Context: an optimization exercise on an open-source flow, tuned for small area, a short achievable clock period and few clock cycles. The choices shown serve that exercise and are no tape-out recipe.
RTL that was checked went through simulation tests only; none was proved equivalent to the original.
The series may have gaps, and a smaller design here may also do less where the tests do not look.
No functional check of the RTL was part of runs 1 to 3.

run_1/pins.png
Pins as bars across the die edge, other pins in gray.
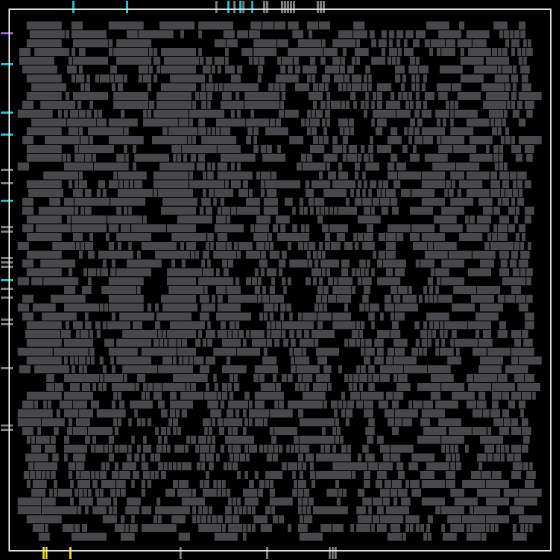
run_1/cell_classes.png
Bar = 50 um.
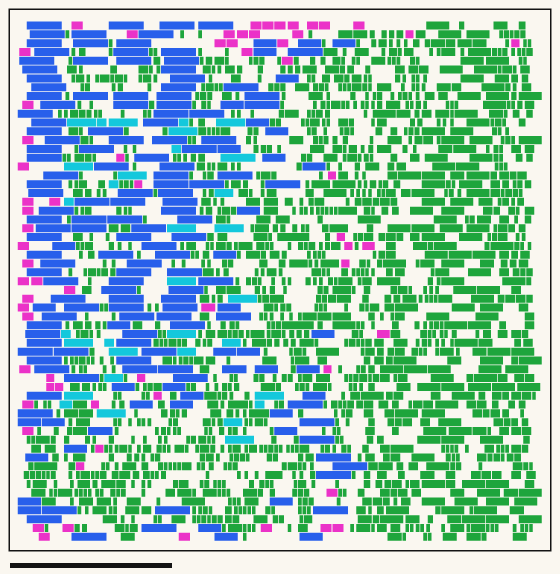
run_1/clock_map.png
Bar = 50 um.
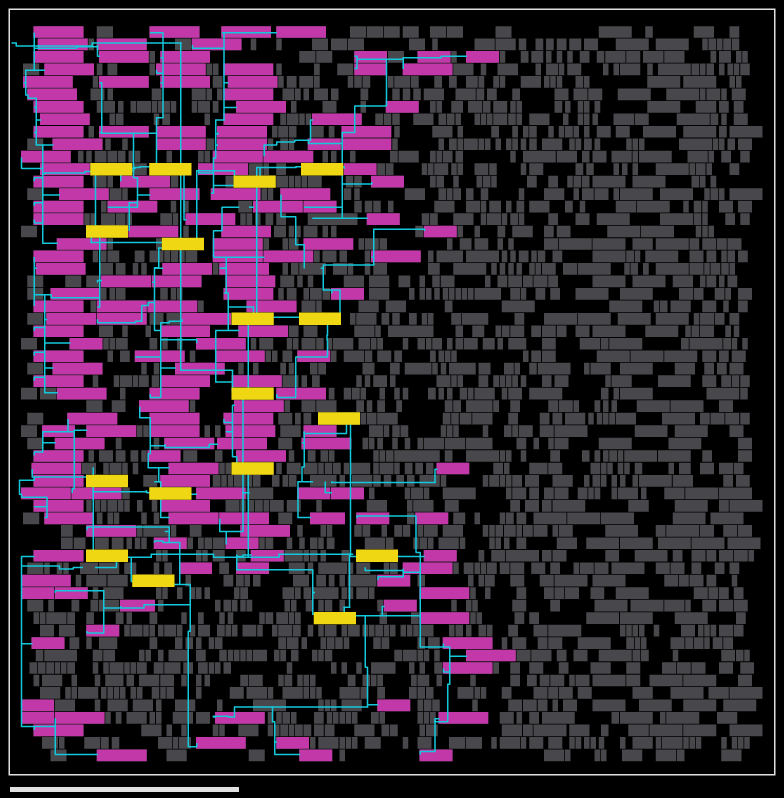
==> flow/design.v <==
module PSE (clk, reset, Xin, Yin, point_num, valid, Xout, Yout);
input clk;
input reset;
input [9:0] Xin;
input [9:0] Yin;
input [2:0] point_num;
output reg valid;
output reg [9:0] Xout;
output reg [9:0] Yout;
localparam ST_IN = 2'd0, ST_PAIR = 2'd1, ST_OUT = 2'd2, ST_GAP = 2'd3;
reg [1:0] st;
reg [2:0] nreg;      
reg [2:0] cnt;       
reg [1:0] len;       
reg [1:0] pos;       
reg [1:0] pc;        
reg [2:0] L0, L1, L2;
reg [5:1] asel;      
reg [4:1] bsel;      
reg [19:0] S0, S1, S2, S3, S4, S5;
wire [19:0] A = ({20{asel[1]}} & S1) | ({20{asel[2]}} & S2) | ({20{asel[3]}} & S3) |
                ({20{asel[4]}} & S4) | ({20{asel[5]}} & S5);
wire [19:0] B = ({20{bsel[1]}} & S1) | ({20{bsel[2]}} & S2) | ({20{bsel[3]}} & S3) |
                ({20{bsel[4]}} & S4);
wire [10:0] ax = {1'b0, A[19:10]} - {1'b0, S0[19:10]};
wire [10:0] ay = {1'b0, A[9:0]} - {1'b0, S0[9:0]};
wire [10:0] bx = {1'b0, B[19:10]} - {1'b0, S0[19:10]};
wire [10:0] by = {1'b0, B[9:0]} - {1'b0, S0[9:0]};
wire bef;    
pse_cmp cmp (.ax(ax), .ay(ay), .bx(bx), .by(by), .bef(bef));
wire [5:1] hi_oh = {nreg == 3'd6, nreg == 3'd5, nreg == 3'd4, nreg == 3'd3, 1'b0};
wire [5:1] lo_oh = {1'b0, nreg == 3'd6, nreg == 3'd5, nreg == 3'd4, nreg == 3'd3};
wire [2:0] ins = {1'b0, len} + 3'd1;
wire ins_act = (st == ST_IN) && (ins + 3'd3 <= nreg) && (ins < cnt);
wire at_end = (pos == len - 2'd1);
wire take_last = (st == ST_IN) && (cnt != 3'd0) && (cnt == nreg - 3'd1);
wire lrem = (pos != len);
wire prem = (pc != 2'd2);
wire last_out = ({1'b0, pos} + {1'b0, pc} == {1'b0, len} + 3'd1);   
wire [2:0] lp = (pos == 2'd0) ? L1 : L2;
wire [4:1] lp_oh = {1'b0, lp == 3'd3, lp == 3'd2, lp == 3'd1};
wire [4:1] l0_oh = {1'b0, L0 == 3'd3, L0 == 3'd2, L0 == 3'd1};
localparam NW = 9 + 2 + 2 + 2 + 5 + 4 + 2 + 1 + 1;
function [NW-1:0] nxt;
	input b;
	reg [2:0] n0, n1, n2;
	reg [1:0] nlen, npos, npc, nst;
	reg [5:1] nasel;
	reg [4:1] nbsel;
	reg nvalid, sela;
	reg [1:0] q;
	begin
		n0 = L0; n1 = L1; n2 = L2;
		nlen = len; npos = pos; npc = pc; nst = st;
		nasel = asel; nbsel = bsel; nvalid = 1'b0; sela = 1'b0;
		case (st)
			ST_IN: begin
				if (ins_act) begin
					if (b || at_end) begin
						q = b ? pos : pos + 2'd1;    
						if (q == 2'd0) n0 = ins;
						if (q == 2'd1) n1 = ins; else if (q < 2'd1) n1 = L0;
						if (q == 2'd2) n2 = ins; else if (q < 2'd2) n2 = L1;
						nlen = len + 2'd1;
						npos = 2'd0;
						nasel = {asel[4:1], 1'b0};
						nbsel = (q == 2'd0) ? asel[4:1] : l0_oh;
					end else begin
						npos = pos + 2'd1;
						nbsel = lp_oh;
					end
				end
				if (take_last) begin
					nst = ST_PAIR;
					nasel = hi_oh;
					nbsel = lo_oh[4:1];
				end
			end
			ST_PAIR: begin
				nvalid = 1'b1;
				nst = ST_OUT;
				npos = 2'd0;
				nasel = b ? hi_oh : lo_oh;
				nbsel = l0_oh;
			end
			ST_OUT: begin
				nvalid = 1'b1;
				sela = prem && (!lrem || b);
				if (sela) begin
					npc = pc + 2'd1;
					nasel = (hi_oh | lo_oh) & ~asel;
				end else begin
					npos = pos + 2'd1;
					nbsel = lp_oh;
				end
				if (last_out) nst = ST_GAP;
			end
			default: begin
				nst = ST_IN;
			end
		endcase
		nxt = {n0, n1, n2, nlen, npos, npc, nasel, nbsel, nst, nvalid, sela};
	end
endfunction
wire [NW-1:0] nx0 = nxt(1'b0);
wire [NW-1:0] nx1 = nxt(1'b1);
wire [NW-1:0] nx = bef ? nx1 : nx0;
wire sel_a = nx[0];
always @(posedge clk) begin
	if (st == ST_IN) begin
		case (cnt)
			3'd0: S0 <= {Xin, Yin};
			3'd1: S1 <= {Xin, Yin};
			3'd2: S2 <= {Xin, Yin};
			3'd3: S3 <= {Xin, Yin};
			3'd4: S4 <= {Xin, Yin};
			default: S5 <= {Xin, Yin};
		endcase
	end
	if (st == ST_PAIR)
		{Xout, Yout} <= S0;
	else
		{Xout, Yout} <= ({20{sel_a}} & A) | ({20{!sel_a}} & B);
	if (st == ST_IN && cnt == 3'd0) begin
		nreg <= point_num;
		len <= (point_num == 3'd3) ? 2'd0 : 2'd1;
		pos <= 2'd0;
		pc <= 2'd0;
		L0 <= 3'd1;
		asel <= 5'b00010;
		bsel <= 4'b0001;
	end else begin
		{L0, L1, L2, len, pos, pc, asel, bsel} <= nx[NW-1:4];
	end
end
always @(posedge clk) begin
	if (reset) begin
		st <= ST_IN;
		cnt <= 3'd0;
		valid <= 1'b0;
	end else begin
		st <= nx[3:2];
		valid <= nx[1];
		if (st == ST_IN) cnt <= cnt + 3'd1;
		else if (st == ST_GAP) cnt <= 3'd0;
	end
end
endmodule
module pse_cmp (ax, ay, bx, by, bef);
input [10:0] ax, ay, bx, by;
output bef;
wire ao1;
wire at2;
wire an3;
wire ap4;
wire ap5;
wire ap6;
wire ap7;
wire ap8;
wire ap9;
wire ap10;
wire ap11;
wire ap12;
wire ap13;
wire ap14;
wire ap15;
wire ao16;
wire at17;
wire an18;
wire ap19;
wire ap20;
wire ap21;
wire ap22;
wire ap23;
wire ap24;
wire ap25;
wire ap26;
wire ap27;
wire ap28;
wire ap29;
wire ap30;
wire ao31;
wire at32;
wire an33;
wire ap34;
wire ap35;
wire ap36;
wire ap37;
wire ap38;
wire ap39;
wire ap40;
wire ap41;
wire ap42;
wire ap43;
wire ap44;
wire ap45;
wire ao46;
wire at47;
wire an48;
wire ap49;
wire ap50;
wire ap51;
wire ap52;
wire ap53;
wire ap54;
wire ap55;
wire ap56;
wire ap57;
wire ap58;
wire ap59;
wire ap60;
wire ao61;
wire at62;
wire an63;
wire ap64;
wire ap65;
wire ap66;
wire ap67;
wire ap68;
wire ap69;
wire ap70;
wire ap71;
wire ap72;
wire ap73;
wire ap74;
wire ap75;
wire ao76;
wire at77;
wire an78;
wire ap79;
wire ap80;
wire ap81;
wire ap82;
wire ap83;
wire ap84;
wire ap85;
wire ap86;
wire ap87;
wire ap88;
wire ap89;
wire ap90;
wire bo91;
wire bt92;
wire bn93;
wire bp94;
wire bp95;
wire bp96;
wire bp97;
wire bp98;
wire bp99;
wire bp100;
wire bp101;
wire bp102;
wire bp103;
wire bp104;
wire bp105;
wire bo106;
wire bt107;
wire bn108;
wire bp109;
wire bp110;
wire bp111;
wire bp112;
wire bp113;
wire bp114;
wire bp115;
wire bp116;
wire bp117;
wire bp118;
wire bp119;
wire bp120;
wire bo121;
wire bt122;
wire bn123;
wire bp124;
wire bp125;
wire bp126;
wire bp127;
wire bp128;
wire bp129;
wire bp130;
wire bp131;
wire bp132;
wire bp133;
wire bp134;
wire bp135;
wire bo136;
wire bt137;
wire bn138;
wire bp139;
wire bp140;
wire bp141;
wire bp142;
wire bp143;
wire bp144;
wire bp145;
wire bp146;
wire bp147;
wire bp148;
wire bp149;
wire bp150;
wire bo151;
wire bt152;
wire bn153;
wire bp154;
wire bp155;
wire bp156;
wire bp157;
wire bp158;
wire bp159;
wire bp160;
wire bp161;
wire bp162;
wire bp163;
wire bp164;
wire bp165;
wire bo166;
wire bt167;
wire bn168;
wire bp169;
wire bp170;
wire bp171;
wire bp172;
wire bp173;
wire bp174;
wire bp175;
wire bp176;
wire bp177;
wire bp178;
wire bp179;
wire bp180;
wire s181;
wire c182;
wire k183;
wire k184;
wire k185;
wire k186;
wire k187;
wire k188;
wire s189;
wire c190;
wire s191;
wire c192;
wire s193;
wire c194;
wire s195;
wire c196;
wire s197;
wire c198;
wire s199;
wire c200;
wire s201;
wire c202;
wire s203;
wire c204;
wire s205;
wire c206;
wire s207;
wire c208;
wire s209;
wire c210;
wire s211;
wire c212;
wire s213;
wire c214;
wire s215;
wire c216;
wire s217;
wire c218;
wire s219;
wire c220;
wire s221;
wire c222;
wire s223;
wire c224;
wire s225;
wire c226;
wire s227;
wire c228;
wire s229;
wire c230;
wire s231;
wire c232;
wire s233;
wire c234;
wire s235;
wire c236;
wire s237;
wire c238;
wire s239;
wire c240;
wire s241;
wire c242;
wire s243;
wire c244;
wire s245;
wire c246;
wire s247;
wire c248;
wire s249;
wire c250;
wire s251;
wire c252;
wire s253;
wire c254;
wire s255;
wire c256;
wire s257;
wire c258;
wire s259;
wire c260;
wire s261;
wire c262;
wire s263;
wire c264;
wire s265;
wire c266;
wire s267;
wire c268;
wire s269;
wire c270;
wire s271;
wire c272;
wire s273;
wire c274;
wire s275;
wire c276;
wire s277;
wire c278;
wire s279;
wire c280;
wire s281;
wire c282;
wire s283;
wire c284;
wire s285;
wire c286;
wire s287;
wire c288;
wire s289;
wire c290;
wire s291;
wire c292;
wire s293;
wire c294;
wire s295;
wire c296;
wire s297;
wire c298;
wire s299;
wire c300;
wire s301;
wire c302;
wire s303;
wire c304;
wire s305;
wire c306;
wire s307;
wire c308;
wire s309;
wire c310;
wire s311;
wire c312;
wire s313;
wire c314;
wire s315;
wire c316;
wire s317;
wire c318;
wire s319;
wire c320;
wire s321;
wire c322;
wire s323;
wire c324;
wire s325;
wire c326;
wire s327;
wire c328;
wire s329;
wire c330;
wire s331;
wire c332;
wire s333;
wire c334;
wire s335;
wire c336;
wire s337;
wire c338;
wire s339;
wire c340;
wire s341;
wire c342;
wire s343;
wire c344;
wire s345;
wire c346;
wire s347;
wire c348;
wire s349;
wire c350;
wire s351;
wire c352;
wire s353;
wire c354;
wire s355;
wire c356;
wire s357;
wire c358;
wire s359;
wire c360;
wire s361;
wire c362;
wire s363;
wire c364;
wire s365;
wire c366;
wire s367;
wire c368;
wire s369;
wire c370;
wire s371;
wire c372;
wire s373;
wire c374;
wire s375;
wire c376;
wire s377;
wire c378;
wire s379;
wire c380;
wire s381;
wire c382;
wire s383;
wire c384;
wire s385;
wire c386;
wire s387;
wire c388;
wire s389;
wire c390;
wire s391;
wire c392;
wire s393;
wire c394;
wire s395;
wire c396;
wire s397;
wire c398;
wire s399;
wire c400;
wire s401;
wire c402;
wire s403;
wire c404;
wire s405;
wire c406;
wire s407;
wire c408;
wire s409;
wire c410;
wire s411;
wire c412;
wire s413;
wire c414;
wire s415;
wire c416;
wire s417;
wire c418;
wire s419;
wire c420;
wire s421;
wire c422;
wire s423;
wire c424;
wire s425;
wire c426;
wire s427;
wire c428;
wire s429;
wire c430;
wire s431;
wire c432;
wire s433;
wire c434;
wire s435;
wire c436;
wire s437;
wire c438;
wire s439;
wire c440;
wire s441;
wire c442;
wire s443;
wire c444;
wire s445;
wire c446;
wire s447;
wire c448;
wire s449;
wire c450;
wire s451;
wire c452;
wire s453;
wire c454;
wire s455;
wire c456;
wire s457;
wire c458;
wire s459;
wire c460;
assign ao1 = ax[0] ^ 1'b0;
assign at2 = (ax[1] & ~ax[0] & ~1'b0) | (~ax[1] & ax[0] & 1'b0);
assign an3 = ax[1];
assign ap4 = ((ao1 & by[0]) | (at2 & 1'b0)) ^ an3;
assign ap5 = ((ao1 & by[1]) | (at2 & by[0])) ^ an3;
assign ap6 = ((ao1 & by[2]) | (at2 & by[1])) ^ an3;
assign ap7 = ((ao1 & by[3]) | (at2 & by[2])) ^ an3;
assign ap8 = ((ao1 & by[4]) | (at2 & by[3])) ^ an3;
assign ap9 = ((ao1 & by[5]) | (at2 & by[4])) ^ an3;
assign ap10 = ((ao1 & by[6]) | (at2 & by[5])) ^ an3;
assign ap11 = ((ao1 & by[7]) | (at2 & by[6])) ^ an3;
assign ap12 = ((ao1 & by[8]) | (at2 & by[7])) ^ an3;
assign ap13 = ((ao1 & by[9]) | (at2 & by[8])) ^ an3;
assign ap14 = ((ao1 & by[10]) | (at2 & by[9])) ^ an3;
assign ap15 = ~(((ao1 & by[10]) | (at2 & by[10])) ^ an3);
assign ao16 = ax[2] ^ ax[1];
assign at17 = (ax[3] & ~ax[2] & ~ax[1]) | (~ax[3] & ax[2] & ax[1]);
assign an18 = ax[3];
assign ap19 = ((ao16 & by[0]) | (at17 & 1'b0)) ^ an18;
assign ap20 = ((ao16 & by[1]) | (at17 & by[0])) ^ an18;
assign ap21 = ((ao16 & by[2]) | (at17 & by[1])) ^ an18;
assign ap22 = ((ao16 & by[3]) | (at17 & by[2])) ^ an18;
assign ap23 = ((ao16 & by[4]) | (at17 & by[3])) ^ an18;
assign ap24 = ((ao16 & by[5]) | (at17 & by[4])) ^ an18;
assign ap25 = ((ao16 & by[6]) | (at17 & by[5])) ^ an18;
assign ap26 = ((ao16 & by[7]) | (at17 & by[6])) ^ an18;
assign ap27 = ((ao16 & by[8]) | (at17 & by[7])) ^ an18;
assign ap28 = ((ao16 & by[9]) | (at17 & by[8])) ^ an18;
assign ap29 = ((ao16 & by[10]) | (at17 & by[9])) ^ an18;
assign ap30 = ~(((ao16 & by[10]) | (at17 & by[10])) ^ an18);
assign ao31 = ax[4] ^ ax[3];
assign at32 = (ax[5] & ~ax[4] & ~ax[3]) | (~ax[5] & ax[4] & ax[3]);
assign an33 = ax[5];
assign ap34 = ((ao31 & by[0]) | (at32 & 1'b0)) ^ an33;
assign ap35 = ((ao31 & by[1]) | (at32 & by[0])) ^ an33;
assign ap36 = ((ao31 & by[2]) | (at32 & by[1])) ^ an33;
assign ap37 = ((ao31 & by[3]) | (at32 & by[2])) ^ an33;
assign ap38 = ((ao31 & by[4]) | (at32 & by[3])) ^ an33;
assign ap39 = ((ao31 & by[5]) | (at32 & by[4])) ^ an33;
assign ap40 = ((ao31 & by[6]) | (at32 & by[5])) ^ an33;
assign ap41 = ((ao31 & by[7]) | (at32 & by[6])) ^ an33;
assign ap42 = ((ao31 & by[8]) | (at32 & by[7])) ^ an33;
assign ap43 = ((ao31 & by[9]) | (at32 & by[8])) ^ an33;
assign ap44 = ((ao31 & by[10]) | (at32 & by[9])) ^ an33;
assign ap45 = ~(((ao31 & by[10]) | (at32 & by[10])) ^ an33);
assign ao46 = ax[6] ^ ax[5];
assign at47 = (ax[7] & ~ax[6] & ~ax[5]) | (~ax[7] & ax[6] & ax[5]);
assign an48 = ax[7];
assign ap49 = ((ao46 & by[0]) | (at47 & 1'b0)) ^ an48;
assign ap50 = ((ao46 & by[1]) | (at47 & by[0])) ^ an48;
assign ap51 = ((ao46 & by[2]) | (at47 & by[1])) ^ an48;
assign ap52 = ((ao46 & by[3]) | (at47 & by[2])) ^ an48;
assign ap53 = ((ao46 & by[4]) | (at47 & by[3])) ^ an48;
assign ap54 = ((ao46 & by[5]) | (at47 & by[4])) ^ an48;
assign ap55 = ((ao46 & by[6]) | (at47 & by[5])) ^ an48;
assign ap56 = ((ao46 & by[7]) | (at47 & by[6])) ^ an48;
assign ap57 = ((ao46 & by[8]) | (at47 & by[7])) ^ an48;
assign ap58 = ((ao46 & by[9]) | (at47 & by[8])) ^ an48;
assign ap59 = ((ao46 & by[10]) | (at47 & by[9])) ^ an48;
assign ap60 = ~(((ao46 & by[10]) | (at47 & by[10])) ^ an48);
assign ao61 = ax[8] ^ ax[7];
assign at62 = (ax[9] & ~ax[8] & ~ax[7]) | (~ax[9] & ax[8] & ax[7]);
assign an63 = ax[9];
assign ap64 = ((ao61 & by[0]) | (at62 & 1'b0)) ^ an63;
assign ap65 = ((ao61 & by[1]) | (at62 & by[0])) ^ an63;
assign ap66 = ((ao61 & by[2]) | (at62 & by[1])) ^ an63;
assign ap67 = ((ao61 & by[3]) | (at62 & by[2])) ^ an63;
assign ap68 = ((ao61 & by[4]) | (at62 & by[3])) ^ an63;
assign ap69 = ((ao61 & by[5]) | (at62 & by[4])) ^ an63;
assign ap70 = ((ao61 & by[6]) | (at62 & by[5])) ^ an63;
assign ap71 = ((ao61 & by[7]) | (at62 & by[6])) ^ an63;
assign ap72 = ((ao61 & by[8]) | (at62 & by[7])) ^ an63;
assign ap73 = ((ao61 & by[9]) | (at62 & by[8])) ^ an63;
assign ap74 = ((ao61 & by[10]) | (at62 & by[9])) ^ an63;
assign ap75 = ~(((ao61 & by[10]) | (at62 & by[10])) ^ an63);
assign ao76 = ax[10] ^ ax[9];
assign at77 = (ax[10] & ~ax[10] & ~ax[9]) | (~ax[10] & ax[10] & ax[9]);
assign an78 = ax[10];
assign ap79 = ((ao76 & by[0]) | (at77 & 1'b0)) ^ an78;
assign ap80 = ((ao76 & by[1]) | (at77 & by[0])) ^ an78;
assign ap81 = ((ao76 & by[2]) | (at77 & by[1])) ^ an78;
assign ap82 = ((ao76 & by[3]) | (at77 & by[2])) ^ an78;
assign ap83 = ((ao76 & by[4]) | (at77 & by[3])) ^ an78;
assign ap84 = ((ao76 & by[5]) | (at77 & by[4])) ^ an78;
assign ap85 = ((ao76 & by[6]) | (at77 & by[5])) ^ an78;
assign ap86 = ((ao76 & by[7]) | (at77 & by[6])) ^ an78;
assign ap87 = ((ao76 & by[8]) | (at77 & by[7])) ^ an78;
assign ap88 = ((ao76 & by[9]) | (at77 & by[8])) ^ an78;
assign ap89 = ((ao76 & by[10]) | (at77 & by[9])) ^ an78;
assign ap90 = ~(((ao76 & by[10]) | (at77 & by[10])) ^ an78);
assign bo91 = ay[0] ^ 1'b0;
assign bt92 = (ay[1] & ~ay[0] & ~1'b0) | (~ay[1] & ay[0] & 1'b0);
assign bn93 = ~ay[1];
assign bp94 = ((bo91 & bx[0]) | (bt92 & 1'b0)) ^ bn93;
assign bp95 = ((bo91 & bx[1]) | (bt92 & bx[0])) ^ bn93;
assign bp96 = ((bo91 & bx[2]) | (bt92 & bx[1])) ^ bn93;
assign bp97 = ((bo91 & bx[3]) | (bt92 & bx[2])) ^ bn93;
assign bp98 = ((bo91 & bx[4]) | (bt92 & bx[3])) ^ bn93;
assign bp99 = ((bo91 & bx[5]) | (bt92 & bx[4])) ^ bn93;
assign bp100 = ((bo91 & bx[6]) | (bt92 & bx[5])) ^ bn93;
assign bp101 = ((bo91 & bx[7]) | (bt92 & bx[6])) ^ bn93;
assign bp102 = ((bo91 & bx[8]) | (bt92 & bx[7])) ^ bn93;
assign bp103 = ((bo91 & bx[9]) | (bt92 & bx[8])) ^ bn93;
assign bp104 = ((bo91 & bx[10]) | (bt92 & bx[9])) ^ bn93;
assign bp105 = ~(((bo91 & bx[10]) | (bt92 & bx[10])) ^ bn93);
assign bo106 = ay[2] ^ ay[1];
assign bt107 = (ay[3] & ~ay[2] & ~ay[1]) | (~ay[3] & ay[2] & ay[1]);
assign bn108 = ~ay[3];
assign bp109 = ((bo106 & bx[0]) | (bt107 & 1'b0)) ^ bn108;
assign bp110 = ((bo106 & bx[1]) | (bt107 & bx[0])) ^ bn108;
assign bp111 = ((bo106 & bx[2]) | (bt107 & bx[1])) ^ bn108;
assign bp112 = ((bo106 & bx[3]) | (bt107 & bx[2])) ^ bn108;
assign bp113 = ((bo106 & bx[4]) | (bt107 & bx[3])) ^ bn108;
assign bp114 = ((bo106 & bx[5]) | (bt107 & bx[4])) ^ bn108;
assign bp115 = ((bo106 & bx[6]) | (bt107 & bx[5])) ^ bn108;
assign bp116 = ((bo106 & bx[7]) | (bt107 & bx[6])) ^ bn108;
assign bp117 = ((bo106 & bx[8]) | (bt107 & bx[7])) ^ bn108;
assign bp118 = ((bo106 & bx[9]) | (bt107 & bx[8])) ^ bn108;
assign bp119 = ((bo106 & bx[10]) | (bt107 & bx[9])) ^ bn108;
assign bp120 = ~(((bo106 & bx[10]) | (bt107 & bx[10])) ^ bn108);
assign bo121 = ay[4] ^ ay[3];
assign bt122 = (ay[5] & ~ay[4] & ~ay[3]) | (~ay[5] & ay[4] & ay[3]);
assign bn123 = ~ay[5];
assign bp124 = ((bo121 & bx[0]) | (bt122 & 1'b0)) ^ bn123;
assign bp125 = ((bo121 & bx[1]) | (bt122 & bx[0])) ^ bn123;
assign bp126 = ((bo121 & bx[2]) | (bt122 & bx[1])) ^ bn123;
assign bp127 = ((bo121 & bx[3]) | (bt122 & bx[2])) ^ bn123;
assign bp128 = ((bo121 & bx[4]) | (bt122 & bx[3])) ^ bn123;
assign bp129 = ((bo121 & bx[5]) | (bt122 & bx[4])) ^ bn123;
assign bp130 = ((bo121 & bx[6]) | (bt122 & bx[5])) ^ bn123;
assign bp131 = ((bo121 & bx[7]) | (bt122 & bx[6])) ^ bn123;
assign bp132 = ((bo121 & bx[8]) | (bt122 & bx[7])) ^ bn123;
assign bp133 = ((bo121 & bx[9]) | (bt122 & bx[8])) ^ bn123;
assign bp134 = ((bo121 & bx[10]) | (bt122 & bx[9])) ^ bn123;
assign bp135 = ~(((bo121 & bx[10]) | (bt122 & bx[10])) ^ bn123);
assign bo136 = ay[6] ^ ay[5];
assign bt137 = (ay[7] & ~ay[6] & ~ay[5]) | (~ay[7] & ay[6] & ay[5]);
assign bn138 = ~ay[7];
assign bp139 = ((bo136 & bx[0]) | (bt137 & 1'b0)) ^ bn138;
assign bp140 = ((bo136 & bx[1]) | (bt137 & bx[0])) ^ bn138;
assign bp141 = ((bo136 & bx[2]) | (bt137 & bx[1])) ^ bn138;
assign bp142 = ((bo136 & bx[3]) | (bt137 & bx[2])) ^ bn138;
assign bp143 = ((bo136 & bx[4]) | (bt137 & bx[3])) ^ bn138;
assign bp144 = ((bo136 & bx[5]) | (bt137 & bx[4])) ^ bn138;
assign bp145 = ((bo136 & bx[6]) | (bt137 & bx[5])) ^ bn138;
assign bp146 = ((bo136 & bx[7]) | (bt137 & bx[6])) ^ bn138;
assign bp147 = ((bo136 & bx[8]) | (bt137 & bx[7])) ^ bn138;
assign bp148 = ((bo136 & bx[9]) | (bt137 & bx[8])) ^ bn138;
assign bp149 = ((bo136 & bx[10]) | (bt137 & bx[9])) ^ bn138;
assign bp150 = ~(((bo136 & bx[10]) | (bt137 & bx[10])) ^ bn138);
assign bo151 = ay[8] ^ ay[7];
assign bt152 = (ay[9] & ~ay[8] & ~ay[7]) | (~ay[9] & ay[8] & ay[7]);
assign bn153 = ~ay[9];
assign bp154 = ((bo151 & bx[0]) | (bt152 & 1'b0)) ^ bn153;
assign bp155 = ((bo151 & bx[1]) | (bt152 & bx[0])) ^ bn153;
assign bp156 = ((bo151 & bx[2]) | (bt152 & bx[1])) ^ bn153;
assign bp157 = ((bo151 & bx[3]) | (bt152 & bx[2])) ^ bn153;
assign bp158 = ((bo151 & bx[4]) | (bt152 & bx[3])) ^ bn153;
assign bp159 = ((bo151 & bx[5]) | (bt152 & bx[4])) ^ bn153;
assign bp160 = ((bo151 & bx[6]) | (bt152 & bx[5])) ^ bn153;
assign bp161 = ((bo151 & bx[7]) | (bt152 & bx[6])) ^ bn153;
assign bp162 = ((bo151 & bx[8]) | (bt152 & bx[7])) ^ bn153;
assign bp163 = ((bo151 & bx[9]) | (bt152 & bx[8])) ^ bn153;
assign bp164 = ((bo151 & bx[10]) | (bt152 & bx[9])) ^ bn153;
assign bp165 = ~(((bo151 & bx[10]) | (bt152 & bx[10])) ^ bn153);
assign bo166 = ay[10] ^ ay[9];
assign bt167 = (ay[10] & ~ay[10] & ~ay[9]) | (~ay[10] & ay[10] & ay[9]);
assign bn168 = ~ay[10];
assign bp169 = ((bo166 & bx[0]) | (bt167 & 1'b0)) ^ bn168;
assign bp170 = ((bo166 & bx[1]) | (bt167 & bx[0])) ^ bn168;
assign bp171 = ((bo166 & bx[2]) | (bt167 & bx[1])) ^ bn168;
assign bp172 = ((bo166 & bx[3]) | (bt167 & bx[2])) ^ bn168;
assign bp173 = ((bo166 & bx[4]) | (bt167 & bx[3])) ^ bn168;
assign bp174 = ((bo166 & bx[5]) | (bt167 & bx[4])) ^ bn168;
assign bp175 = ((bo166 & bx[6]) | (bt167 & bx[5])) ^ bn168;
assign bp176 = ((bo166 & bx[7]) | (bt167 & bx[6])) ^ bn168;
assign bp177 = ((bo166 & bx[8]) | (bt167 & bx[7])) ^ bn168;
assign bp178 = ((bo166 & bx[9]) | (bt167 & bx[8])) ^ bn168;
assign bp179 = ((bo166 & bx[10]) | (bt167 & bx[9])) ^ bn168;
assign bp180 = ~(((bo166 & bx[10]) | (bt167 & bx[10])) ^ bn168);
assign s181 = an78 ^ bn168;
assign c182 = an78 & bn168;
assign k183 = ~bp171;
assign k184 = ~bp171;
assign k185 = ~bp174;
assign k186 = ~bp176;
assign k187 = ~bp178;
assign k188 = ~bp180;
pse_ha us189 (.a(ap10), .b(ap23), .s(s189), .co(c190));
pse_fa us191 (.a(ap12), .b(ap25), .c(ap38), .s(s191), .co(c192));
pse_ha us193 (.a(ap51), .b(ap64), .s(s193), .co(c194));
pse_fa us195 (.a(ap13), .b(ap26), .c(ap39), .s(s195), .co(c196));
pse_ha us197 (.a(ap52), .b(ap65), .s(s197), .co(c198));
pse_fa us199 (.a(ap14), .b(ap27), .c(ap40), .s(s199), .co(c200));
pse_fa us201 (.a(ap53), .b(ap66), .c(ap79), .s(s201), .co(c202));
pse_fa us203 (.a(bp104), .b(bp117), .c(bp130), .s(s203), .co(c204));
pse_fa us205 (.a(ap15), .b(ap28), .c(ap41), .s(s205), .co(c206));
pse_fa us207 (.a(ap54), .b(ap67), .c(ap80), .s(s207), .co(c208));
pse_fa us209 (.a(bp105), .b(bp118), .c(bp131), .s(s209), .co(c210));
pse_ha us211 (.a(bp144), .b(bp157), .s(s211), .co(c212));
pse_fa us213 (.a(ap29), .b(ap42), .c(ap55), .s(s213), .co(c214));
pse_fa us215 (.a(ap68), .b(ap81), .c(bp119), .s(s215), .co(c216));
pse_ha us217 (.a(bp132), .b(bp145), .s(s217), .co(c218));
pse_fa us219 (.a(ap30), .b(ap43), .c(ap56), .s(s219), .co(c220));
pse_fa us221 (.a(ap69), .b(ap82), .c(bp120), .s(s221), .co(c222));
pse_ha us223 (.a(bp133), .b(bp146), .s(s223), .co(c224));
pse_fa us225 (.a(ap44), .b(ap57), .c(ap70), .s(s225), .co(c226));
pse_ha us227 (.a(ap83), .b(bp134), .s(s227), .co(c228));
pse_ha us229 (.a(ap45), .b(ap58), .s(s229), .co(c230));
pse_fa us231 (.a(ap8), .b(ap21), .c(ap34), .s(s231), .co(c232));
pse_ha us233 (.a(ap9), .b(ap22), .s(s233), .co(c234));
pse_fa us235 (.a(s189), .b(ap36), .c(ap49), .s(s235), .co(c236));
pse_fa us237 (.a(an48), .b(bp100), .c(bp113), .s(s237), .co(c238));
pse_fa us239 (.a(c190), .b(ap11), .c(ap24), .s(s239), .co(c240));
pse_fa us241 (.a(ap37), .b(ap50), .c(bp101), .s(s241), .co(c242));
pse_ha us243 (.a(bp114), .b(bp127), .s(s243), .co(c244));
pse_fa us245 (.a(s191), .b(s193), .c(an63), .s(s245), .co(c246));
pse_fa us247 (.a(bp102), .b(bp115), .c(bp128), .s(s247), .co(c248));
pse_fa us249 (.a(bp141), .b(bp154), .c(bn153), .s(s249), .co(c250));
pse_fa us251 (.a(c192), .b(c194), .c(s195), .s(s251), .co(c252));
pse_fa us253 (.a(s197), .b(bp103), .c(bp116), .s(s253), .co(c254));
pse_fa us255 (.a(bp129), .b(bp142), .c(bp155), .s(s255), .co(c256));
pse_fa us257 (.a(c196), .b(c198), .c(s199), .s(s257), .co(c258));
pse_fa us259 (.a(s201), .b(s203), .c(bp143), .s(s259), .co(c260));
pse_fa us261 (.a(bp156), .b(bp169), .c(s181), .s(s261), .co(c262));
pse_fa us263 (.a(c200), .b(c202), .c(c204), .s(s263), .co(c264));
pse_fa us265 (.a(s205), .b(s207), .c(s209), .s(s265), .co(c266));
pse_fa us267 (.a(s211), .b(bp170), .c(c182), .s(s267), .co(c268));
pse_fa us269 (.a(c206), .b(c208), .c(c210), .s(s269), .co(c270));
pse_fa us271 (.a(c212), .b(s213), .c(s215), .s(s271), .co(c272));
pse_fa us273 (.a(s217), .b(bp158), .c(k183), .s(s273), .co(c274));
pse_fa us275 (.a(c214), .b(c216), .c(c218), .s(s275), .co(c276));
pse_fa us277 (.a(s219), .b(s221), .c(s223), .s(s277), .co(c278));
pse_fa us279 (.a(bp159), .b(bp172), .c(k184), .s(s279), .co(c280));
pse_fa us281 (.a(c220), .b(c222), .c(c224), .s(s281), .co(c282));
pse_fa us283 (.a(s225), .b(s227), .c(bp147), .s(s283), .co(c284));
pse_fa us285 (.a(bp160), .b(bp173), .c(bp171), .s(s285), .co(c286));
pse_fa us287 (.a(c226), .b(c228), .c(s229), .s(s287), .co(c288));
pse_fa us289 (.a(ap71), .b(ap84), .c(bp135), .s(s289), .co(c290));
pse_fa us291 (.a(bp148), .b(bp161), .c(k185), .s(s291), .co(c292));
pse_fa us293 (.a(c230), .b(ap59), .c(ap72), .s(s293), .co(c294));
pse_fa us295 (.a(ap85), .b(bp149), .c(bp162), .s(s295), .co(c296));
pse_ha us297 (.a(bp175), .b(bp174), .s(s297), .co(c298));
pse_fa us299 (.a(ap60), .b(ap73), .c(ap86), .s(s299), .co(c300));
pse_ha us301 (.a(bp150), .b(bp163), .s(s301), .co(c302));
pse_ha us303 (.a(ap74), .b(ap87), .s(s303), .co(c304));
pse_fa us305 (.a(ap6), .b(ap19), .c(an18), .s(s305), .co(c306));
pse_ha us307 (.a(ap7), .b(ap20), .s(s307), .co(c308));
pse_fa us309 (.a(s231), .b(an33), .c(bp98), .s(s309), .co(c310));
pse_ha us311 (.a(bp111), .b(bp124), .s(s311), .co(c312));
pse_fa us313 (.a(c232), .b(s233), .c(ap35), .s(s313), .co(c314));
pse_fa us315 (.a(bp99), .b(bp112), .c(bp125), .s(s315), .co(c316));
pse_fa us317 (.a(c234), .b(s235), .c(s237), .s(s317), .co(c318));
pse_fa us319 (.a(bp126), .b(bp139), .c(bn138), .s(s319), .co(c320));
pse_fa us321 (.a(c236), .b(c238), .c(s239), .s(s321), .co(c322));
pse_fa us323 (.a(s241), .b(s243), .c(bp140), .s(s323), .co(c324));
pse_fa us325 (.a(c240), .b(c242), .c(c244), .s(s325), .co(c326));
pse_fa us327 (.a(s245), .b(s247), .c(s249), .s(s327), .co(c328));
pse_fa us329 (.a(c246), .b(c248), .c(c250), .s(s329), .co(c330));
pse_fa us331 (.a(s251), .b(s253), .c(s255), .s(s331), .co(c332));
pse_fa us333 (.a(c252), .b(c254), .c(c256), .s(s333), .co(c334));
pse_fa us335 (.a(s257), .b(s259), .c(s261), .s(s335), .co(c336));
pse_fa us337 (.a(c258), .b(c260), .c(c262), .s(s337), .co(c338));
pse_fa us339 (.a(s263), .b(s265), .c(s267), .s(s339), .co(c340));
pse_fa us341 (.a(c264), .b(c266), .c(c268), .s(s341), .co(c342));
pse_fa us343 (.a(s269), .b(s271), .c(s273), .s(s343), .co(c344));
pse_fa us345 (.a(c270), .b(c272), .c(c274), .s(s345), .co(c346));
pse_fa us347 (.a(s275), .b(s277), .c(s279), .s(s347), .co(c348));
pse_fa us349 (.a(c276), .b(c278), .c(c280), .s(s349), .co(c350));
pse_fa us351 (.a(s281), .b(s283), .c(s285), .s(s351), .co(c352));
pse_fa us353 (.a(c282), .b(c284), .c(c286), .s(s353), .co(c354));
pse_fa us355 (.a(s287), .b(s289), .c(s291), .s(s355), .co(c356));
pse_fa us357 (.a(c288), .b(c290), .c(c292), .s(s357), .co(c358));
pse_fa us359 (.a(s293), .b(s295), .c(s297), .s(s359), .co(c360));
pse_fa us361 (.a(c294), .b(c296), .c(c298), .s(s361), .co(c362));
pse_fa us363 (.a(s299), .b(s301), .c(k186), .s(s363), .co(c364));
pse_fa us365 (.a(c300), .b(c302), .c(s303), .s(s365), .co(c366));
pse_fa us367 (.a(bp164), .b(bp177), .c(bp176), .s(s367), .co(c368));
pse_fa us369 (.a(c304), .b(ap75), .c(ap88), .s(s369), .co(c370));
pse_ha us371 (.a(bp165), .b(k187), .s(s371), .co(c372));
pse_ha us373 (.a(ap89), .b(bp179), .s(s373), .co(c374));
pse_ha us375 (.a(ap4), .b(an3), .s(s375), .co(c376));
pse_ha us377 (.a(s305), .b(bp96), .s(s377), .co(c378));
pse_fa us379 (.a(c306), .b(s307), .c(bp97), .s(s379), .co(c380));
pse_fa us381 (.a(c308), .b(s309), .c(s311), .s(s381), .co(c382));
pse_fa us383 (.a(c310), .b(c312), .c(s313), .s(s383), .co(c384));
pse_fa us385 (.a(c314), .b(c316), .c(s317), .s(s385), .co(c386));
pse_fa us387 (.a(c318), .b(c320), .c(s321), .s(s387), .co(c388));
pse_fa us389 (.a(c322), .b(c324), .c(s325), .s(s389), .co(c390));
pse_fa us391 (.a(c326), .b(c328), .c(s329), .s(s391), .co(c392));
pse_fa us393 (.a(c330), .b(c332), .c(s333), .s(s393), .co(c394));
pse_fa us395 (.a(c334), .b(c336), .c(s337), .s(s395), .co(c396));
pse_fa us397 (.a(c338), .b(c340), .c(s341), .s(s397), .co(c398));
pse_fa us399 (.a(c342), .b(c344), .c(s345), .s(s399), .co(c400));
pse_fa us401 (.a(c346), .b(c348), .c(s349), .s(s401), .co(c402));
pse_fa us403 (.a(c350), .b(c352), .c(s353), .s(s403), .co(c404));
pse_fa us405 (.a(c354), .b(c356), .c(s357), .s(s405), .co(c406));
pse_fa us407 (.a(c358), .b(c360), .c(s361), .s(s407), .co(c408));
pse_fa us409 (.a(c362), .b(c364), .c(s365), .s(s409), .co(c410));
pse_fa us411 (.a(c366), .b(c368), .c(s369), .s(s411), .co(c412));
pse_fa us413 (.a(c370), .b(c372), .c(s373), .s(s413), .co(c414));
pse_ha us415 (.a(c374), .b(ap90), .s(s415), .co(c416));
pse_ha us417 (.a(s375), .b(bp94), .s(s417), .co(c418));
pse_fa us419 (.a(c376), .b(ap5), .c(bp95), .s(s419), .co(c420));
pse_fa us421 (.a(s377), .b(bp109), .c(bn108), .s(s421), .co(c422));
pse_fa us423 (.a(c378), .b(s379), .c(bp110), .s(s423), .co(c424));
pse_fa us425 (.a(c380), .b(s381), .c(bn123), .s(s425), .co(c426));
pse_fa us427 (.a(c382), .b(s383), .c(s315), .s(s427), .co(c428));
pse_fa us429 (.a(c384), .b(s385), .c(s319), .s(s429), .co(c430));
pse_fa us431 (.a(c386), .b(s387), .c(s323), .s(s431), .co(c432));
pse_fa us433 (.a(c388), .b(s389), .c(s327), .s(s433), .co(c434));
pse_fa us435 (.a(c390), .b(s391), .c(s331), .s(s435), .co(c436));
pse_fa us437 (.a(c392), .b(s393), .c(s335), .s(s437), .co(c438));
pse_fa us439 (.a(c394), .b(s395), .c(s339), .s(s439), .co(c440));
pse_fa us441 (.a(c396), .b(s397), .c(s343), .s(s441), .co(c442));
pse_fa us443 (.a(c398), .b(s399), .c(s347), .s(s443), .co(c444));
pse_fa us445 (.a(c400), .b(s401), .c(s351), .s(s445), .co(c446));
pse_fa us447 (.a(c402), .b(s403), .c(s355), .s(s447), .co(c448));
pse_fa us449 (.a(c404), .b(s405), .c(s359), .s(s449), .co(c450));
pse_fa us451 (.a(c406), .b(s407), .c(s363), .s(s451), .co(c452));
pse_fa us453 (.a(c408), .b(s409), .c(s367), .s(s453), .co(c454));
pse_fa us455 (.a(c410), .b(s411), .c(s371), .s(s455), .co(c456));
pse_fa us457 (.a(c412), .b(s413), .c(bp178), .s(s457), .co(c458));
pse_fa us459 (.a(c414), .b(s415), .c(k188), .s(s459), .co(c460));
wire [21:0] r1 = {c458, c456, c454, c452, c450, c448, c446, c444, c442, c440, c438, c436, c434, c432, c430, c428, c426, c424, c422, c420, c418, s417};
wire [21:0] r2 = {s459, s457, s455, s453, s451, s449, s447, s445, s443, s441, s439, s437, s435, s433, s431, s429, s427, s425, s423, s421, s419, bn93};
wire [21:0] sum = r1 + r2;
assign bef = sum[21];
endmodule
module pse_fa (a, b, c, s, co);
input a, b, c;
output s, co;
assign s = a ^ b ^ c;
assign co = (a & b) | (a & c) | (b & c);
endmodule
module pse_ha (a, b, s, co);
input a, b;
output s, co;
assign s = a ^ b;
assign co = a & b;
endmodule
==> flow/run.sh <==
#!/bin/bash
# synth_recipe.tcl (not shown) runs the flow's synth.tcl, then flattens the netlist and writes it again
# the make line also repeats each setting of config.mk as NAME=value (left out here)
make -C /OpenROAD-flow-scripts/flow DESIGN_CONFIG=/design/flow/config.mk WORK_HOME=/design/flow/orfs CLKGATE_MAP_FILE= SYNTH_SCRIPT=/design/flow/synth_recipe.tcl finish
==> flow/config.mk <==
export PLATFORM = sky130hd
export DESIGN_NAME = PSE
export DESIGN_NICKNAME = PSE
export VERILOG_FILES = /design/flow/design.v
export SDC_FILE = /design/flow/constraint.sdc
export NUM_CORES = 4
export LEC_CHECK = 0
export ABC_AREA = 1
export CAP_MARGIN = 20
export CORE_MARGIN = 2
export CORE_UTILIZATION = 60
export SLEW_MARGIN = 60
export SYNTH_HIERARCHICAL = 1
export SYNTH_MINIMUM_KEEP_SIZE = 0
==> flow/constraint.sdc <==
create_clock -name core_clock -period 35.0 [get_ports {clk}]
set_input_delay 7.0000 -clock core_clock [delete_from_list [all_inputs] [get_ports {clk}]]
set_output_delay 7.0000 -clock core_clock [all_outputs]
set_load 0.01 [all_outputs]
==> results.rst, run 1 <==
.. list-table::
   :header-rows: 1

   * - Metric
     - Value
   * - Maximum number of pins on one net before global-route repair
     - 32
   * - Total Wirelength
     - between 40000 and 50000 um
   * - Area growth from synthesis to final layout
     - 9.07%
   * - Share of cells above drive strength 1
     - roughly 6.8%
   * - Synthesis-stage register bit count
     - between 150 and 200
   * - Most frequently used flop master after synthesis
     - sky130_fd_sc_hd__edfxtp_1
   * - Syn Nets
     - roughly 2100
   * - Final core utilization
     - between 60% and 70%
   * - Worst path slowest cell
     - sky130_fd_sc_hd__fa_1
   * - Largest fanout on the critical path
     - 29
   * - Launch point of the worst reg-to-reg path
     - asel[2]
   * - YS warnings
     - 7
   * - Max_slew headroom
     - between 50% and 60%
   * - Top-count cell post-synth
     - sky130_fd_sc_hd__nand2_1
   * - Data arrival time at the worst-slack endpoint
     - about 9600 ps
   * - Vias per Instance
     - between 5 and 6
   * - Gates resized, CTS repair
     - 0
   * - Half-perimeter wire length after detailed placement
     - ~34000 um
   * - Crit path time final
     - 9290 ps
   * - I/O pin count
     - 46
   * - Number of cells on the worst reg-to-reg path
     - 36
   * - Most frequent cells after synthesis
     - 359 x sky130_fd_sc_hd__nand2_1, 208 x sky130_fd_sc_hd__inv_1, 134 x sky130_fd_sc_hd__xor2_1
   * - Worst setup path end
     - Xout[1]
   * - Hold Path Cell Cnt
     - 2
   * - Portion of synthesized cell area occupied by the leading cell type
     - 24.8%
   * - Number of synthesized flops with an enable pin
     - 131
   * - Total number of H-tree levels
     - 4
   * - Cts bufs inserted
     - 17
   * - Multiplexer share of the synthesized area
     - 0%
   * - First DRT Iteration DRCs
     - roughly 1200
   * - Hold WC Path Type
     - reg -> reg
   * - Average wire per standard cell
     - just under 20 um
   * - GR Util All Layers
     - between 30% and 40%
   * - Number of hold violations in the final report
     - 0
   * - Crit-path leading delay family
     - adder cells
   * - Clk sinks
     - approximately 170
   * - Remaining number of nets flagged by the antenna check after routing
     - 0
   * - Total overflow reported by the global router
     - 0
   * - Post-placement setup slack
     - between 20000 and 30000 ps
   * - Type of destination of the critical path
     - flip-flop
   * - Flop2flop setup slack
     - 25710 ps
   * - Beginning of the worst hold path
     - S0[10]
   * - Netlist area before placement
     - 15900 um^2
   * - Final number of max-transition violations
     - 0
   * - Skew-Pair Late Insertion Delay
     - 440 ps
   * - TritonCTS clock tree
     - built
   * - Worst R2R End
     - Xout[1]
   * - Slew of the pin with the lowest slew margin
     - between 600 and 700 ps
   * - Register area share after synthesis
     - between 30 and 40%
   * - Outcome
     - no timing/DRC/antenna violations
   * - Worst setup SP type
     - flip-flop
   * - Clock root buffer
     - sky130_fd_sc_hd__clkbuf_16
   * - Crit path launch
     - asel[2]
   * - Vias in the first global route
     - between 10000 and 15000
## Picture notes: pins.png
| color | port | pins | direction | edge |
|---|---|---|---|---|
| purple | clk | 1 | input | left |
| cyan | Yin | 10 | input | 5 left, 5 top |
| yellow | point_num | 3 | input | bottom |
Die X: 167 um
Vert. Die Dim: 167 um
quantity of I/O buffers inserted on ports: 45

## Picture notes: cell_classes.png
| color | class | cells | share of their area |
|---|---|---|---|
| cyan | clock drivers and dummy loads | 32 | 3.7% |
| green | all other logic | 1580 | 64% |
| magenta | other buffers and delay cells | 65 | 3.6% |
| blue | flip-flops | 173 | 28% |
share of cell area taken by flip-flops and latches: 27.6%
Std-Cell Core Area: 26000 um^2

## Picture notes: clock_map.png
[yellow] cells driving clock nets | count: 17
[cyan] clock wires | length: 2010 um
[magenta] flip-flops | count: 173
routed clock nets: 18
final setup skew: 13.7 ps

-- run 1: cell usage in the layout (no fill, tap or decap), types with 6 or more instances in the layout --
master                            Yosys  final
sky130_fd_sc_hd__nand2_1            359    358
sky130_fd_sc_hd__inv_1              208    205
sky130_fd_sc_hd__edfxtp_1           131    131
sky130_fd_sc_hd__xor2_1             134    128
sky130_fd_sc_hd__fa_1               120    120
sky130_fd_sc_hd__o22ai_1            111    111
sky130_fd_sc_hd__ha_1               108    108
sky130_fd_sc_hd__nor2_1              97     95
sky130_fd_sc_hd__a21oi_1             94     94
sky130_fd_sc_hd__o21ai_0             79     79
sky130_fd_sc_hd__nand3_1             52     52
sky130_fd_sc_hd__clkdlybuf4s50_1      0     45
sky130_fd_sc_hd__dfxtp_1             42     40
sky130_fd_sc_hd__clkinv_1            28     24
sky130_fd_sc_hd__o211ai_1            24     24
sky130_fd_sc_hd__a22o_1              22     22
sky130_fd_sc_hd__clkbuf_16            0     17
sky130_fd_sc_hd__buf_4                5     17
sky130_fd_sc_hd__nand2_2             13     14
sky130_fd_sc_hd__inv_2               10     13
sky130_fd_sc_hd__o21ai_1             12     12
sky130_fd_sc_hd__xnor2_1             13     10
sky130_fd_sc_hd__a31oi_1              9      9
sky130_fd_sc_hd__nor3_1              11      9
sky130_fd_sc_hd__nand4_1              9      9
sky130_fd_sc_hd__o21ai_2              8      8
sky130_fd_sc_hd__inv_6                1      6
sky130_fd_sc_hd__or2_1                6      6
-- run 1: layout make-up --
| class | instances | area (um^2) |
|---|---|---|
| Multi-Input combinational cell | 1333 | 9940 |
| Timing Repair Buffer | 65 | 613 |
| Tap cell | 335 | 419 |
| Fill cell | 2252 | 8680 |
| Sequential cell | 173 | 4780 |
| Clock buffer | 17 | 425 |
| Clock inverter | 15 | 193 |
| Inverter | 247 | 937 |
-- run 1: metal layers --
metal	share of wire [%]	track usage (%)	up-vias
met5	0	0	-
met4	2.3	9.41	0
met3	5.9	3.16	62
met2	49	53.5	499
met1	43	43.6	6192
li1	-	-	6152
-- run 1: modules after synthesis, one instance, submodules excluded --
module,flops+latches,cells
pse_ha,0,1
pse_fa,0,1
PSE,173,1173
pse_cmp,0,509
-- run 1: through the flow --
step	hold WS (ps)	std cells	instance area, um^2
after floorplan	469	1818	15900
after global placement	515	2150	16600
after detailed placement	521	2152	16700
after CTS	535	2184	17300
after global routing	582	2185	17300
final	543	2185	17300
run_1/final_worst_path.png
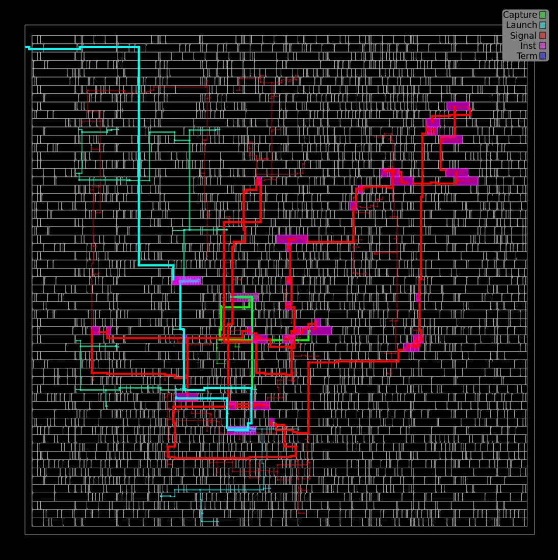

==> inputs of run 2 (changes only) <==
==> flow/flow/run.sh (new file) <==
#!/bin/bash
# Layout flow: the standard flow (standard.sh), with two changes in how
# the layout is made:
#  * the port buffers are sky130_fd_sc_hd__buf_2 cells (buffer_ports picks a
#    slow delay cell by default);
#  * after global placement and repair_design, size.tcl upsizes gates on the
#    worst paths (drive strengths only; the netlist's function, the registers
#    and the constraints stay the same), before detailed placement.
# Each step's full output goes to a log file of its own in this folder.
set -euo pipefail
export BUFFER_PORTS_ARGS="-buffer_cell sky130_fd_sc_hd__buf_2"
RES=$PWD/orfs/results/$FLOW_PLATFORM/PSE/base
bash standard.sh $RES/3_4_place_resized.odb > flow_1_to_resize.log 2>&1
cp $RES/3_4_place_resized.odb $RES/3_4_place_resized_unsized.odb
SIZE_IN=$RES/3_4_place_resized_unsized.odb SIZE_OUT=$RES/3_4_place_resized.odb \
  LIB=$FLOW_HOME/platforms/$FLOW_PLATFORM/lib/sky130_fd_sc_hd__tt_025C_1v80.lib \
  SDC=$FLOW_SDC SIZE_ITERS=400 SIZE_WINDOW=0.3 \
  openroad -exit -no_init flow/size.tcl > flow_2_size.log 2>&1
bash standard.sh > flow_3_to_finish.log 2>&1
==> flow/flow/size.tcl (new file) <==
# Gate sizing on the worst paths.  For the worst endpoint, try a one-step
# upsize of each cell that drives a stage of its worst path and keep the one
# that helps that endpoint most without hurting the design's worst slack;
# repeat.  Constraints are not changed: this only picks drive strengths.
read_db $::env(SIZE_IN)
read_liberty $::env(LIB)
read_sdc $::env(SDC)
source $::env(FLOW_HOME)/platforms/sky130hd/setRC.tcl
estimate_parasitics -placement

proc wns {} { return [expr {[sta::worst_slack_cmd max] * 1e9}] }
proc ep_slack {pin} {
  set pe [lindex [find_timing_paths -path_delay max -to $pin -group_path_count 1] 0]
  return [expr {[$pe slack] * 1e9}]
}
proc bigger {master} {
  if {![regexp {^(.*)_([0-9]+)$} $master -> base sz]} { return "" }
  foreach s {1 2 4 6 8 12 16} {
    if {$s <= $sz} continue
    if {[llength [get_lib_cells -quiet */${base}_$s]] > 0} { return "${base}_$s" }
  }
  return ""
}
set dont {__fa_ __ha_ __clkbuf_ __clkinv dlygate clkdlybuf __tap __fill __decap __conb}

set start [wns]
puts "start wns [format %.3f $start]"
set stuck [dict create]
set n 0
for {set it 0} {$it < $::env(SIZE_ITERS)} {incr it} {
  set ws [wns]
  # worst endpoint that is not stuck
  set pe ""
  foreach p [find_timing_paths -path_delay max -group_path_count 200 -endpoint_path_count 1 -sort_by_slack] {
    set ep [get_full_name [$p pin]]
    if {![dict exists $stuck $ep]} { set pe $p; break }
  }
  if {$pe eq ""} break
  set endpin [$pe pin]
  set epname [get_full_name $endpin]
  if {[expr {[$pe slack] * 1e9}] > $ws + $::env(SIZE_WINDOW)} break
  set es [expr {[$pe slack] * 1e9}]
  set cands {}
  foreach pin [[$pe path] pins] {
    if {![$pin is_driver]} continue
    set inst [$pin instance]
    if {$inst eq "NULL" || $inst eq ""} continue
    set iname [get_full_name $inst]
    set m [get_property $inst ref_name]
    set skip 0
    foreach d $dont { if {[string first $d $m] >= 0} { set skip 1 } }
    if {$skip} continue
    set b [bigger $m]
    if {$b ne ""} { lappend cands [list $iname $m $b] }
  }
  set best ""; set bestes [expr {$es + 0.002}]
  foreach c $cands {
    lassign $c iname m b
    replace_cell $iname [get_lib_cells */$b]
    estimate_parasitics -placement
    set e [ep_slack $endpin]
    set w [wns]
    replace_cell $iname [get_lib_cells */$m]
    estimate_parasitics -placement
    if {$e > $bestes && $w >= $ws - 0.0005} { set bestes $e; set best $c }
  }
  if {$best eq ""} { dict set stuck $epname 1; continue }
  lassign $best iname m b
  replace_cell $iname [get_lib_cells */$b]
  estimate_parasitics -placement
  incr n
  puts "it $it $epname: $iname $m -> $b endpoint [format %.3f $es] -> [format %.3f $bestes] wns [format %.3f [wns]]"
}
puts "end wns [format %.3f [wns]] (start [format %.3f $start]), $n cells upsized"
write_db $::env(SIZE_OUT)
==> flow/standard.sh (new file) <==
#!/bin/bash
# synth_recipe.tcl (not shown) runs the flow's synth.tcl, then flattens the netlist and writes it again
# the make line also repeats each setting of config.mk as NAME=value (left out here)
make -C /OpenROAD-flow-scripts/flow DESIGN_CONFIG=/design/flow/config.mk WORK_HOME=/design/flow/orfs CLKGATE_MAP_FILE= SYNTH_SCRIPT=/design/flow/synth_recipe.tcl "${@:-finish}"
removed: flow/run.sh
run_2/final_worst_path.png
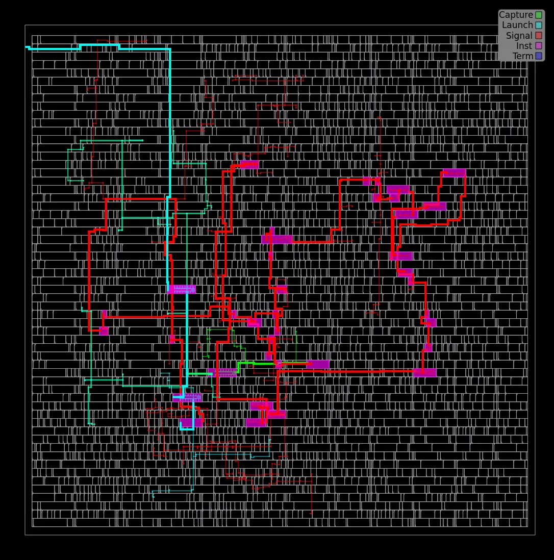
final setup slack of the worst path: 26350 ps
setup TNS: 0 ps
fin cells: 2183
final core utilization: 66.4%

==> results.rst, run 2 <==
.. list-table::
   :header-rows: 1

   * - Metric
     - Value
   * - Clock-pin slew on the worst setup and hold paths
     - roughly 80 ps
   * - Category of the critical setup timing path
     - reg -> reg
   * - Average cell area after synthesis
     - approximately 8.7 um^2
   * - Worst setup path end
     - Xout[3]
   * - Unrepaired setup endpoints after global routing
     - false
   * - Worst path slowest cell
     - sky130_fd_sc_hd__fa_1
   * - Slew of the pin with the lowest slew margin
     - 609 ps (+1.07 ps)
   * - Max Root-Sink Buffers
     - 2
   * - Remaining number of nets flagged by the antenna check after routing
     - 0 (unchanged)
   * - Fraction of the mapped netlist area in simple logic gates
     - between 10 and 15%
   * - Launch point of the worst reg-to-reg path
     - asel[2]
   * - YS warnings
     - 7 (unchanged)
   * - Global-route wire length before repair
     - approximately 70000 um
   * - Antenna violations before repair
     - 0
   * - Compound-Gate Fraction of Synth Area
     - approximately 15%
   * - Vert. Die Dim
     - 167 um (unchanged)
   * - Worst path max stage delay
     - ~610 ps
   * - Quantity of I/O buffers inserted on ports
     - 45 (unchanged)
   * - Post-route DRC
     - 0
   * - TritonCTS clock tree
     - built
   * - Fraction of registers with async set/reset
     - 0%
   * - Final number of max-transition violations
     - 0 (unchanged)
   * - Flop2flop setup slack
     - 26350 ps (+640 ps)
   * - Outcome
     - no timing/DRC/antenna violations
   * - Gates resized, CTS repair
     - 0 (unchanged)
   * - Cts bufs inserted
     - 17 (unchanged)
   * - Leading post-synthesis cells by cell area
     - sky130_fd_sc_hd__edfxtp_1 25%, sky130_fd_sc_hd__fa_1 15%, sky130_fd_sc_hd__ha_1 8.5%
   * - Area share of fa/ha/maj cells after synthesis
     - 23.7%
   * - Share of cells above drive strength 1
     - 10.8% (+4.0 points)
   * - Data arrival time at the worst-slack endpoint
     - 8950 ps (-650 ps)
   * - Post-CTS setup repair buffer count
     - 0
   * - Area growth from synthesis to final layout
     - 8.74%
   * - Type of destination of the critical path
     - flip-flop
   * - Required time worst endpoint
     - between 30000 and 40000 ps
   * - Top-count cell post-synth
     - sky130_fd_sc_hd__nand2_1
   * - Total number of placement rows
     - 59
   * - Ratio of final minimum period to clock period
     - around 25%
   * - Number of detailed-routing iterations run before antenna repair
     - 5
   * - Post-synth cell types
     - between 40 and 50
   * - Number of stages on the worst setup path
     - 33
   * - Final weighted congestion of routability-driven global placement
     - about 0.94
   * - Top library cells by usage in the layout, fill and taps aside
     - 348 x sky130_fd_sc_hd__nand2_1, 203 x sky130_fd_sc_hd__inv_1, 131 x sky130_fd_sc_hd__edfxtp_1
   * - Post-Synth XOR/XNOR Area
     - a little over 8%
   * - Std-Cell Core Area
     - 26000 um^2 (unchanged)
   * - Register area share after synthesis
     - 30.1% (unchanged)
   * - Half-perimeter wire length after detailed placement
     - 34500 um (+1.7%)
   * - Clock root buffer
     - sky130_fd_sc_hd__clkbuf_16
   * - Vias per Instance
     - 5.93 (+0.43%)
   * - Total overflow reported by the global router
     - 0 (unchanged)
   * - Bufs and invs on worst path
     - 4
   * - Max_slew headroom
     - 59.2% (about the same)
   * - Synthesis-stage register bit count
     - 173 (unchanged)
   * - Most frequent CP cell
     - sky130_fd_sc_hd__fa_1
   * - Hold WC Path Type
     - reg -> reg
   * - Most frequent cells after synthesis
     - 359 x sky130_fd_sc_hd__nand2_1, 208 x sky130_fd_sc_hd__inv_1, 134 x sky130_fd_sc_hd__xor2_1
   * - Total Wirelength
     - 44100 um (+1.7%)
   * - Crit path time final
     - 8650 ps (-638 ps)
   * - Crit-path leading delay family
     - adder cells
   * - Post-placement setup slack
     - 26440 ps (+628 ps)
   * - Effective utilization at floorplan
     - 61.1%
   * - First DRT Iteration DRCs
     - 1083 (-11%)
   * - Worst R2R End
     - Xout[3]
   * - Netlist area before placement
     - 15900 um^2 (unchanged)
   * - Vias in the first global route
     - 12917 (+1.9%)
   * - Die X
     - 167 um (unchanged)
   * - Most common cell after layout, fill and taps aside
     - sky130_fd_sc_hd__nand2_1
   * - Post-synth top area cell
     - sky130_fd_sc_hd__edfxtp_1
   * - Maximum number of pins on one net before global-route repair
     - 32 (unchanged)
   * - Combinational family with the most area after synthesis
     - adder cells
   * - Most frequently used flop master after synthesis
     - sky130_fd_sc_hd__edfxtp_1
   * - Number of hold violations in the final report
     - 0 (unchanged)
   * - # nets final
     - about 2100
   * - Syn Nets
     - 2071 (unchanged)
   * - I/O pin count
     - 46 (unchanged)
   * - Multiplexer share of the synthesized area
     - 0% (unchanged)
   * - Antenna diode count
     - 0
   * - Number of cells on the worst reg-to-reg path
     - 33 (-8.3%)
   * - Vias
     - between 10000 and 15000
   * - Crit path launch
     - asel[2]
   * - Number of max-cap violations
     - 0
   * - Clk sinks
     - 173 (unchanged)
   * - Largest fanout on the critical path
     - 29 (unchanged)
   * - Hold buffer count at CTS
     - 0
   * - Synth Instances
     - 1818
   * - F_max
     - roughly 120 MHz
   * - Fin Hold WS
     - 526 ps (-17.3 ps)
   * - Average wire per standard cell
     - 20.2 um (+1.8%)
   * - Number of synthesized flops with an enable pin
     - 131 (unchanged)
   * - Total number of H-tree levels
     - 4 (unchanged)
   * - Portion of synthesized cell area occupied by the leading cell type
     - 24.8% (unchanged)
   * - Setup Viol. Count Final
     - 0
   * - Worst setup SP type
     - flip-flop
   * - Floorplan die area
     - roughly 28000 um^2
   * - GR Util All Layers
     - 32.1% (+0.46 points)
run_2/clock_map.png
Bar = 50 um.
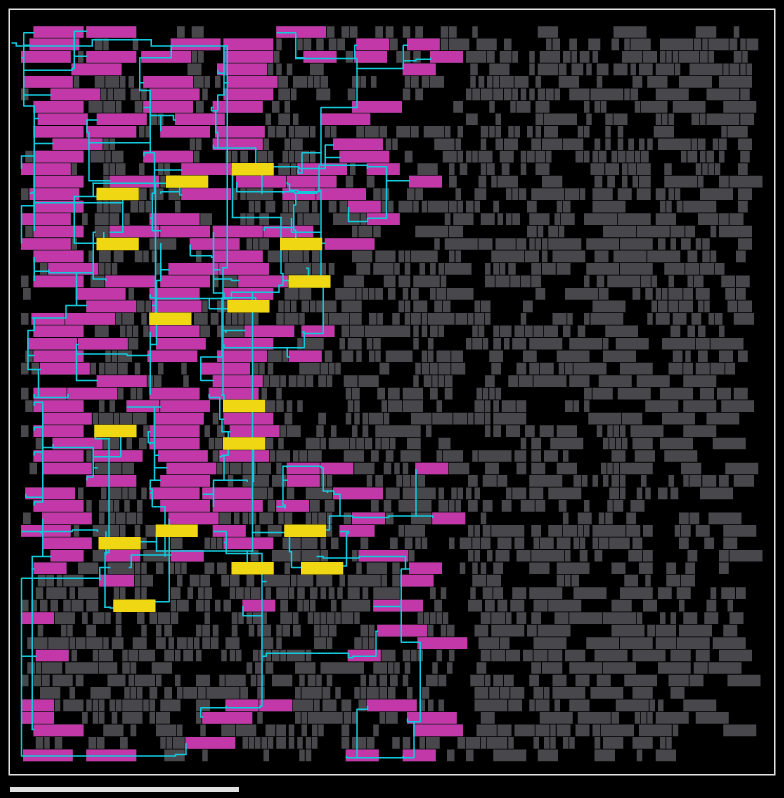
Skew-Pair Late Insertion Delay: 440 ps
final setup skew: 16.8 ps

-- run 2: changes by cell type in the layout (fill, tap and decap cells not counted), sizes merged --
cell	delta
clkinv	+2
buf	+44
bufinv	-1
dlymetal6s2s	-1
clkdlybuf4s50	-45
inv	-1
-- run 2: per-stage QoR --
stage               instances  utilization (%)  cell area [um^2]
floorplan                1818                -             15900
global placement         2149             62.8             16300
detailed placement       2151             63.8             16600
CTS                      2183             66.3             17200
global route             2183             66.4             17300
finish                   2183             66.4             17300
-- run 2: kinds of logic after synthesis --
logic type / after synthesis
simple gates: 559
flops: 173
buf+inv: 312
compound gates: 399
fa+ha+maj: 228
xor+xnor: 147
-- run 2: worst min-delay path by stage --
| stage | startpoint | end | slack [ps] | depth (start not counted) |
|---|---|---|---|---|
| floorplan | pc[0] | pc[0] | 470 | 2 |
| global placement | S0[10] | Xout[0] | 500 | 2 |
| detailed placement | S0[10] | Xout[0] | 510 | 2 |
| CTS | S0[10] | Xout[0] | 530 | 2 |
| global route | S0[16] | Xout[6] | 580 | 2 |
| finish | S0[10] | Xout[0] | 530 | 2 |
-- run 2: metal layers --
| metal | GRT usage, % | share of wire (%) | vias to the layer above |
|---|---|---|---|
| met4 | 11.2 | 3.1 | 0 |
| li1 | - | - | 6149 |
| met1 | 43.2 | 42 | 6199 |
| met2 | 54.2 | 48 | 522 |
| met5 | 0 | 0 | - |
| met3 | 3.78 | 6.4 | 78 |
-- run 2: worst register-to-register path: cells and delay by family, from the launching register on --
family	cells	cell delay, ps
AOI/OAI and AO/OA	10	1610
DFF	1	400
buffers and inverters	4	810
xor gates and xnor gates	2	360
and+or+nand+nor	10	2200
adders and majority gates	7	3140
-- run 2: layout make-up --
cell class,count,area [um^2]
sequential,173,4780
clock buffer,17,425
clock inverter,15,216
tap,335,419
fill,2177,8730
timing repair buffer,63,360
multi-input combinational,1333,10100
inverter,247,961
-- run 2: per-module statistics from Yosys, one instance, submodules excluded --
module	area, um^2	times used
pse_ha	12.5	21
pse_fa	20.0	115
PSE	10300	1
pse_cmp	3050	1
run_2/pins.png
Pins as bars across the die edge, other pins in gray.
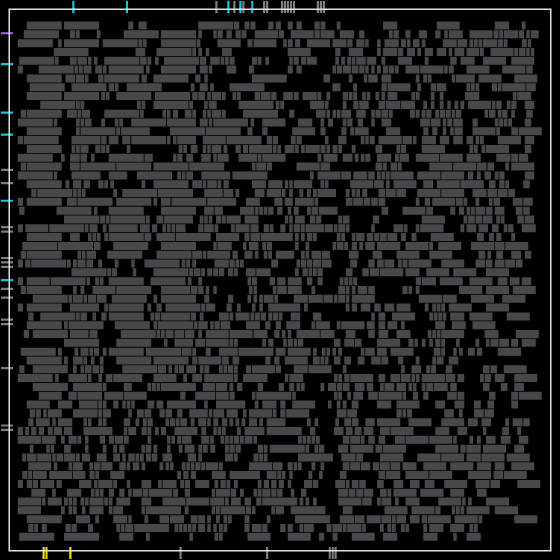

==> inputs of run 3 (changes only) <==
--- a/flow/flow/size.tcl
+++ b/flow/flow/size.tcl
@@ -31,11 +31,10 @@
   set ws [wns]
   # worst endpoint that is not stuck
   set pe ""
-  foreach p [find_timing_paths -path_delay max -group_path_count 200 -endpoint_path_count 1 -sort_by_slack] {
-    set ep [get_full_name [$p pin]]
-    if {![dict exists $stuck $ep]} { set pe $p; break }
-  }
-  if {$pe eq ""} break
+  # the worst endpoint sets the period: stop once it cannot be helped
+  set p [lindex [find_timing_paths -path_delay max -group_path_count 1 -sort_by_slack] 0]
+  if {[dict exists $stuck [get_full_name [$p pin]]]} break
+  set pe $p
   set endpin [$pe pin]
   set epname [get_full_name $endpin]
   if {[expr {[$pe slack] * 1e9}] > $ws + $::env(SIZE_WINDOW)} break
--- a/flow/config.mk
+++ b/flow/config.mk
@@ -8,7 +8,8 @@
 export ABC_AREA = 1
 export CAP_MARGIN = 20
 export CORE_MARGIN = 2
-export CORE_UTILIZATION = 60
+export CORE_UTILIZATION = 70
+export PLACE_DENSITY = 0.75
 export SLEW_MARGIN = 60
 export SYNTH_HIERARCHICAL = 1
 export SYNTH_MINIMUM_KEEP_SIZE = 0
run_3/pins.png
Pins as bars across the die edge, other pins in gray.
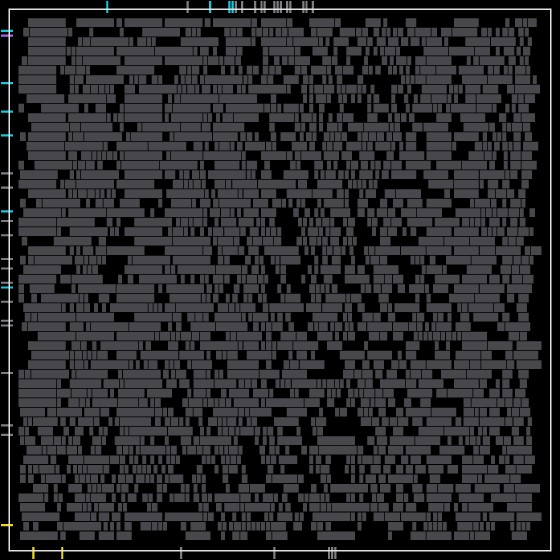
| color | port | pins | direction | edge |
|---|---|---|---|---|
| yellow | point_num | 3 | input | 2 bottom, 1 left |
| cyan | Yin | 10 | input | 6 left, 4 top |
| purple | clk | 1 | input | left |
all pins by edge: 21 left, 18 top, 7 bottom
Vert. Die Dim: 155 um
Die X: 155 um

run_3/zoom.png
Bar = 10 um. Region (26, 26) to (51, 51) um. Cells in gray, sequential cells in the stronger gray; small squares are vias.
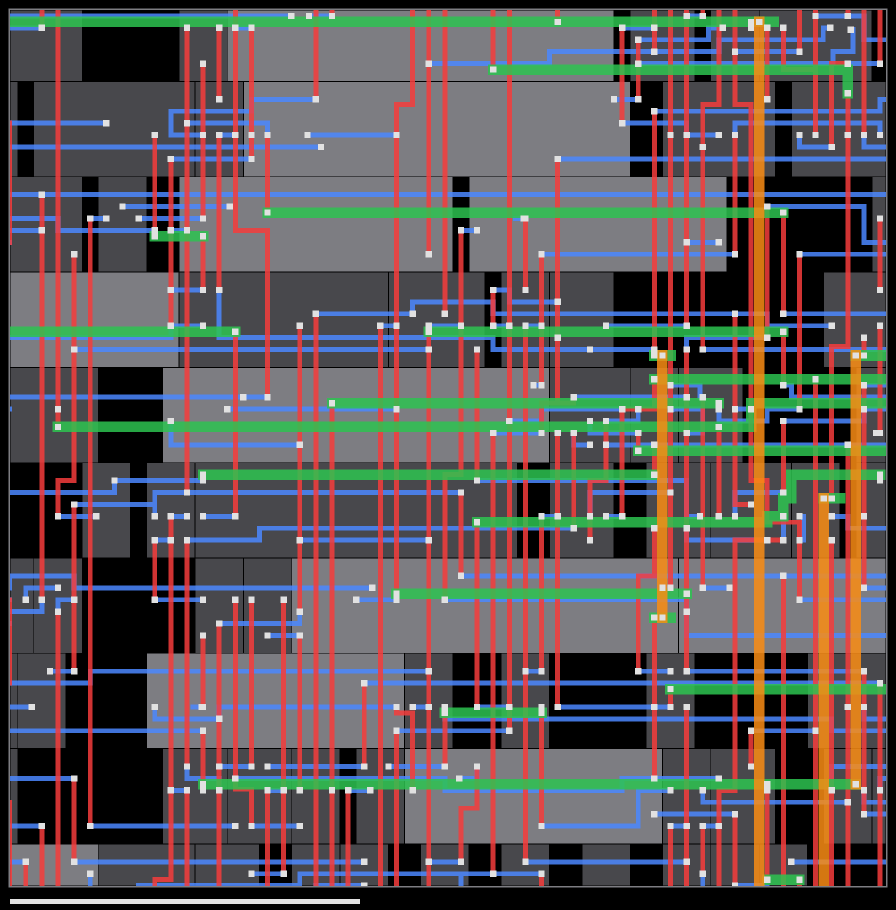
| color | layer |
|---|---|
| blue | met1 |
| green | met3 |
| red | met2 |
| orange | met4 |
cells with their middle in the window: 51
most frequent: nand2_1 (15), dfxtp_1 (5)
sequential cells in the window: 10
netlist names of flops here include: asel (3), bsel (2)

==> results.rst, run 3 <==
.. list-table::
   :header-rows: 1

   * - Metric
     - Value
   * - Outcome
     - no timing/DRC/antenna violations
   * - Area growth from synthesis to final layout
     - 7.79%
   * - Beginning of the worst hold path
     - S0[16]
   * - Slew of the pin with the lowest slew margin
     - 553 ps (-56.6 ps)
   * - Final setup slack of the worst path
     - 26360 ps (+13.9 ps)
   * - Hold Path Sink
     - Xout[6]
   * - Max Root-Sink Buffers
     - 2 (unchanged)
   * - Netlist area before placement
     - 15900 um^2 (unchanged)
   * - Skew-Pair Late Insertion Delay
     - 440 ps (about the same)
   * - Post-placement setup slack
     - 26560 ps (+114 ps)
   * - Final setup skew
     - 15.8 ps (-1.05 ps)
   * - First DRT Iteration DRCs
     - 1402 (+29%)
   * - Synth Instances
     - 1818 (unchanged)
   * - Crit path time final
     - 8640 ps (-13.9 ps)
   * - Total number of placement rows
     - 55 (-6.8%)
   * - I/O pin count
     - 46 (unchanged)
   * - Clock-pin slew on the worst setup and hold paths
     - 80 ps (about the same)
   * - Most frequent cells after synthesis
     - 359 x sky130_fd_sc_hd__nand2_1, 208 x sky130_fd_sc_hd__inv_1, 134 x sky130_fd_sc_hd__xor2_1
   * - Vias per Instance
     - 6.19 (+4.3%)
   * - Number of detailed-routing iterations run before antenna repair
     - 6 (+1)
   * - Post-synth top area cell
     - sky130_fd_sc_hd__edfxtp_1
   * - Setup TNS
     - 0 ps (unchanged)
   * - Post-placement cell area
     - 16500 um^2 (-0.80%)
   * - Unrepaired setup endpoints after global routing
     - false
   * - Hold WC Path Type
     - reg -> reg
   * - Antenna violations before repair
     - 0 (unchanged)
   * - Launch point of the worst reg-to-reg path
     - bsel[2]
   * - Worst setup SP type
     - flip-flop
   * - Top library cells by usage in the layout, fill and taps aside
     - 354 x sky130_fd_sc_hd__nand2_1, 205 x sky130_fd_sc_hd__inv_1, 131 x sky130_fd_sc_hd__edfxtp_1
   * - Largest fanout on the critical path
     - 29 (unchanged)
   * - Worst path max stage delay
     - 580 ps (-30 ps)
   * - Effective utilization at floorplan
     - 70.7% (+9.7 points)
   * - Std-Cell Core Area
     - 22400 um^2 (-14%)
   * - Number of hold violations in the final report
     - 0 (unchanged)
   * - Fin cells
     - 2134 (-2.2%)
   * - Syn Nets
     - 2071 (unchanged)
   * - Worst R2R End
     - Xout[3]
   * - Average cell area after synthesis
     - 8.73 um^2 (unchanged)
   * - Vias
     - 13199 (+1.9%)
   * - Global-route wire length before repair
     - 69100 um (-0.91%)
   * - Cells after DPL
     - 2102 (-2.3%)
   * - Antenna diode count
     - 0 (unchanged)
   * - TritonCTS clock tree
     - built
   * - Category of the critical setup timing path
     - reg -> reg
   * - Total Wirelength
     - 42900 um (-2.8%)
   * - Bufs and invs on worst path
     - 5 (+1)
   * - Type of destination of the critical path
     - flip-flop
   * - Leading post-synthesis cells by cell area
     - sky130_fd_sc_hd__edfxtp_1 25%, sky130_fd_sc_hd__fa_1 15%, sky130_fd_sc_hd__ha_1 8.5%
   * - Post-CTS setup repair buffer count
     - 0 (unchanged)
   * - Flop2flop setup slack
     - 26360 ps (about the same)
   * - Half-perimeter wire length after detailed placement
     - 32900 um (-4.6%)
   * - Number of synthesized flops with an enable pin
     - 131 (unchanged)
   * - Most frequently used flop master after synthesis
     - sky130_fd_sc_hd__edfxtp_1
   * - Fraction of registers with async set/reset
     - 0% (unchanged)
   * - Hold buffer count at CTS
     - 0 (unchanged)
   * - Final number of max-transition violations
     - 0 (unchanged)
   * - Most common cell after layout, fill and taps aside
     - sky130_fd_sc_hd__nand2_1
   * - Setup Viol. Count Final
     - 0 (unchanged)
   * - Most frequent CP cell
     - sky130_fd_sc_hd__nand2_1
   * - Vias in the first global route
     - 13318 (+3.1%)
   * - Remaining number of nets flagged by the antenna check after routing
     - 0 (unchanged)
-- run 3: layer usage --
| layer | global-route usage (%) | part of all wire [%] | wire [um] | vias up |
|---|---|---|---|---|
| li1 | - | - | - | 6140 |
| met1 | 48.7 | 40 | 17100 | 6257 |
| met2 | 62.6 | 48 | 20800 | 663 |
| met3 | 4.34 | 7.7 | 3280 | 139 |
| met4 | 15.2 | 4.0 | 1700 | 0 |
| met5 | 0 | 0 | 0 | - |
-- run 3: worst max path at each step --
| stage | startpoint | to | slack [ps] | cells past startpoint |
|---|---|---|---|---|
| floorplan | asel[2] | L2[0] | 27430 | 37 |
| global placement | asel[1] | Yout[1] | 25030 | 36 |
| finish | bsel[2] | Xout[3] | 26360 | 36 |
| CTS | asel[5] | Xout[3] | 26460 | 34 |
| global route | bsel[2] | Xout[9] | 25820 | 36 |
| detailed placement | asel[2] | Xout[1] | 26560 | 36 |
-- run 3: Yosys stat by module, one instance, submodules excluded --
module   flops+latches  area, um^2  cells inside  copies in the design
PSE                173       10300          1173                     1
pse_cmp              0        3050           509                     1
pse_fa               0        20.0             1                   115
pse_ha               0        12.5             1                    21
-- run 3: logic make-up (layout without fill, tap and decap cells) --
family	after synthesis	count (layout)	share of synthesized area, %
flops	173	173	30.1
xor+xnor	147	147	8.11
fa+ha+maj	228	228	23.7
buf+inv	312	343	8.17
simple gates	559	559	14.6
compound gates	399	399	15.4
-- run 3: worst reg2reg max path, delay by kind of cell (launching register included) --
kind,cells,cell delay [ps]
adder cells (fa/ha/maj),7,3110
AND/OR/NAND/NOR,14,1860
AO/OA/AOI/OAI,8,1470
buffers and inverters,5,1100
XOR/XNOR,2,570
flip-flops,1,380
-- run 3: layout make-up --
type                            instances  area, um^2
Multi-Input combinational cell       1333       10000
Fill cell                            1658        5330
Sequential cell                       173        4780
Inverter                              247         967
Clock buffer                           17         425
Timing Repair Buffer                   64         372
Tap cell                              285         357
Clock inverter                         15         208
run_3/final_worst_path.png
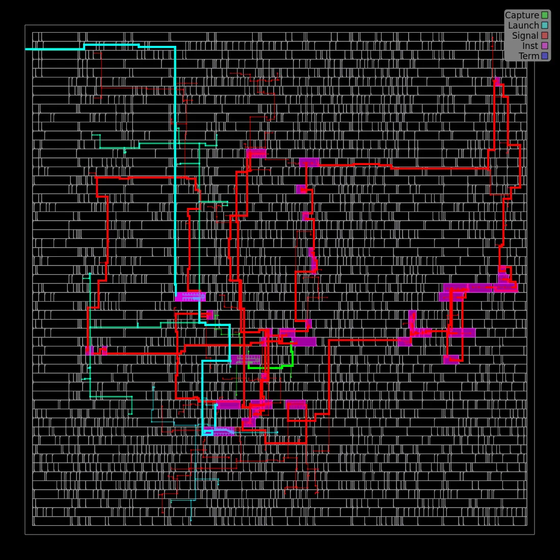

==> inputs of run 4 (changes only) <==
--- a/flow/design.v
+++ b/flow/design.v
@@ -105,7 +105,13 @@
 wire [NW-1:0] nx0 = nxt(1'b0);
 wire [NW-1:0] nx1 = nxt(1'b1);
 wire [NW-1:0] nx = bef ? nx1 : nx0;
-wire sel_a = nx[0];
+wire pair = (st == ST_PAIR);
+wire sa1 = !pair && prem;
+wire sa0 = !pair && prem && !lrem;
+wire sb1 = !pair && !prem;
+wire sb0 = !pair && !(prem && !lrem);
+wire [19:0] xo1 = ({20{pair}} & S0) | ({20{sa1}} & A) | ({20{sb1}} & B);
+wire [19:0] xo0 = ({20{pair}} & S0) | ({20{sa0}} & A) | ({20{sb0}} & B);
 always @(posedge clk) begin
 	if (st == ST_IN) begin
 		case (cnt)
@@ -117,10 +123,7 @@
 			default: S5 <= {Xin, Yin};
 		endcase
 	end
-	if (st == ST_PAIR)
-		{Xout, Yout} <= S0;
-	else
-		{Xout, Yout} <= ({20{sel_a}} & A) | ({20{!sel_a}} & B);
+	{Xout, Yout} <= ({20{bef}} & xo1) | ({20{!bef}} & xo0);
 	if (st == ST_IN && cnt == 3'd0) begin
 		nreg <= point_num;
 		len <= (point_num == 3'd3) ? 2'd0 : 2'd1;
--- a/flow/config.mk
+++ b/flow/config.mk
@@ -8,8 +8,7 @@
 export ABC_AREA = 1
 export CAP_MARGIN = 20
 export CORE_MARGIN = 2
-export CORE_UTILIZATION = 70
-export PLACE_DENSITY = 0.75
+export CORE_UTILIZATION = 60
 export SLEW_MARGIN = 60
 export SYNTH_HIERARCHICAL = 1
 export SYNTH_MINIMUM_KEEP_SIZE = 0
run_4/final_worst_path.png
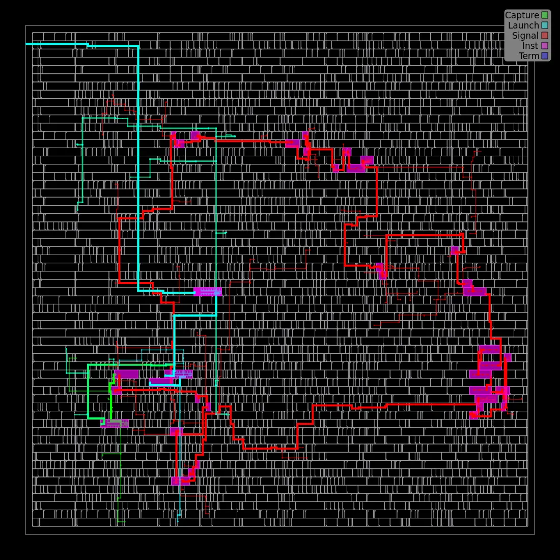
final setup slack of the worst path: 26700 ps
fin cells: 2274
final core utilization: 65.7%
crit path time final: 8300 ps

run_4/zoom.png
Bar = 10 um. Region (30, 30) to (55, 55) um. Cells in gray, sequential cells in the stronger gray; small squares are vias.
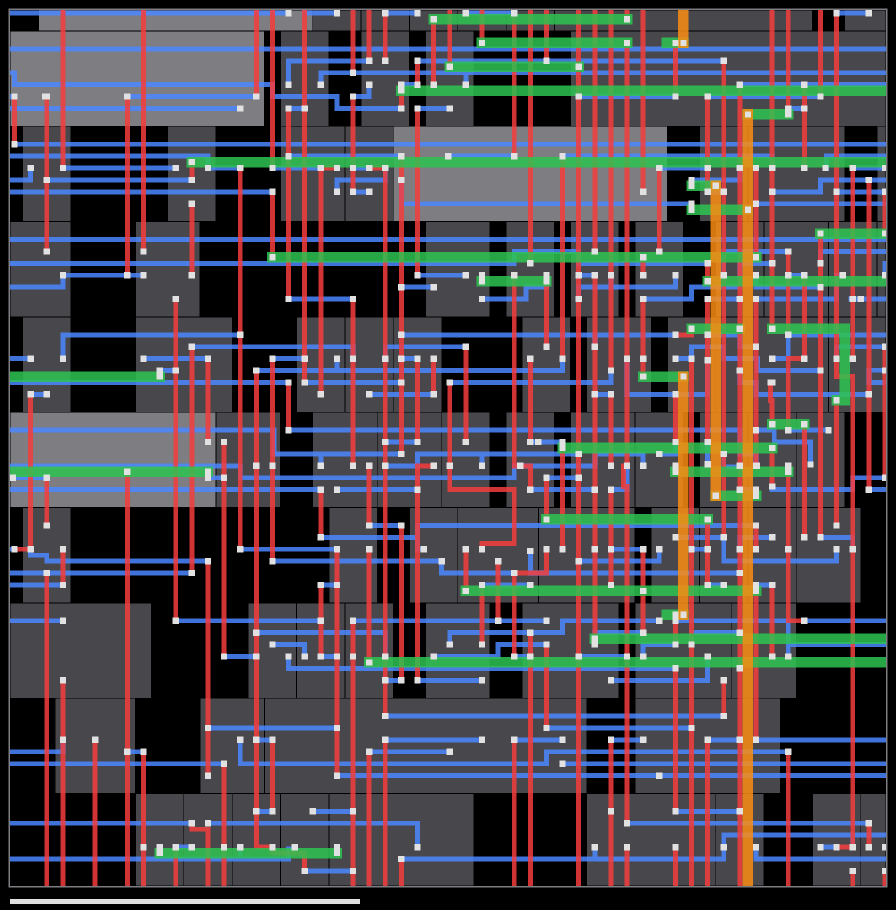
| color | layer |
|---|---|
| green | met3 |
| blue | met1 |
| orange | met4 |
| red | met2 |
sequential cells in the window: 3
most frequent: nand2_1 (26), nor2_1 (6), a21oi_1 (6)
netlist names of flops here include: bsel (2), asel (1)
cells with their middle in the window: 70

==> results.rst, run 4 <==
.. list-table::
   :header-rows: 1

   * - Metric
     - Value
   * - Total number of placement rows
     - 60 (+9.1%)
   * - Clock root buffer
     - sky130_fd_sc_hd__clkbuf_16
   * - Cts bufs inserted
     - 17
   * - Vias in the first global route
     - 13233 (-0.64%)
   * - Fin area
     - about 18000 um^2
   * - Most frequently used flop master after synthesis
     - sky130_fd_sc_hd__edfxtp_1
   * - Worst path max stage delay
     - 650 ps (+70 ps)
   * - Half-perimeter wire length after detailed placement
     - 37500 um (+14%)
   * - Number of hold violations in the final report
     - 0 (unchanged)
   * - Syn Nets
     - 2165 (+4.5%)
   * - Setup Viol. Count Final
     - 0 (unchanged)
   * - YS warnings
     - 7
   * - Hold WC Path Type
     - reg -> reg
   * - Fin Hold WS
     - 504 ps
   * - Launch point of the worst reg-to-reg path
     - asel[3]
   * - Final setup skew
     - 12.2 ps (-3.56 ps)
   * - # nets final
     - about 2200
   * - Fraction of registers with async set/reset
     - 0% (unchanged)
   * - Met3 track demand over resource in global routing
     - 3.90% (-0.44 points)
   * - Effective utilization at floorplan
     - 60.6% (-10 points)
   * - Average wire per standard cell
     - 20.9 um
   * - Vias per Instance
     - 5.99 (-3.2%)
   * - Bufs and invs on worst path
     - 1 (-4)
   * - Top library cells by usage in the layout, fill and taps aside
     - 479 x sky130_fd_sc_hd__nand2_1, 154 x sky130_fd_sc_hd__inv_1, 148 x sky130_fd_sc_hd__a21oi_1
   * - Total number of H-tree levels
     - 4
   * - Most frequent CP cell
     - sky130_fd_sc_hd__nand2_1
   * - Met2 track demand over resource
     - 57.0% (-5.6 points)
   * - Share of cells above drive strength 1
     - under 10%
   * - Maximum number of pins on one net before global-route repair
     - between 50 and 60
   * - Met2 wire length
     - 22800 um (+9.6%)
   * - Std-Cell Core Area
     - 26700 um^2 (+19%)
   * - Gates resized, CTS repair
     - 0
   * - First DRT Iteration DRCs
     - 1597 (+14%)
   * - Slew of the pin with the lowest slew margin
     - 543 ps (-9.27 ps)
   * - Max Root-Sink Buffers
     - 2 (unchanged)
   * - Worst setup SP type
     - flip-flop
   * - Area growth from synthesis to final layout
     - 8.44%
   * - Required time worst endpoint
     - roughly 35000 ps
   * - Unrepaired setup endpoints after global routing
     - false
   * - Antenna diode count
     - 0 (unchanged)
   * - Post-placement setup slack
     - 26820 ps (+266 ps)
   * - Worst path slowest cell
     - sky130_fd_sc_hd__dfxtp_2
   * - Number of detailed-routing iterations run before antenna repair
     - 6 (unchanged)
   * - Clock-pin slew on the worst setup and hold paths
     - 80 ps (about the same)
   * - Hold buffer count at CTS
     - 0 (unchanged)
   * - Category of the critical setup timing path
     - reg -> reg
   * - Post-route DRC
     - 0
   * - Type of destination of the critical path
     - flip-flop
   * - Setup TNS
     - 0 ps (unchanged)
   * - Die X
     - 168 um (+8.9%)
   * - Synth Instances
     - 1912 (+5.2%)
   * - Most frequent cells after synthesis
     - 483 x sky130_fd_sc_hd__nand2_1, 158 x sky130_fd_sc_hd__inv_1, 148 x sky130_fd_sc_hd__a21oi_1
   * - Final weighted congestion of routability-driven global placement
     - 0.970
   * - Largest fanout on the critical path
     - 23 (-21%)
   * - Outcome
     - no timing/DRC/antenna violations
   * - Routed length on met3
     - 3300 um (+0.52%)
   * - Remaining number of nets flagged by the antenna check after routing
     - 0 (unchanged)
   * - Quantity of I/O buffers inserted on ports
     - 45
   * - I/O pin count
     - 46 (unchanged)
   * - Number of synthesized flops with an enable pin
     - 131 (unchanged)
   * - Final number of max-transition violations
     - 0 (unchanged)
   * - TritonCTS clock tree
     - built
   * - Leading post-synthesis cells by cell area
     - sky130_fd_sc_hd__edfxtp_1 24%, sky130_fd_sc_hd__fa_1 15%, sky130_fd_sc_hd__nand2_1 11%
   * - Post-synth top area cell
     - sky130_fd_sc_hd__edfxtp_1
   * - Crit path launch
     - asel[3]
   * - Total Wirelength
     - 47400 um (+11%)
   * - Wire length on met1
     - 18800 um (+10%)
   * - Average cell area after synthesis
     - 8.47 um^2 (-3.0%)
   * - Netlist area before placement
     - 16200 um^2 (+2.0%)
   * - Antenna violations before repair
     - 0 (unchanged)
   * - Post-placement cell area
     - 16900 um^2 (+2.6%)
   * - Post-synth cell types
     - 52
   * - Skew-Pair Late Insertion Delay
     - 450 ps (about the same)
   * - Top routing layer in use
     - met4
   * - Highest-utilization routing layer at the global route stage
     - met2
   * - Beginning of the worst hold path
     - S0[14]
   * - Global-route wire length before repair
     - 74300 um (+7.5%)
   * - GR Util All Layers
     - about a third
   * - Post-CTS setup repair buffer count
     - 0 (unchanged)
   * - Vias
     - 13621 (+3.2%)
   * - Vert. Die Dim
     - 168 um (+8.9%)
   * - Met1 demand-to-capacity share in global routing
     - 44.3% (-4.4 points)
   * - Most common cell after layout, fill and taps aside
     - sky130_fd_sc_hd__nand2_1
Testbench counts for the RTL of run 4, summed over its fixed seeds: cycles 31,902.
run 4: changes by cell type after synthesis, moves of 7 or more:
cell / previous run / this run
sky130_fd_sc_hd__o21ai_2: 8 / 1
sky130_fd_sc_hd__o22ai_1: 111 / 99
sky130_fd_sc_hd__nand2_1: 359 / 483
sky130_fd_sc_hd__a21oi_1: 94 / 148
sky130_fd_sc_hd__inv_1: 208 / 158
sky130_fd_sc_hd__a22o_1: 22 / 4
run 4: worst paths after layout:
kind             end  slack [ps]  cells past startpoint
min reg2reg  Xout[4]         500                      2
max          bsel[2]       26700                     36
min          Xout[4]         500                      2
max reg2reg  bsel[2]       26700                     36
run 4: layout make-up:
type / count / area, um^2
Multi-Input combinational cell: 1470 / 10600
Fill cell: 2260 / 9170
Sequential cell: 173 / 4780
Inverter: 197 / 763
Tap cell: 341 / 427
Clock buffer: 17 / 425
Timing Repair Buffer: 61 / 375
Clock inverter: 15 / 223
run 4: modules after synthesis (local to each module, per instance):
module | flip-flops and latches | times used | cells | area [um^2]
pse_cmp | 0 | 1 | 509 | 3050
PSE | 173 | 1 | 1267 | 10600
pse_ha | 0 | 21 | 1 | 12.5
pse_fa | 0 | 115 | 1 | 20.0
run 4: logic make-up after synthesis:
| family | share of synthesized area (%) |
|---|---|
| AOI/OAI and AO/OA | 14.8 |
| xor gates and xnor gates | 7.90 |
| adders and majority gates | 23.2 |
| buffers and inverters | 6.97 |
| DFF | 29.5 |
| and+or+nand+nor | 17.6 |
run 4: worst register-to-register path: cells and delay by family (launching register included):
family,cells,cell delay (ps)
fa+ha+maj,7,3060
simple gates,18,2310
compound gates,8,1610
flops,1,650
xor+xnor,2,350
buf+inv,1,250
run 4: stage by stage:
stage / util (%) / std cells
floorplan: - / 1912
global placement: 62.1 / 2237
detailed placement: 63.2 / 2242
CTS: 65.6 / 2274
global route: 65.7 / 2274
finish: 65.7 / 2274
run_4/pins.png
Pins as bars across the die edge, other pins in gray.
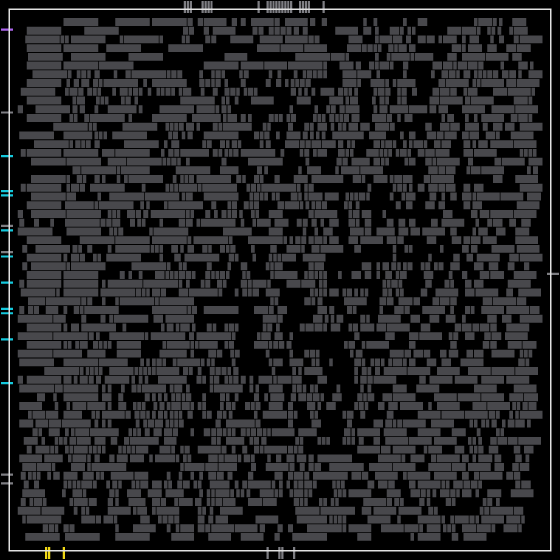

==> inputs of run 5 (changes only) <==
--- a/flow/flow/size.tcl
+++ b/flow/flow/size.tcl
@@ -21,7 +21,7 @@
   }
   return ""
 }
-set dont {__fa_ __ha_ __clkbuf_ __clkinv dlygate clkdlybuf __tap __fill __decap __conb}
+set dont {__clkbuf_ __clkinv dlygate clkdlybuf __tap __fill __decap __conb}
 
 set start [wns]
 puts "start wns [format %.3f $start]"
--- a/flow/config.mk
+++ b/flow/config.mk
@@ -9,6 +9,6 @@
 export CAP_MARGIN = 20
 export CORE_MARGIN = 2
 export CORE_UTILIZATION = 60
-export SLEW_MARGIN = 60
+export SLEW_MARGIN = 20
 export SYNTH_HIERARCHICAL = 1
 export SYNTH_MINIMUM_KEEP_SIZE = 0
run_5/pins.png
Pins as bars across the die edge, other pins in gray.
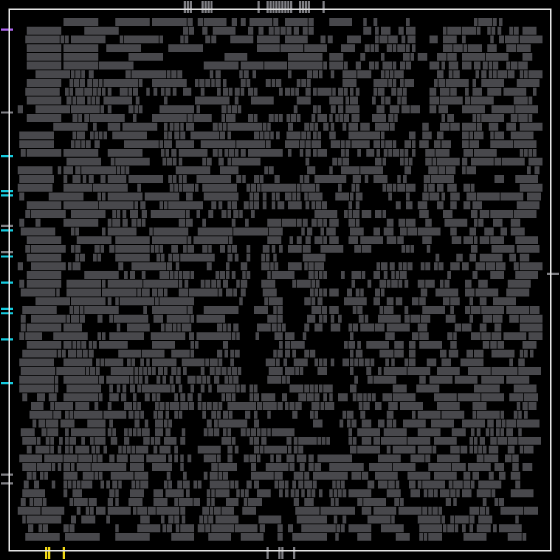
Vert. Die Dim: 168 um
Die X: 168 um

==> results.rst, run 5 <==
.. list-table::
   :header-rows: 1

   * - Metric
     - Value
   * - YS warnings
     - 7 (unchanged)
   * - Floorplan die area
     - between 20000 and 30000 um^2
   * - Post-synth cell types
     - 52 (unchanged)
   * - Most frequent CP cell
     - sky130_fd_sc_hd__nand2_1
   * - Synthesis-stage register bit count
     - between 150 and 200
   * - Half-perimeter wire length after detailed placement
     - 37100 um (-0.84%)
   * - I/O pin count
     - 46 (unchanged)
   * - Max_slew headroom
     - 27.3%
   * - Top library cells by usage in the layout, fill and taps aside
     - 481 x sky130_fd_sc_hd__nand2_1, 156 x sky130_fd_sc_hd__inv_1, 147 x sky130_fd_sc_hd__a21oi_1
   * - Most frequent cells after synthesis
     - 483 x sky130_fd_sc_hd__nand2_1, 158 x sky130_fd_sc_hd__inv_1, 148 x sky130_fd_sc_hd__a21oi_1
   * - Fraction of registers with async set/reset
     - 0% (unchanged)
   * - Required time worst endpoint
     - 35150 ps (-220 ps)
   * - Worst path max stage delay
     - 930 ps (+280 ps)
   * - Fin area
     - 17400 um^2 (-0.94%)
   * - First DRT Iteration DRCs
     - 1353 (-15%)
   * - F_max
     - about 120 MHz
   * - Total number of H-tree levels
     - 4 (unchanged)
   * - Syn Nets
     - 2165 (unchanged)
   * - Quantity of I/O buffers inserted on ports
     - 45 (unchanged)
   * - Most frequently used flop master after synthesis
     - sky130_fd_sc_hd__edfxtp_1
   * - Vias per Instance
     - 6.00 (+0.17%)
   * - Std-Cell Core Area
     - 26700 um^2 (unchanged)
   * - Worst path slowest cell
     - sky130_fd_sc_hd__dfxtp_1
   * - Type of destination of the critical path
     - flip-flop
   * - Clk sinks
     - 173
   * - Register area share after synthesis
     - 29.5%
   * - Register Area
     - 4780 um^2 (-0.18%)
   * - Category of the critical setup timing path
     - reg -> reg
   * - Slew of the pin with the lowest slew margin
     - 1090 ps (+547 ps)
   * - Data arrival time at the worst-slack endpoint
     - between 8000 and 9000 ps
   * - Final setup skew
     - 13.4 ps (+1.20 ps)
   * - Post-route DRC
     - 0 (unchanged)
   * - Area growth from synthesis to final layout
     - 7.42%
   * - Portion of synthesized cell area occupied by the leading cell type
     - 24.3%
   * - Setup TNS
     - 0 ps (unchanged)
   * - Leading post-synthesis cells by cell area
     - sky130_fd_sc_hd__edfxtp_1 24%, sky130_fd_sc_hd__fa_1 15%, sky130_fd_sc_hd__nand2_1 11%
   * - Clock root buffer
     - sky130_fd_sc_hd__clkbuf_16
   * - Number of max-cap violations
     - 0
   * - Setup Viol. Count Final
     - 0 (unchanged)
   * - Most common cell after layout, fill and taps aside
     - sky130_fd_sc_hd__nand2_1
   * - Cts bufs inserted
     - 17 (unchanged)
   * - Hold buffer count at CTS
     - 0 (unchanged)
   * - Share of cells above drive strength 1
     - 8.55% (-1.4 points)
   * - GR Util All Layers
     - 33.8% (-0.25 points)
   * - Outcome
     - no timing/DRC/antenna violations
   * - Average wire per standard cell
     - 20.8 um (-0.15%)
   * - Worst setup SP type
     - flip-flop
   * - Hold WC Path Type
     - reg -> reg
   * - Total overflow reported by the global router
     - 0
   * - Effective utilization at floorplan
     - 60.6% (unchanged)
   * - TritonCTS clock tree
     - built
   * - Skew-Pair Late Insertion Delay
     - 440 ps (about the same)
   * - Clock-pin slew on the worst setup and hold paths
     - 80 ps (about the same)
   * - # nets final
     - 2169 (-0.18%)
   * - Final number of max-transition violations
     - 0 (unchanged)
   * - Number of synthesized flops with an enable pin
     - 131 (unchanged)
   * - Fillers
     - 2284 (+1.1%)
   * - Max Root-Sink Buffers
     - 2 (unchanged)
   * - Antenna diode count
     - 0 (unchanged)
   * - Final weighted congestion of routability-driven global placement
     - 0.970 (unchanged)
   * - Number of cells on the worst reg-to-reg path
     - 30 (-17%)
   * - Combined area of the multi-input logic cells
     - 10500 um^2 (-1.0%)
   * - Remaining number of nets flagged by the antenna check after routing
     - 0 (unchanged)
   * - Post-CTS setup repair buffer count
     - 0 (unchanged)
   * - Post-placement setup slack
     - 26480 ps (-346 ps)
   * - Post-synth top area cell
     - sky130_fd_sc_hd__edfxtp_1
   * - Gates resized, CTS repair
     - 0 (unchanged)
   * - Vias in the first global route
     - 13163 (-0.53%)
   * - Flop2flop setup slack
     - 26370 ps (-330 ps)
   * - Synth Instances
     - 1912 (unchanged)
   * - Antenna violations before repair
     - 0 (unchanged)
   * - Top-count cell post-synth
     - sky130_fd_sc_hd__nand2_1
   * - Unrepaired setup endpoints after global routing
     - false
   * - Total number of placement rows
     - 60 (unchanged)
   * - Average cell area after synthesis
     - 8.47 um^2 (unchanged)
   * - Largest fanout on the critical path
     - 55 (+140%)
   * - Number of hold violations in the final report
     - 0 (unchanged)
   * - Global-route wire length before repair
     - 73500 um (-1.0%)
   * - Post-placement cell area
     - 16700 um^2 (-0.85%)
   * - Total Wirelength
     - 47300 um (-0.33%)
   * - Netlist area before placement
     - 16200 um^2 (unchanged)
   * - Vias
     - 13620 (-0.0073%)
   * - Number of detailed-routing iterations run before antenna repair
     - 5 (-1)
   * - Ratio of final minimum period to clock period
     - ~25%
   * - Maximum number of pins on one net before global-route repair
     - 56 (unchanged)
   * - Hold Path Cell Cnt
     - 2 (unchanged)
run_5/final_worst_path.png
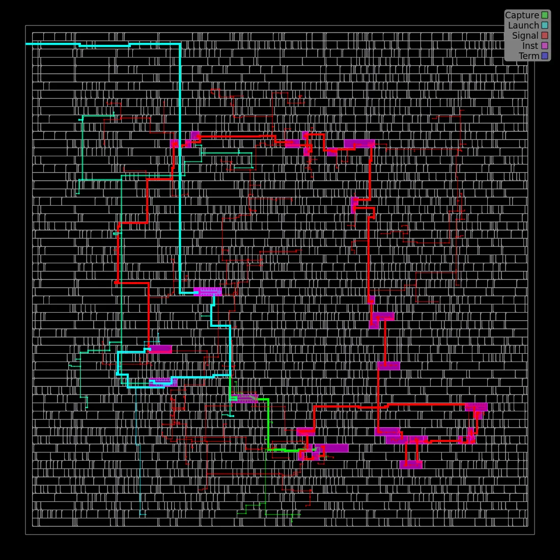
fin cells: 2270
final setup slack of the worst path: 26370 ps
crit path time final: 8630 ps

==> run 5: cell counts after synthesis <==
No cell type changed its count.
==> run 5: per-layer routing <==
layer / up-vias / GRT usage [%] / part of all wire (%)
li1: 6428 / - / -
met1: 6430 / 43.7 / 40
met2: 646 / 56.7 / 48
met3: 116 / 3.97 / 6.7
met4: 0 / 17.0 / 5.3
met5: - / 0 / 0
==> run 5: through the flow <==
step	hold slack, ps	cells	utilization [%]
6_report	493	2270	65.1
5_1_grt	500	2270	65.1
4_1_cts	487	2270	65.1
3_5_place_dp	469	2238	62.6
3_3_place_gp	477	2237	62.1
2_1_floorplan	446	1912	-
==> run 5: path summary, 6_finish.rpt <==
path / endpoint / from
setup reg to reg: L1[2] / asel[3]
hold reg to reg: Xout[4] / S0[14]
hold / removal: Xout[4] / S0[14]
setup / recovery: L1[2] / asel[3]
==> run 5: area by class of cell <==
cell class | instances | share of cell area, %
clock inverter | 15 | 1.31
inverter | 197 | 4.37
sequential | 173 | 27.5
tap | 341 | 2.45
timing repair buffer | 57 | 1.86
multi-input combinational | 1470 | 60.1
clock buffer | 17 | 2.45
==> run 5: cells by family (layout without fill, tap and decap cells) <==
| logic type | after synthesis | after routing | synth area share, % |
|---|---|---|---|
| flip-flops | 173 | 173 | 29.5 |
| adder cells (fa/ha/maj) | 228 | 228 | 23.2 |
| AO/OA/AOI/OAI | 414 | 414 | 14.8 |
| XOR/XNOR | 146 | 146 | 7.90 |
| AND/OR/NAND/NOR | 682 | 682 | 17.6 |
| buffers and inverters | 269 | 286 | 6.97 |
==> run 5: critical path: cells and delay by family (launching register included) <==
kind                     cells  cell delay [ps]
AO/OA/AOI/OAI                9             1690
XOR/XNOR                     2              780
adder cells (fa/ha/maj)      7             3050
buffers and inverters        2              180
flip-flops                   1              930
AND/OR/NAND/NOR             10             1650
==> run 5: Yosys stat by module, one instance, submodules excluded <==
module / cells inside / flip-flops and latches
PSE: 1267 / 173
pse_cmp: 509 / 0
pse_fa: 1 / 0
pse_ha: 1 / 0
run_5/cell_classes.png
Bar = 50 um.
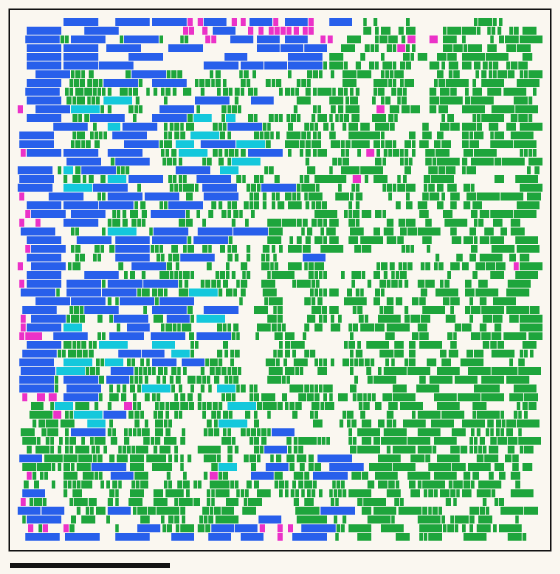

==> inputs of run 6 (changes only) <==
--- a/flow/config.mk
+++ b/flow/config.mk
@@ -9,6 +9,6 @@
 export CAP_MARGIN = 20
 export CORE_MARGIN = 2
 export CORE_UTILIZATION = 60
-export SLEW_MARGIN = 20
+export SLEW_MARGIN = 40
 export SYNTH_HIERARCHICAL = 1
 export SYNTH_MINIMUM_KEEP_SIZE = 0
run_6/cell_classes.png
Bar = 50 um.
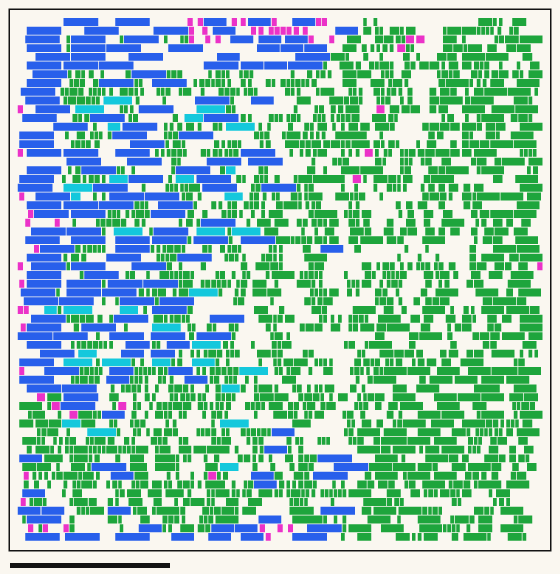
| color | class | cells | share of their area |
|---|---|---|---|
| magenta | other buffers and delay cells | 56 | 1.8% |
| green | all other logic | 1667 | 66% |
| blue | flip-flops | 173 | 28% |
| cyan | clock drivers and dummy loads | 32 | 3.8% |
final core utilization: 65.1%
fin area: 17400 um^2
Std-Cell Core Area: 26700 um^2
total number of placement rows: 60
share of cell area taken by flip-flops and latches: 27.5%

run_6/zoom.png
Bar = 10 um. Region (30, 30) to (55, 55) um. Cells in gray, sequential cells in the stronger gray; small squares are vias.
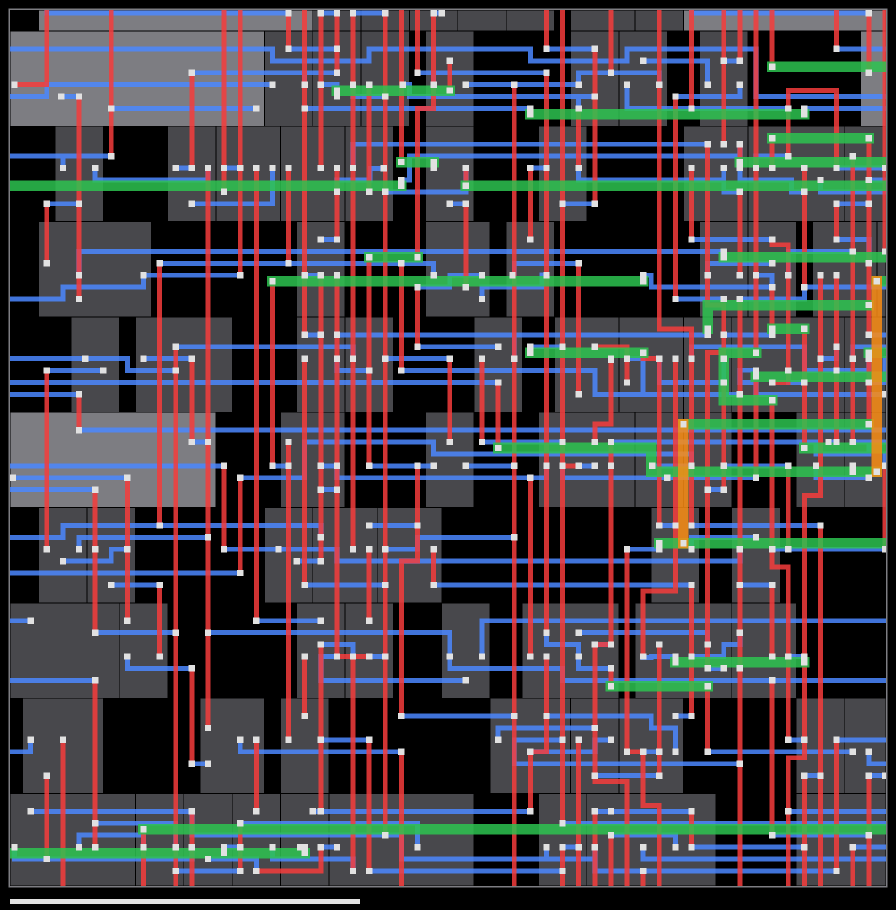

==> results.rst, run 6 <==
.. list-table::
   :header-rows: 1

   * - Metric
     - Value
   * - Most frequent CP cell
     - sky130_fd_sc_hd__nand2_1
   * - Outcome
     - no timing/DRC/antenna violations
   * - Post-CTS setup repair buffer count
     - 0 (unchanged)
   * - Largest fanout on the critical path
     - 22 (-60%)
   * - Crit path time final
     - 8570 ps (-67.1 ps)
   * - Register area share after synthesis
     - 29.5% (unchanged)
   * - Unrepaired setup endpoints after global routing
     - false
   * - Max Root-Sink Buffers
     - 2 (unchanged)
   * - Beginning of the worst hold path
     - S0[14]
   * - Total Wirelength
     - 47300 um (about the same)
   * - Most frequent cells after synthesis
     - 483 x sky130_fd_sc_hd__nand2_1, 158 x sky130_fd_sc_hd__inv_1, 148 x sky130_fd_sc_hd__a21oi_1
   * - Maximum number of pins on one net before global-route repair
     - 56 (unchanged)
   * - Worst path slowest cell
     - sky130_fd_sc_hd__dfxtp_1
   * - Vias
     - 13559 (-0.45%)
   * - Synth Instances
     - 1912 (unchanged)
   * - Final number of max-transition violations
     - 0 (unchanged)
   * - Category of the critical setup timing path
     - reg -> reg
   * - Clock-pin slew on the worst setup and hold paths
     - 80 ps (about the same)
   * - Half-perimeter wire length after detailed placement
     - 37000 um (-0.37%)
   * - Required time worst endpoint
     - 35370 ps (+220 ps)
   * - Most common cell after layout, fill and taps aside
     - sky130_fd_sc_hd__nand2_1
   * - Combined area of the multi-input logic cells
     - 10500 um^2 (+0.15%)
   * - Skew-Pair Late Insertion Delay
     - 440 ps (about the same)
   * - Portion of synthesized cell area occupied by the leading cell type
     - 24.3% (unchanged)
   * - Launch point of the worst reg-to-reg path
     - bsel[2]
   * - Fraction of the mapped netlist area in simple logic gates
     - 17.6% (unchanged)
   * - Most frequently used flop master after synthesis
     - sky130_fd_sc_hd__edfxtp_1
   * - Average cell area after synthesis
     - 8.47 um^2 (unchanged)
   * - Number of synthesized flops with an enable pin
     - 131 (unchanged)
   * - Cells after DPL
     - 2237 (-0.045%)
   * - Ratio of final minimum period to clock period
     - 24.5% (-0.19 points)
   * - Area growth from synthesis to final layout
     - 7.42% (unchanged)
   * - Vias in the first global route
     - 13226 (+0.48%)
   * - Vert. Die Dim
     - 168 um (unchanged)
   * - Effective utilization at floorplan
     - 60.6% (unchanged)
   * - TritonCTS clock tree
     - built
   * - Post-Synth XOR/XNOR Area
     - 7.90% (unchanged)
   * - Final setup skew
     - 13.9 ps (+0.496 ps)
   * - Multiplexer share of the synthesized area
     - 0% (unchanged)
   * - Gates resized, CTS repair
     - 0 (unchanged)
   * - Remaining number of nets flagged by the antenna check after routing
     - 0 (unchanged)
   * - Clk sinks
     - 173 (unchanged)
   * - Hold buffer count at CTS
     - 0 (unchanged)
   * - Max_slew headroom
     - 38.8% (+12 points)
   * - Worst R2R End
     - bsel[2]
   * - Leading post-synthesis cells by cell area
     - sky130_fd_sc_hd__edfxtp_1 24%, sky130_fd_sc_hd__fa_1 15%, sky130_fd_sc_hd__nand2_1 11%
   * - Data arrival time at the worst-slack endpoint
     - 8940 ps (+160 ps)
   * - Area share of fa/ha/maj cells after synthesis
     - 23.2% (unchanged)
   * - I/O pin count
     - 46 (unchanged)
   * - Worst path max stage delay
     - 890 ps (-40 ps)
   * - Fraction of registers with async set/reset
     - 0% (unchanged)
   * - Quantity of I/O buffers inserted on ports
     - 45 (unchanged)
   * - Register Area
     - 4780 um^2 (about the same)
   * - Type of destination of the critical path
     - flip-flop
   * - Total number of H-tree levels
     - 4 (unchanged)
   * - Average wire per standard cell
     - 20.8 um (about the same)
   * - F_max
     - 117 MHz (+0.78%)
   * - Share of cells above drive strength 1
     - 8.82% (+0.26 points)
   * - Post-synth top area cell
     - sky130_fd_sc_hd__edfxtp_1
   * - Fillers
     - 2295 (+0.48%)
   * - Final weighted congestion of routability-driven global placement
     - 0.970 (unchanged)
   * - Fin Hold WS
     - 490 ps (-2.58 ps)
   * - Number of max-cap violations
     - 0 (unchanged)
   * - Synthesis-stage register bit count
     - 173 (unchanged)
   * - Vias per Instance
     - 5.98 (-0.40%)
   * - Floorplan die area
     - 28300 um^2 (unchanged)
   * - Crit-path leading delay family
     - adder cells
   * - Number of cells on the worst reg-to-reg path
     - 33 (+10%)
==> run 6: cell types whose count changed in the layout (fill, tap and decap cells not counted), sizes merged <==
cell    previous run  this run
clkinv            30        27
inv              182       185
buf               57        56
==> run 6: logic make-up (layout without fill, tap and decap cells) <==
kind of cell / Yosys count / count (layout)
buffers and inverters: 269 / 285
xor gates and xnor gates: 146 / 146
and+or+nand+nor: 682 / 682
DFF: 173 / 173
AOI/OAI and AO/OA: 414 / 414
adders and majority gates: 228 / 228
==> run 6: layout make-up <==
type,count,area share [%]
multi-input cells,1470,60.2
flip-flops and latches,173,27.5
inverters,197,4.37
well taps,341,2.45
clock buffers,17,2.45
repair buffers,56,1.77
clock inverters,15,1.28
==> run 6: modules after synthesis, one instance, submodules excluded <==
module,times used,cell area (um^2)
pse_fa,115,20.0
pse_ha,21,12.5
PSE,1,10600
pse_cmp,1,3050
==> run 6: metrics by stage <==
| step | utilization [%] | setup WS (ps) |
|---|---|---|
| 2_1_floorplan | - | 27520 |
| 3_3_place_gp | 62.1 | 25350 |
| 3_5_place_dp | 62.6 | 26480 |
| 4_1_cts | 65.1 | 26470 |
| 5_1_grt | 65.1 | 25980 |
| 6_report | 65.1 | 26430 |
==> run 6: per-layer routing <==
layer | up-vias | part of all wire [%] | GRT usage, %
li1 | 6425 | - | -
met4 | 0 | 5.3 | 16.9
met5 | - | 0 | 0
met2 | 627 | 48 | 56.8
met1 | 6394 | 40 | 43.7
met3 | 113 | 6.6 | 4.61
==> run 6: worst max path at each step <==
stage / from / end / slack [ps] / depth (start not counted)
final: bsel[2] / bsel[2] / 26430 / 33
after global routing: bsel[2] / bsel[2] / 25980 / 33
after CTS: asel[3] / L2[0] / 26470 / 30
after detailed placement: asel[3] / L2[1] / 26480 / 30
after global placement: asel[2] / L2[0] / 25350 / 29
after floorplan: point_num[1] / len[0] / 27520 / 3
==> run 6: worst register-to-register path, delay by kind of cell, from the launching register on <==
family / cells / cell delay (ps)
adder cells (fa/ha/maj): 7 / 2940
AND/OR/NAND/NOR: 16 / 2000
AO/OA/AOI/OAI: 7 / 1260
flip-flops: 1 / 890
XOR/XNOR: 2 / 870
buffers and inverters: 1 / 550
run_6/clock_map.png
Bar = 50 um.
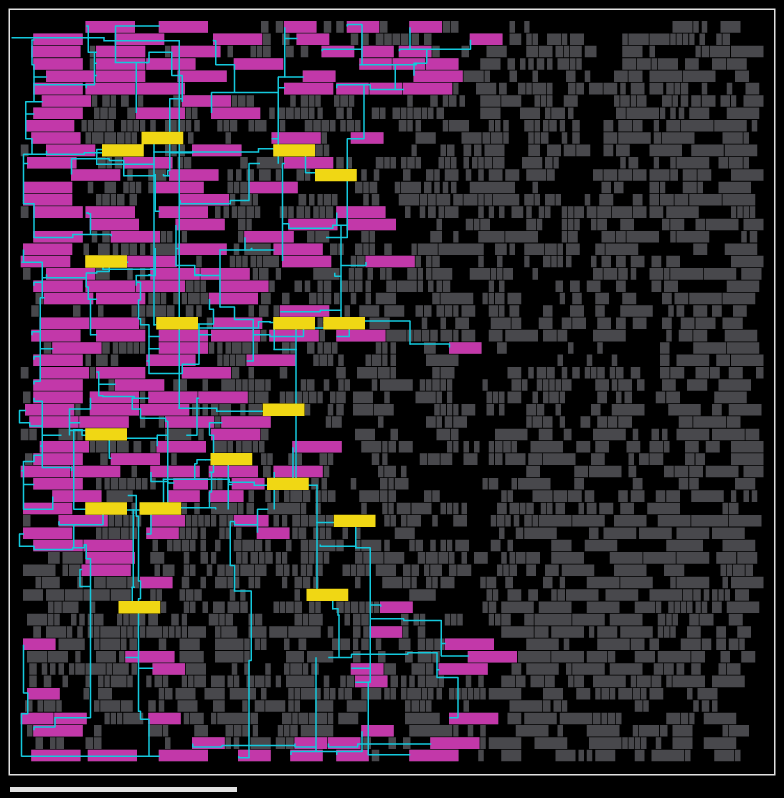

==> inputs of run 7 (changes only) <==
--- a/flow/config.mk
+++ b/flow/config.mk
@@ -9,6 +9,6 @@
 export CAP_MARGIN = 20
 export CORE_MARGIN = 2
 export CORE_UTILIZATION = 60
-export SLEW_MARGIN = 40
+export SLEW_MARGIN = 60
 export SYNTH_HIERARCHICAL = 1
 export SYNTH_MINIMUM_KEEP_SIZE = 0
run_7/clock_map.png
Bar = 50 um.
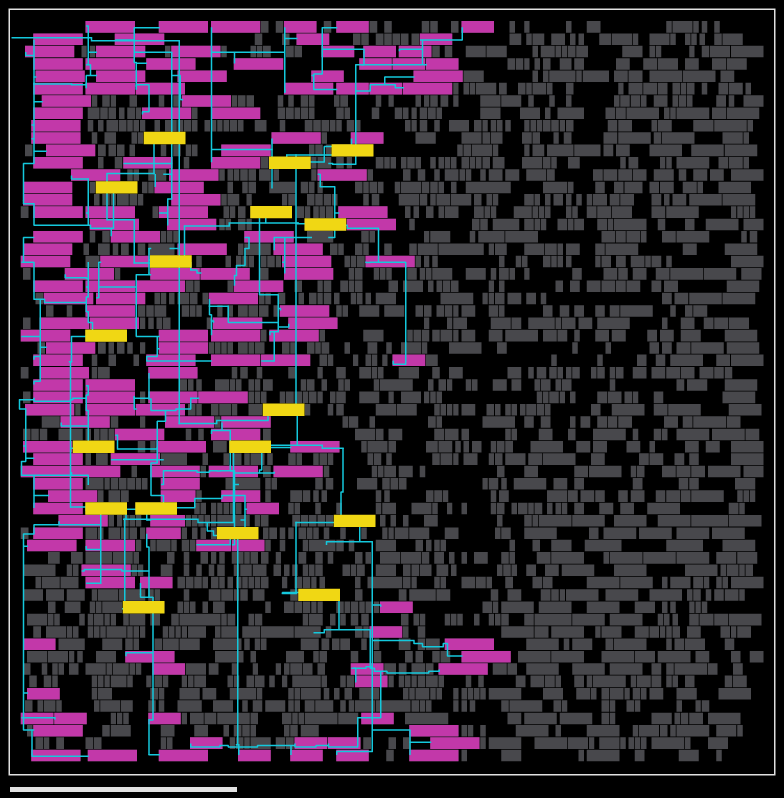
[cyan] clock wires | length: 2150 um
[magenta] flip-flops | count: 173
[yellow] cells driving clock nets | count: 17
routed clock nets: 18
Skew-Pair Late Insertion Delay: 450 ps

run_7/zoom.png
Bar = 10 um. Region (30, 30) to (55, 55) um. Cells in gray, sequential cells in the stronger gray; small squares are vias.
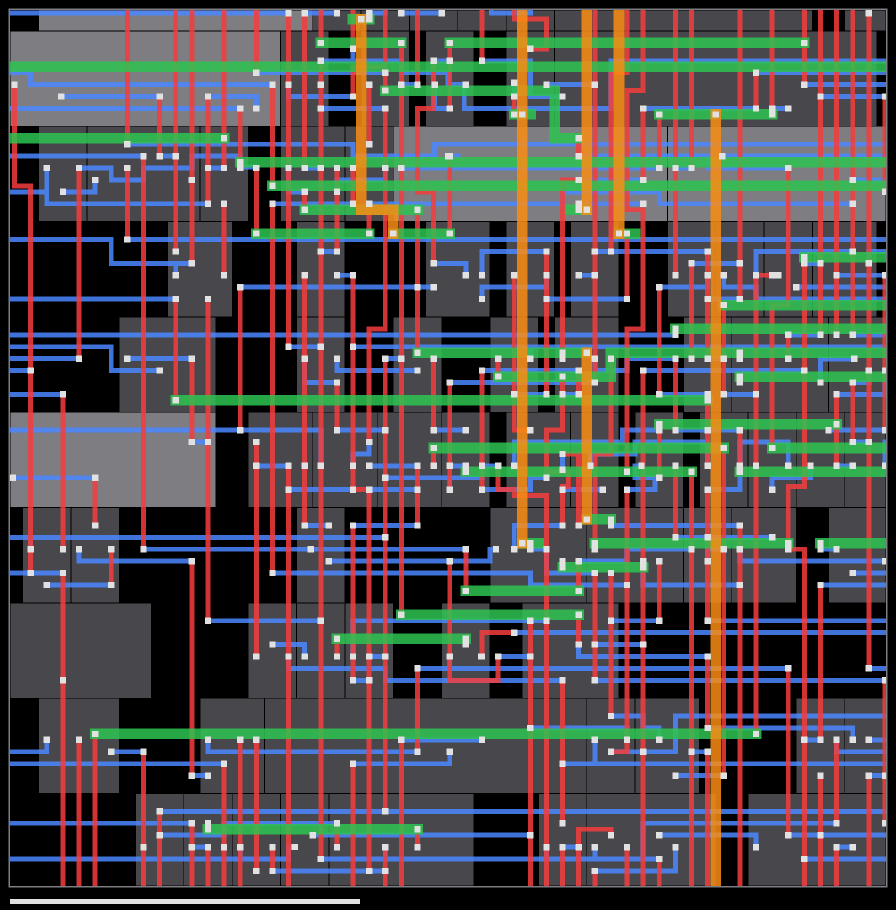

==> results.rst, run 7 <==
.. list-table::
   :header-rows: 1

   * - Metric
     - Value
   * - Outcome
     - no timing/DRC/antenna violations
   * - Maximum number of pins on one net before global-route repair
     - 56 (unchanged)
   * - Hold WC Path Type
     - reg -> reg
   * - Data arrival time at the worst-slack endpoint
     - 8690 ps (-250 ps)
   * - Fraction of registers with async set/reset
     - 0% (unchanged)
   * - Vias per Instance
     - 6.00 (+0.43%)
   * - Post-synth top area cell
     - sky130_fd_sc_hd__edfxtp_1
   * - Leading post-synthesis cells by cell area
     - sky130_fd_sc_hd__edfxtp_1 24%, sky130_fd_sc_hd__fa_1 15%, sky130_fd_sc_hd__nand2_1 11%
   * - Unrepaired setup endpoints after global routing
     - false
   * - Largest fanout on the critical path
     - 22 (unchanged)
   * - Antenna violations before repair
     - 0
   * - Total overflow reported by the global router
     - 0
   * - First DRT Iteration DRCs
     - about 1600
   * - Post-synth cell types
     - 52
   * - Combined area of the multi-input logic cells
     - 10600 um^2 (+0.78%)
   * - Vert. Die Dim
     - 168 um (unchanged)
   * - Setup Viol. Count Final
     - 0
   * - Fillers
     - 2243 (-2.3%)
   * - Final setup skew
     - 11.6 ps (-2.31 ps)
   * - Synth Instances
     - 1912 (unchanged)
   * - Clock root buffer
     - sky130_fd_sc_hd__clkbuf_16
   * - Share of cells above drive strength 1
     - 9.93% (+1.1 points)
   * - Clock-pin slew on the worst setup and hold paths
     - 80 ps (about the same)
   * - Final weighted congestion of routability-driven global placement
     - 0.970 (unchanged)
   * - Bufs and invs on worst path
     - 2
   * - Crit-path leading delay family
     - adder cells
   * - Most frequently used flop master after synthesis
     - sky130_fd_sc_hd__edfxtp_1
   * - Number of hold violations in the final report
     - 0
   * - Effective utilization at floorplan
     - 60.6% (unchanged)
   * - Total Wirelength
     - 47600 um (+0.73%)
   * - Total number of placement rows
     - 60 (unchanged)
   * - Die X
     - about 170 um
   * - Register area share after synthesis
     - 29.5% (unchanged)
   * - Clk sinks
     - 173 (unchanged)
   * - Category of the critical setup timing path
     - reg -> reg
   * - Vias
     - 13647 (+0.65%)
   * - Flop2flop setup slack
     - 26680 ps
   * - Top-count cell post-synth
     - sky130_fd_sc_hd__nand2_1
   * - Top library cells by usage in the layout, fill and taps aside
     - 479 x sky130_fd_sc_hd__nand2_1, 154 x sky130_fd_sc_hd__inv_1, 148 x sky130_fd_sc_hd__a21oi_1
   * - Synthesis-stage register bit count
     - 173 (unchanged)
   * - Global-route wire length before repair
     - around 74000 um
   * - Vias in the first global route
     - 13356 (+0.98%)
   * - Area growth from synthesis to final layout
     - 8.41%
   * - Average cell area after synthesis
     - 8.47 um^2 (unchanged)
   * - Required time worst endpoint
     - 35370 ps (about the same)
   * - Remaining number of nets flagged by the antenna check after routing
     - 0 (unchanged)
   * - Setup TNS
     - 0 ps
   * - Half-perimeter wire length after detailed placement
     - 37400 um (+0.99%)
   * - Final number of max-transition violations
     - 0 (unchanged)
   * - Slew of the pin with the lowest slew margin
     - between 500 and 600 ps
   * - Ratio of final minimum period to clock period
     - 23.8% (-0.71 points)
   * - Gates resized, CTS repair
     - 0 (unchanged)
   * - GR Util All Layers
     - about a third
   * - Worst setup SP type
     - flip-flop
   * - Crit path time final
     - 8320 ps (-248 ps)
   * - Post-route DRC
     - 0
   * - Most frequent CP cell
     - sky130_fd_sc_hd__nand2_1
   * - TritonCTS clock tree
     - built
   * - Max_slew headroom
     - 60.6% (+22 points)
   * - Std-Cell Core Area
     - 26700 um^2 (unchanged)
   * - Max Root-Sink Buffers
     - 2 (unchanged)
   * - Most common cell after layout, fill and taps aside
     - sky130_fd_sc_hd__nand2_1
   * - Quantity of I/O buffers inserted on ports
     - 45 (unchanged)
   * - I/O pin count
     - 46 (unchanged)
   * - # nets final
     - roughly 2200
   * - Number of max-cap violations
     - 0 (unchanged)
   * - Type of destination of the critical path
     - flip-flop
   * - YS warnings
     - 7
   * - Final core utilization
     - 65.7% (+0.60 points)
   * - Netlist area before placement
     - roughly 16000 um^2
   * - Syn Nets
     - between 2000 and 2500
   * - Register Area
     - 4790 um^2 (+0.16%)
   * - Cts bufs inserted
     - 17
   * - Most frequent cells after synthesis
     - 483 x sky130_fd_sc_hd__nand2_1, 158 x sky130_fd_sc_hd__inv_1, 148 x sky130_fd_sc_hd__a21oi_1
   * - Floorplan die area
     - 28300 um^2 (unchanged)
   * - Post-CTS setup repair buffer count
     - 0 (unchanged)
   * - Number of synthesized flops with an enable pin
     - 131 (unchanged)
   * - Average wire per standard cell
     - 20.9 um (+0.51%)
   * - Worst path slowest cell
     - sky130_fd_sc_hd__fa_1
   * - Antenna diode count
     - 0
   * - Hold buffer count at CTS
     - 0 (unchanged)
   * - Portion of synthesized cell area occupied by the leading cell type
     - 24.3% (unchanged)
   * - Total number of H-tree levels
     - 4 (unchanged)
   * - F_max
     - 120 MHz (+3.0%)
   * - Number of detailed-routing iterations run before antenna repair
     - 6
   * - Worst path max stage delay
     - 540 ps (-350 ps)
run 7: cell types whose count changed in the layout (fill, tap and decap cells not counted), moves of 3 or more:
cell | before | now
sky130_fd_sc_hd__xor2_1 | 126 | 121
sky130_fd_sc_hd__xor2_2 | 1 | 6
sky130_fd_sc_hd__buf_6 | 0 | 4
sky130_fd_sc_hd__clkinv_2 | 0 | 3
sky130_fd_sc_hd__nand2_1 | 482 | 479
sky130_fd_sc_hd__nand2_2 | 12 | 15
run 7: logic make-up after synthesis:
family          after synthesis  synth area share (%)
simple gates                682                  17.6
fa+ha+maj                   228                  23.2
xor+xnor                    146                  7.90
compound gates              414                  14.8
buf+inv                     269                  6.97
flops                       173                  29.5
run 7: Yosys stat by module (local to each module, per instance):
module / cells / cell area [um^2] / times used
pse_ha: 1 / 12.5 / 21
pse_fa: 1 / 20.0 / 115
PSE: 1267 / 10600 / 1
pse_cmp: 509 / 3050 / 1
run 7: per-layer routing:
metal	track usage, %	share of wire, %	up-vias
li1	-	-	6432
met1	43.8	40	6484
met2	57.6	48	620
met3	3.93	6.1	111
met4	16.9	5.0	0
met5	0	0	-
run 7: cell type report:
cell class | instances | share of cell area (%)
multi-input combinational | 1470 | 60.1
sequential | 173 | 27.3
inverter | 197 | 4.35
tap | 341 | 2.43
clock buffer | 17 | 2.42
timing repair buffer | 61 | 2.14
clock inverter | 15 | 1.27
run 7: final timing paths:
check,start,end,depth (start not counted)
max reg2reg,asel[1],bsel[2],35
max,asel[1],bsel[2],35
min,S0[14],Xout[4],2
min reg2reg,S0[14],Xout[4],2
run 7: through the flow:
stage | std cells | setup slack, ps | area (um^2) | hold slack, ps
final | 2274 | 26680 | 17600 | 508
after floorplan | 1912 | 27520 | 16200 | 446
after detailed placement | 2242 | 26830 | 16900 | 481
after global placement | 2237 | 25350 | 16600 | 477
after global routing | 2274 | 26160 | 17600 | 511
after CTS | 2274 | 26830 | 17500 | 499
run_7/pins.png
Pins as bars across the die edge, other pins in gray.
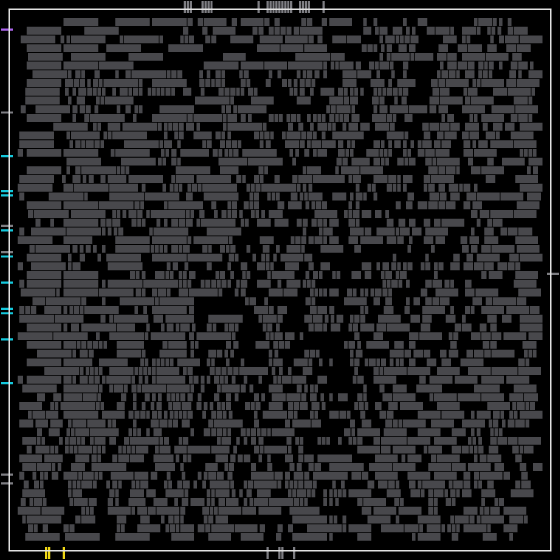

==> inputs of run 8 (changes only) <==
--- a/flow/flow/run.sh
+++ b/flow/flow/run.sh
@@ -14,6 +14,6 @@
 cp $RES/3_4_place_resized.odb $RES/3_4_place_resized_unsized.odb
 SIZE_IN=$RES/3_4_place_resized_unsized.odb SIZE_OUT=$RES/3_4_place_resized.odb \
   LIB=$FLOW_HOME/platforms/$FLOW_PLATFORM/lib/sky130_fd_sc_hd__tt_025C_1v80.lib \
-  SDC=$FLOW_SDC SIZE_ITERS=400 SIZE_WINDOW=0.3 \
+  SDC=$FLOW_SDC SIZE_ITERS=80 SIZE_WINDOW=0.3 \
   openroad -exit -no_init flow/size.tcl > flow_2_size.log 2>&1
 bash standard.sh > flow_3_to_finish.log 2>&1
--- a/flow/flow/size.tcl
+++ b/flow/flow/size.tcl
@@ -31,10 +31,13 @@
   set ws [wns]
   # worst endpoint that is not stuck
   set pe ""
-  # the worst endpoint sets the period: stop once it cannot be helped
-  set p [lindex [find_timing_paths -path_delay max -group_path_count 1 -sort_by_slack] 0]
-  if {[dict exists $stuck [get_full_name [$p pin]]]} break
-  set pe $p
+  # the worst endpoint that can still be helped, among those within
+  # SIZE_WINDOW of the worst slack (after routing, any of them may be worst)
+  set pe ""
+  foreach p [find_timing_paths -path_delay max -group_path_count 300 -endpoint_path_count 1 -sort_by_slack] {
+    if {![dict exists $stuck [get_full_name [$p pin]]]} { set pe $p; break }
+  }
+  if {$pe eq ""} break
   set endpin [$pe pin]
   set epname [get_full_name $endpin]
   if {[expr {[$pe slack] * 1e9}] > $ws + $::env(SIZE_WINDOW)} break
run_8/pins.png
Pins as bars across the die edge, other pins in gray.
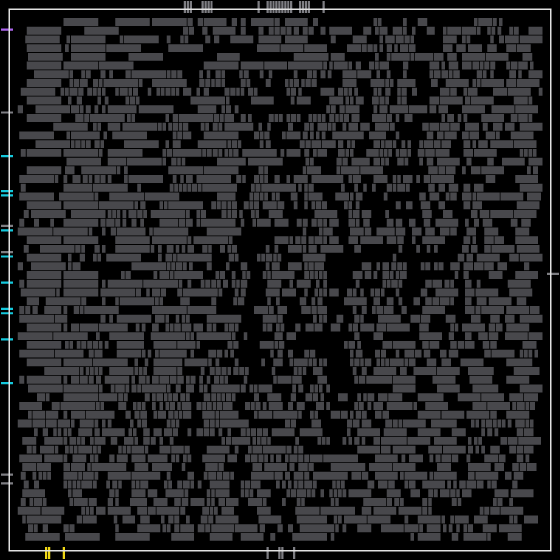

==> results.rst, run 8 <==
.. list-table::
   :header-rows: 1

   * - Metric
     - Value
   * - Bufs and invs on worst path
     - 2 (unchanged)
   * - Post-placement setup slack
     - 26890 ps (+56.1 ps)
   * - Type of destination of the critical path
     - flip-flop
   * - Worst path max stage delay
     - 660 ps (+120 ps)
   * - Final weighted congestion of routability-driven global placement
     - 0.970 (unchanged)
   * - Clock-pin slew on the worst setup and hold paths
     - 80 ps (about the same)
   * - Vias in the first global route
     - 13189 (-1.3%)
   * - Combined area of the multi-input logic cells
     - 10600 um^2 (+0.89%)
   * - Fraction of registers with async set/reset
     - 0% (unchanged)
   * - Fin area
     - 17700 um^2 (+0.60%)
   * - Category of the critical setup timing path
     - reg -> reg
   * - Remaining number of nets flagged by the antenna check after routing
     - 0 (unchanged)
   * - Antenna violations before repair
     - 0 (unchanged)
   * - Total number of H-tree levels
     - 4 (unchanged)
   * - Crit-path leading delay family
     - adder cells
   * - Hold WC Path Type
     - reg -> reg
   * - Number of max-cap violations
     - 0 (unchanged)
   * - Max Root-Sink Buffers
     - 2 (unchanged)
   * - Post-synth cell types
     - 52 (unchanged)
   * - Outcome
     - no timing/DRC/antenna violations
   * - Slew of the pin with the lowest slew margin
     - 563 ps (-26.3 ps)
   * - Hold Path Sink
     - Xout[4]
   * - Floorplan die area
     - 28300 um^2 (unchanged)
   * - Share of cells above drive strength 1
     - 11.3% (+1.4 points)
   * - Average wire per standard cell
     - 20.9 um (-0.17%)
   * - Synthesis-stage register bit count
     - 173 (unchanged)
   * - Number of hold violations in the final report
     - 0 (unchanged)
   * - Register Area
     - 4790 um^2 (unchanged)
   * - Most common cell after layout, fill and taps aside
     - sky130_fd_sc_hd__nand2_1
   * - Total number of placement rows
     - 60 (unchanged)
   * - Synth Instances
     - 1912 (unchanged)
   * - Portion of synthesized cell area occupied by the leading cell type
     - 24.3% (unchanged)
   * - Number of cells on the worst reg-to-reg path
     - 37 (+5.7%)
   * - Clock root buffer
     - sky130_fd_sc_hd__clkbuf_16
   * - Most frequent cells after synthesis
     - 483 x sky130_fd_sc_hd__nand2_1, 158 x sky130_fd_sc_hd__inv_1, 148 x sky130_fd_sc_hd__a21oi_1
   * - Beginning of the worst hold path
     - S0[14]
   * - Ratio of final minimum period to clock period
     - 23.5% (-0.23 points)
   * - Worst R2R End
     - bsel[3]
   * - Final core utilization
     - 66.1% (+0.39 points)
   * - Post-CTS setup repair buffer count
     - 0 (unchanged)
   * - Average cell area after synthesis
     - 8.47 um^2 (unchanged)
   * - Vert. Die Dim
     - 168 um (unchanged)
   * - Flop2flop setup slack
     - 26760 ps (+80 ps)
   * - Top-count cell post-synth
     - sky130_fd_sc_hd__nand2_1
   * - GR Util All Layers
     - 34.0% (-0.13 points)
   * - Std-Cell Core Area
     - 26700 um^2 (unchanged)
   * - Fillers
     - 2292 (+2.2%)
   * - Number of synthesized flops with an enable pin
     - 131 (unchanged)
   * - Crit path time final
     - 8240 ps (-79.9 ps)
   * - Maximum number of pins on one net before global-route repair
     - 56 (unchanged)
   * - Antenna diode count
     - 0 (unchanged)
   * - Final setup slack of the worst path
     - 26760 ps (+79.9 ps)
   * - Launch point of the worst reg-to-reg path
     - asel[3]
   * - Netlist area before placement
     - 16200 um^2 (unchanged)
   * - Quantity of I/O buffers inserted on ports
     - 45 (unchanged)
   * - Hold buffer count at CTS
     - 0 (unchanged)
   * - Global-route wire length before repair
     - 73900 um (-0.41%)
   * - Final number of max-transition violations
     - 0 (unchanged)
   * - Top library cells by usage in the layout, fill and taps aside
     - 468 x sky130_fd_sc_hd__nand2_1, 153 x sky130_fd_sc_hd__inv_1, 144 x sky130_fd_sc_hd__a21oi_1
   * - I/O pin count
     - 46 (unchanged)
   * - Number of detailed-routing iterations run before antenna repair
     - 6 (unchanged)
run_8/clock_map.png
Bar = 50 um.
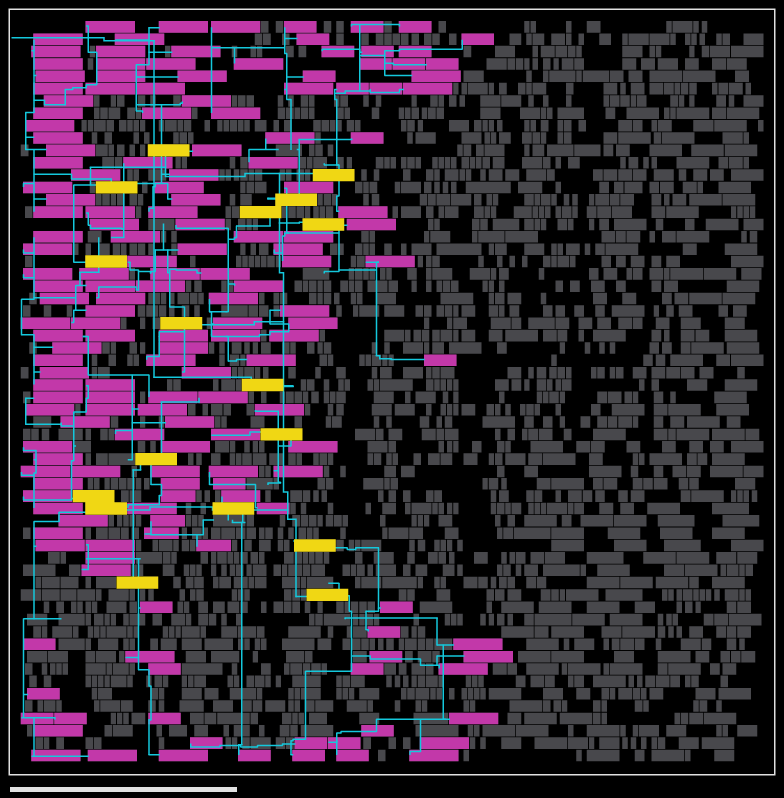
final setup skew: 13.2 ps
Skew-Pair Late Insertion Delay: 440 ps

==> run 8: worst max path at each step <==
stage / from / endpoint / slack [ps] / cells past startpoint
2_1_floorplan: point_num[1] / len[0] / 27520 / 3
3_3_place_gp: asel[2] / L2[0] / 25350 / 29
3_5_place_dp: asel[3] / L2[1] / 26890 / 34
4_1_cts: asel[3] / bsel[3] / 26870 / 34
5_1_grt: asel[3] / bsel[3] / 26280 / 38
6_report: asel[3] / bsel[3] / 26760 / 37
==> run 8: cells by family after synthesis <==
family                     after synthesis  synth area share (%)
and+or+nand+nor                        682                  17.6
AOI/OAI and AO/OA                      414                  14.8
buffers and inverters                  269                  6.97
adders and majority gates              228                  23.2
DFF                                    173                  29.5
xor gates and xnor gates               146                  7.90
==> run 8: per-stage QoR <==
stage,cells,hold WS [ps]
after floorplan,1912,446
after global placement,2237,477
after detailed placement,2242,473
after CTS,2274,492
after global routing,2274,498
final,2274,499
==> run 8: cell type report <==
class                      instances  area share [%]
inverter                         197            4.39
clock inverter                    15            1.26
tap                              341            2.42
sequential                       173            27.1
multi-input combinational       1470            60.3
clock buffer                      17            2.41
timing repair buffer              61            2.13
==> run 8: Yosys stat by module, one instance, submodules excluded <==
module	area [um^2]	copies in the design	cells inside	flops+latches
PSE	10600	1	1267	173
pse_cmp	3050	1	509	0
pse_fa	20.0	115	1	0
pse_ha	12.5	21	1	0
==> run 8: worst reg2reg max path, delay by kind of cell, from the launching register on <==
kind	cells	cell delay (ps)
adders and majority gates	7	3050
and+or+nand+nor	17	2120
AOI/OAI and AO/OA	9	1700
DFF	1	660
xor gates and xnor gates	2	310
buffers and inverters	2	290
==> run 8: layer usage <==
metal,up-vias,routed length [um],GRT usage [%]
met5,-,0,0
met4,0,2420,15.2
met3,122,2870,3.46
met2,601,23000,57.7
met1,6464,19300,44.3
li1,6442,-,-
run_8/cell_classes.png
Bar = 50 um.
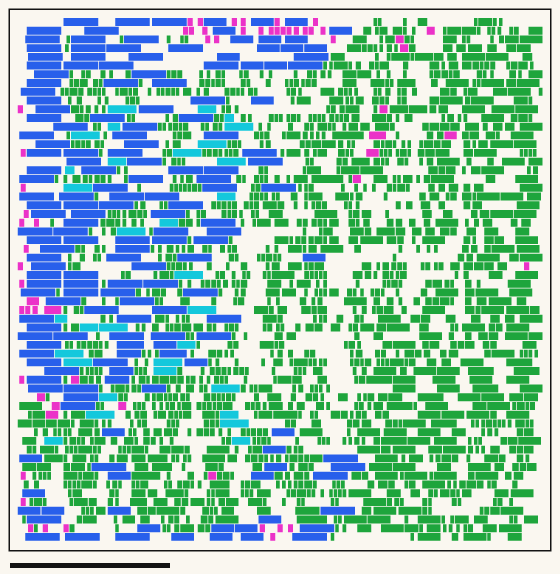

==> inputs of run 9 (changes only) <==
--- a/flow/config.mk
+++ b/flow/config.mk
@@ -8,7 +8,8 @@
 export ABC_AREA = 1
 export CAP_MARGIN = 20
 export CORE_MARGIN = 2
-export CORE_UTILIZATION = 60
+export CORE_UTILIZATION = 70
+export PLACE_DENSITY = 0.7
 export SLEW_MARGIN = 60
 export SYNTH_HIERARCHICAL = 1
 export SYNTH_MINIMUM_KEEP_SIZE = 0
run_9/cell_classes.png
Bar = 50 um.
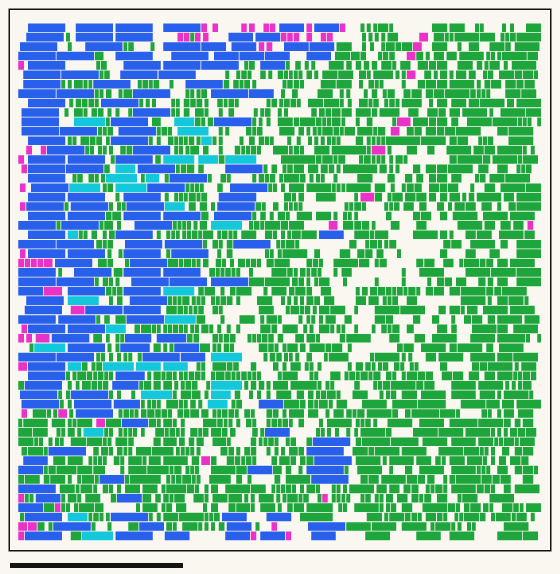
| color | class | cells | share of their area |
|---|---|---|---|
| blue | flip-flops | 173 | 28% |
| green | all other logic | 1667 | 66% |
| cyan | clock drivers and dummy loads | 32 | 3.8% |
| magenta | other buffers and delay cells | 63 | 2.3% |
final core utilization: 77.9%
share of cell area taken by flip-flops and latches: 27.2%

run_9/clock_map.png
Bar = 50 um.
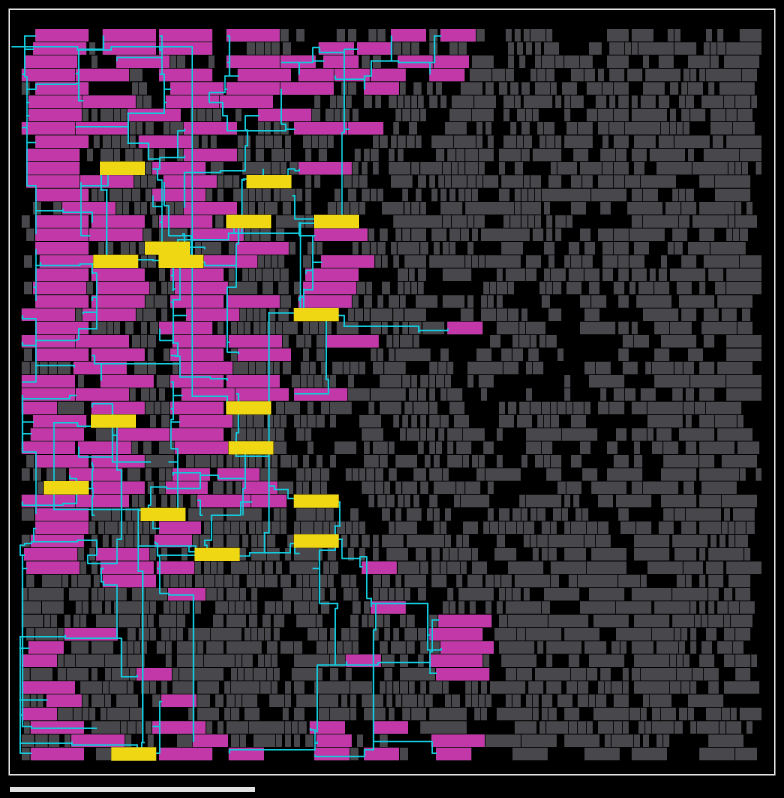
[magenta] flip-flops | count: 173
[yellow] cells driving clock nets | count: 17
[cyan] clock wires | length: 2040 um
routed clock nets: 18
final setup skew: 10.3 ps

==> results.rst, run 9 <==
.. list-table::
   :header-rows: 1

   * - Metric
     - Value
   * - Setup TNS
     - 0 ps
   * - TritonCTS clock tree
     - built
   * - Antenna diode count
     - 0 (unchanged)
   * - Hold WC Path Type
     - reg -> reg
   * - Skew-Pair Late Insertion Delay
     - 440 ps (about the same)
   * - Number of detailed-routing iterations run before antenna repair
     - 6 (unchanged)
   * - Data arrival time at the worst-slack endpoint
     - approximately 8600 ps
   * - Most frequent cells after synthesis
     - 483 x sky130_fd_sc_hd__nand2_1, 158 x sky130_fd_sc_hd__inv_1, 148 x sky130_fd_sc_hd__a21oi_1
   * - Post-CTS setup repair buffer count
     - 0 (unchanged)
   * - Antenna violations before repair
     - 0 (unchanged)
   * - Cts bufs inserted
     - 17
   * - Worst path slowest cell
     - sky130_fd_sc_hd__fa_1
   * - Beginning of the worst hold path
     - pc[0]
   * - Synthesis-stage register bit count
     - 173 (unchanged)
   * - Unrepaired setup endpoints after global routing
     - false
   * - Hold buffer count at CTS
     - 0 (unchanged)
   * - Most frequently used flop master after synthesis
     - sky130_fd_sc_hd__edfxtp_1
   * - Effective utilization at floorplan
     - 71.5%
   * - First DRT Iteration DRCs
     - around 1800
   * - Category of the critical setup timing path
     - reg -> reg
   * - Cells after DPL
     - 2188 (-2.4%)
   * - Vias per Instance
     - around 6.4
   * - Leading post-synthesis cells by cell area
     - sky130_fd_sc_hd__edfxtp_1 24%, sky130_fd_sc_hd__fa_1 15%, sky130_fd_sc_hd__nand2_1 11%
   * - Flop2flop setup slack
     - 26820 ps (+60 ps)
   * - Area growth from synthesis to final layout
     - 8.94%
   * - Crit path time final
     - 8180 ps (-56.3 ps)
   * - Fin cells
     - 2220 (-2.4%)
   * - Hold Path Cell Cnt
     - 2
   * - Number of cells on the worst reg-to-reg path
     - 33 (-11%)
   * - Final weighted congestion of routability-driven global placement
     - 1.01 (+3.7%)
   * - Vert. Die Dim
     - 156 um (-7.2%)
   * - Vias
     - between 10000 and 15000
   * - Clock-pin slew on the worst setup and hold paths
     - 80 ps (about the same)
   * - Total overflow reported by the global router
     - 0
   * - Number of max-cap violations
     - 0 (unchanged)
   * - Top-count cell post-synth
     - sky130_fd_sc_hd__nand2_1
   * - Quantity of I/O buffers inserted on ports
     - 45 (unchanged)
   * - Total Wirelength
     - between 40000 and 50000 um
   * - Ratio of final minimum period to clock period
     - 23.4% (-0.16 points)
   * - F_max
     - roughly 120 MHz
   * - Total number of H-tree levels
     - 4 (unchanged)
   * - Average cell area after synthesis
     - 8.47 um^2 (unchanged)
   * - Number of synthesized flops with an enable pin
     - 131 (unchanged)
   * - Largest fanout on the critical path
     - 22
   * - Worst R2R End
     - bsel[2]
   * - Total number of placement rows
     - 55 (-8.3%)
   * - Hold Path Sink
     - pc[0]
   * - Fillers
     - 1585 (-31%)
   * - Clk sinks
     - about 170
   * - Std-Cell Core Area
     - 22600 um^2 (-15%)
   * - Fraction of registers with async set/reset
     - 0% (unchanged)
   * - Portion of synthesized cell area occupied by the leading cell type
     - 24.3% (unchanged)
   * - Top library cells by usage in the layout, fill and taps aside
     - 470 x sky130_fd_sc_hd__nand2_1, 152 x sky130_fd_sc_hd__inv_1, 143 x sky130_fd_sc_hd__a21oi_1
   * - Final number of max-transition violations
     - 0 (unchanged)
   * - Most common cell after layout, fill and taps aside
     - sky130_fd_sc_hd__nand2_1
   * - Worst setup SP type
     - flip-flop
   * - Worst path max stage delay
     - 540 ps (-120 ps)
   * - Die X
     - about 160 um
   * - Remaining number of nets flagged by the antenna check after routing
     - 0 (unchanged)
   * - Max_slew headroom
     - 61.0%
   * - Clock root buffer
     - sky130_fd_sc_hd__clkbuf_16
   * - Max Root-Sink Buffers
     - 2 (unchanged)
   * - Crit-path leading delay family
     - adder cells
   * - Half-perimeter wire length after detailed placement
     - about 37000 um
   * - Slew of the pin with the lowest slew margin
     - 584 ps (+20.7 ps)
   * - Number of hold violations in the final report
     - 0 (unchanged)
   * - Post-placement cell area
     - between 15000 and 20000 um^2
   * - I/O pin count
     - 46 (unchanged)
   * - Required time worst endpoint
     - roughly 35000 ps
   * - Syn Nets
     - around 2200
   * - Maximum number of pins on one net before global-route repair
     - 56 (unchanged)
   * - Post-synth top area cell
     - sky130_fd_sc_hd__edfxtp_1
   * - # nets final
     - 2175
   * - Average wire per standard cell
     - 21.9 um (+4.6%)
   * - Setup Viol. Count Final
     - 0
   * - Global-route wire length before repair
     - 75400 um (+2.1%)
   * - YS warnings
     - 7
   * - Netlist area before placement
     - 16200 um^2 (unchanged)
   * - Bufs and invs on worst path
     - 3 (+1)
   * - Post-route DRC
     - 0
   * - Post-synth cell types
     - 52 (unchanged)
   * - Share of cells above drive strength 1
     - 11.4% (+0.092 points)
   * - Register area share after synthesis
     - 29.5%
   * - Floorplan die area
     - 24400 um^2 (-14%)
   * - Vias in the first global route
     - 13901 (+5.4%)
   * - GR Util All Layers
     - 40.7% (+6.7 points)
   * - Outcome
     - no timing/DRC/antenna violations
   * - Synth Instances
     - 1912 (unchanged)
   * - Launch point of the worst reg-to-reg path
     - bsel[1]
   * - Gates resized, CTS repair
     - 0
   * - Type of destination of the critical path
     - flip-flop
   * - Fin area
     - 17600 um^2 (-0.11%)
## run 9: changes by cell type in the layout (fill, tap and decap cells not counted), sizes merged
cell | before | now
clkinv | 29 | 26
inv | 183 | 186
buf | 61 | 63
## run 9: cells by family (layout without fill, tap and decap cells)
family                   count (synthesis)  count (layout)  share of synthesized area (%)
AND/OR/NAND/NOR                        682             682                           17.6
AO/OA/AOI/OAI                          414             414                           14.8
buffers and inverters                  269             292                           6.97
adder cells (fa/ha/maj)                228             228                           23.2
flip-flops                             173             173                           29.5
XOR/XNOR                               146             146                           7.90
## run 9: layer usage
metal / part of all wire, % / routed length, um / vias to the layer above / track usage [%]
met1: 37 / 18100 / 6701 / 51.2
met3: 9.6 / 4670 / 195 / 7.69
met5: 0 / 0 / - / 0
met4: 6.2 / 3030 / 0 / 23.1
li1: - / - / 6430 / -
met2: 47 / 22700 / 968 / 66.4
## run 9: tightest hold or removal path, delay by kind of cell, from the launching register on
family                 cells  cell delay [ps]
DFF                        1              320
buffers and inverters      1               80
AOI/OAI and AO/OA          1               60
## run 9: through the flow
step | hold WS (ps) | setup slack [ps]
after detailed placement | 488 | 27080
after global placement | 484 | 25420
after floorplan | 446 | 27520
final | 506 | 26820
after CTS | 503 | 26990
after global routing | 534 | 26330
## run 9: how the worst max path moves through the flow
stage               slack (ps)  cells past startpoint      end    startpoint
floorplan                27520                      3   len[0]  point_num[1]
global placement         25420                     32    L2[0]       asel[2]
global route             26330                     33  bsel[2]       bsel[1]
finish                   26820                     33  bsel[2]       bsel[1]
detailed placement       27080                     29    L2[2]       asel[1]
CTS                      26990                     35  bsel[2]       bsel[1]
## run 9: per-module statistics from Yosys (local to each module, per instance)
module	flip-flops and latches	times used	cells
PSE	173	1	1267
pse_cmp	0	1	509
pse_fa	0	115	1
pse_ha	0	21	1
## run 9: final cells by class
class	count	area (um^2)	share of cell area, %
clock buffer	17	425	2.41
clock inverter	15	226	1.28
inverter	197	774	4.39
multi-input combinational	1470	10700	60.5
sequential	173	4790	27.2
tap	285	357	2.02
timing repair buffer	63	389	2.21
run_9/pins.png
Pins as bars across the die edge, other pins in gray.
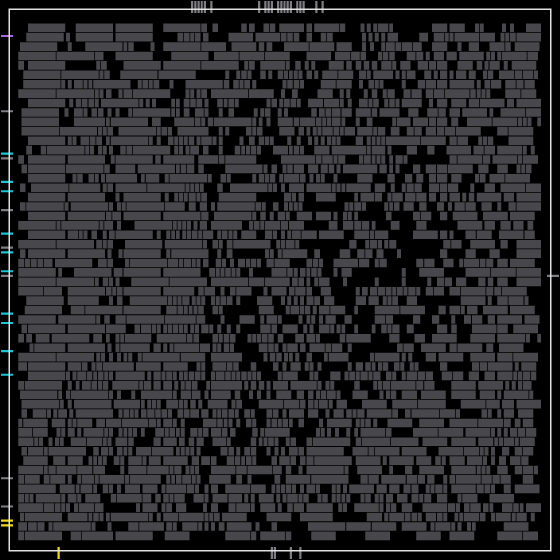

==> inputs of run 10 (changes only) <==
--- a/flow/config.mk
+++ b/flow/config.mk
@@ -9,6 +9,8 @@
 export CAP_MARGIN = 20
 export CORE_MARGIN = 2
 export CORE_UTILIZATION = 70
+export CTS_BUF_LIST = sky130_fd_sc_hd__clkbuf_8
+export CTS_CLUSTER_SIZE = 40
 export PLACE_DENSITY = 0.7
 export SLEW_MARGIN = 60
 export SYNTH_HIERARCHICAL = 1
run_10/pins.png
Pins as bars across the die edge, other pins in gray.
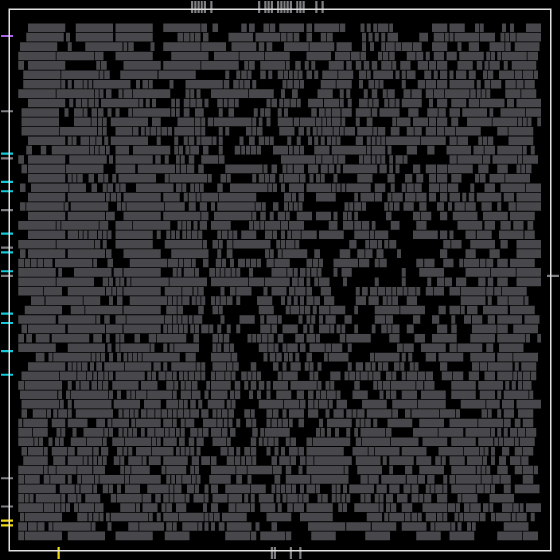
Die X: 156 um
Vert. Die Dim: 156 um

run_10/zoom.png
Bar = 10 um. Region (27, 27) to (52, 52) um. Cells in gray, sequential cells in the stronger gray; small squares are vias.
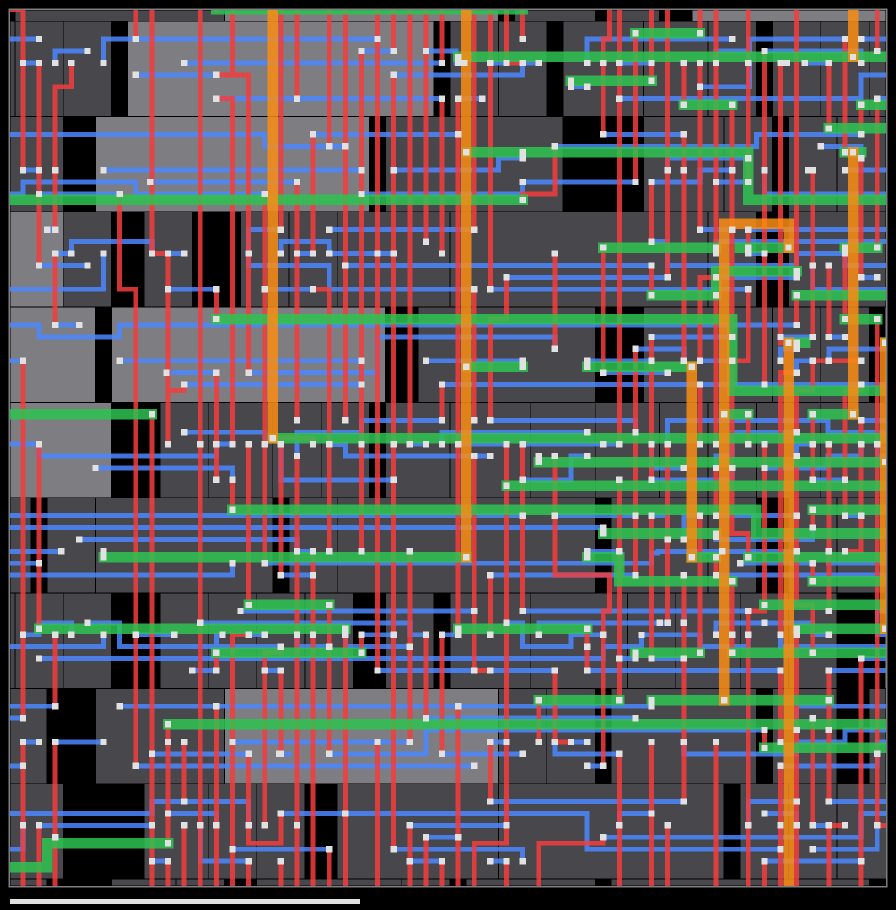

==> results.rst, run 10 <==
.. list-table::
   :header-rows: 1

   * - Metric
     - Value
   * - Most frequent CP cell
     - sky130_fd_sc_hd__nand2_1
   * - Most frequently used flop master after synthesis
     - sky130_fd_sc_hd__edfxtp_1
   * - Hold Path Sink
     - pc[0]
   * - Data arrival time at the worst-slack endpoint
     - 8610 ps (+60 ps)
   * - Cells after DPL
     - 2188 (unchanged)
   * - Category of the critical setup timing path
     - reg -> reg
   * - Hold buffer count at CTS
     - 0 (unchanged)
   * - Area growth from synthesis to final layout
     - 7.76%
   * - Final number of max-transition violations
     - 0 (unchanged)
   * - Number of synthesized flops with an enable pin
     - 131 (unchanged)
   * - Worst setup SP type
     - flip-flop
   * - Met3 track demand over resource in global routing
     - 8.11% (+0.42 points)
   * - Outcome
     - no timing/DRC/antenna violations
   * - Std-Cell Core Area
     - 22600 um^2 (unchanged)
   * - TritonCTS clock tree
     - built
   * - Beginning of the worst hold path
     - pc[0]
   * - Setup Viol. Count Final
     - 0 (unchanged)
   * - Average cell area after synthesis
     - 8.47 um^2 (unchanged)
   * - Post-route DRC
     - 0 (unchanged)
   * - Total overflow reported by the global router
     - 0 (unchanged)
   * - Total number of H-tree levels
     - 4 (unchanged)
   * - Most frequent cells after synthesis
     - 483 x sky130_fd_sc_hd__nand2_1, 158 x sky130_fd_sc_hd__inv_1, 148 x sky130_fd_sc_hd__a21oi_1
   * - Max Root-Sink Buffers
     - 2 (unchanged)
   * - Type of destination of the critical path
     - flip-flop
   * - Post-CTS setup repair buffer count
     - 0 (unchanged)
   * - Top library cells by usage in the layout, fill and taps aside
     - 470 x sky130_fd_sc_hd__nand2_1, 152 x sky130_fd_sc_hd__inv_1, 143 x sky130_fd_sc_hd__a21oi_1
   * - Post-synth top area cell
     - sky130_fd_sc_hd__edfxtp_1
   * - Fin cells
     - 2220 (unchanged)
   * - Antenna diode count
     - 0 (unchanged)
   * - Portion of synthesized cell area occupied by the leading cell type
     - 24.3% (unchanged)
   * - Synthesis-stage register bit count
     - 173 (unchanged)
   * - Worst path slowest cell
     - sky130_fd_sc_hd__fa_1
   * - Number of hold violations in the final report
     - 0 (unchanged)
   * - Flop2flop setup slack
     - 26810 ps (about the same)
   * - Share of cells above drive strength 1
     - 11.5% (+0.052 points)
   * - Slew of the pin with the lowest slew margin
     - 587 ps (+3.32 ps)
   * - Half-perimeter wire length after detailed placement
     - 36500 um (unchanged)
   * - Leading post-synthesis cells by cell area
     - sky130_fd_sc_hd__edfxtp_1 24%, sky130_fd_sc_hd__fa_1 15%, sky130_fd_sc_hd__nand2_1 11%
   * - Highest-utilization routing layer at the global route stage
     - met2
   * - F_max
     - 122 MHz (-0.15%)
   * - Number of cells on the worst reg-to-reg path
     - 32 (-3.0%)
   * - Quantity of I/O buffers inserted on ports
     - 45 (unchanged)
   * - First DRT Iteration DRCs
     - 1745 (-1.2%)
   * - Netlist area before placement
     - 16200 um^2 (unchanged)
   * - Vias in the first global route
     - 13684 (-1.6%)
   * - Largest fanout on the critical path
     - 22 (unchanged)
   * - Worst path max stage delay
     - 580 ps (+40 ps)
   * - Hold Path Cell Cnt
     - 2 (unchanged)
   * - Hold WC Path Type
     - reg -> reg
   * - Vias per Instance
     - 6.43 (about the same)
   * - Met2 track demand over resource
     - 65.3% (-1.1 points)
   * - Maximum number of pins on one net before global-route repair
     - 56 (unchanged)
   * - Final weighted congestion of routability-driven global placement
     - 1.01 (unchanged)
   * - Antenna violations before repair
     - 0 (unchanged)
   * - GR Util All Layers
     - 40.0% (-0.70 points)
   * - Number of max-cap violations
     - 0 (unchanged)
   * - Skew-Pair Late Insertion Delay
     - 490 ps (+50 ps)
   * - Remaining number of nets flagged by the antenna check after routing
     - 0 (unchanged)
   * - Total number of placement rows
     - 55 (unchanged)
   * - Final setup skew
     - 13.2 ps (+2.86 ps)
   * - Ratio of final minimum period to clock period
     - 23.4% (+0.034 points)
   * - Total Wirelength
     - 48200 um (-0.72%)
   * - Post-placement setup slack
     - 27080 ps (unchanged)
   * - Cts bufs inserted
     - 17 (unchanged)
   * - Most common cell after layout, fill and taps aside
     - sky130_fd_sc_hd__nand2_1
   * - Unrepaired setup endpoints after global routing
     - false
   * - Fillers
     - 1621 (+2.3%)
   * - Required time worst endpoint
     - 35410 ps (+40 ps)
   * - I/O pin count
     - 46 (unchanged)
   * - Fin Hold WS
     - 512 ps (+5.74 ps)
   * - Gates resized, CTS repair
     - 0 (unchanged)
   * - Global-route wire length before repair
     - 74100 um (-1.8%)
   * - Crit path time final
     - 8190 ps (+12.0 ps)
   * - Met1 demand-to-capacity share in global routing
     - 50.3% (-0.87 points)
   * - Clk sinks
     - 173 (unchanged)
   * - Crit path launch
     - bsel[1]
   * - Register area share after synthesis
     - 29.5% (unchanged)
   * - Top-count cell post-synth
     - sky130_fd_sc_hd__nand2_1
   * - Average wire per standard cell
     - 21.7 um (-0.72%)
   * - Max_slew headroom
     - 60.7% (-0.22 points)
   * - Final setup slack of the worst path
     - 26810 ps (-12.0 ps)
   * - Clock root buffer
     - sky130_fd_sc_hd__clkbuf_8
   * - Fraction of registers with async set/reset
     - 0% (unchanged)
   * - Syn Nets
     - 2165 (unchanged)
   * - Effective utilization at floorplan
     - 71.5% (unchanged)
   * - Setup TNS
     - 0 ps (unchanged)
   * - Worst R2R End
     - bsel[2]
   * - Floorplan die area
     - 24400 um^2 (unchanged)
   * - YS warnings
     - 7 (unchanged)
   * - Clock-pin slew on the worst setup and hold paths
     - 120 ps (+40 ps)
   * - Synth Instances
     - 1912 (unchanged)
   * - Post-synth cell types
     - 52 (unchanged)
   * - Launch point of the worst reg-to-reg path
     - bsel[1]
   * - # nets final
     - 2175 (unchanged)
   * - Number of detailed-routing iterations run before antenna repair
     - 6 (unchanged)
   * - Vias
     - 14281 (-0.091%)
run 10: cell types whose count changed in the layout (fill, tap and decap cells not counted):
cell / before / now
sky130_fd_sc_hd__clkinv_1: 21 / 20
sky130_fd_sc_hd__clkbuf_16: 17 / 0
sky130_fd_sc_hd__inv_2: 15 / 16
sky130_fd_sc_hd__clkbuf_8: 0 / 17
run 10: cell type report:
type,instances,area (um^2),share of cell area (%)
multi-input combinational,1470,10700,61.2
inverter,197,774,4.44
clock buffer,17,234,1.34
tap,285,357,2.04
timing repair buffer,63,389,2.23
sequential,173,4790,27.5
clock inverter,15,226,1.30
run 10: worst max-delay path by stage:
stage	endpoint	cells past startpoint
after floorplan	len[0]	3
after global placement	L2[0]	32
after detailed placement	L2[2]	29
after CTS	Yout[1]	1
after global routing	bsel[2]	36
final	bsel[2]	32
run 10: cells by family (layout without fill, tap and decap cells):
kind of cell	count (synthesis)	after routing	synth area share, %
AND/OR/NAND/NOR	682	682	17.6
AO/OA/AOI/OAI	414	414	14.8
buffers and inverters	269	292	6.97
adder cells (fa/ha/maj)	228	228	23.2
flip-flops	173	173	29.5
XOR/XNOR	146	146	7.90
run 10: critical path, delay by kind of cell, from the launching register on:
family | cells | cell delay, ps
fa+ha+maj | 7 | 2930
simple gates | 15 | 2350
compound gates | 6 | 1240
buf+inv | 2 | 700
xor+xnor | 2 | 510
flops | 1 | 380
run 10: modules after synthesis (local to each module, per instance):
module | flops+latches | cells inside | times used
pse_ha | 0 | 1 | 21
PSE | 173 | 1267 | 1
pse_cmp | 0 | 509 | 1
pse_fa | 0 | 1 | 115
run 10: metal layers:
layer | routed length (um) | share of wire, %
met1 | 17800 | 37
met2 | 22400 | 46
met3 | 4770 | 9.9
met4 | 3220 | 6.7
met5 | 0 | 0
run 10: stage by stage:
| stage | area, um^2 | util [%] |
|---|---|---|
| final | 17400 | 77.1 |
| after global routing | 17400 | 77.1 |
| after CTS | 17400 | 76.9 |
| after detailed placement | 17000 | 74.9 |
| after global placement | 16500 | 73.0 |
| after floorplan | 16200 | - |
run_10/final_worst_path.png
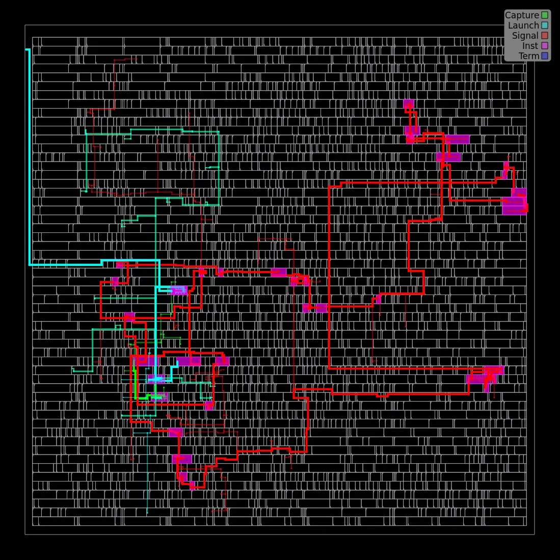

==> inputs of run 11 (changes only) <==
--- a/flow/config.mk
+++ b/flow/config.mk
@@ -9,8 +9,7 @@
 export CAP_MARGIN = 20
 export CORE_MARGIN = 2
 export CORE_UTILIZATION = 70
-export CTS_BUF_LIST = sky130_fd_sc_hd__clkbuf_8
-export CTS_CLUSTER_SIZE = 40
+export CTS_BUF_LIST = sky130_fd_sc_hd__clkbuf_8 sky130_fd_sc_hd__clkbuf_16
 export PLACE_DENSITY = 0.7
 export SLEW_MARGIN = 60
 export SYNTH_HIERARCHICAL = 1
run_11/final_worst_path.png
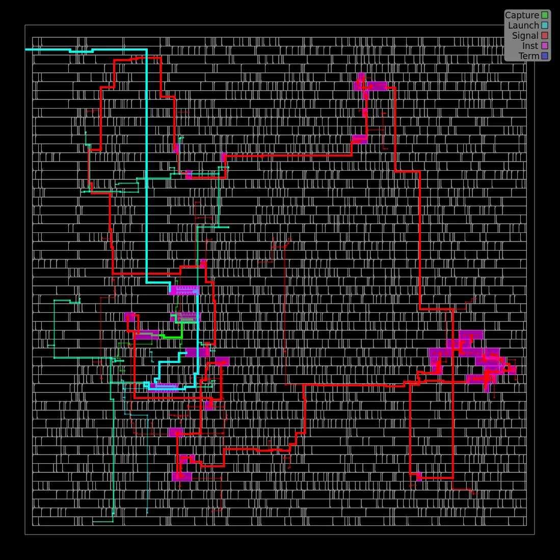
fin cells: 2220
crit path time final: 8180 ps
final setup slack of the worst path: 26820 ps

==> results.rst, run 11 <==
.. list-table::
   :header-rows: 1

   * - Metric
     - Value
   * - Area growth from synthesis to final layout
     - 8.94%
   * - I/O pin count
     - 46 (unchanged)
   * - Number of detailed-routing iterations run before antenna repair
     - 6 (unchanged)
   * - Leading post-synthesis cells by cell area
     - sky130_fd_sc_hd__edfxtp_1 24%, sky130_fd_sc_hd__fa_1 15%, sky130_fd_sc_hd__nand2_1 11%
   * - Worst path slowest cell
     - sky130_fd_sc_hd__fa_1
   * - Die X
     - 156 um (unchanged)
   * - TritonCTS clock tree
     - built
   * - Setup TNS
     - 0 ps (unchanged)
   * - Half-perimeter wire length after detailed placement
     - 36500 um (unchanged)
   * - Max Root-Sink Buffers
     - 2 (unchanged)
   * - Clk sinks
     - 173 (unchanged)
   * - Outcome
     - no timing/DRC/antenna violations
   * - F_max
     - 122 MHz (+0.15%)
   * - Total Wirelength
     - 48500 um (+0.72%)
   * - Vias
     - 14294 (+0.091%)
   * - Syn Nets
     - 2165 (unchanged)
   * - Max_slew headroom
     - 61.0% (+0.22 points)
   * - Setup Viol. Count Final
     - 0 (unchanged)
   * - Quantity of I/O buffers inserted on ports
     - 45 (unchanged)
   * - GR Util All Layers
     - 40.7% (+0.70 points)
   * - Largest fanout on the critical path
     - 22 (unchanged)
   * - Final setup skew
     - 10.3 ps (-2.86 ps)
   * - Final weighted congestion of routability-driven global placement
     - 1.01 (unchanged)
   * - Post-synth cell types
     - 52 (unchanged)
   * - Unrepaired setup endpoints after global routing
     - false
   * - Worst path max stage delay
     - 540 ps (-40 ps)
   * - Data arrival time at the worst-slack endpoint
     - 8550 ps (-60 ps)
   * - Slew of the pin with the lowest slew margin
     - 584 ps (-3.32 ps)
   * - Clock root buffer
     - sky130_fd_sc_hd__clkbuf_16
   * - Crit-path leading delay family
     - adder cells
   * - Share of cells above drive strength 1
     - 11.4% (-0.052 points)
   * - Fraction of registers with async set/reset
     - 0% (unchanged)
   * - Vert. Die Dim
     - 156 um (unchanged)
   * - Global-route wire length before repair
     - 75400 um (+1.8%)
   * - Number of hold violations in the final report
     - 0 (unchanged)
   * - Ratio of final minimum period to clock period
     - 23.4% (-0.034 points)
   * - Total overflow reported by the global router
     - 0 (unchanged)
   * - Most frequent cells after synthesis
     - 483 x sky130_fd_sc_hd__nand2_1, 158 x sky130_fd_sc_hd__inv_1, 148 x sky130_fd_sc_hd__a21oi_1
   * - Skew-Pair Late Insertion Delay
     - 440 ps (-50 ps)
   * - Post-route DRC
     - 0 (unchanged)
   * - Hold buffer count at CTS
     - 0 (unchanged)
   * - Final number of max-transition violations
     - 0 (unchanged)
   * - Bufs and invs on worst path
     - 3 (+1)
   * - Number of max-cap violations
     - 0 (unchanged)
   * - Register area share after synthesis
     - 29.5% (unchanged)
   * - Cts bufs inserted
     - 17 (unchanged)
   * - Vias per Instance
     - 6.44 (about the same)
   * - Netlist area before placement
     - 16200 um^2 (unchanged)
   * - Post-CTS setup repair buffer count
     - 0 (unchanged)
   * - Std-Cell Core Area
     - 22600 um^2 (unchanged)
   * - Average wire per standard cell
     - 21.9 um (+0.72%)
   * - First DRT Iteration DRCs
     - 1766 (+1.2%)
   * - YS warnings
     - 7 (unchanged)
   * - Gates resized, CTS repair
     - 0 (unchanged)
   * - Top-count cell post-synth
     - sky130_fd_sc_hd__nand2_1
   * - Final core utilization
     - 77.9% (+0.85 points)
   * - Top library cells by usage in the layout, fill and taps aside
     - 470 x sky130_fd_sc_hd__nand2_1, 152 x sky130_fd_sc_hd__inv_1, 143 x sky130_fd_sc_hd__a21oi_1
   * - Maximum number of pins on one net before global-route repair
     - 56 (unchanged)
   * - Clock-pin slew on the worst setup and hold paths
     - 80 ps (-40 ps)
   * - Total number of placement rows
     - 55 (unchanged)
   * - Remaining number of nets flagged by the antenna check after routing
     - 0 (unchanged)
   * - Number of synthesized flops with an enable pin
     - 131 (unchanged)
   * - Post-synth top area cell
     - sky130_fd_sc_hd__edfxtp_1
   * - Synth Instances
     - 1912 (unchanged)
   * - Total number of H-tree levels
     - 4 (unchanged)
   * - Required time worst endpoint
     - 35370 ps (-40 ps)
   * - # nets final
     - 2175 (unchanged)
   * - Type of destination of the critical path
     - flip-flop
   * - Average cell area after synthesis
     - 8.47 um^2 (unchanged)
   * - Floorplan die area
     - 24400 um^2 (unchanged)
   * - Fillers
     - 1585 (-2.2%)
   * - Antenna diode count
     - 0 (unchanged)
   * - Category of the critical setup timing path
     - reg -> reg
   * - Synthesis-stage register bit count
     - 173 (unchanged)
   * - Worst setup SP type
     - flip-flop
   * - Hold WC Path Type
     - reg -> reg
   * - Effective utilization at floorplan
     - 71.5% (unchanged)
   * - Most frequently used flop master after synthesis
     - sky130_fd_sc_hd__edfxtp_1
   * - Vias in the first global route
     - 13901 (+1.6%)
   * - Most common cell after layout, fill and taps aside
     - sky130_fd_sc_hd__nand2_1
   * - Portion of synthesized cell area occupied by the leading cell type
     - 24.3% (unchanged)
   * - Antenna violations before repair
     - 0 (unchanged)
run_11/zoom.png
Bar = 10 um. Region (27, 27) to (52, 52) um. Cells in gray, sequential cells in the stronger gray; small squares are vias.
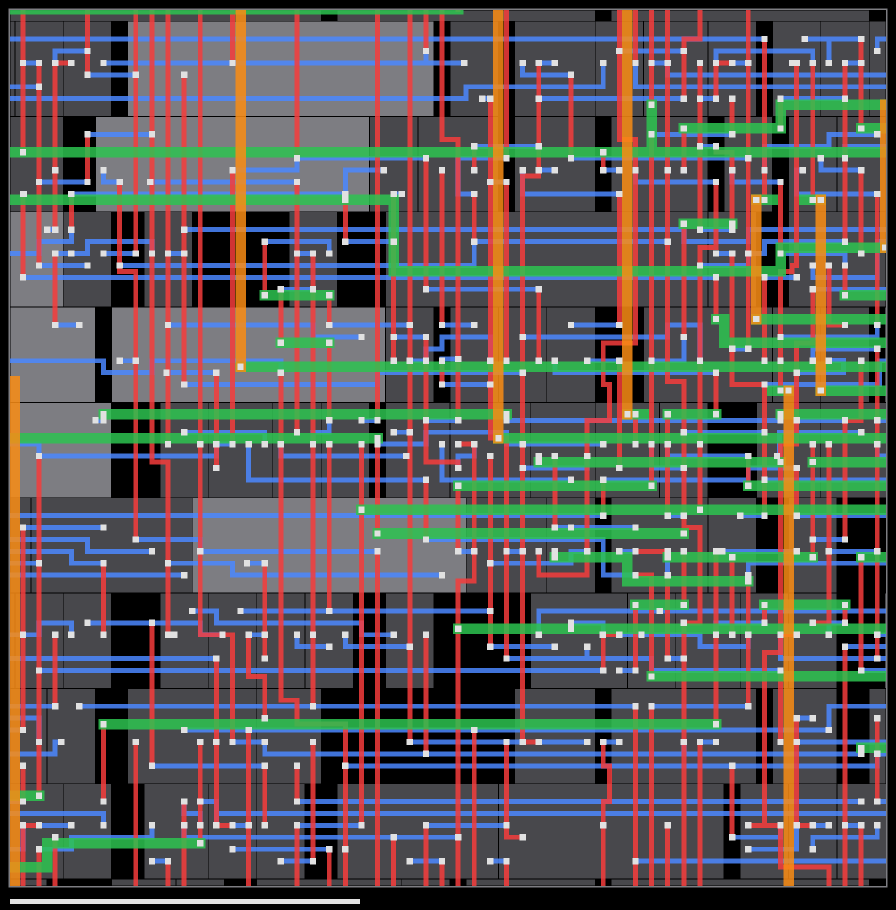

## run 11: cell counts after synthesis
No cell type changed its count.
## run 11: path summary, 6_finish.rpt
kind	end	cells after the start	startpoint	slack, ps
setup / recovery	bsel[2]	33	bsel[1]	26820
hold / removal	pc[0]	2	pc[0]	510
setup reg to reg	bsel[2]	33	bsel[1]	26820
hold reg to reg	pc[0]	2	pc[0]	510
## run 11: cells by family (layout without fill, tap and decap cells)
group / count (synthesis) / in the layout / share of synthesized area (%)
adders and majority gates: 228 / 228 / 23.2
AOI/OAI and AO/OA: 414 / 414 / 14.8
and+or+nand+nor: 682 / 682 / 17.6
DFF: 173 / 173 / 29.5
xor gates and xnor gates: 146 / 146 / 7.90
buffers and inverters: 269 / 292 / 6.97
## run 11: Yosys stat by module, one instance, submodules excluded
module / flops+latches / cell area (um^2) / cells
PSE: 173 / 10600 / 1267
pse_ha: 0 / 12.5 / 1
pse_fa: 0 / 20.0 / 1
pse_cmp: 0 / 3050 / 509
## run 11: stage by stage
step	std cells	worst slack [ps]	cell area, um^2	hold slack [ps]
2_1_floorplan	1912	27520	16200	446
3_3_place_gp	2179	25420	16500	484
3_5_place_dp	2188	27080	17000	488
4_1_cts	2220	26990	17600	503
5_1_grt	2220	26330	17600	534
6_report	2220	26820	17600	506
## run 11: worst reg2reg max path, delay by kind of cell, from the launching register on
family	cells	cell delay (ps)
AND/OR/NAND/NOR	16	2110
flip-flops	1	370
AO/OA/AOI/OAI	5	1010
adder cells (fa/ha/maj)	7	3110
XOR/XNOR	2	680
buffers and inverters	3	830
## run 11: routing by layer
layer  routed length (um)  vias up  global-route usage, %
li1                     -     6430                      -
met1                18100     6701                   51.2
met2                22700      968                   66.4
met3                 4670      195                   7.69
met4                 3030        0                   23.1
met5                    0        -                      0
## run 11: layout make-up
class | count | area (um^2) | area share [%]
clock buffers | 17 | 425 | 2.41
clock inverters | 15 | 226 | 1.28
inverters | 197 | 774 | 4.39
multi-input cells | 1470 | 10700 | 60.5
flip-flops and latches | 173 | 4790 | 27.2
well taps | 285 | 357 | 2.02
repair buffers | 63 | 389 | 2.21
==> inputs of run 12 (changes only) <==
--- a/flow/design.v
+++ b/flow/design.v
@@ -22,10 +22,11 @@
                 ({20{asel[4]}} & S4) | ({20{asel[5]}} & S5);
 wire [19:0] B = ({20{bsel[1]}} & S1) | ({20{bsel[2]}} & S2) | ({20{bsel[3]}} & S3) |
                 ({20{bsel[4]}} & S4);
-wire [10:0] ax = {1'b0, A[19:10]} - {1'b0, S0[19:10]};
-wire [10:0] ay = {1'b0, A[9:0]} - {1'b0, S0[9:0]};
-wire [10:0] bx = {1'b0, B[19:10]} - {1'b0, S0[19:10]};
-wire [10:0] by = {1'b0, B[9:0]} - {1'b0, S0[9:0]};
+wire [10:0] ax, ay, bx, by;      
+pse_sub sax (.a(A[19:10]), .b(S0[19:10]), .d(ax));
+pse_sub say (.a(A[9:0]), .b(S0[9:0]), .d(ay));
+pse_sub sbx (.a(B[19:10]), .b(S0[19:10]), .d(bx));
+pse_sub sby (.a(B[9:0]), .b(S0[9:0]), .d(by));
 wire bef;    
 pse_cmp cmp (.ax(ax), .ay(ay), .bx(bx), .by(by), .bef(bef));
 wire [5:1] hi_oh = {nreg == 3'd6, nreg == 3'd5, nreg == 3'd4, nreg == 3'd3, 1'b0};
@@ -149,6 +150,11 @@
 	end
 end
 endmodule
+module pse_sub (a, b, d);
+input [9:0] a, b;
+output [10:0] d;
+assign d = {1'b0, a} - {1'b0, b};
+endmodule
 module pse_cmp (ax, ay, bx, by, bef);
 input [10:0] ax, ay, bx, by;
 output bef;
--- a/flow/config.mk
+++ b/flow/config.mk
@@ -9,7 +9,6 @@
 export CAP_MARGIN = 20
 export CORE_MARGIN = 2
 export CORE_UTILIZATION = 70
-export CTS_BUF_LIST = sky130_fd_sc_hd__clkbuf_8 sky130_fd_sc_hd__clkbuf_16
 export PLACE_DENSITY = 0.7
 export SLEW_MARGIN = 60
 export SYNTH_HIERARCHICAL = 1
run_12/zoom.png
Bar = 10 um. Region (27, 27) to (52, 52) um. Cells in gray, sequential cells in the stronger gray; small squares are vias.
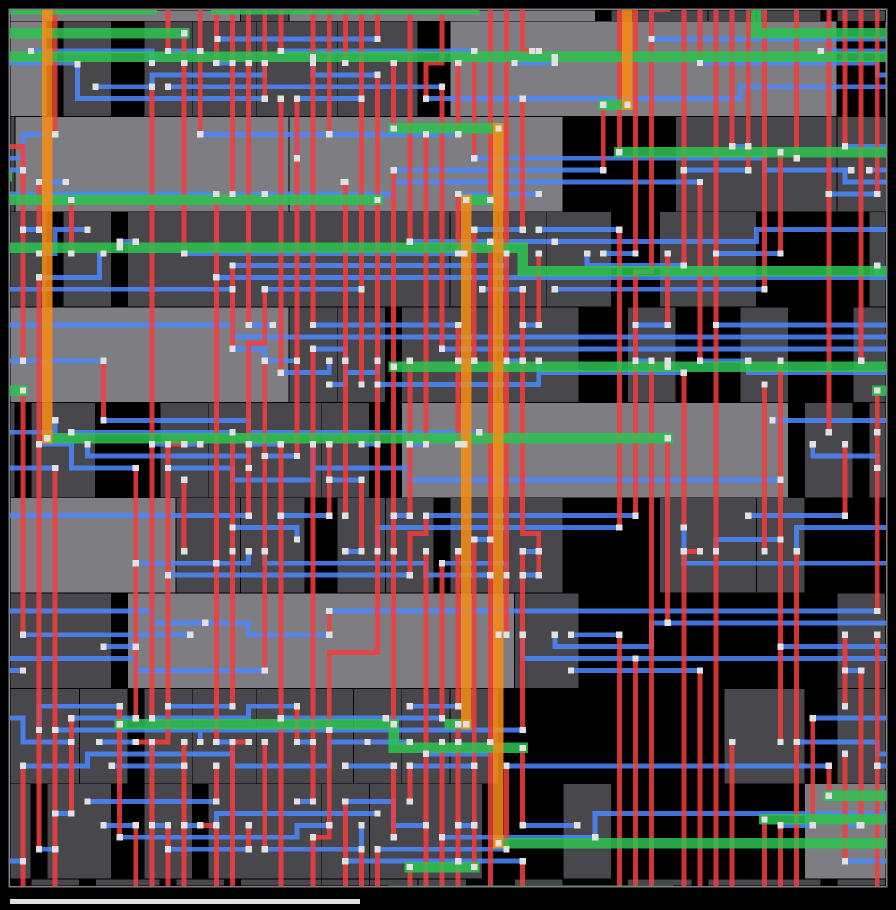
| color | layer |
|---|---|
| orange | met4 |
| green | met3 |
| blue | met1 |
| red | met2 |
sequential cells in the window: 7
cells with their middle in the window: 58
netlist names of flops here include: S4 (2), asel (2)
most frequent: nand2_1 (11), nor2_1 (9), inv_1 (6)

==> results.rst, run 12 <==
.. list-table::
   :header-rows: 1

   * - Metric
     - Value
   * - Final number of max-transition violations
     - 0 (unchanged)
   * - Average wire per standard cell
     - 21.7 um (-0.57%)
   * - Post-synth cell types
     - 50 (-3.8%)
   * - Half-perimeter wire length after detailed placement
     - 38000 um (+4.1%)
   * - Clock-pin slew on the worst setup and hold paths
     - 90 ps (about the same)
   * - Syn Nets
     - 2298 (+6.1%)
   * - Post-placement setup slack
     - 27090 ps (+11.7 ps)
   * - Ratio of final minimum period to clock period
     - 23.5% (+0.095 points)
   * - Clk sinks
     - 173 (unchanged)
   * - Vert. Die Dim
     - 157 um (+0.88%)
   * - Outcome
     - no timing/DRC/antenna violations
   * - Hold WC Path Type
     - reg -> reg
   * - Fin Hold WS
     - 528 ps (+22.3 ps)
   * - Final weighted congestion of routability-driven global placement
     - 1.00 (-0.13%)
   * - Synthesis-stage register bit count
     - 173 (unchanged)
   * - Largest fanout on the critical path
     - 52 (+140%)
   * - Average cell area after synthesis
     - 8.06 um^2 (-4.9%)
   * - Remaining number of nets flagged by the antenna check after routing
     - 0 (unchanged)
   * - Setup Viol. Count Final
     - 0 (unchanged)
   * - Data arrival time at the worst-slack endpoint
     - 8350 ps (-200 ps)
   * - Post-CTS setup repair buffer count
     - 0 (unchanged)
   * - Fillers
     - 1673 (+5.6%)
   * - TritonCTS clock tree
     - built
   * - Std-Cell Core Area
     - 23300 um^2 (+2.7%)
   * - Setup TNS
     - 0 ps (unchanged)
   * - Most frequently used flop master after synthesis
     - sky130_fd_sc_hd__edfxtp_1
   * - Fraction of registers with async set/reset
     - 0% (unchanged)
   * - Top-count cell post-synth
     - sky130_fd_sc_hd__nand2_1
   * - Vias per Instance
     - 6.31 (-2.0%)
   * - Most common cell after layout, fill and taps aside
     - sky130_fd_sc_hd__nand2_1
   * - Leading post-synthesis cells by cell area
     - sky130_fd_sc_hd__edfxtp_1 24%, sky130_fd_sc_hd__fa_1 15%, sky130_fd_sc_hd__nand2_1 13%
   * - Synth Instances
     - 2046 (+7.0%)
   * - Antenna violations before repair
     - 0 (unchanged)
   * - Fin cells
     - 2389 (+7.6%)
   * - Number of synthesized flops with an enable pin
     - 131 (unchanged)
   * - Vias in the first global route
     - 14620 (+5.2%)
   * - Worst path max stage delay
     - 570 ps (+30 ps)
   * - Maximum number of pins on one net before global-route repair
     - 53 (-5.4%)
   * - Max Root-Sink Buffers
     - 2 (unchanged)
   * - First DRT Iteration DRCs
     - 2120 (+20%)
   * - Slew of the pin with the lowest slew margin
     - 594 ps (+10.1 ps)
   * - # nets final
     - 2308 (+6.1%)
   * - Fraction of the mapped netlist area in simple logic gates
     - 19.5% (+1.9 points)
   * - YS warnings
     - 7 (unchanged)
   * - Category of the critical setup timing path
     - reg -> reg
   * - Total number of H-tree levels
     - 4 (unchanged)
   * - Compound-Gate Fraction of Synth Area
     - 14.3% (-0.50 points)
   * - Post-route DRC
     - 0 (unchanged)
   * - Required time worst endpoint
     - 35130 ps (-240 ps)
   * - Number of hold violations in the final report
     - 0 (unchanged)
   * - Crit path time final
     - 8220 ps (+33.4 ps)
   * - I/O pin count
     - 46 (unchanged)
   * - Type of destination of the critical path
     - flip-flop
   * - Post-synth top area cell
     - sky130_fd_sc_hd__edfxtp_1
   * - Number of detailed-routing iterations run before antenna repair
     - 7 (+1)
   * - Top library cells by usage in the layout, fill and taps aside
     - 555 x sky130_fd_sc_hd__nand2_1, 195 x sky130_fd_sc_hd__inv_1, 155 x sky130_fd_sc_hd__a21oi_1
   * - Worst path slowest cell
     - sky130_fd_sc_hd__fa_1
   * - Multiplexer share of the synthesized area
     - 0% (unchanged)
   * - Unrepaired setup endpoints after global routing
     - false
   * - Cells after DPL
     - 2355 (+7.6%)
Testbench counts for the RTL of run 12, summed over its fixed seeds: cycles 31,902.
run_12/clock_map.png
Bar = 50 um.
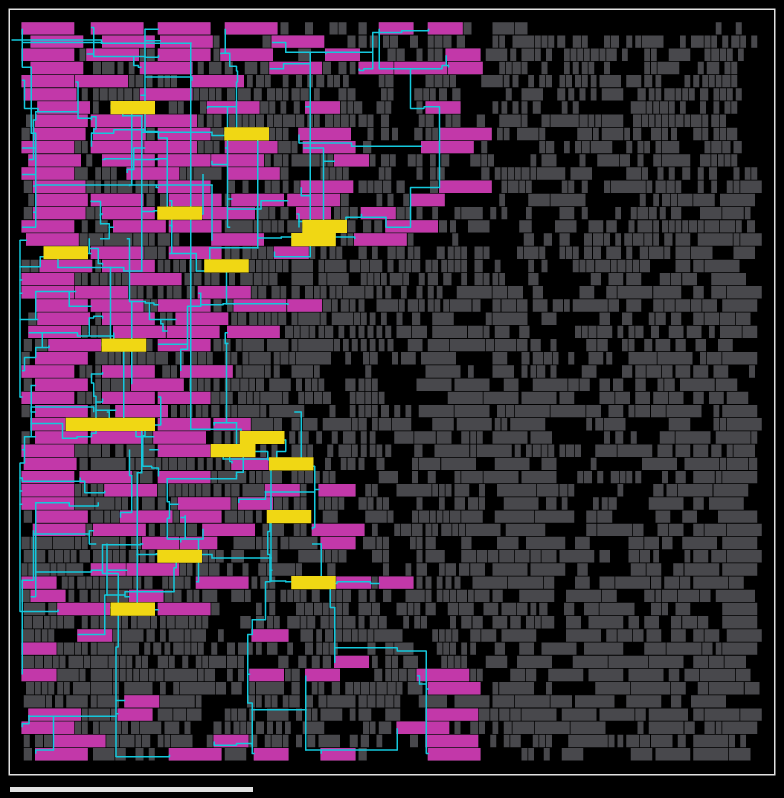
Skew-Pair Late Insertion Delay: 450 ps
final setup skew: 18.4 ps

run 12: changes by cell type after synthesis, moves of 6 or more:
cell,previous run,this run
sky130_fd_sc_hd__nand2_1,483,574
sky130_fd_sc_hd__xnor2_1,17,8
sky130_fd_sc_hd__nand3_1,51,57
sky130_fd_sc_hd__o21ai_0,82,94
sky130_fd_sc_hd__xor2_1,129,119
sky130_fd_sc_hd__nor2_1,93,121
sky130_fd_sc_hd__inv_1,158,200
sky130_fd_sc_hd__o22ai_1,99,90
sky130_fd_sc_hd__a21oi_1,148,156
run 12: cell families after synthesis:
logic type      count (synthesis)
simple gates                  801
compound gates                411
buf+inv                       307
fa+ha+maj                     227
flops                         173
xor+xnor                      127
run 12: metal layers:
metal	track usage [%]	vias up	routed length (um)
met5	0	-	0
met2	66.0	1114	23200
met3	11.1	271	6000
met4	27.9	0	3900
li1	-	6766	-
met1	52.1	6924	18800
run 12: critical path: cells and delay by family (launching register included):
kind                       cells  cell delay, ps
AOI/OAI and AO/OA              7            1560
buffers and inverters          3             530
and+or+nand+nor               13            1880
adders and majority gates      7            3020
DFF                            1             500
xor gates and xnor gates       1             380
run 12: final timing paths:
kind	endpoint	cells after the start	start	slack (ps)
hold reg to reg	pc[0]	2	pc[0]	530
setup / recovery	L2[2]	31	bsel[1]	26780
hold / removal	pc[0]	2	pc[0]	530
setup reg to reg	L2[2]	31	bsel[1]	26780
run 12: layout make-up:
class                      count  area, um^2  share of cell area (%)
timing repair buffer          64         385                    2.16
clock inverter                15         215                    1.21
antenna                        1        2.50                  0.0141
multi-input combinational   1566       10700                    60.1
inverter                     234         891                    5.00
tap                          319         399                    2.24
sequential                   173        4790                    26.9
clock buffer                  17         425                    2.39
run 12: Yosys stat by module (local to each module, per instance):
module / copies in the design / area [um^2] / flip-flops and latches
pse_fa: 115 / 20.0 / 0
pse_ha: 21 / 12.5 / 0
PSE: 1 / 8650 / 173
pse_cmp: 1 / 3050 / 0
pse_sub: 4 / 556 / 0

==> notes/layouts.md <==
Pictures saved along the way, in no particular order.

Placed cells, one color a class.
Bar = 50 um.
panel A
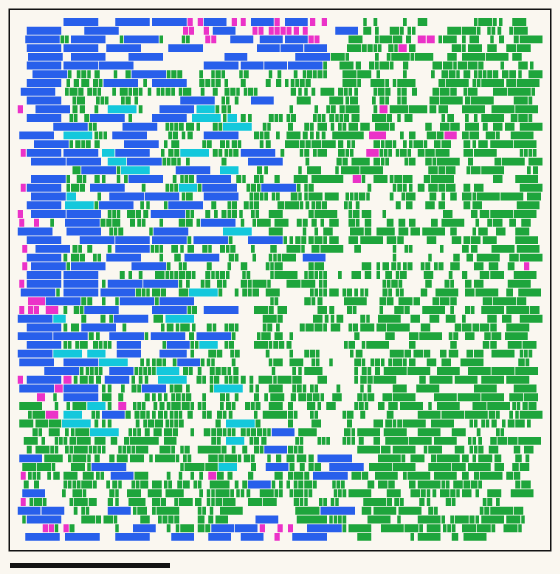
panel B
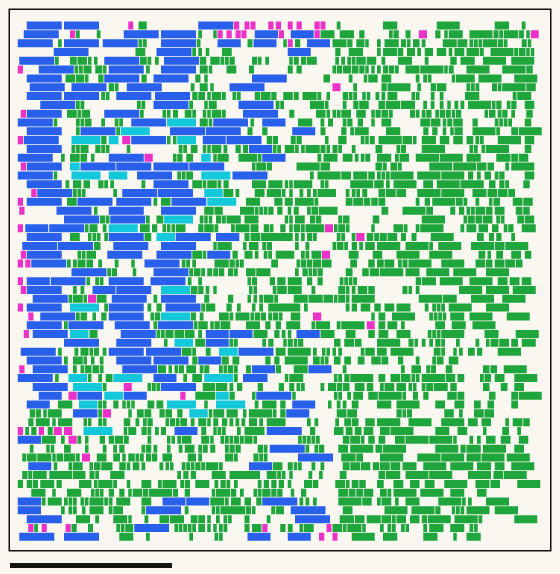
panel C
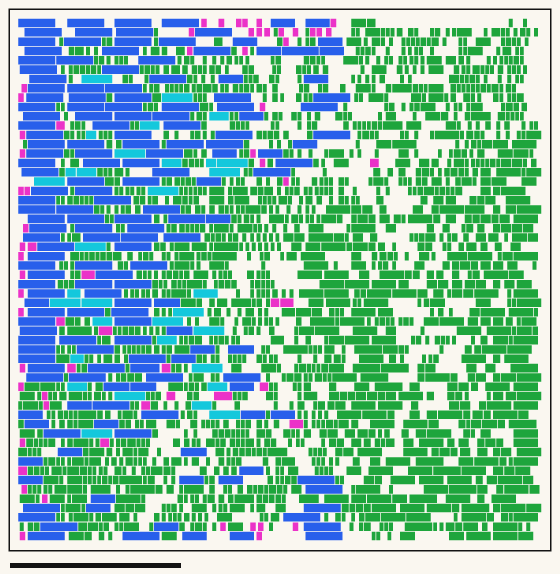
| picture | from |
|---|---|
| panel C | run 12 |
| panel B | run 2 |
| panel A | run 4 |
- highest utilization: panel C

Key to panel C:
| color | class | cells | share of their area |
|---|---|---|---|
| magenta | other buffers and delay cells | 64 | 2.2% |
| green | all other logic | 1800 | 67% |
| cyan | clock drivers and dummy loads | 32 | 3.7% |
| blue | flip-flops | 173 | 27% |


==> screenshots <==
Close-up of the layout.
(a)
Bar = 10 um. Region (30, 30) to (55, 55) um. Cells in gray, sequential cells in the stronger gray; small squares are vias.
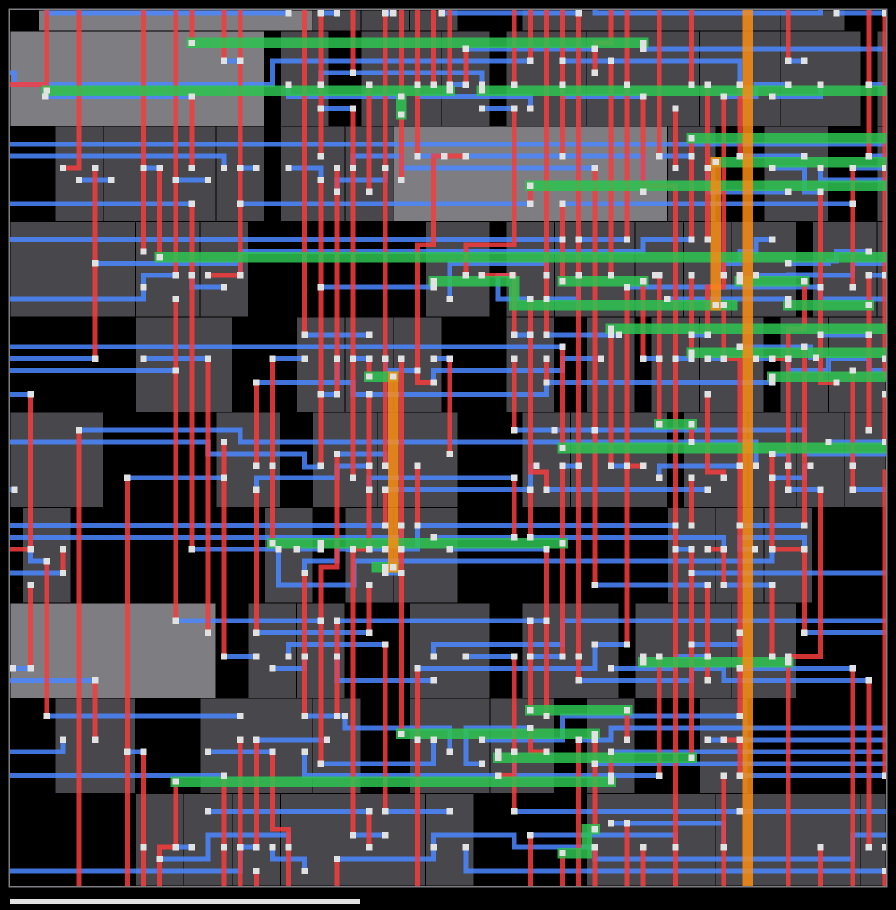
(b)
Bar = 10 um. Region (29, 29) to (54, 54) um. Cells in gray, sequential cells in the stronger gray; small squares are vias.
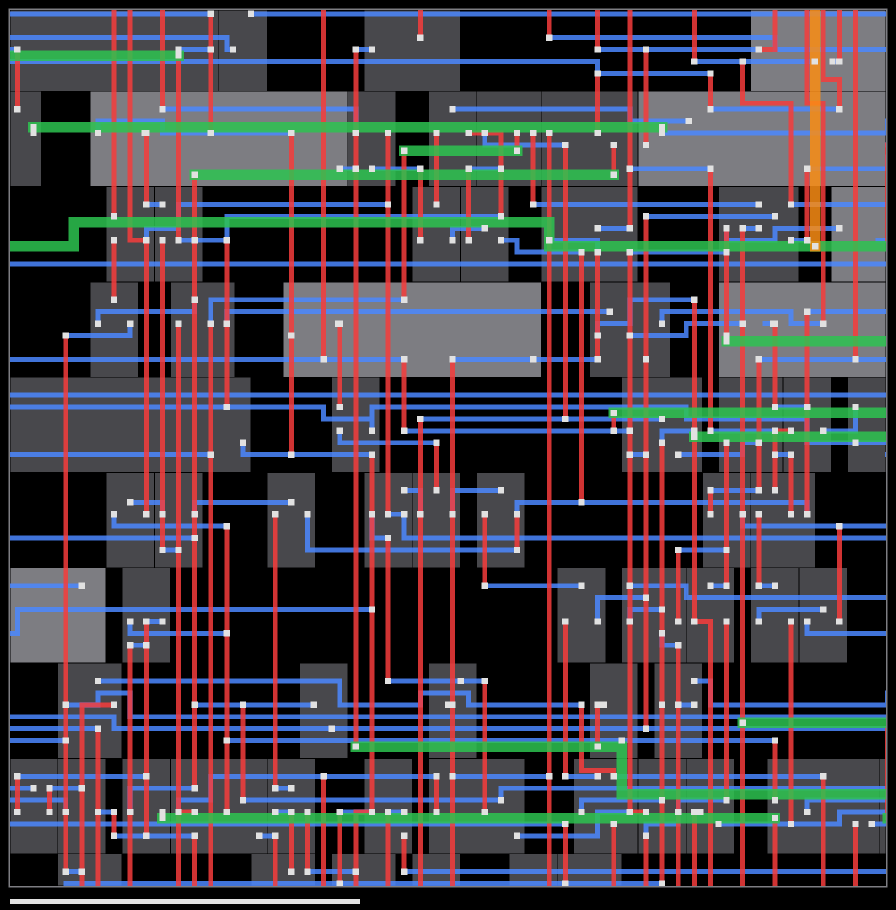
(c)
Bar = 10 um. Region (29, 29) to (54, 54) um. Cells in gray, sequential cells in the stronger gray; small squares are vias.
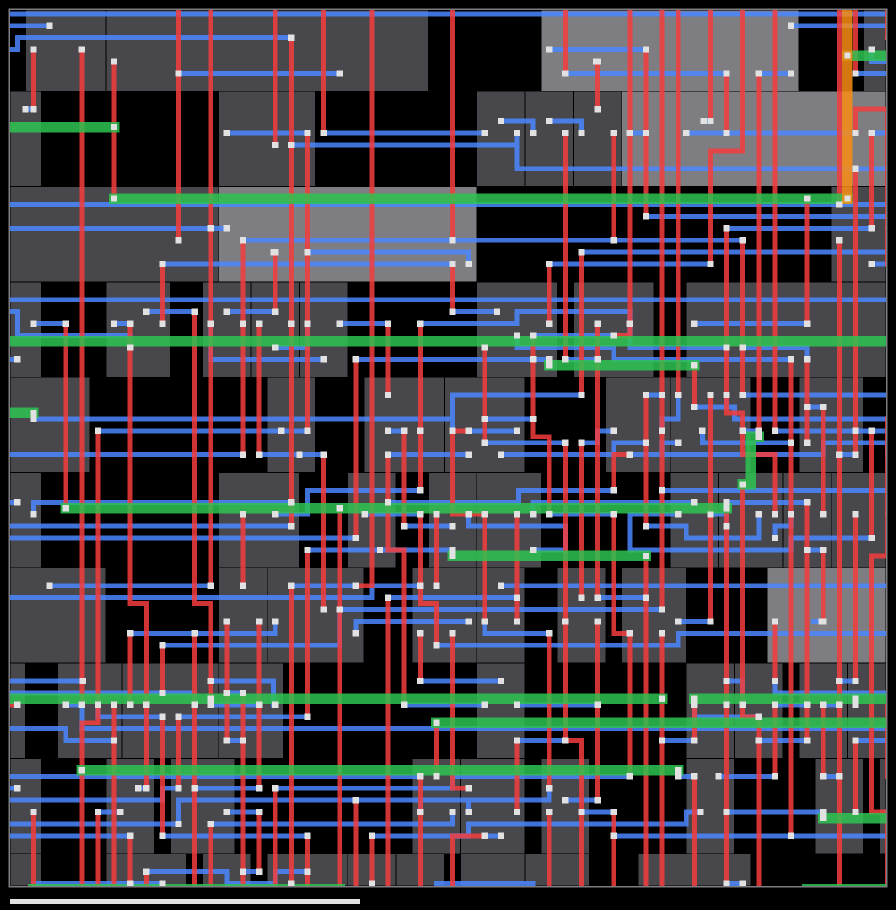
(d)
Bar = 10 um. Region (30, 30) to (55, 55) um. Cells in gray, sequential cells in the stronger gray; small squares are vias.
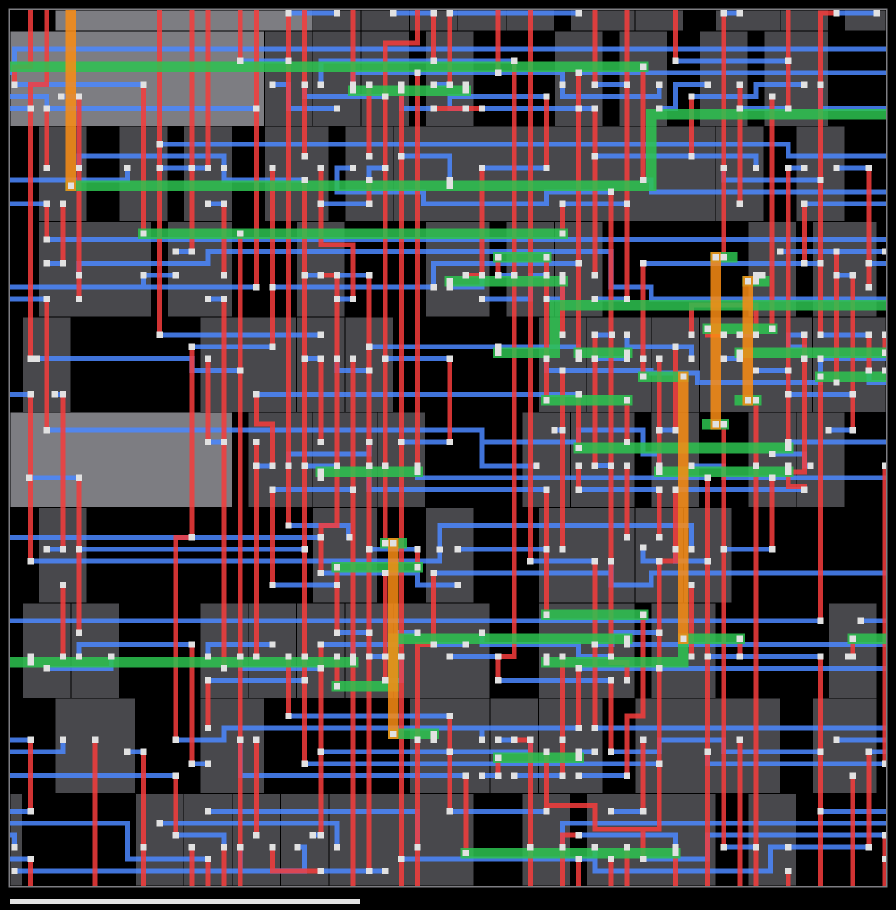
| from | picture |
|---|---|
| run 2 | (c) |
| run 8 | (a) |
| run 5 | (d) |
| run 1 | (b) |

Key to (d):
| color | layer |
|---|---|
| blue | met1 |
| red | met2 |
| orange | met4 |
| green | met3 |
cells with their middle in the window: 74
most frequent: nand2_1 (30), inv_1 (7)
sequential cells in the window: 2
netlist names of flops here include: bsel (2)

separate check: timing with driven ports:
No port has a modelled driver above. Below, the same layouts with a new extraction and two added sets of constraints. Step 1 (the two cells are an assumption about what drives the block):
set clk [get_ports {clk}]
set_driving_cell -lib_cell sky130_fd_sc_hd__clkbuf_16 $clk
set_driving_cell -lib_cell sky130_fd_sc_hd__buf_2 [delete_from_list [all_inputs] $clk]
Step 2 also shifts input and output timing later by t, the mid clock arrival at the registers, as if the neighbouring blocks saw the same clock. Slacks: ideal ports / drivers / drivers and shift; pairs: ideal ports / drivers.
| run | shift t [ns] | setup slack, ns | clock arrival spread, ns | worst register clock-pin slew, ns | worst data-port slew with drivers (ns) |
|---|---|---|---|---|---|
| run 1 | 0.473 | 25.711 / 25.711 / 25.711 | 0.014 / 0.014 | 0.08 / 0.08 | 0.03 |
| run 2 | 0.477 | 26.348 / 26.348 / 26.348 | 0.016 / 0.017 | 0.09 / 0.09 | 0.05 |
| run 3 | 0.476 | 26.362 / 26.362 / 26.362 | 0.016 / 0.016 | 0.08 / 0.08 | 0.03 |
| run 4 | 0.486 | 26.700 / 26.700 / 26.700 | 0.013 / 0.012 | 0.08 / 0.08 | 0.03 |
| run 5 | 0.484 | 26.366 / 26.366 / 26.366 | 0.014 / 0.014 | 0.08 / 0.08 | 0.03 |
| run 6 | 0.485 | 26.433 / 26.433 / 26.433 | 0.014 / 0.014 | 0.08 / 0.08 | 0.03 |
| run 7 | 0.491 | 26.681 / 26.681 / 26.681 | 0.012 / 0.012 | 0.08 / 0.08 | 0.03 |
| run 8 | 0.485 | 26.761 / 26.761 / 26.761 | 0.014 / 0.013 | 0.08 / 0.08 | 0.03 |
| run 9 | 0.485 | 26.817 / 26.817 / 26.817 | 0.010 / 0.010 | 0.08 / 0.08 | 0.03 |
| run 10 | 0.516 | 26.805 / 26.805 / 26.805 | 0.015 / 0.014 | 0.12 / 0.12 | 0.03 |
| run 11 | 0.485 | 26.817 / 26.817 / 26.817 | 0.010 / 0.010 | 0.08 / 0.08 | 0.03 |
| run 12 | 0.487 | 26.784 / 26.784 / 26.784 | 0.019 / 0.019 | 0.09 / 0.09 | 0.04 |
After both steps setup and hold are still met in every run listed.
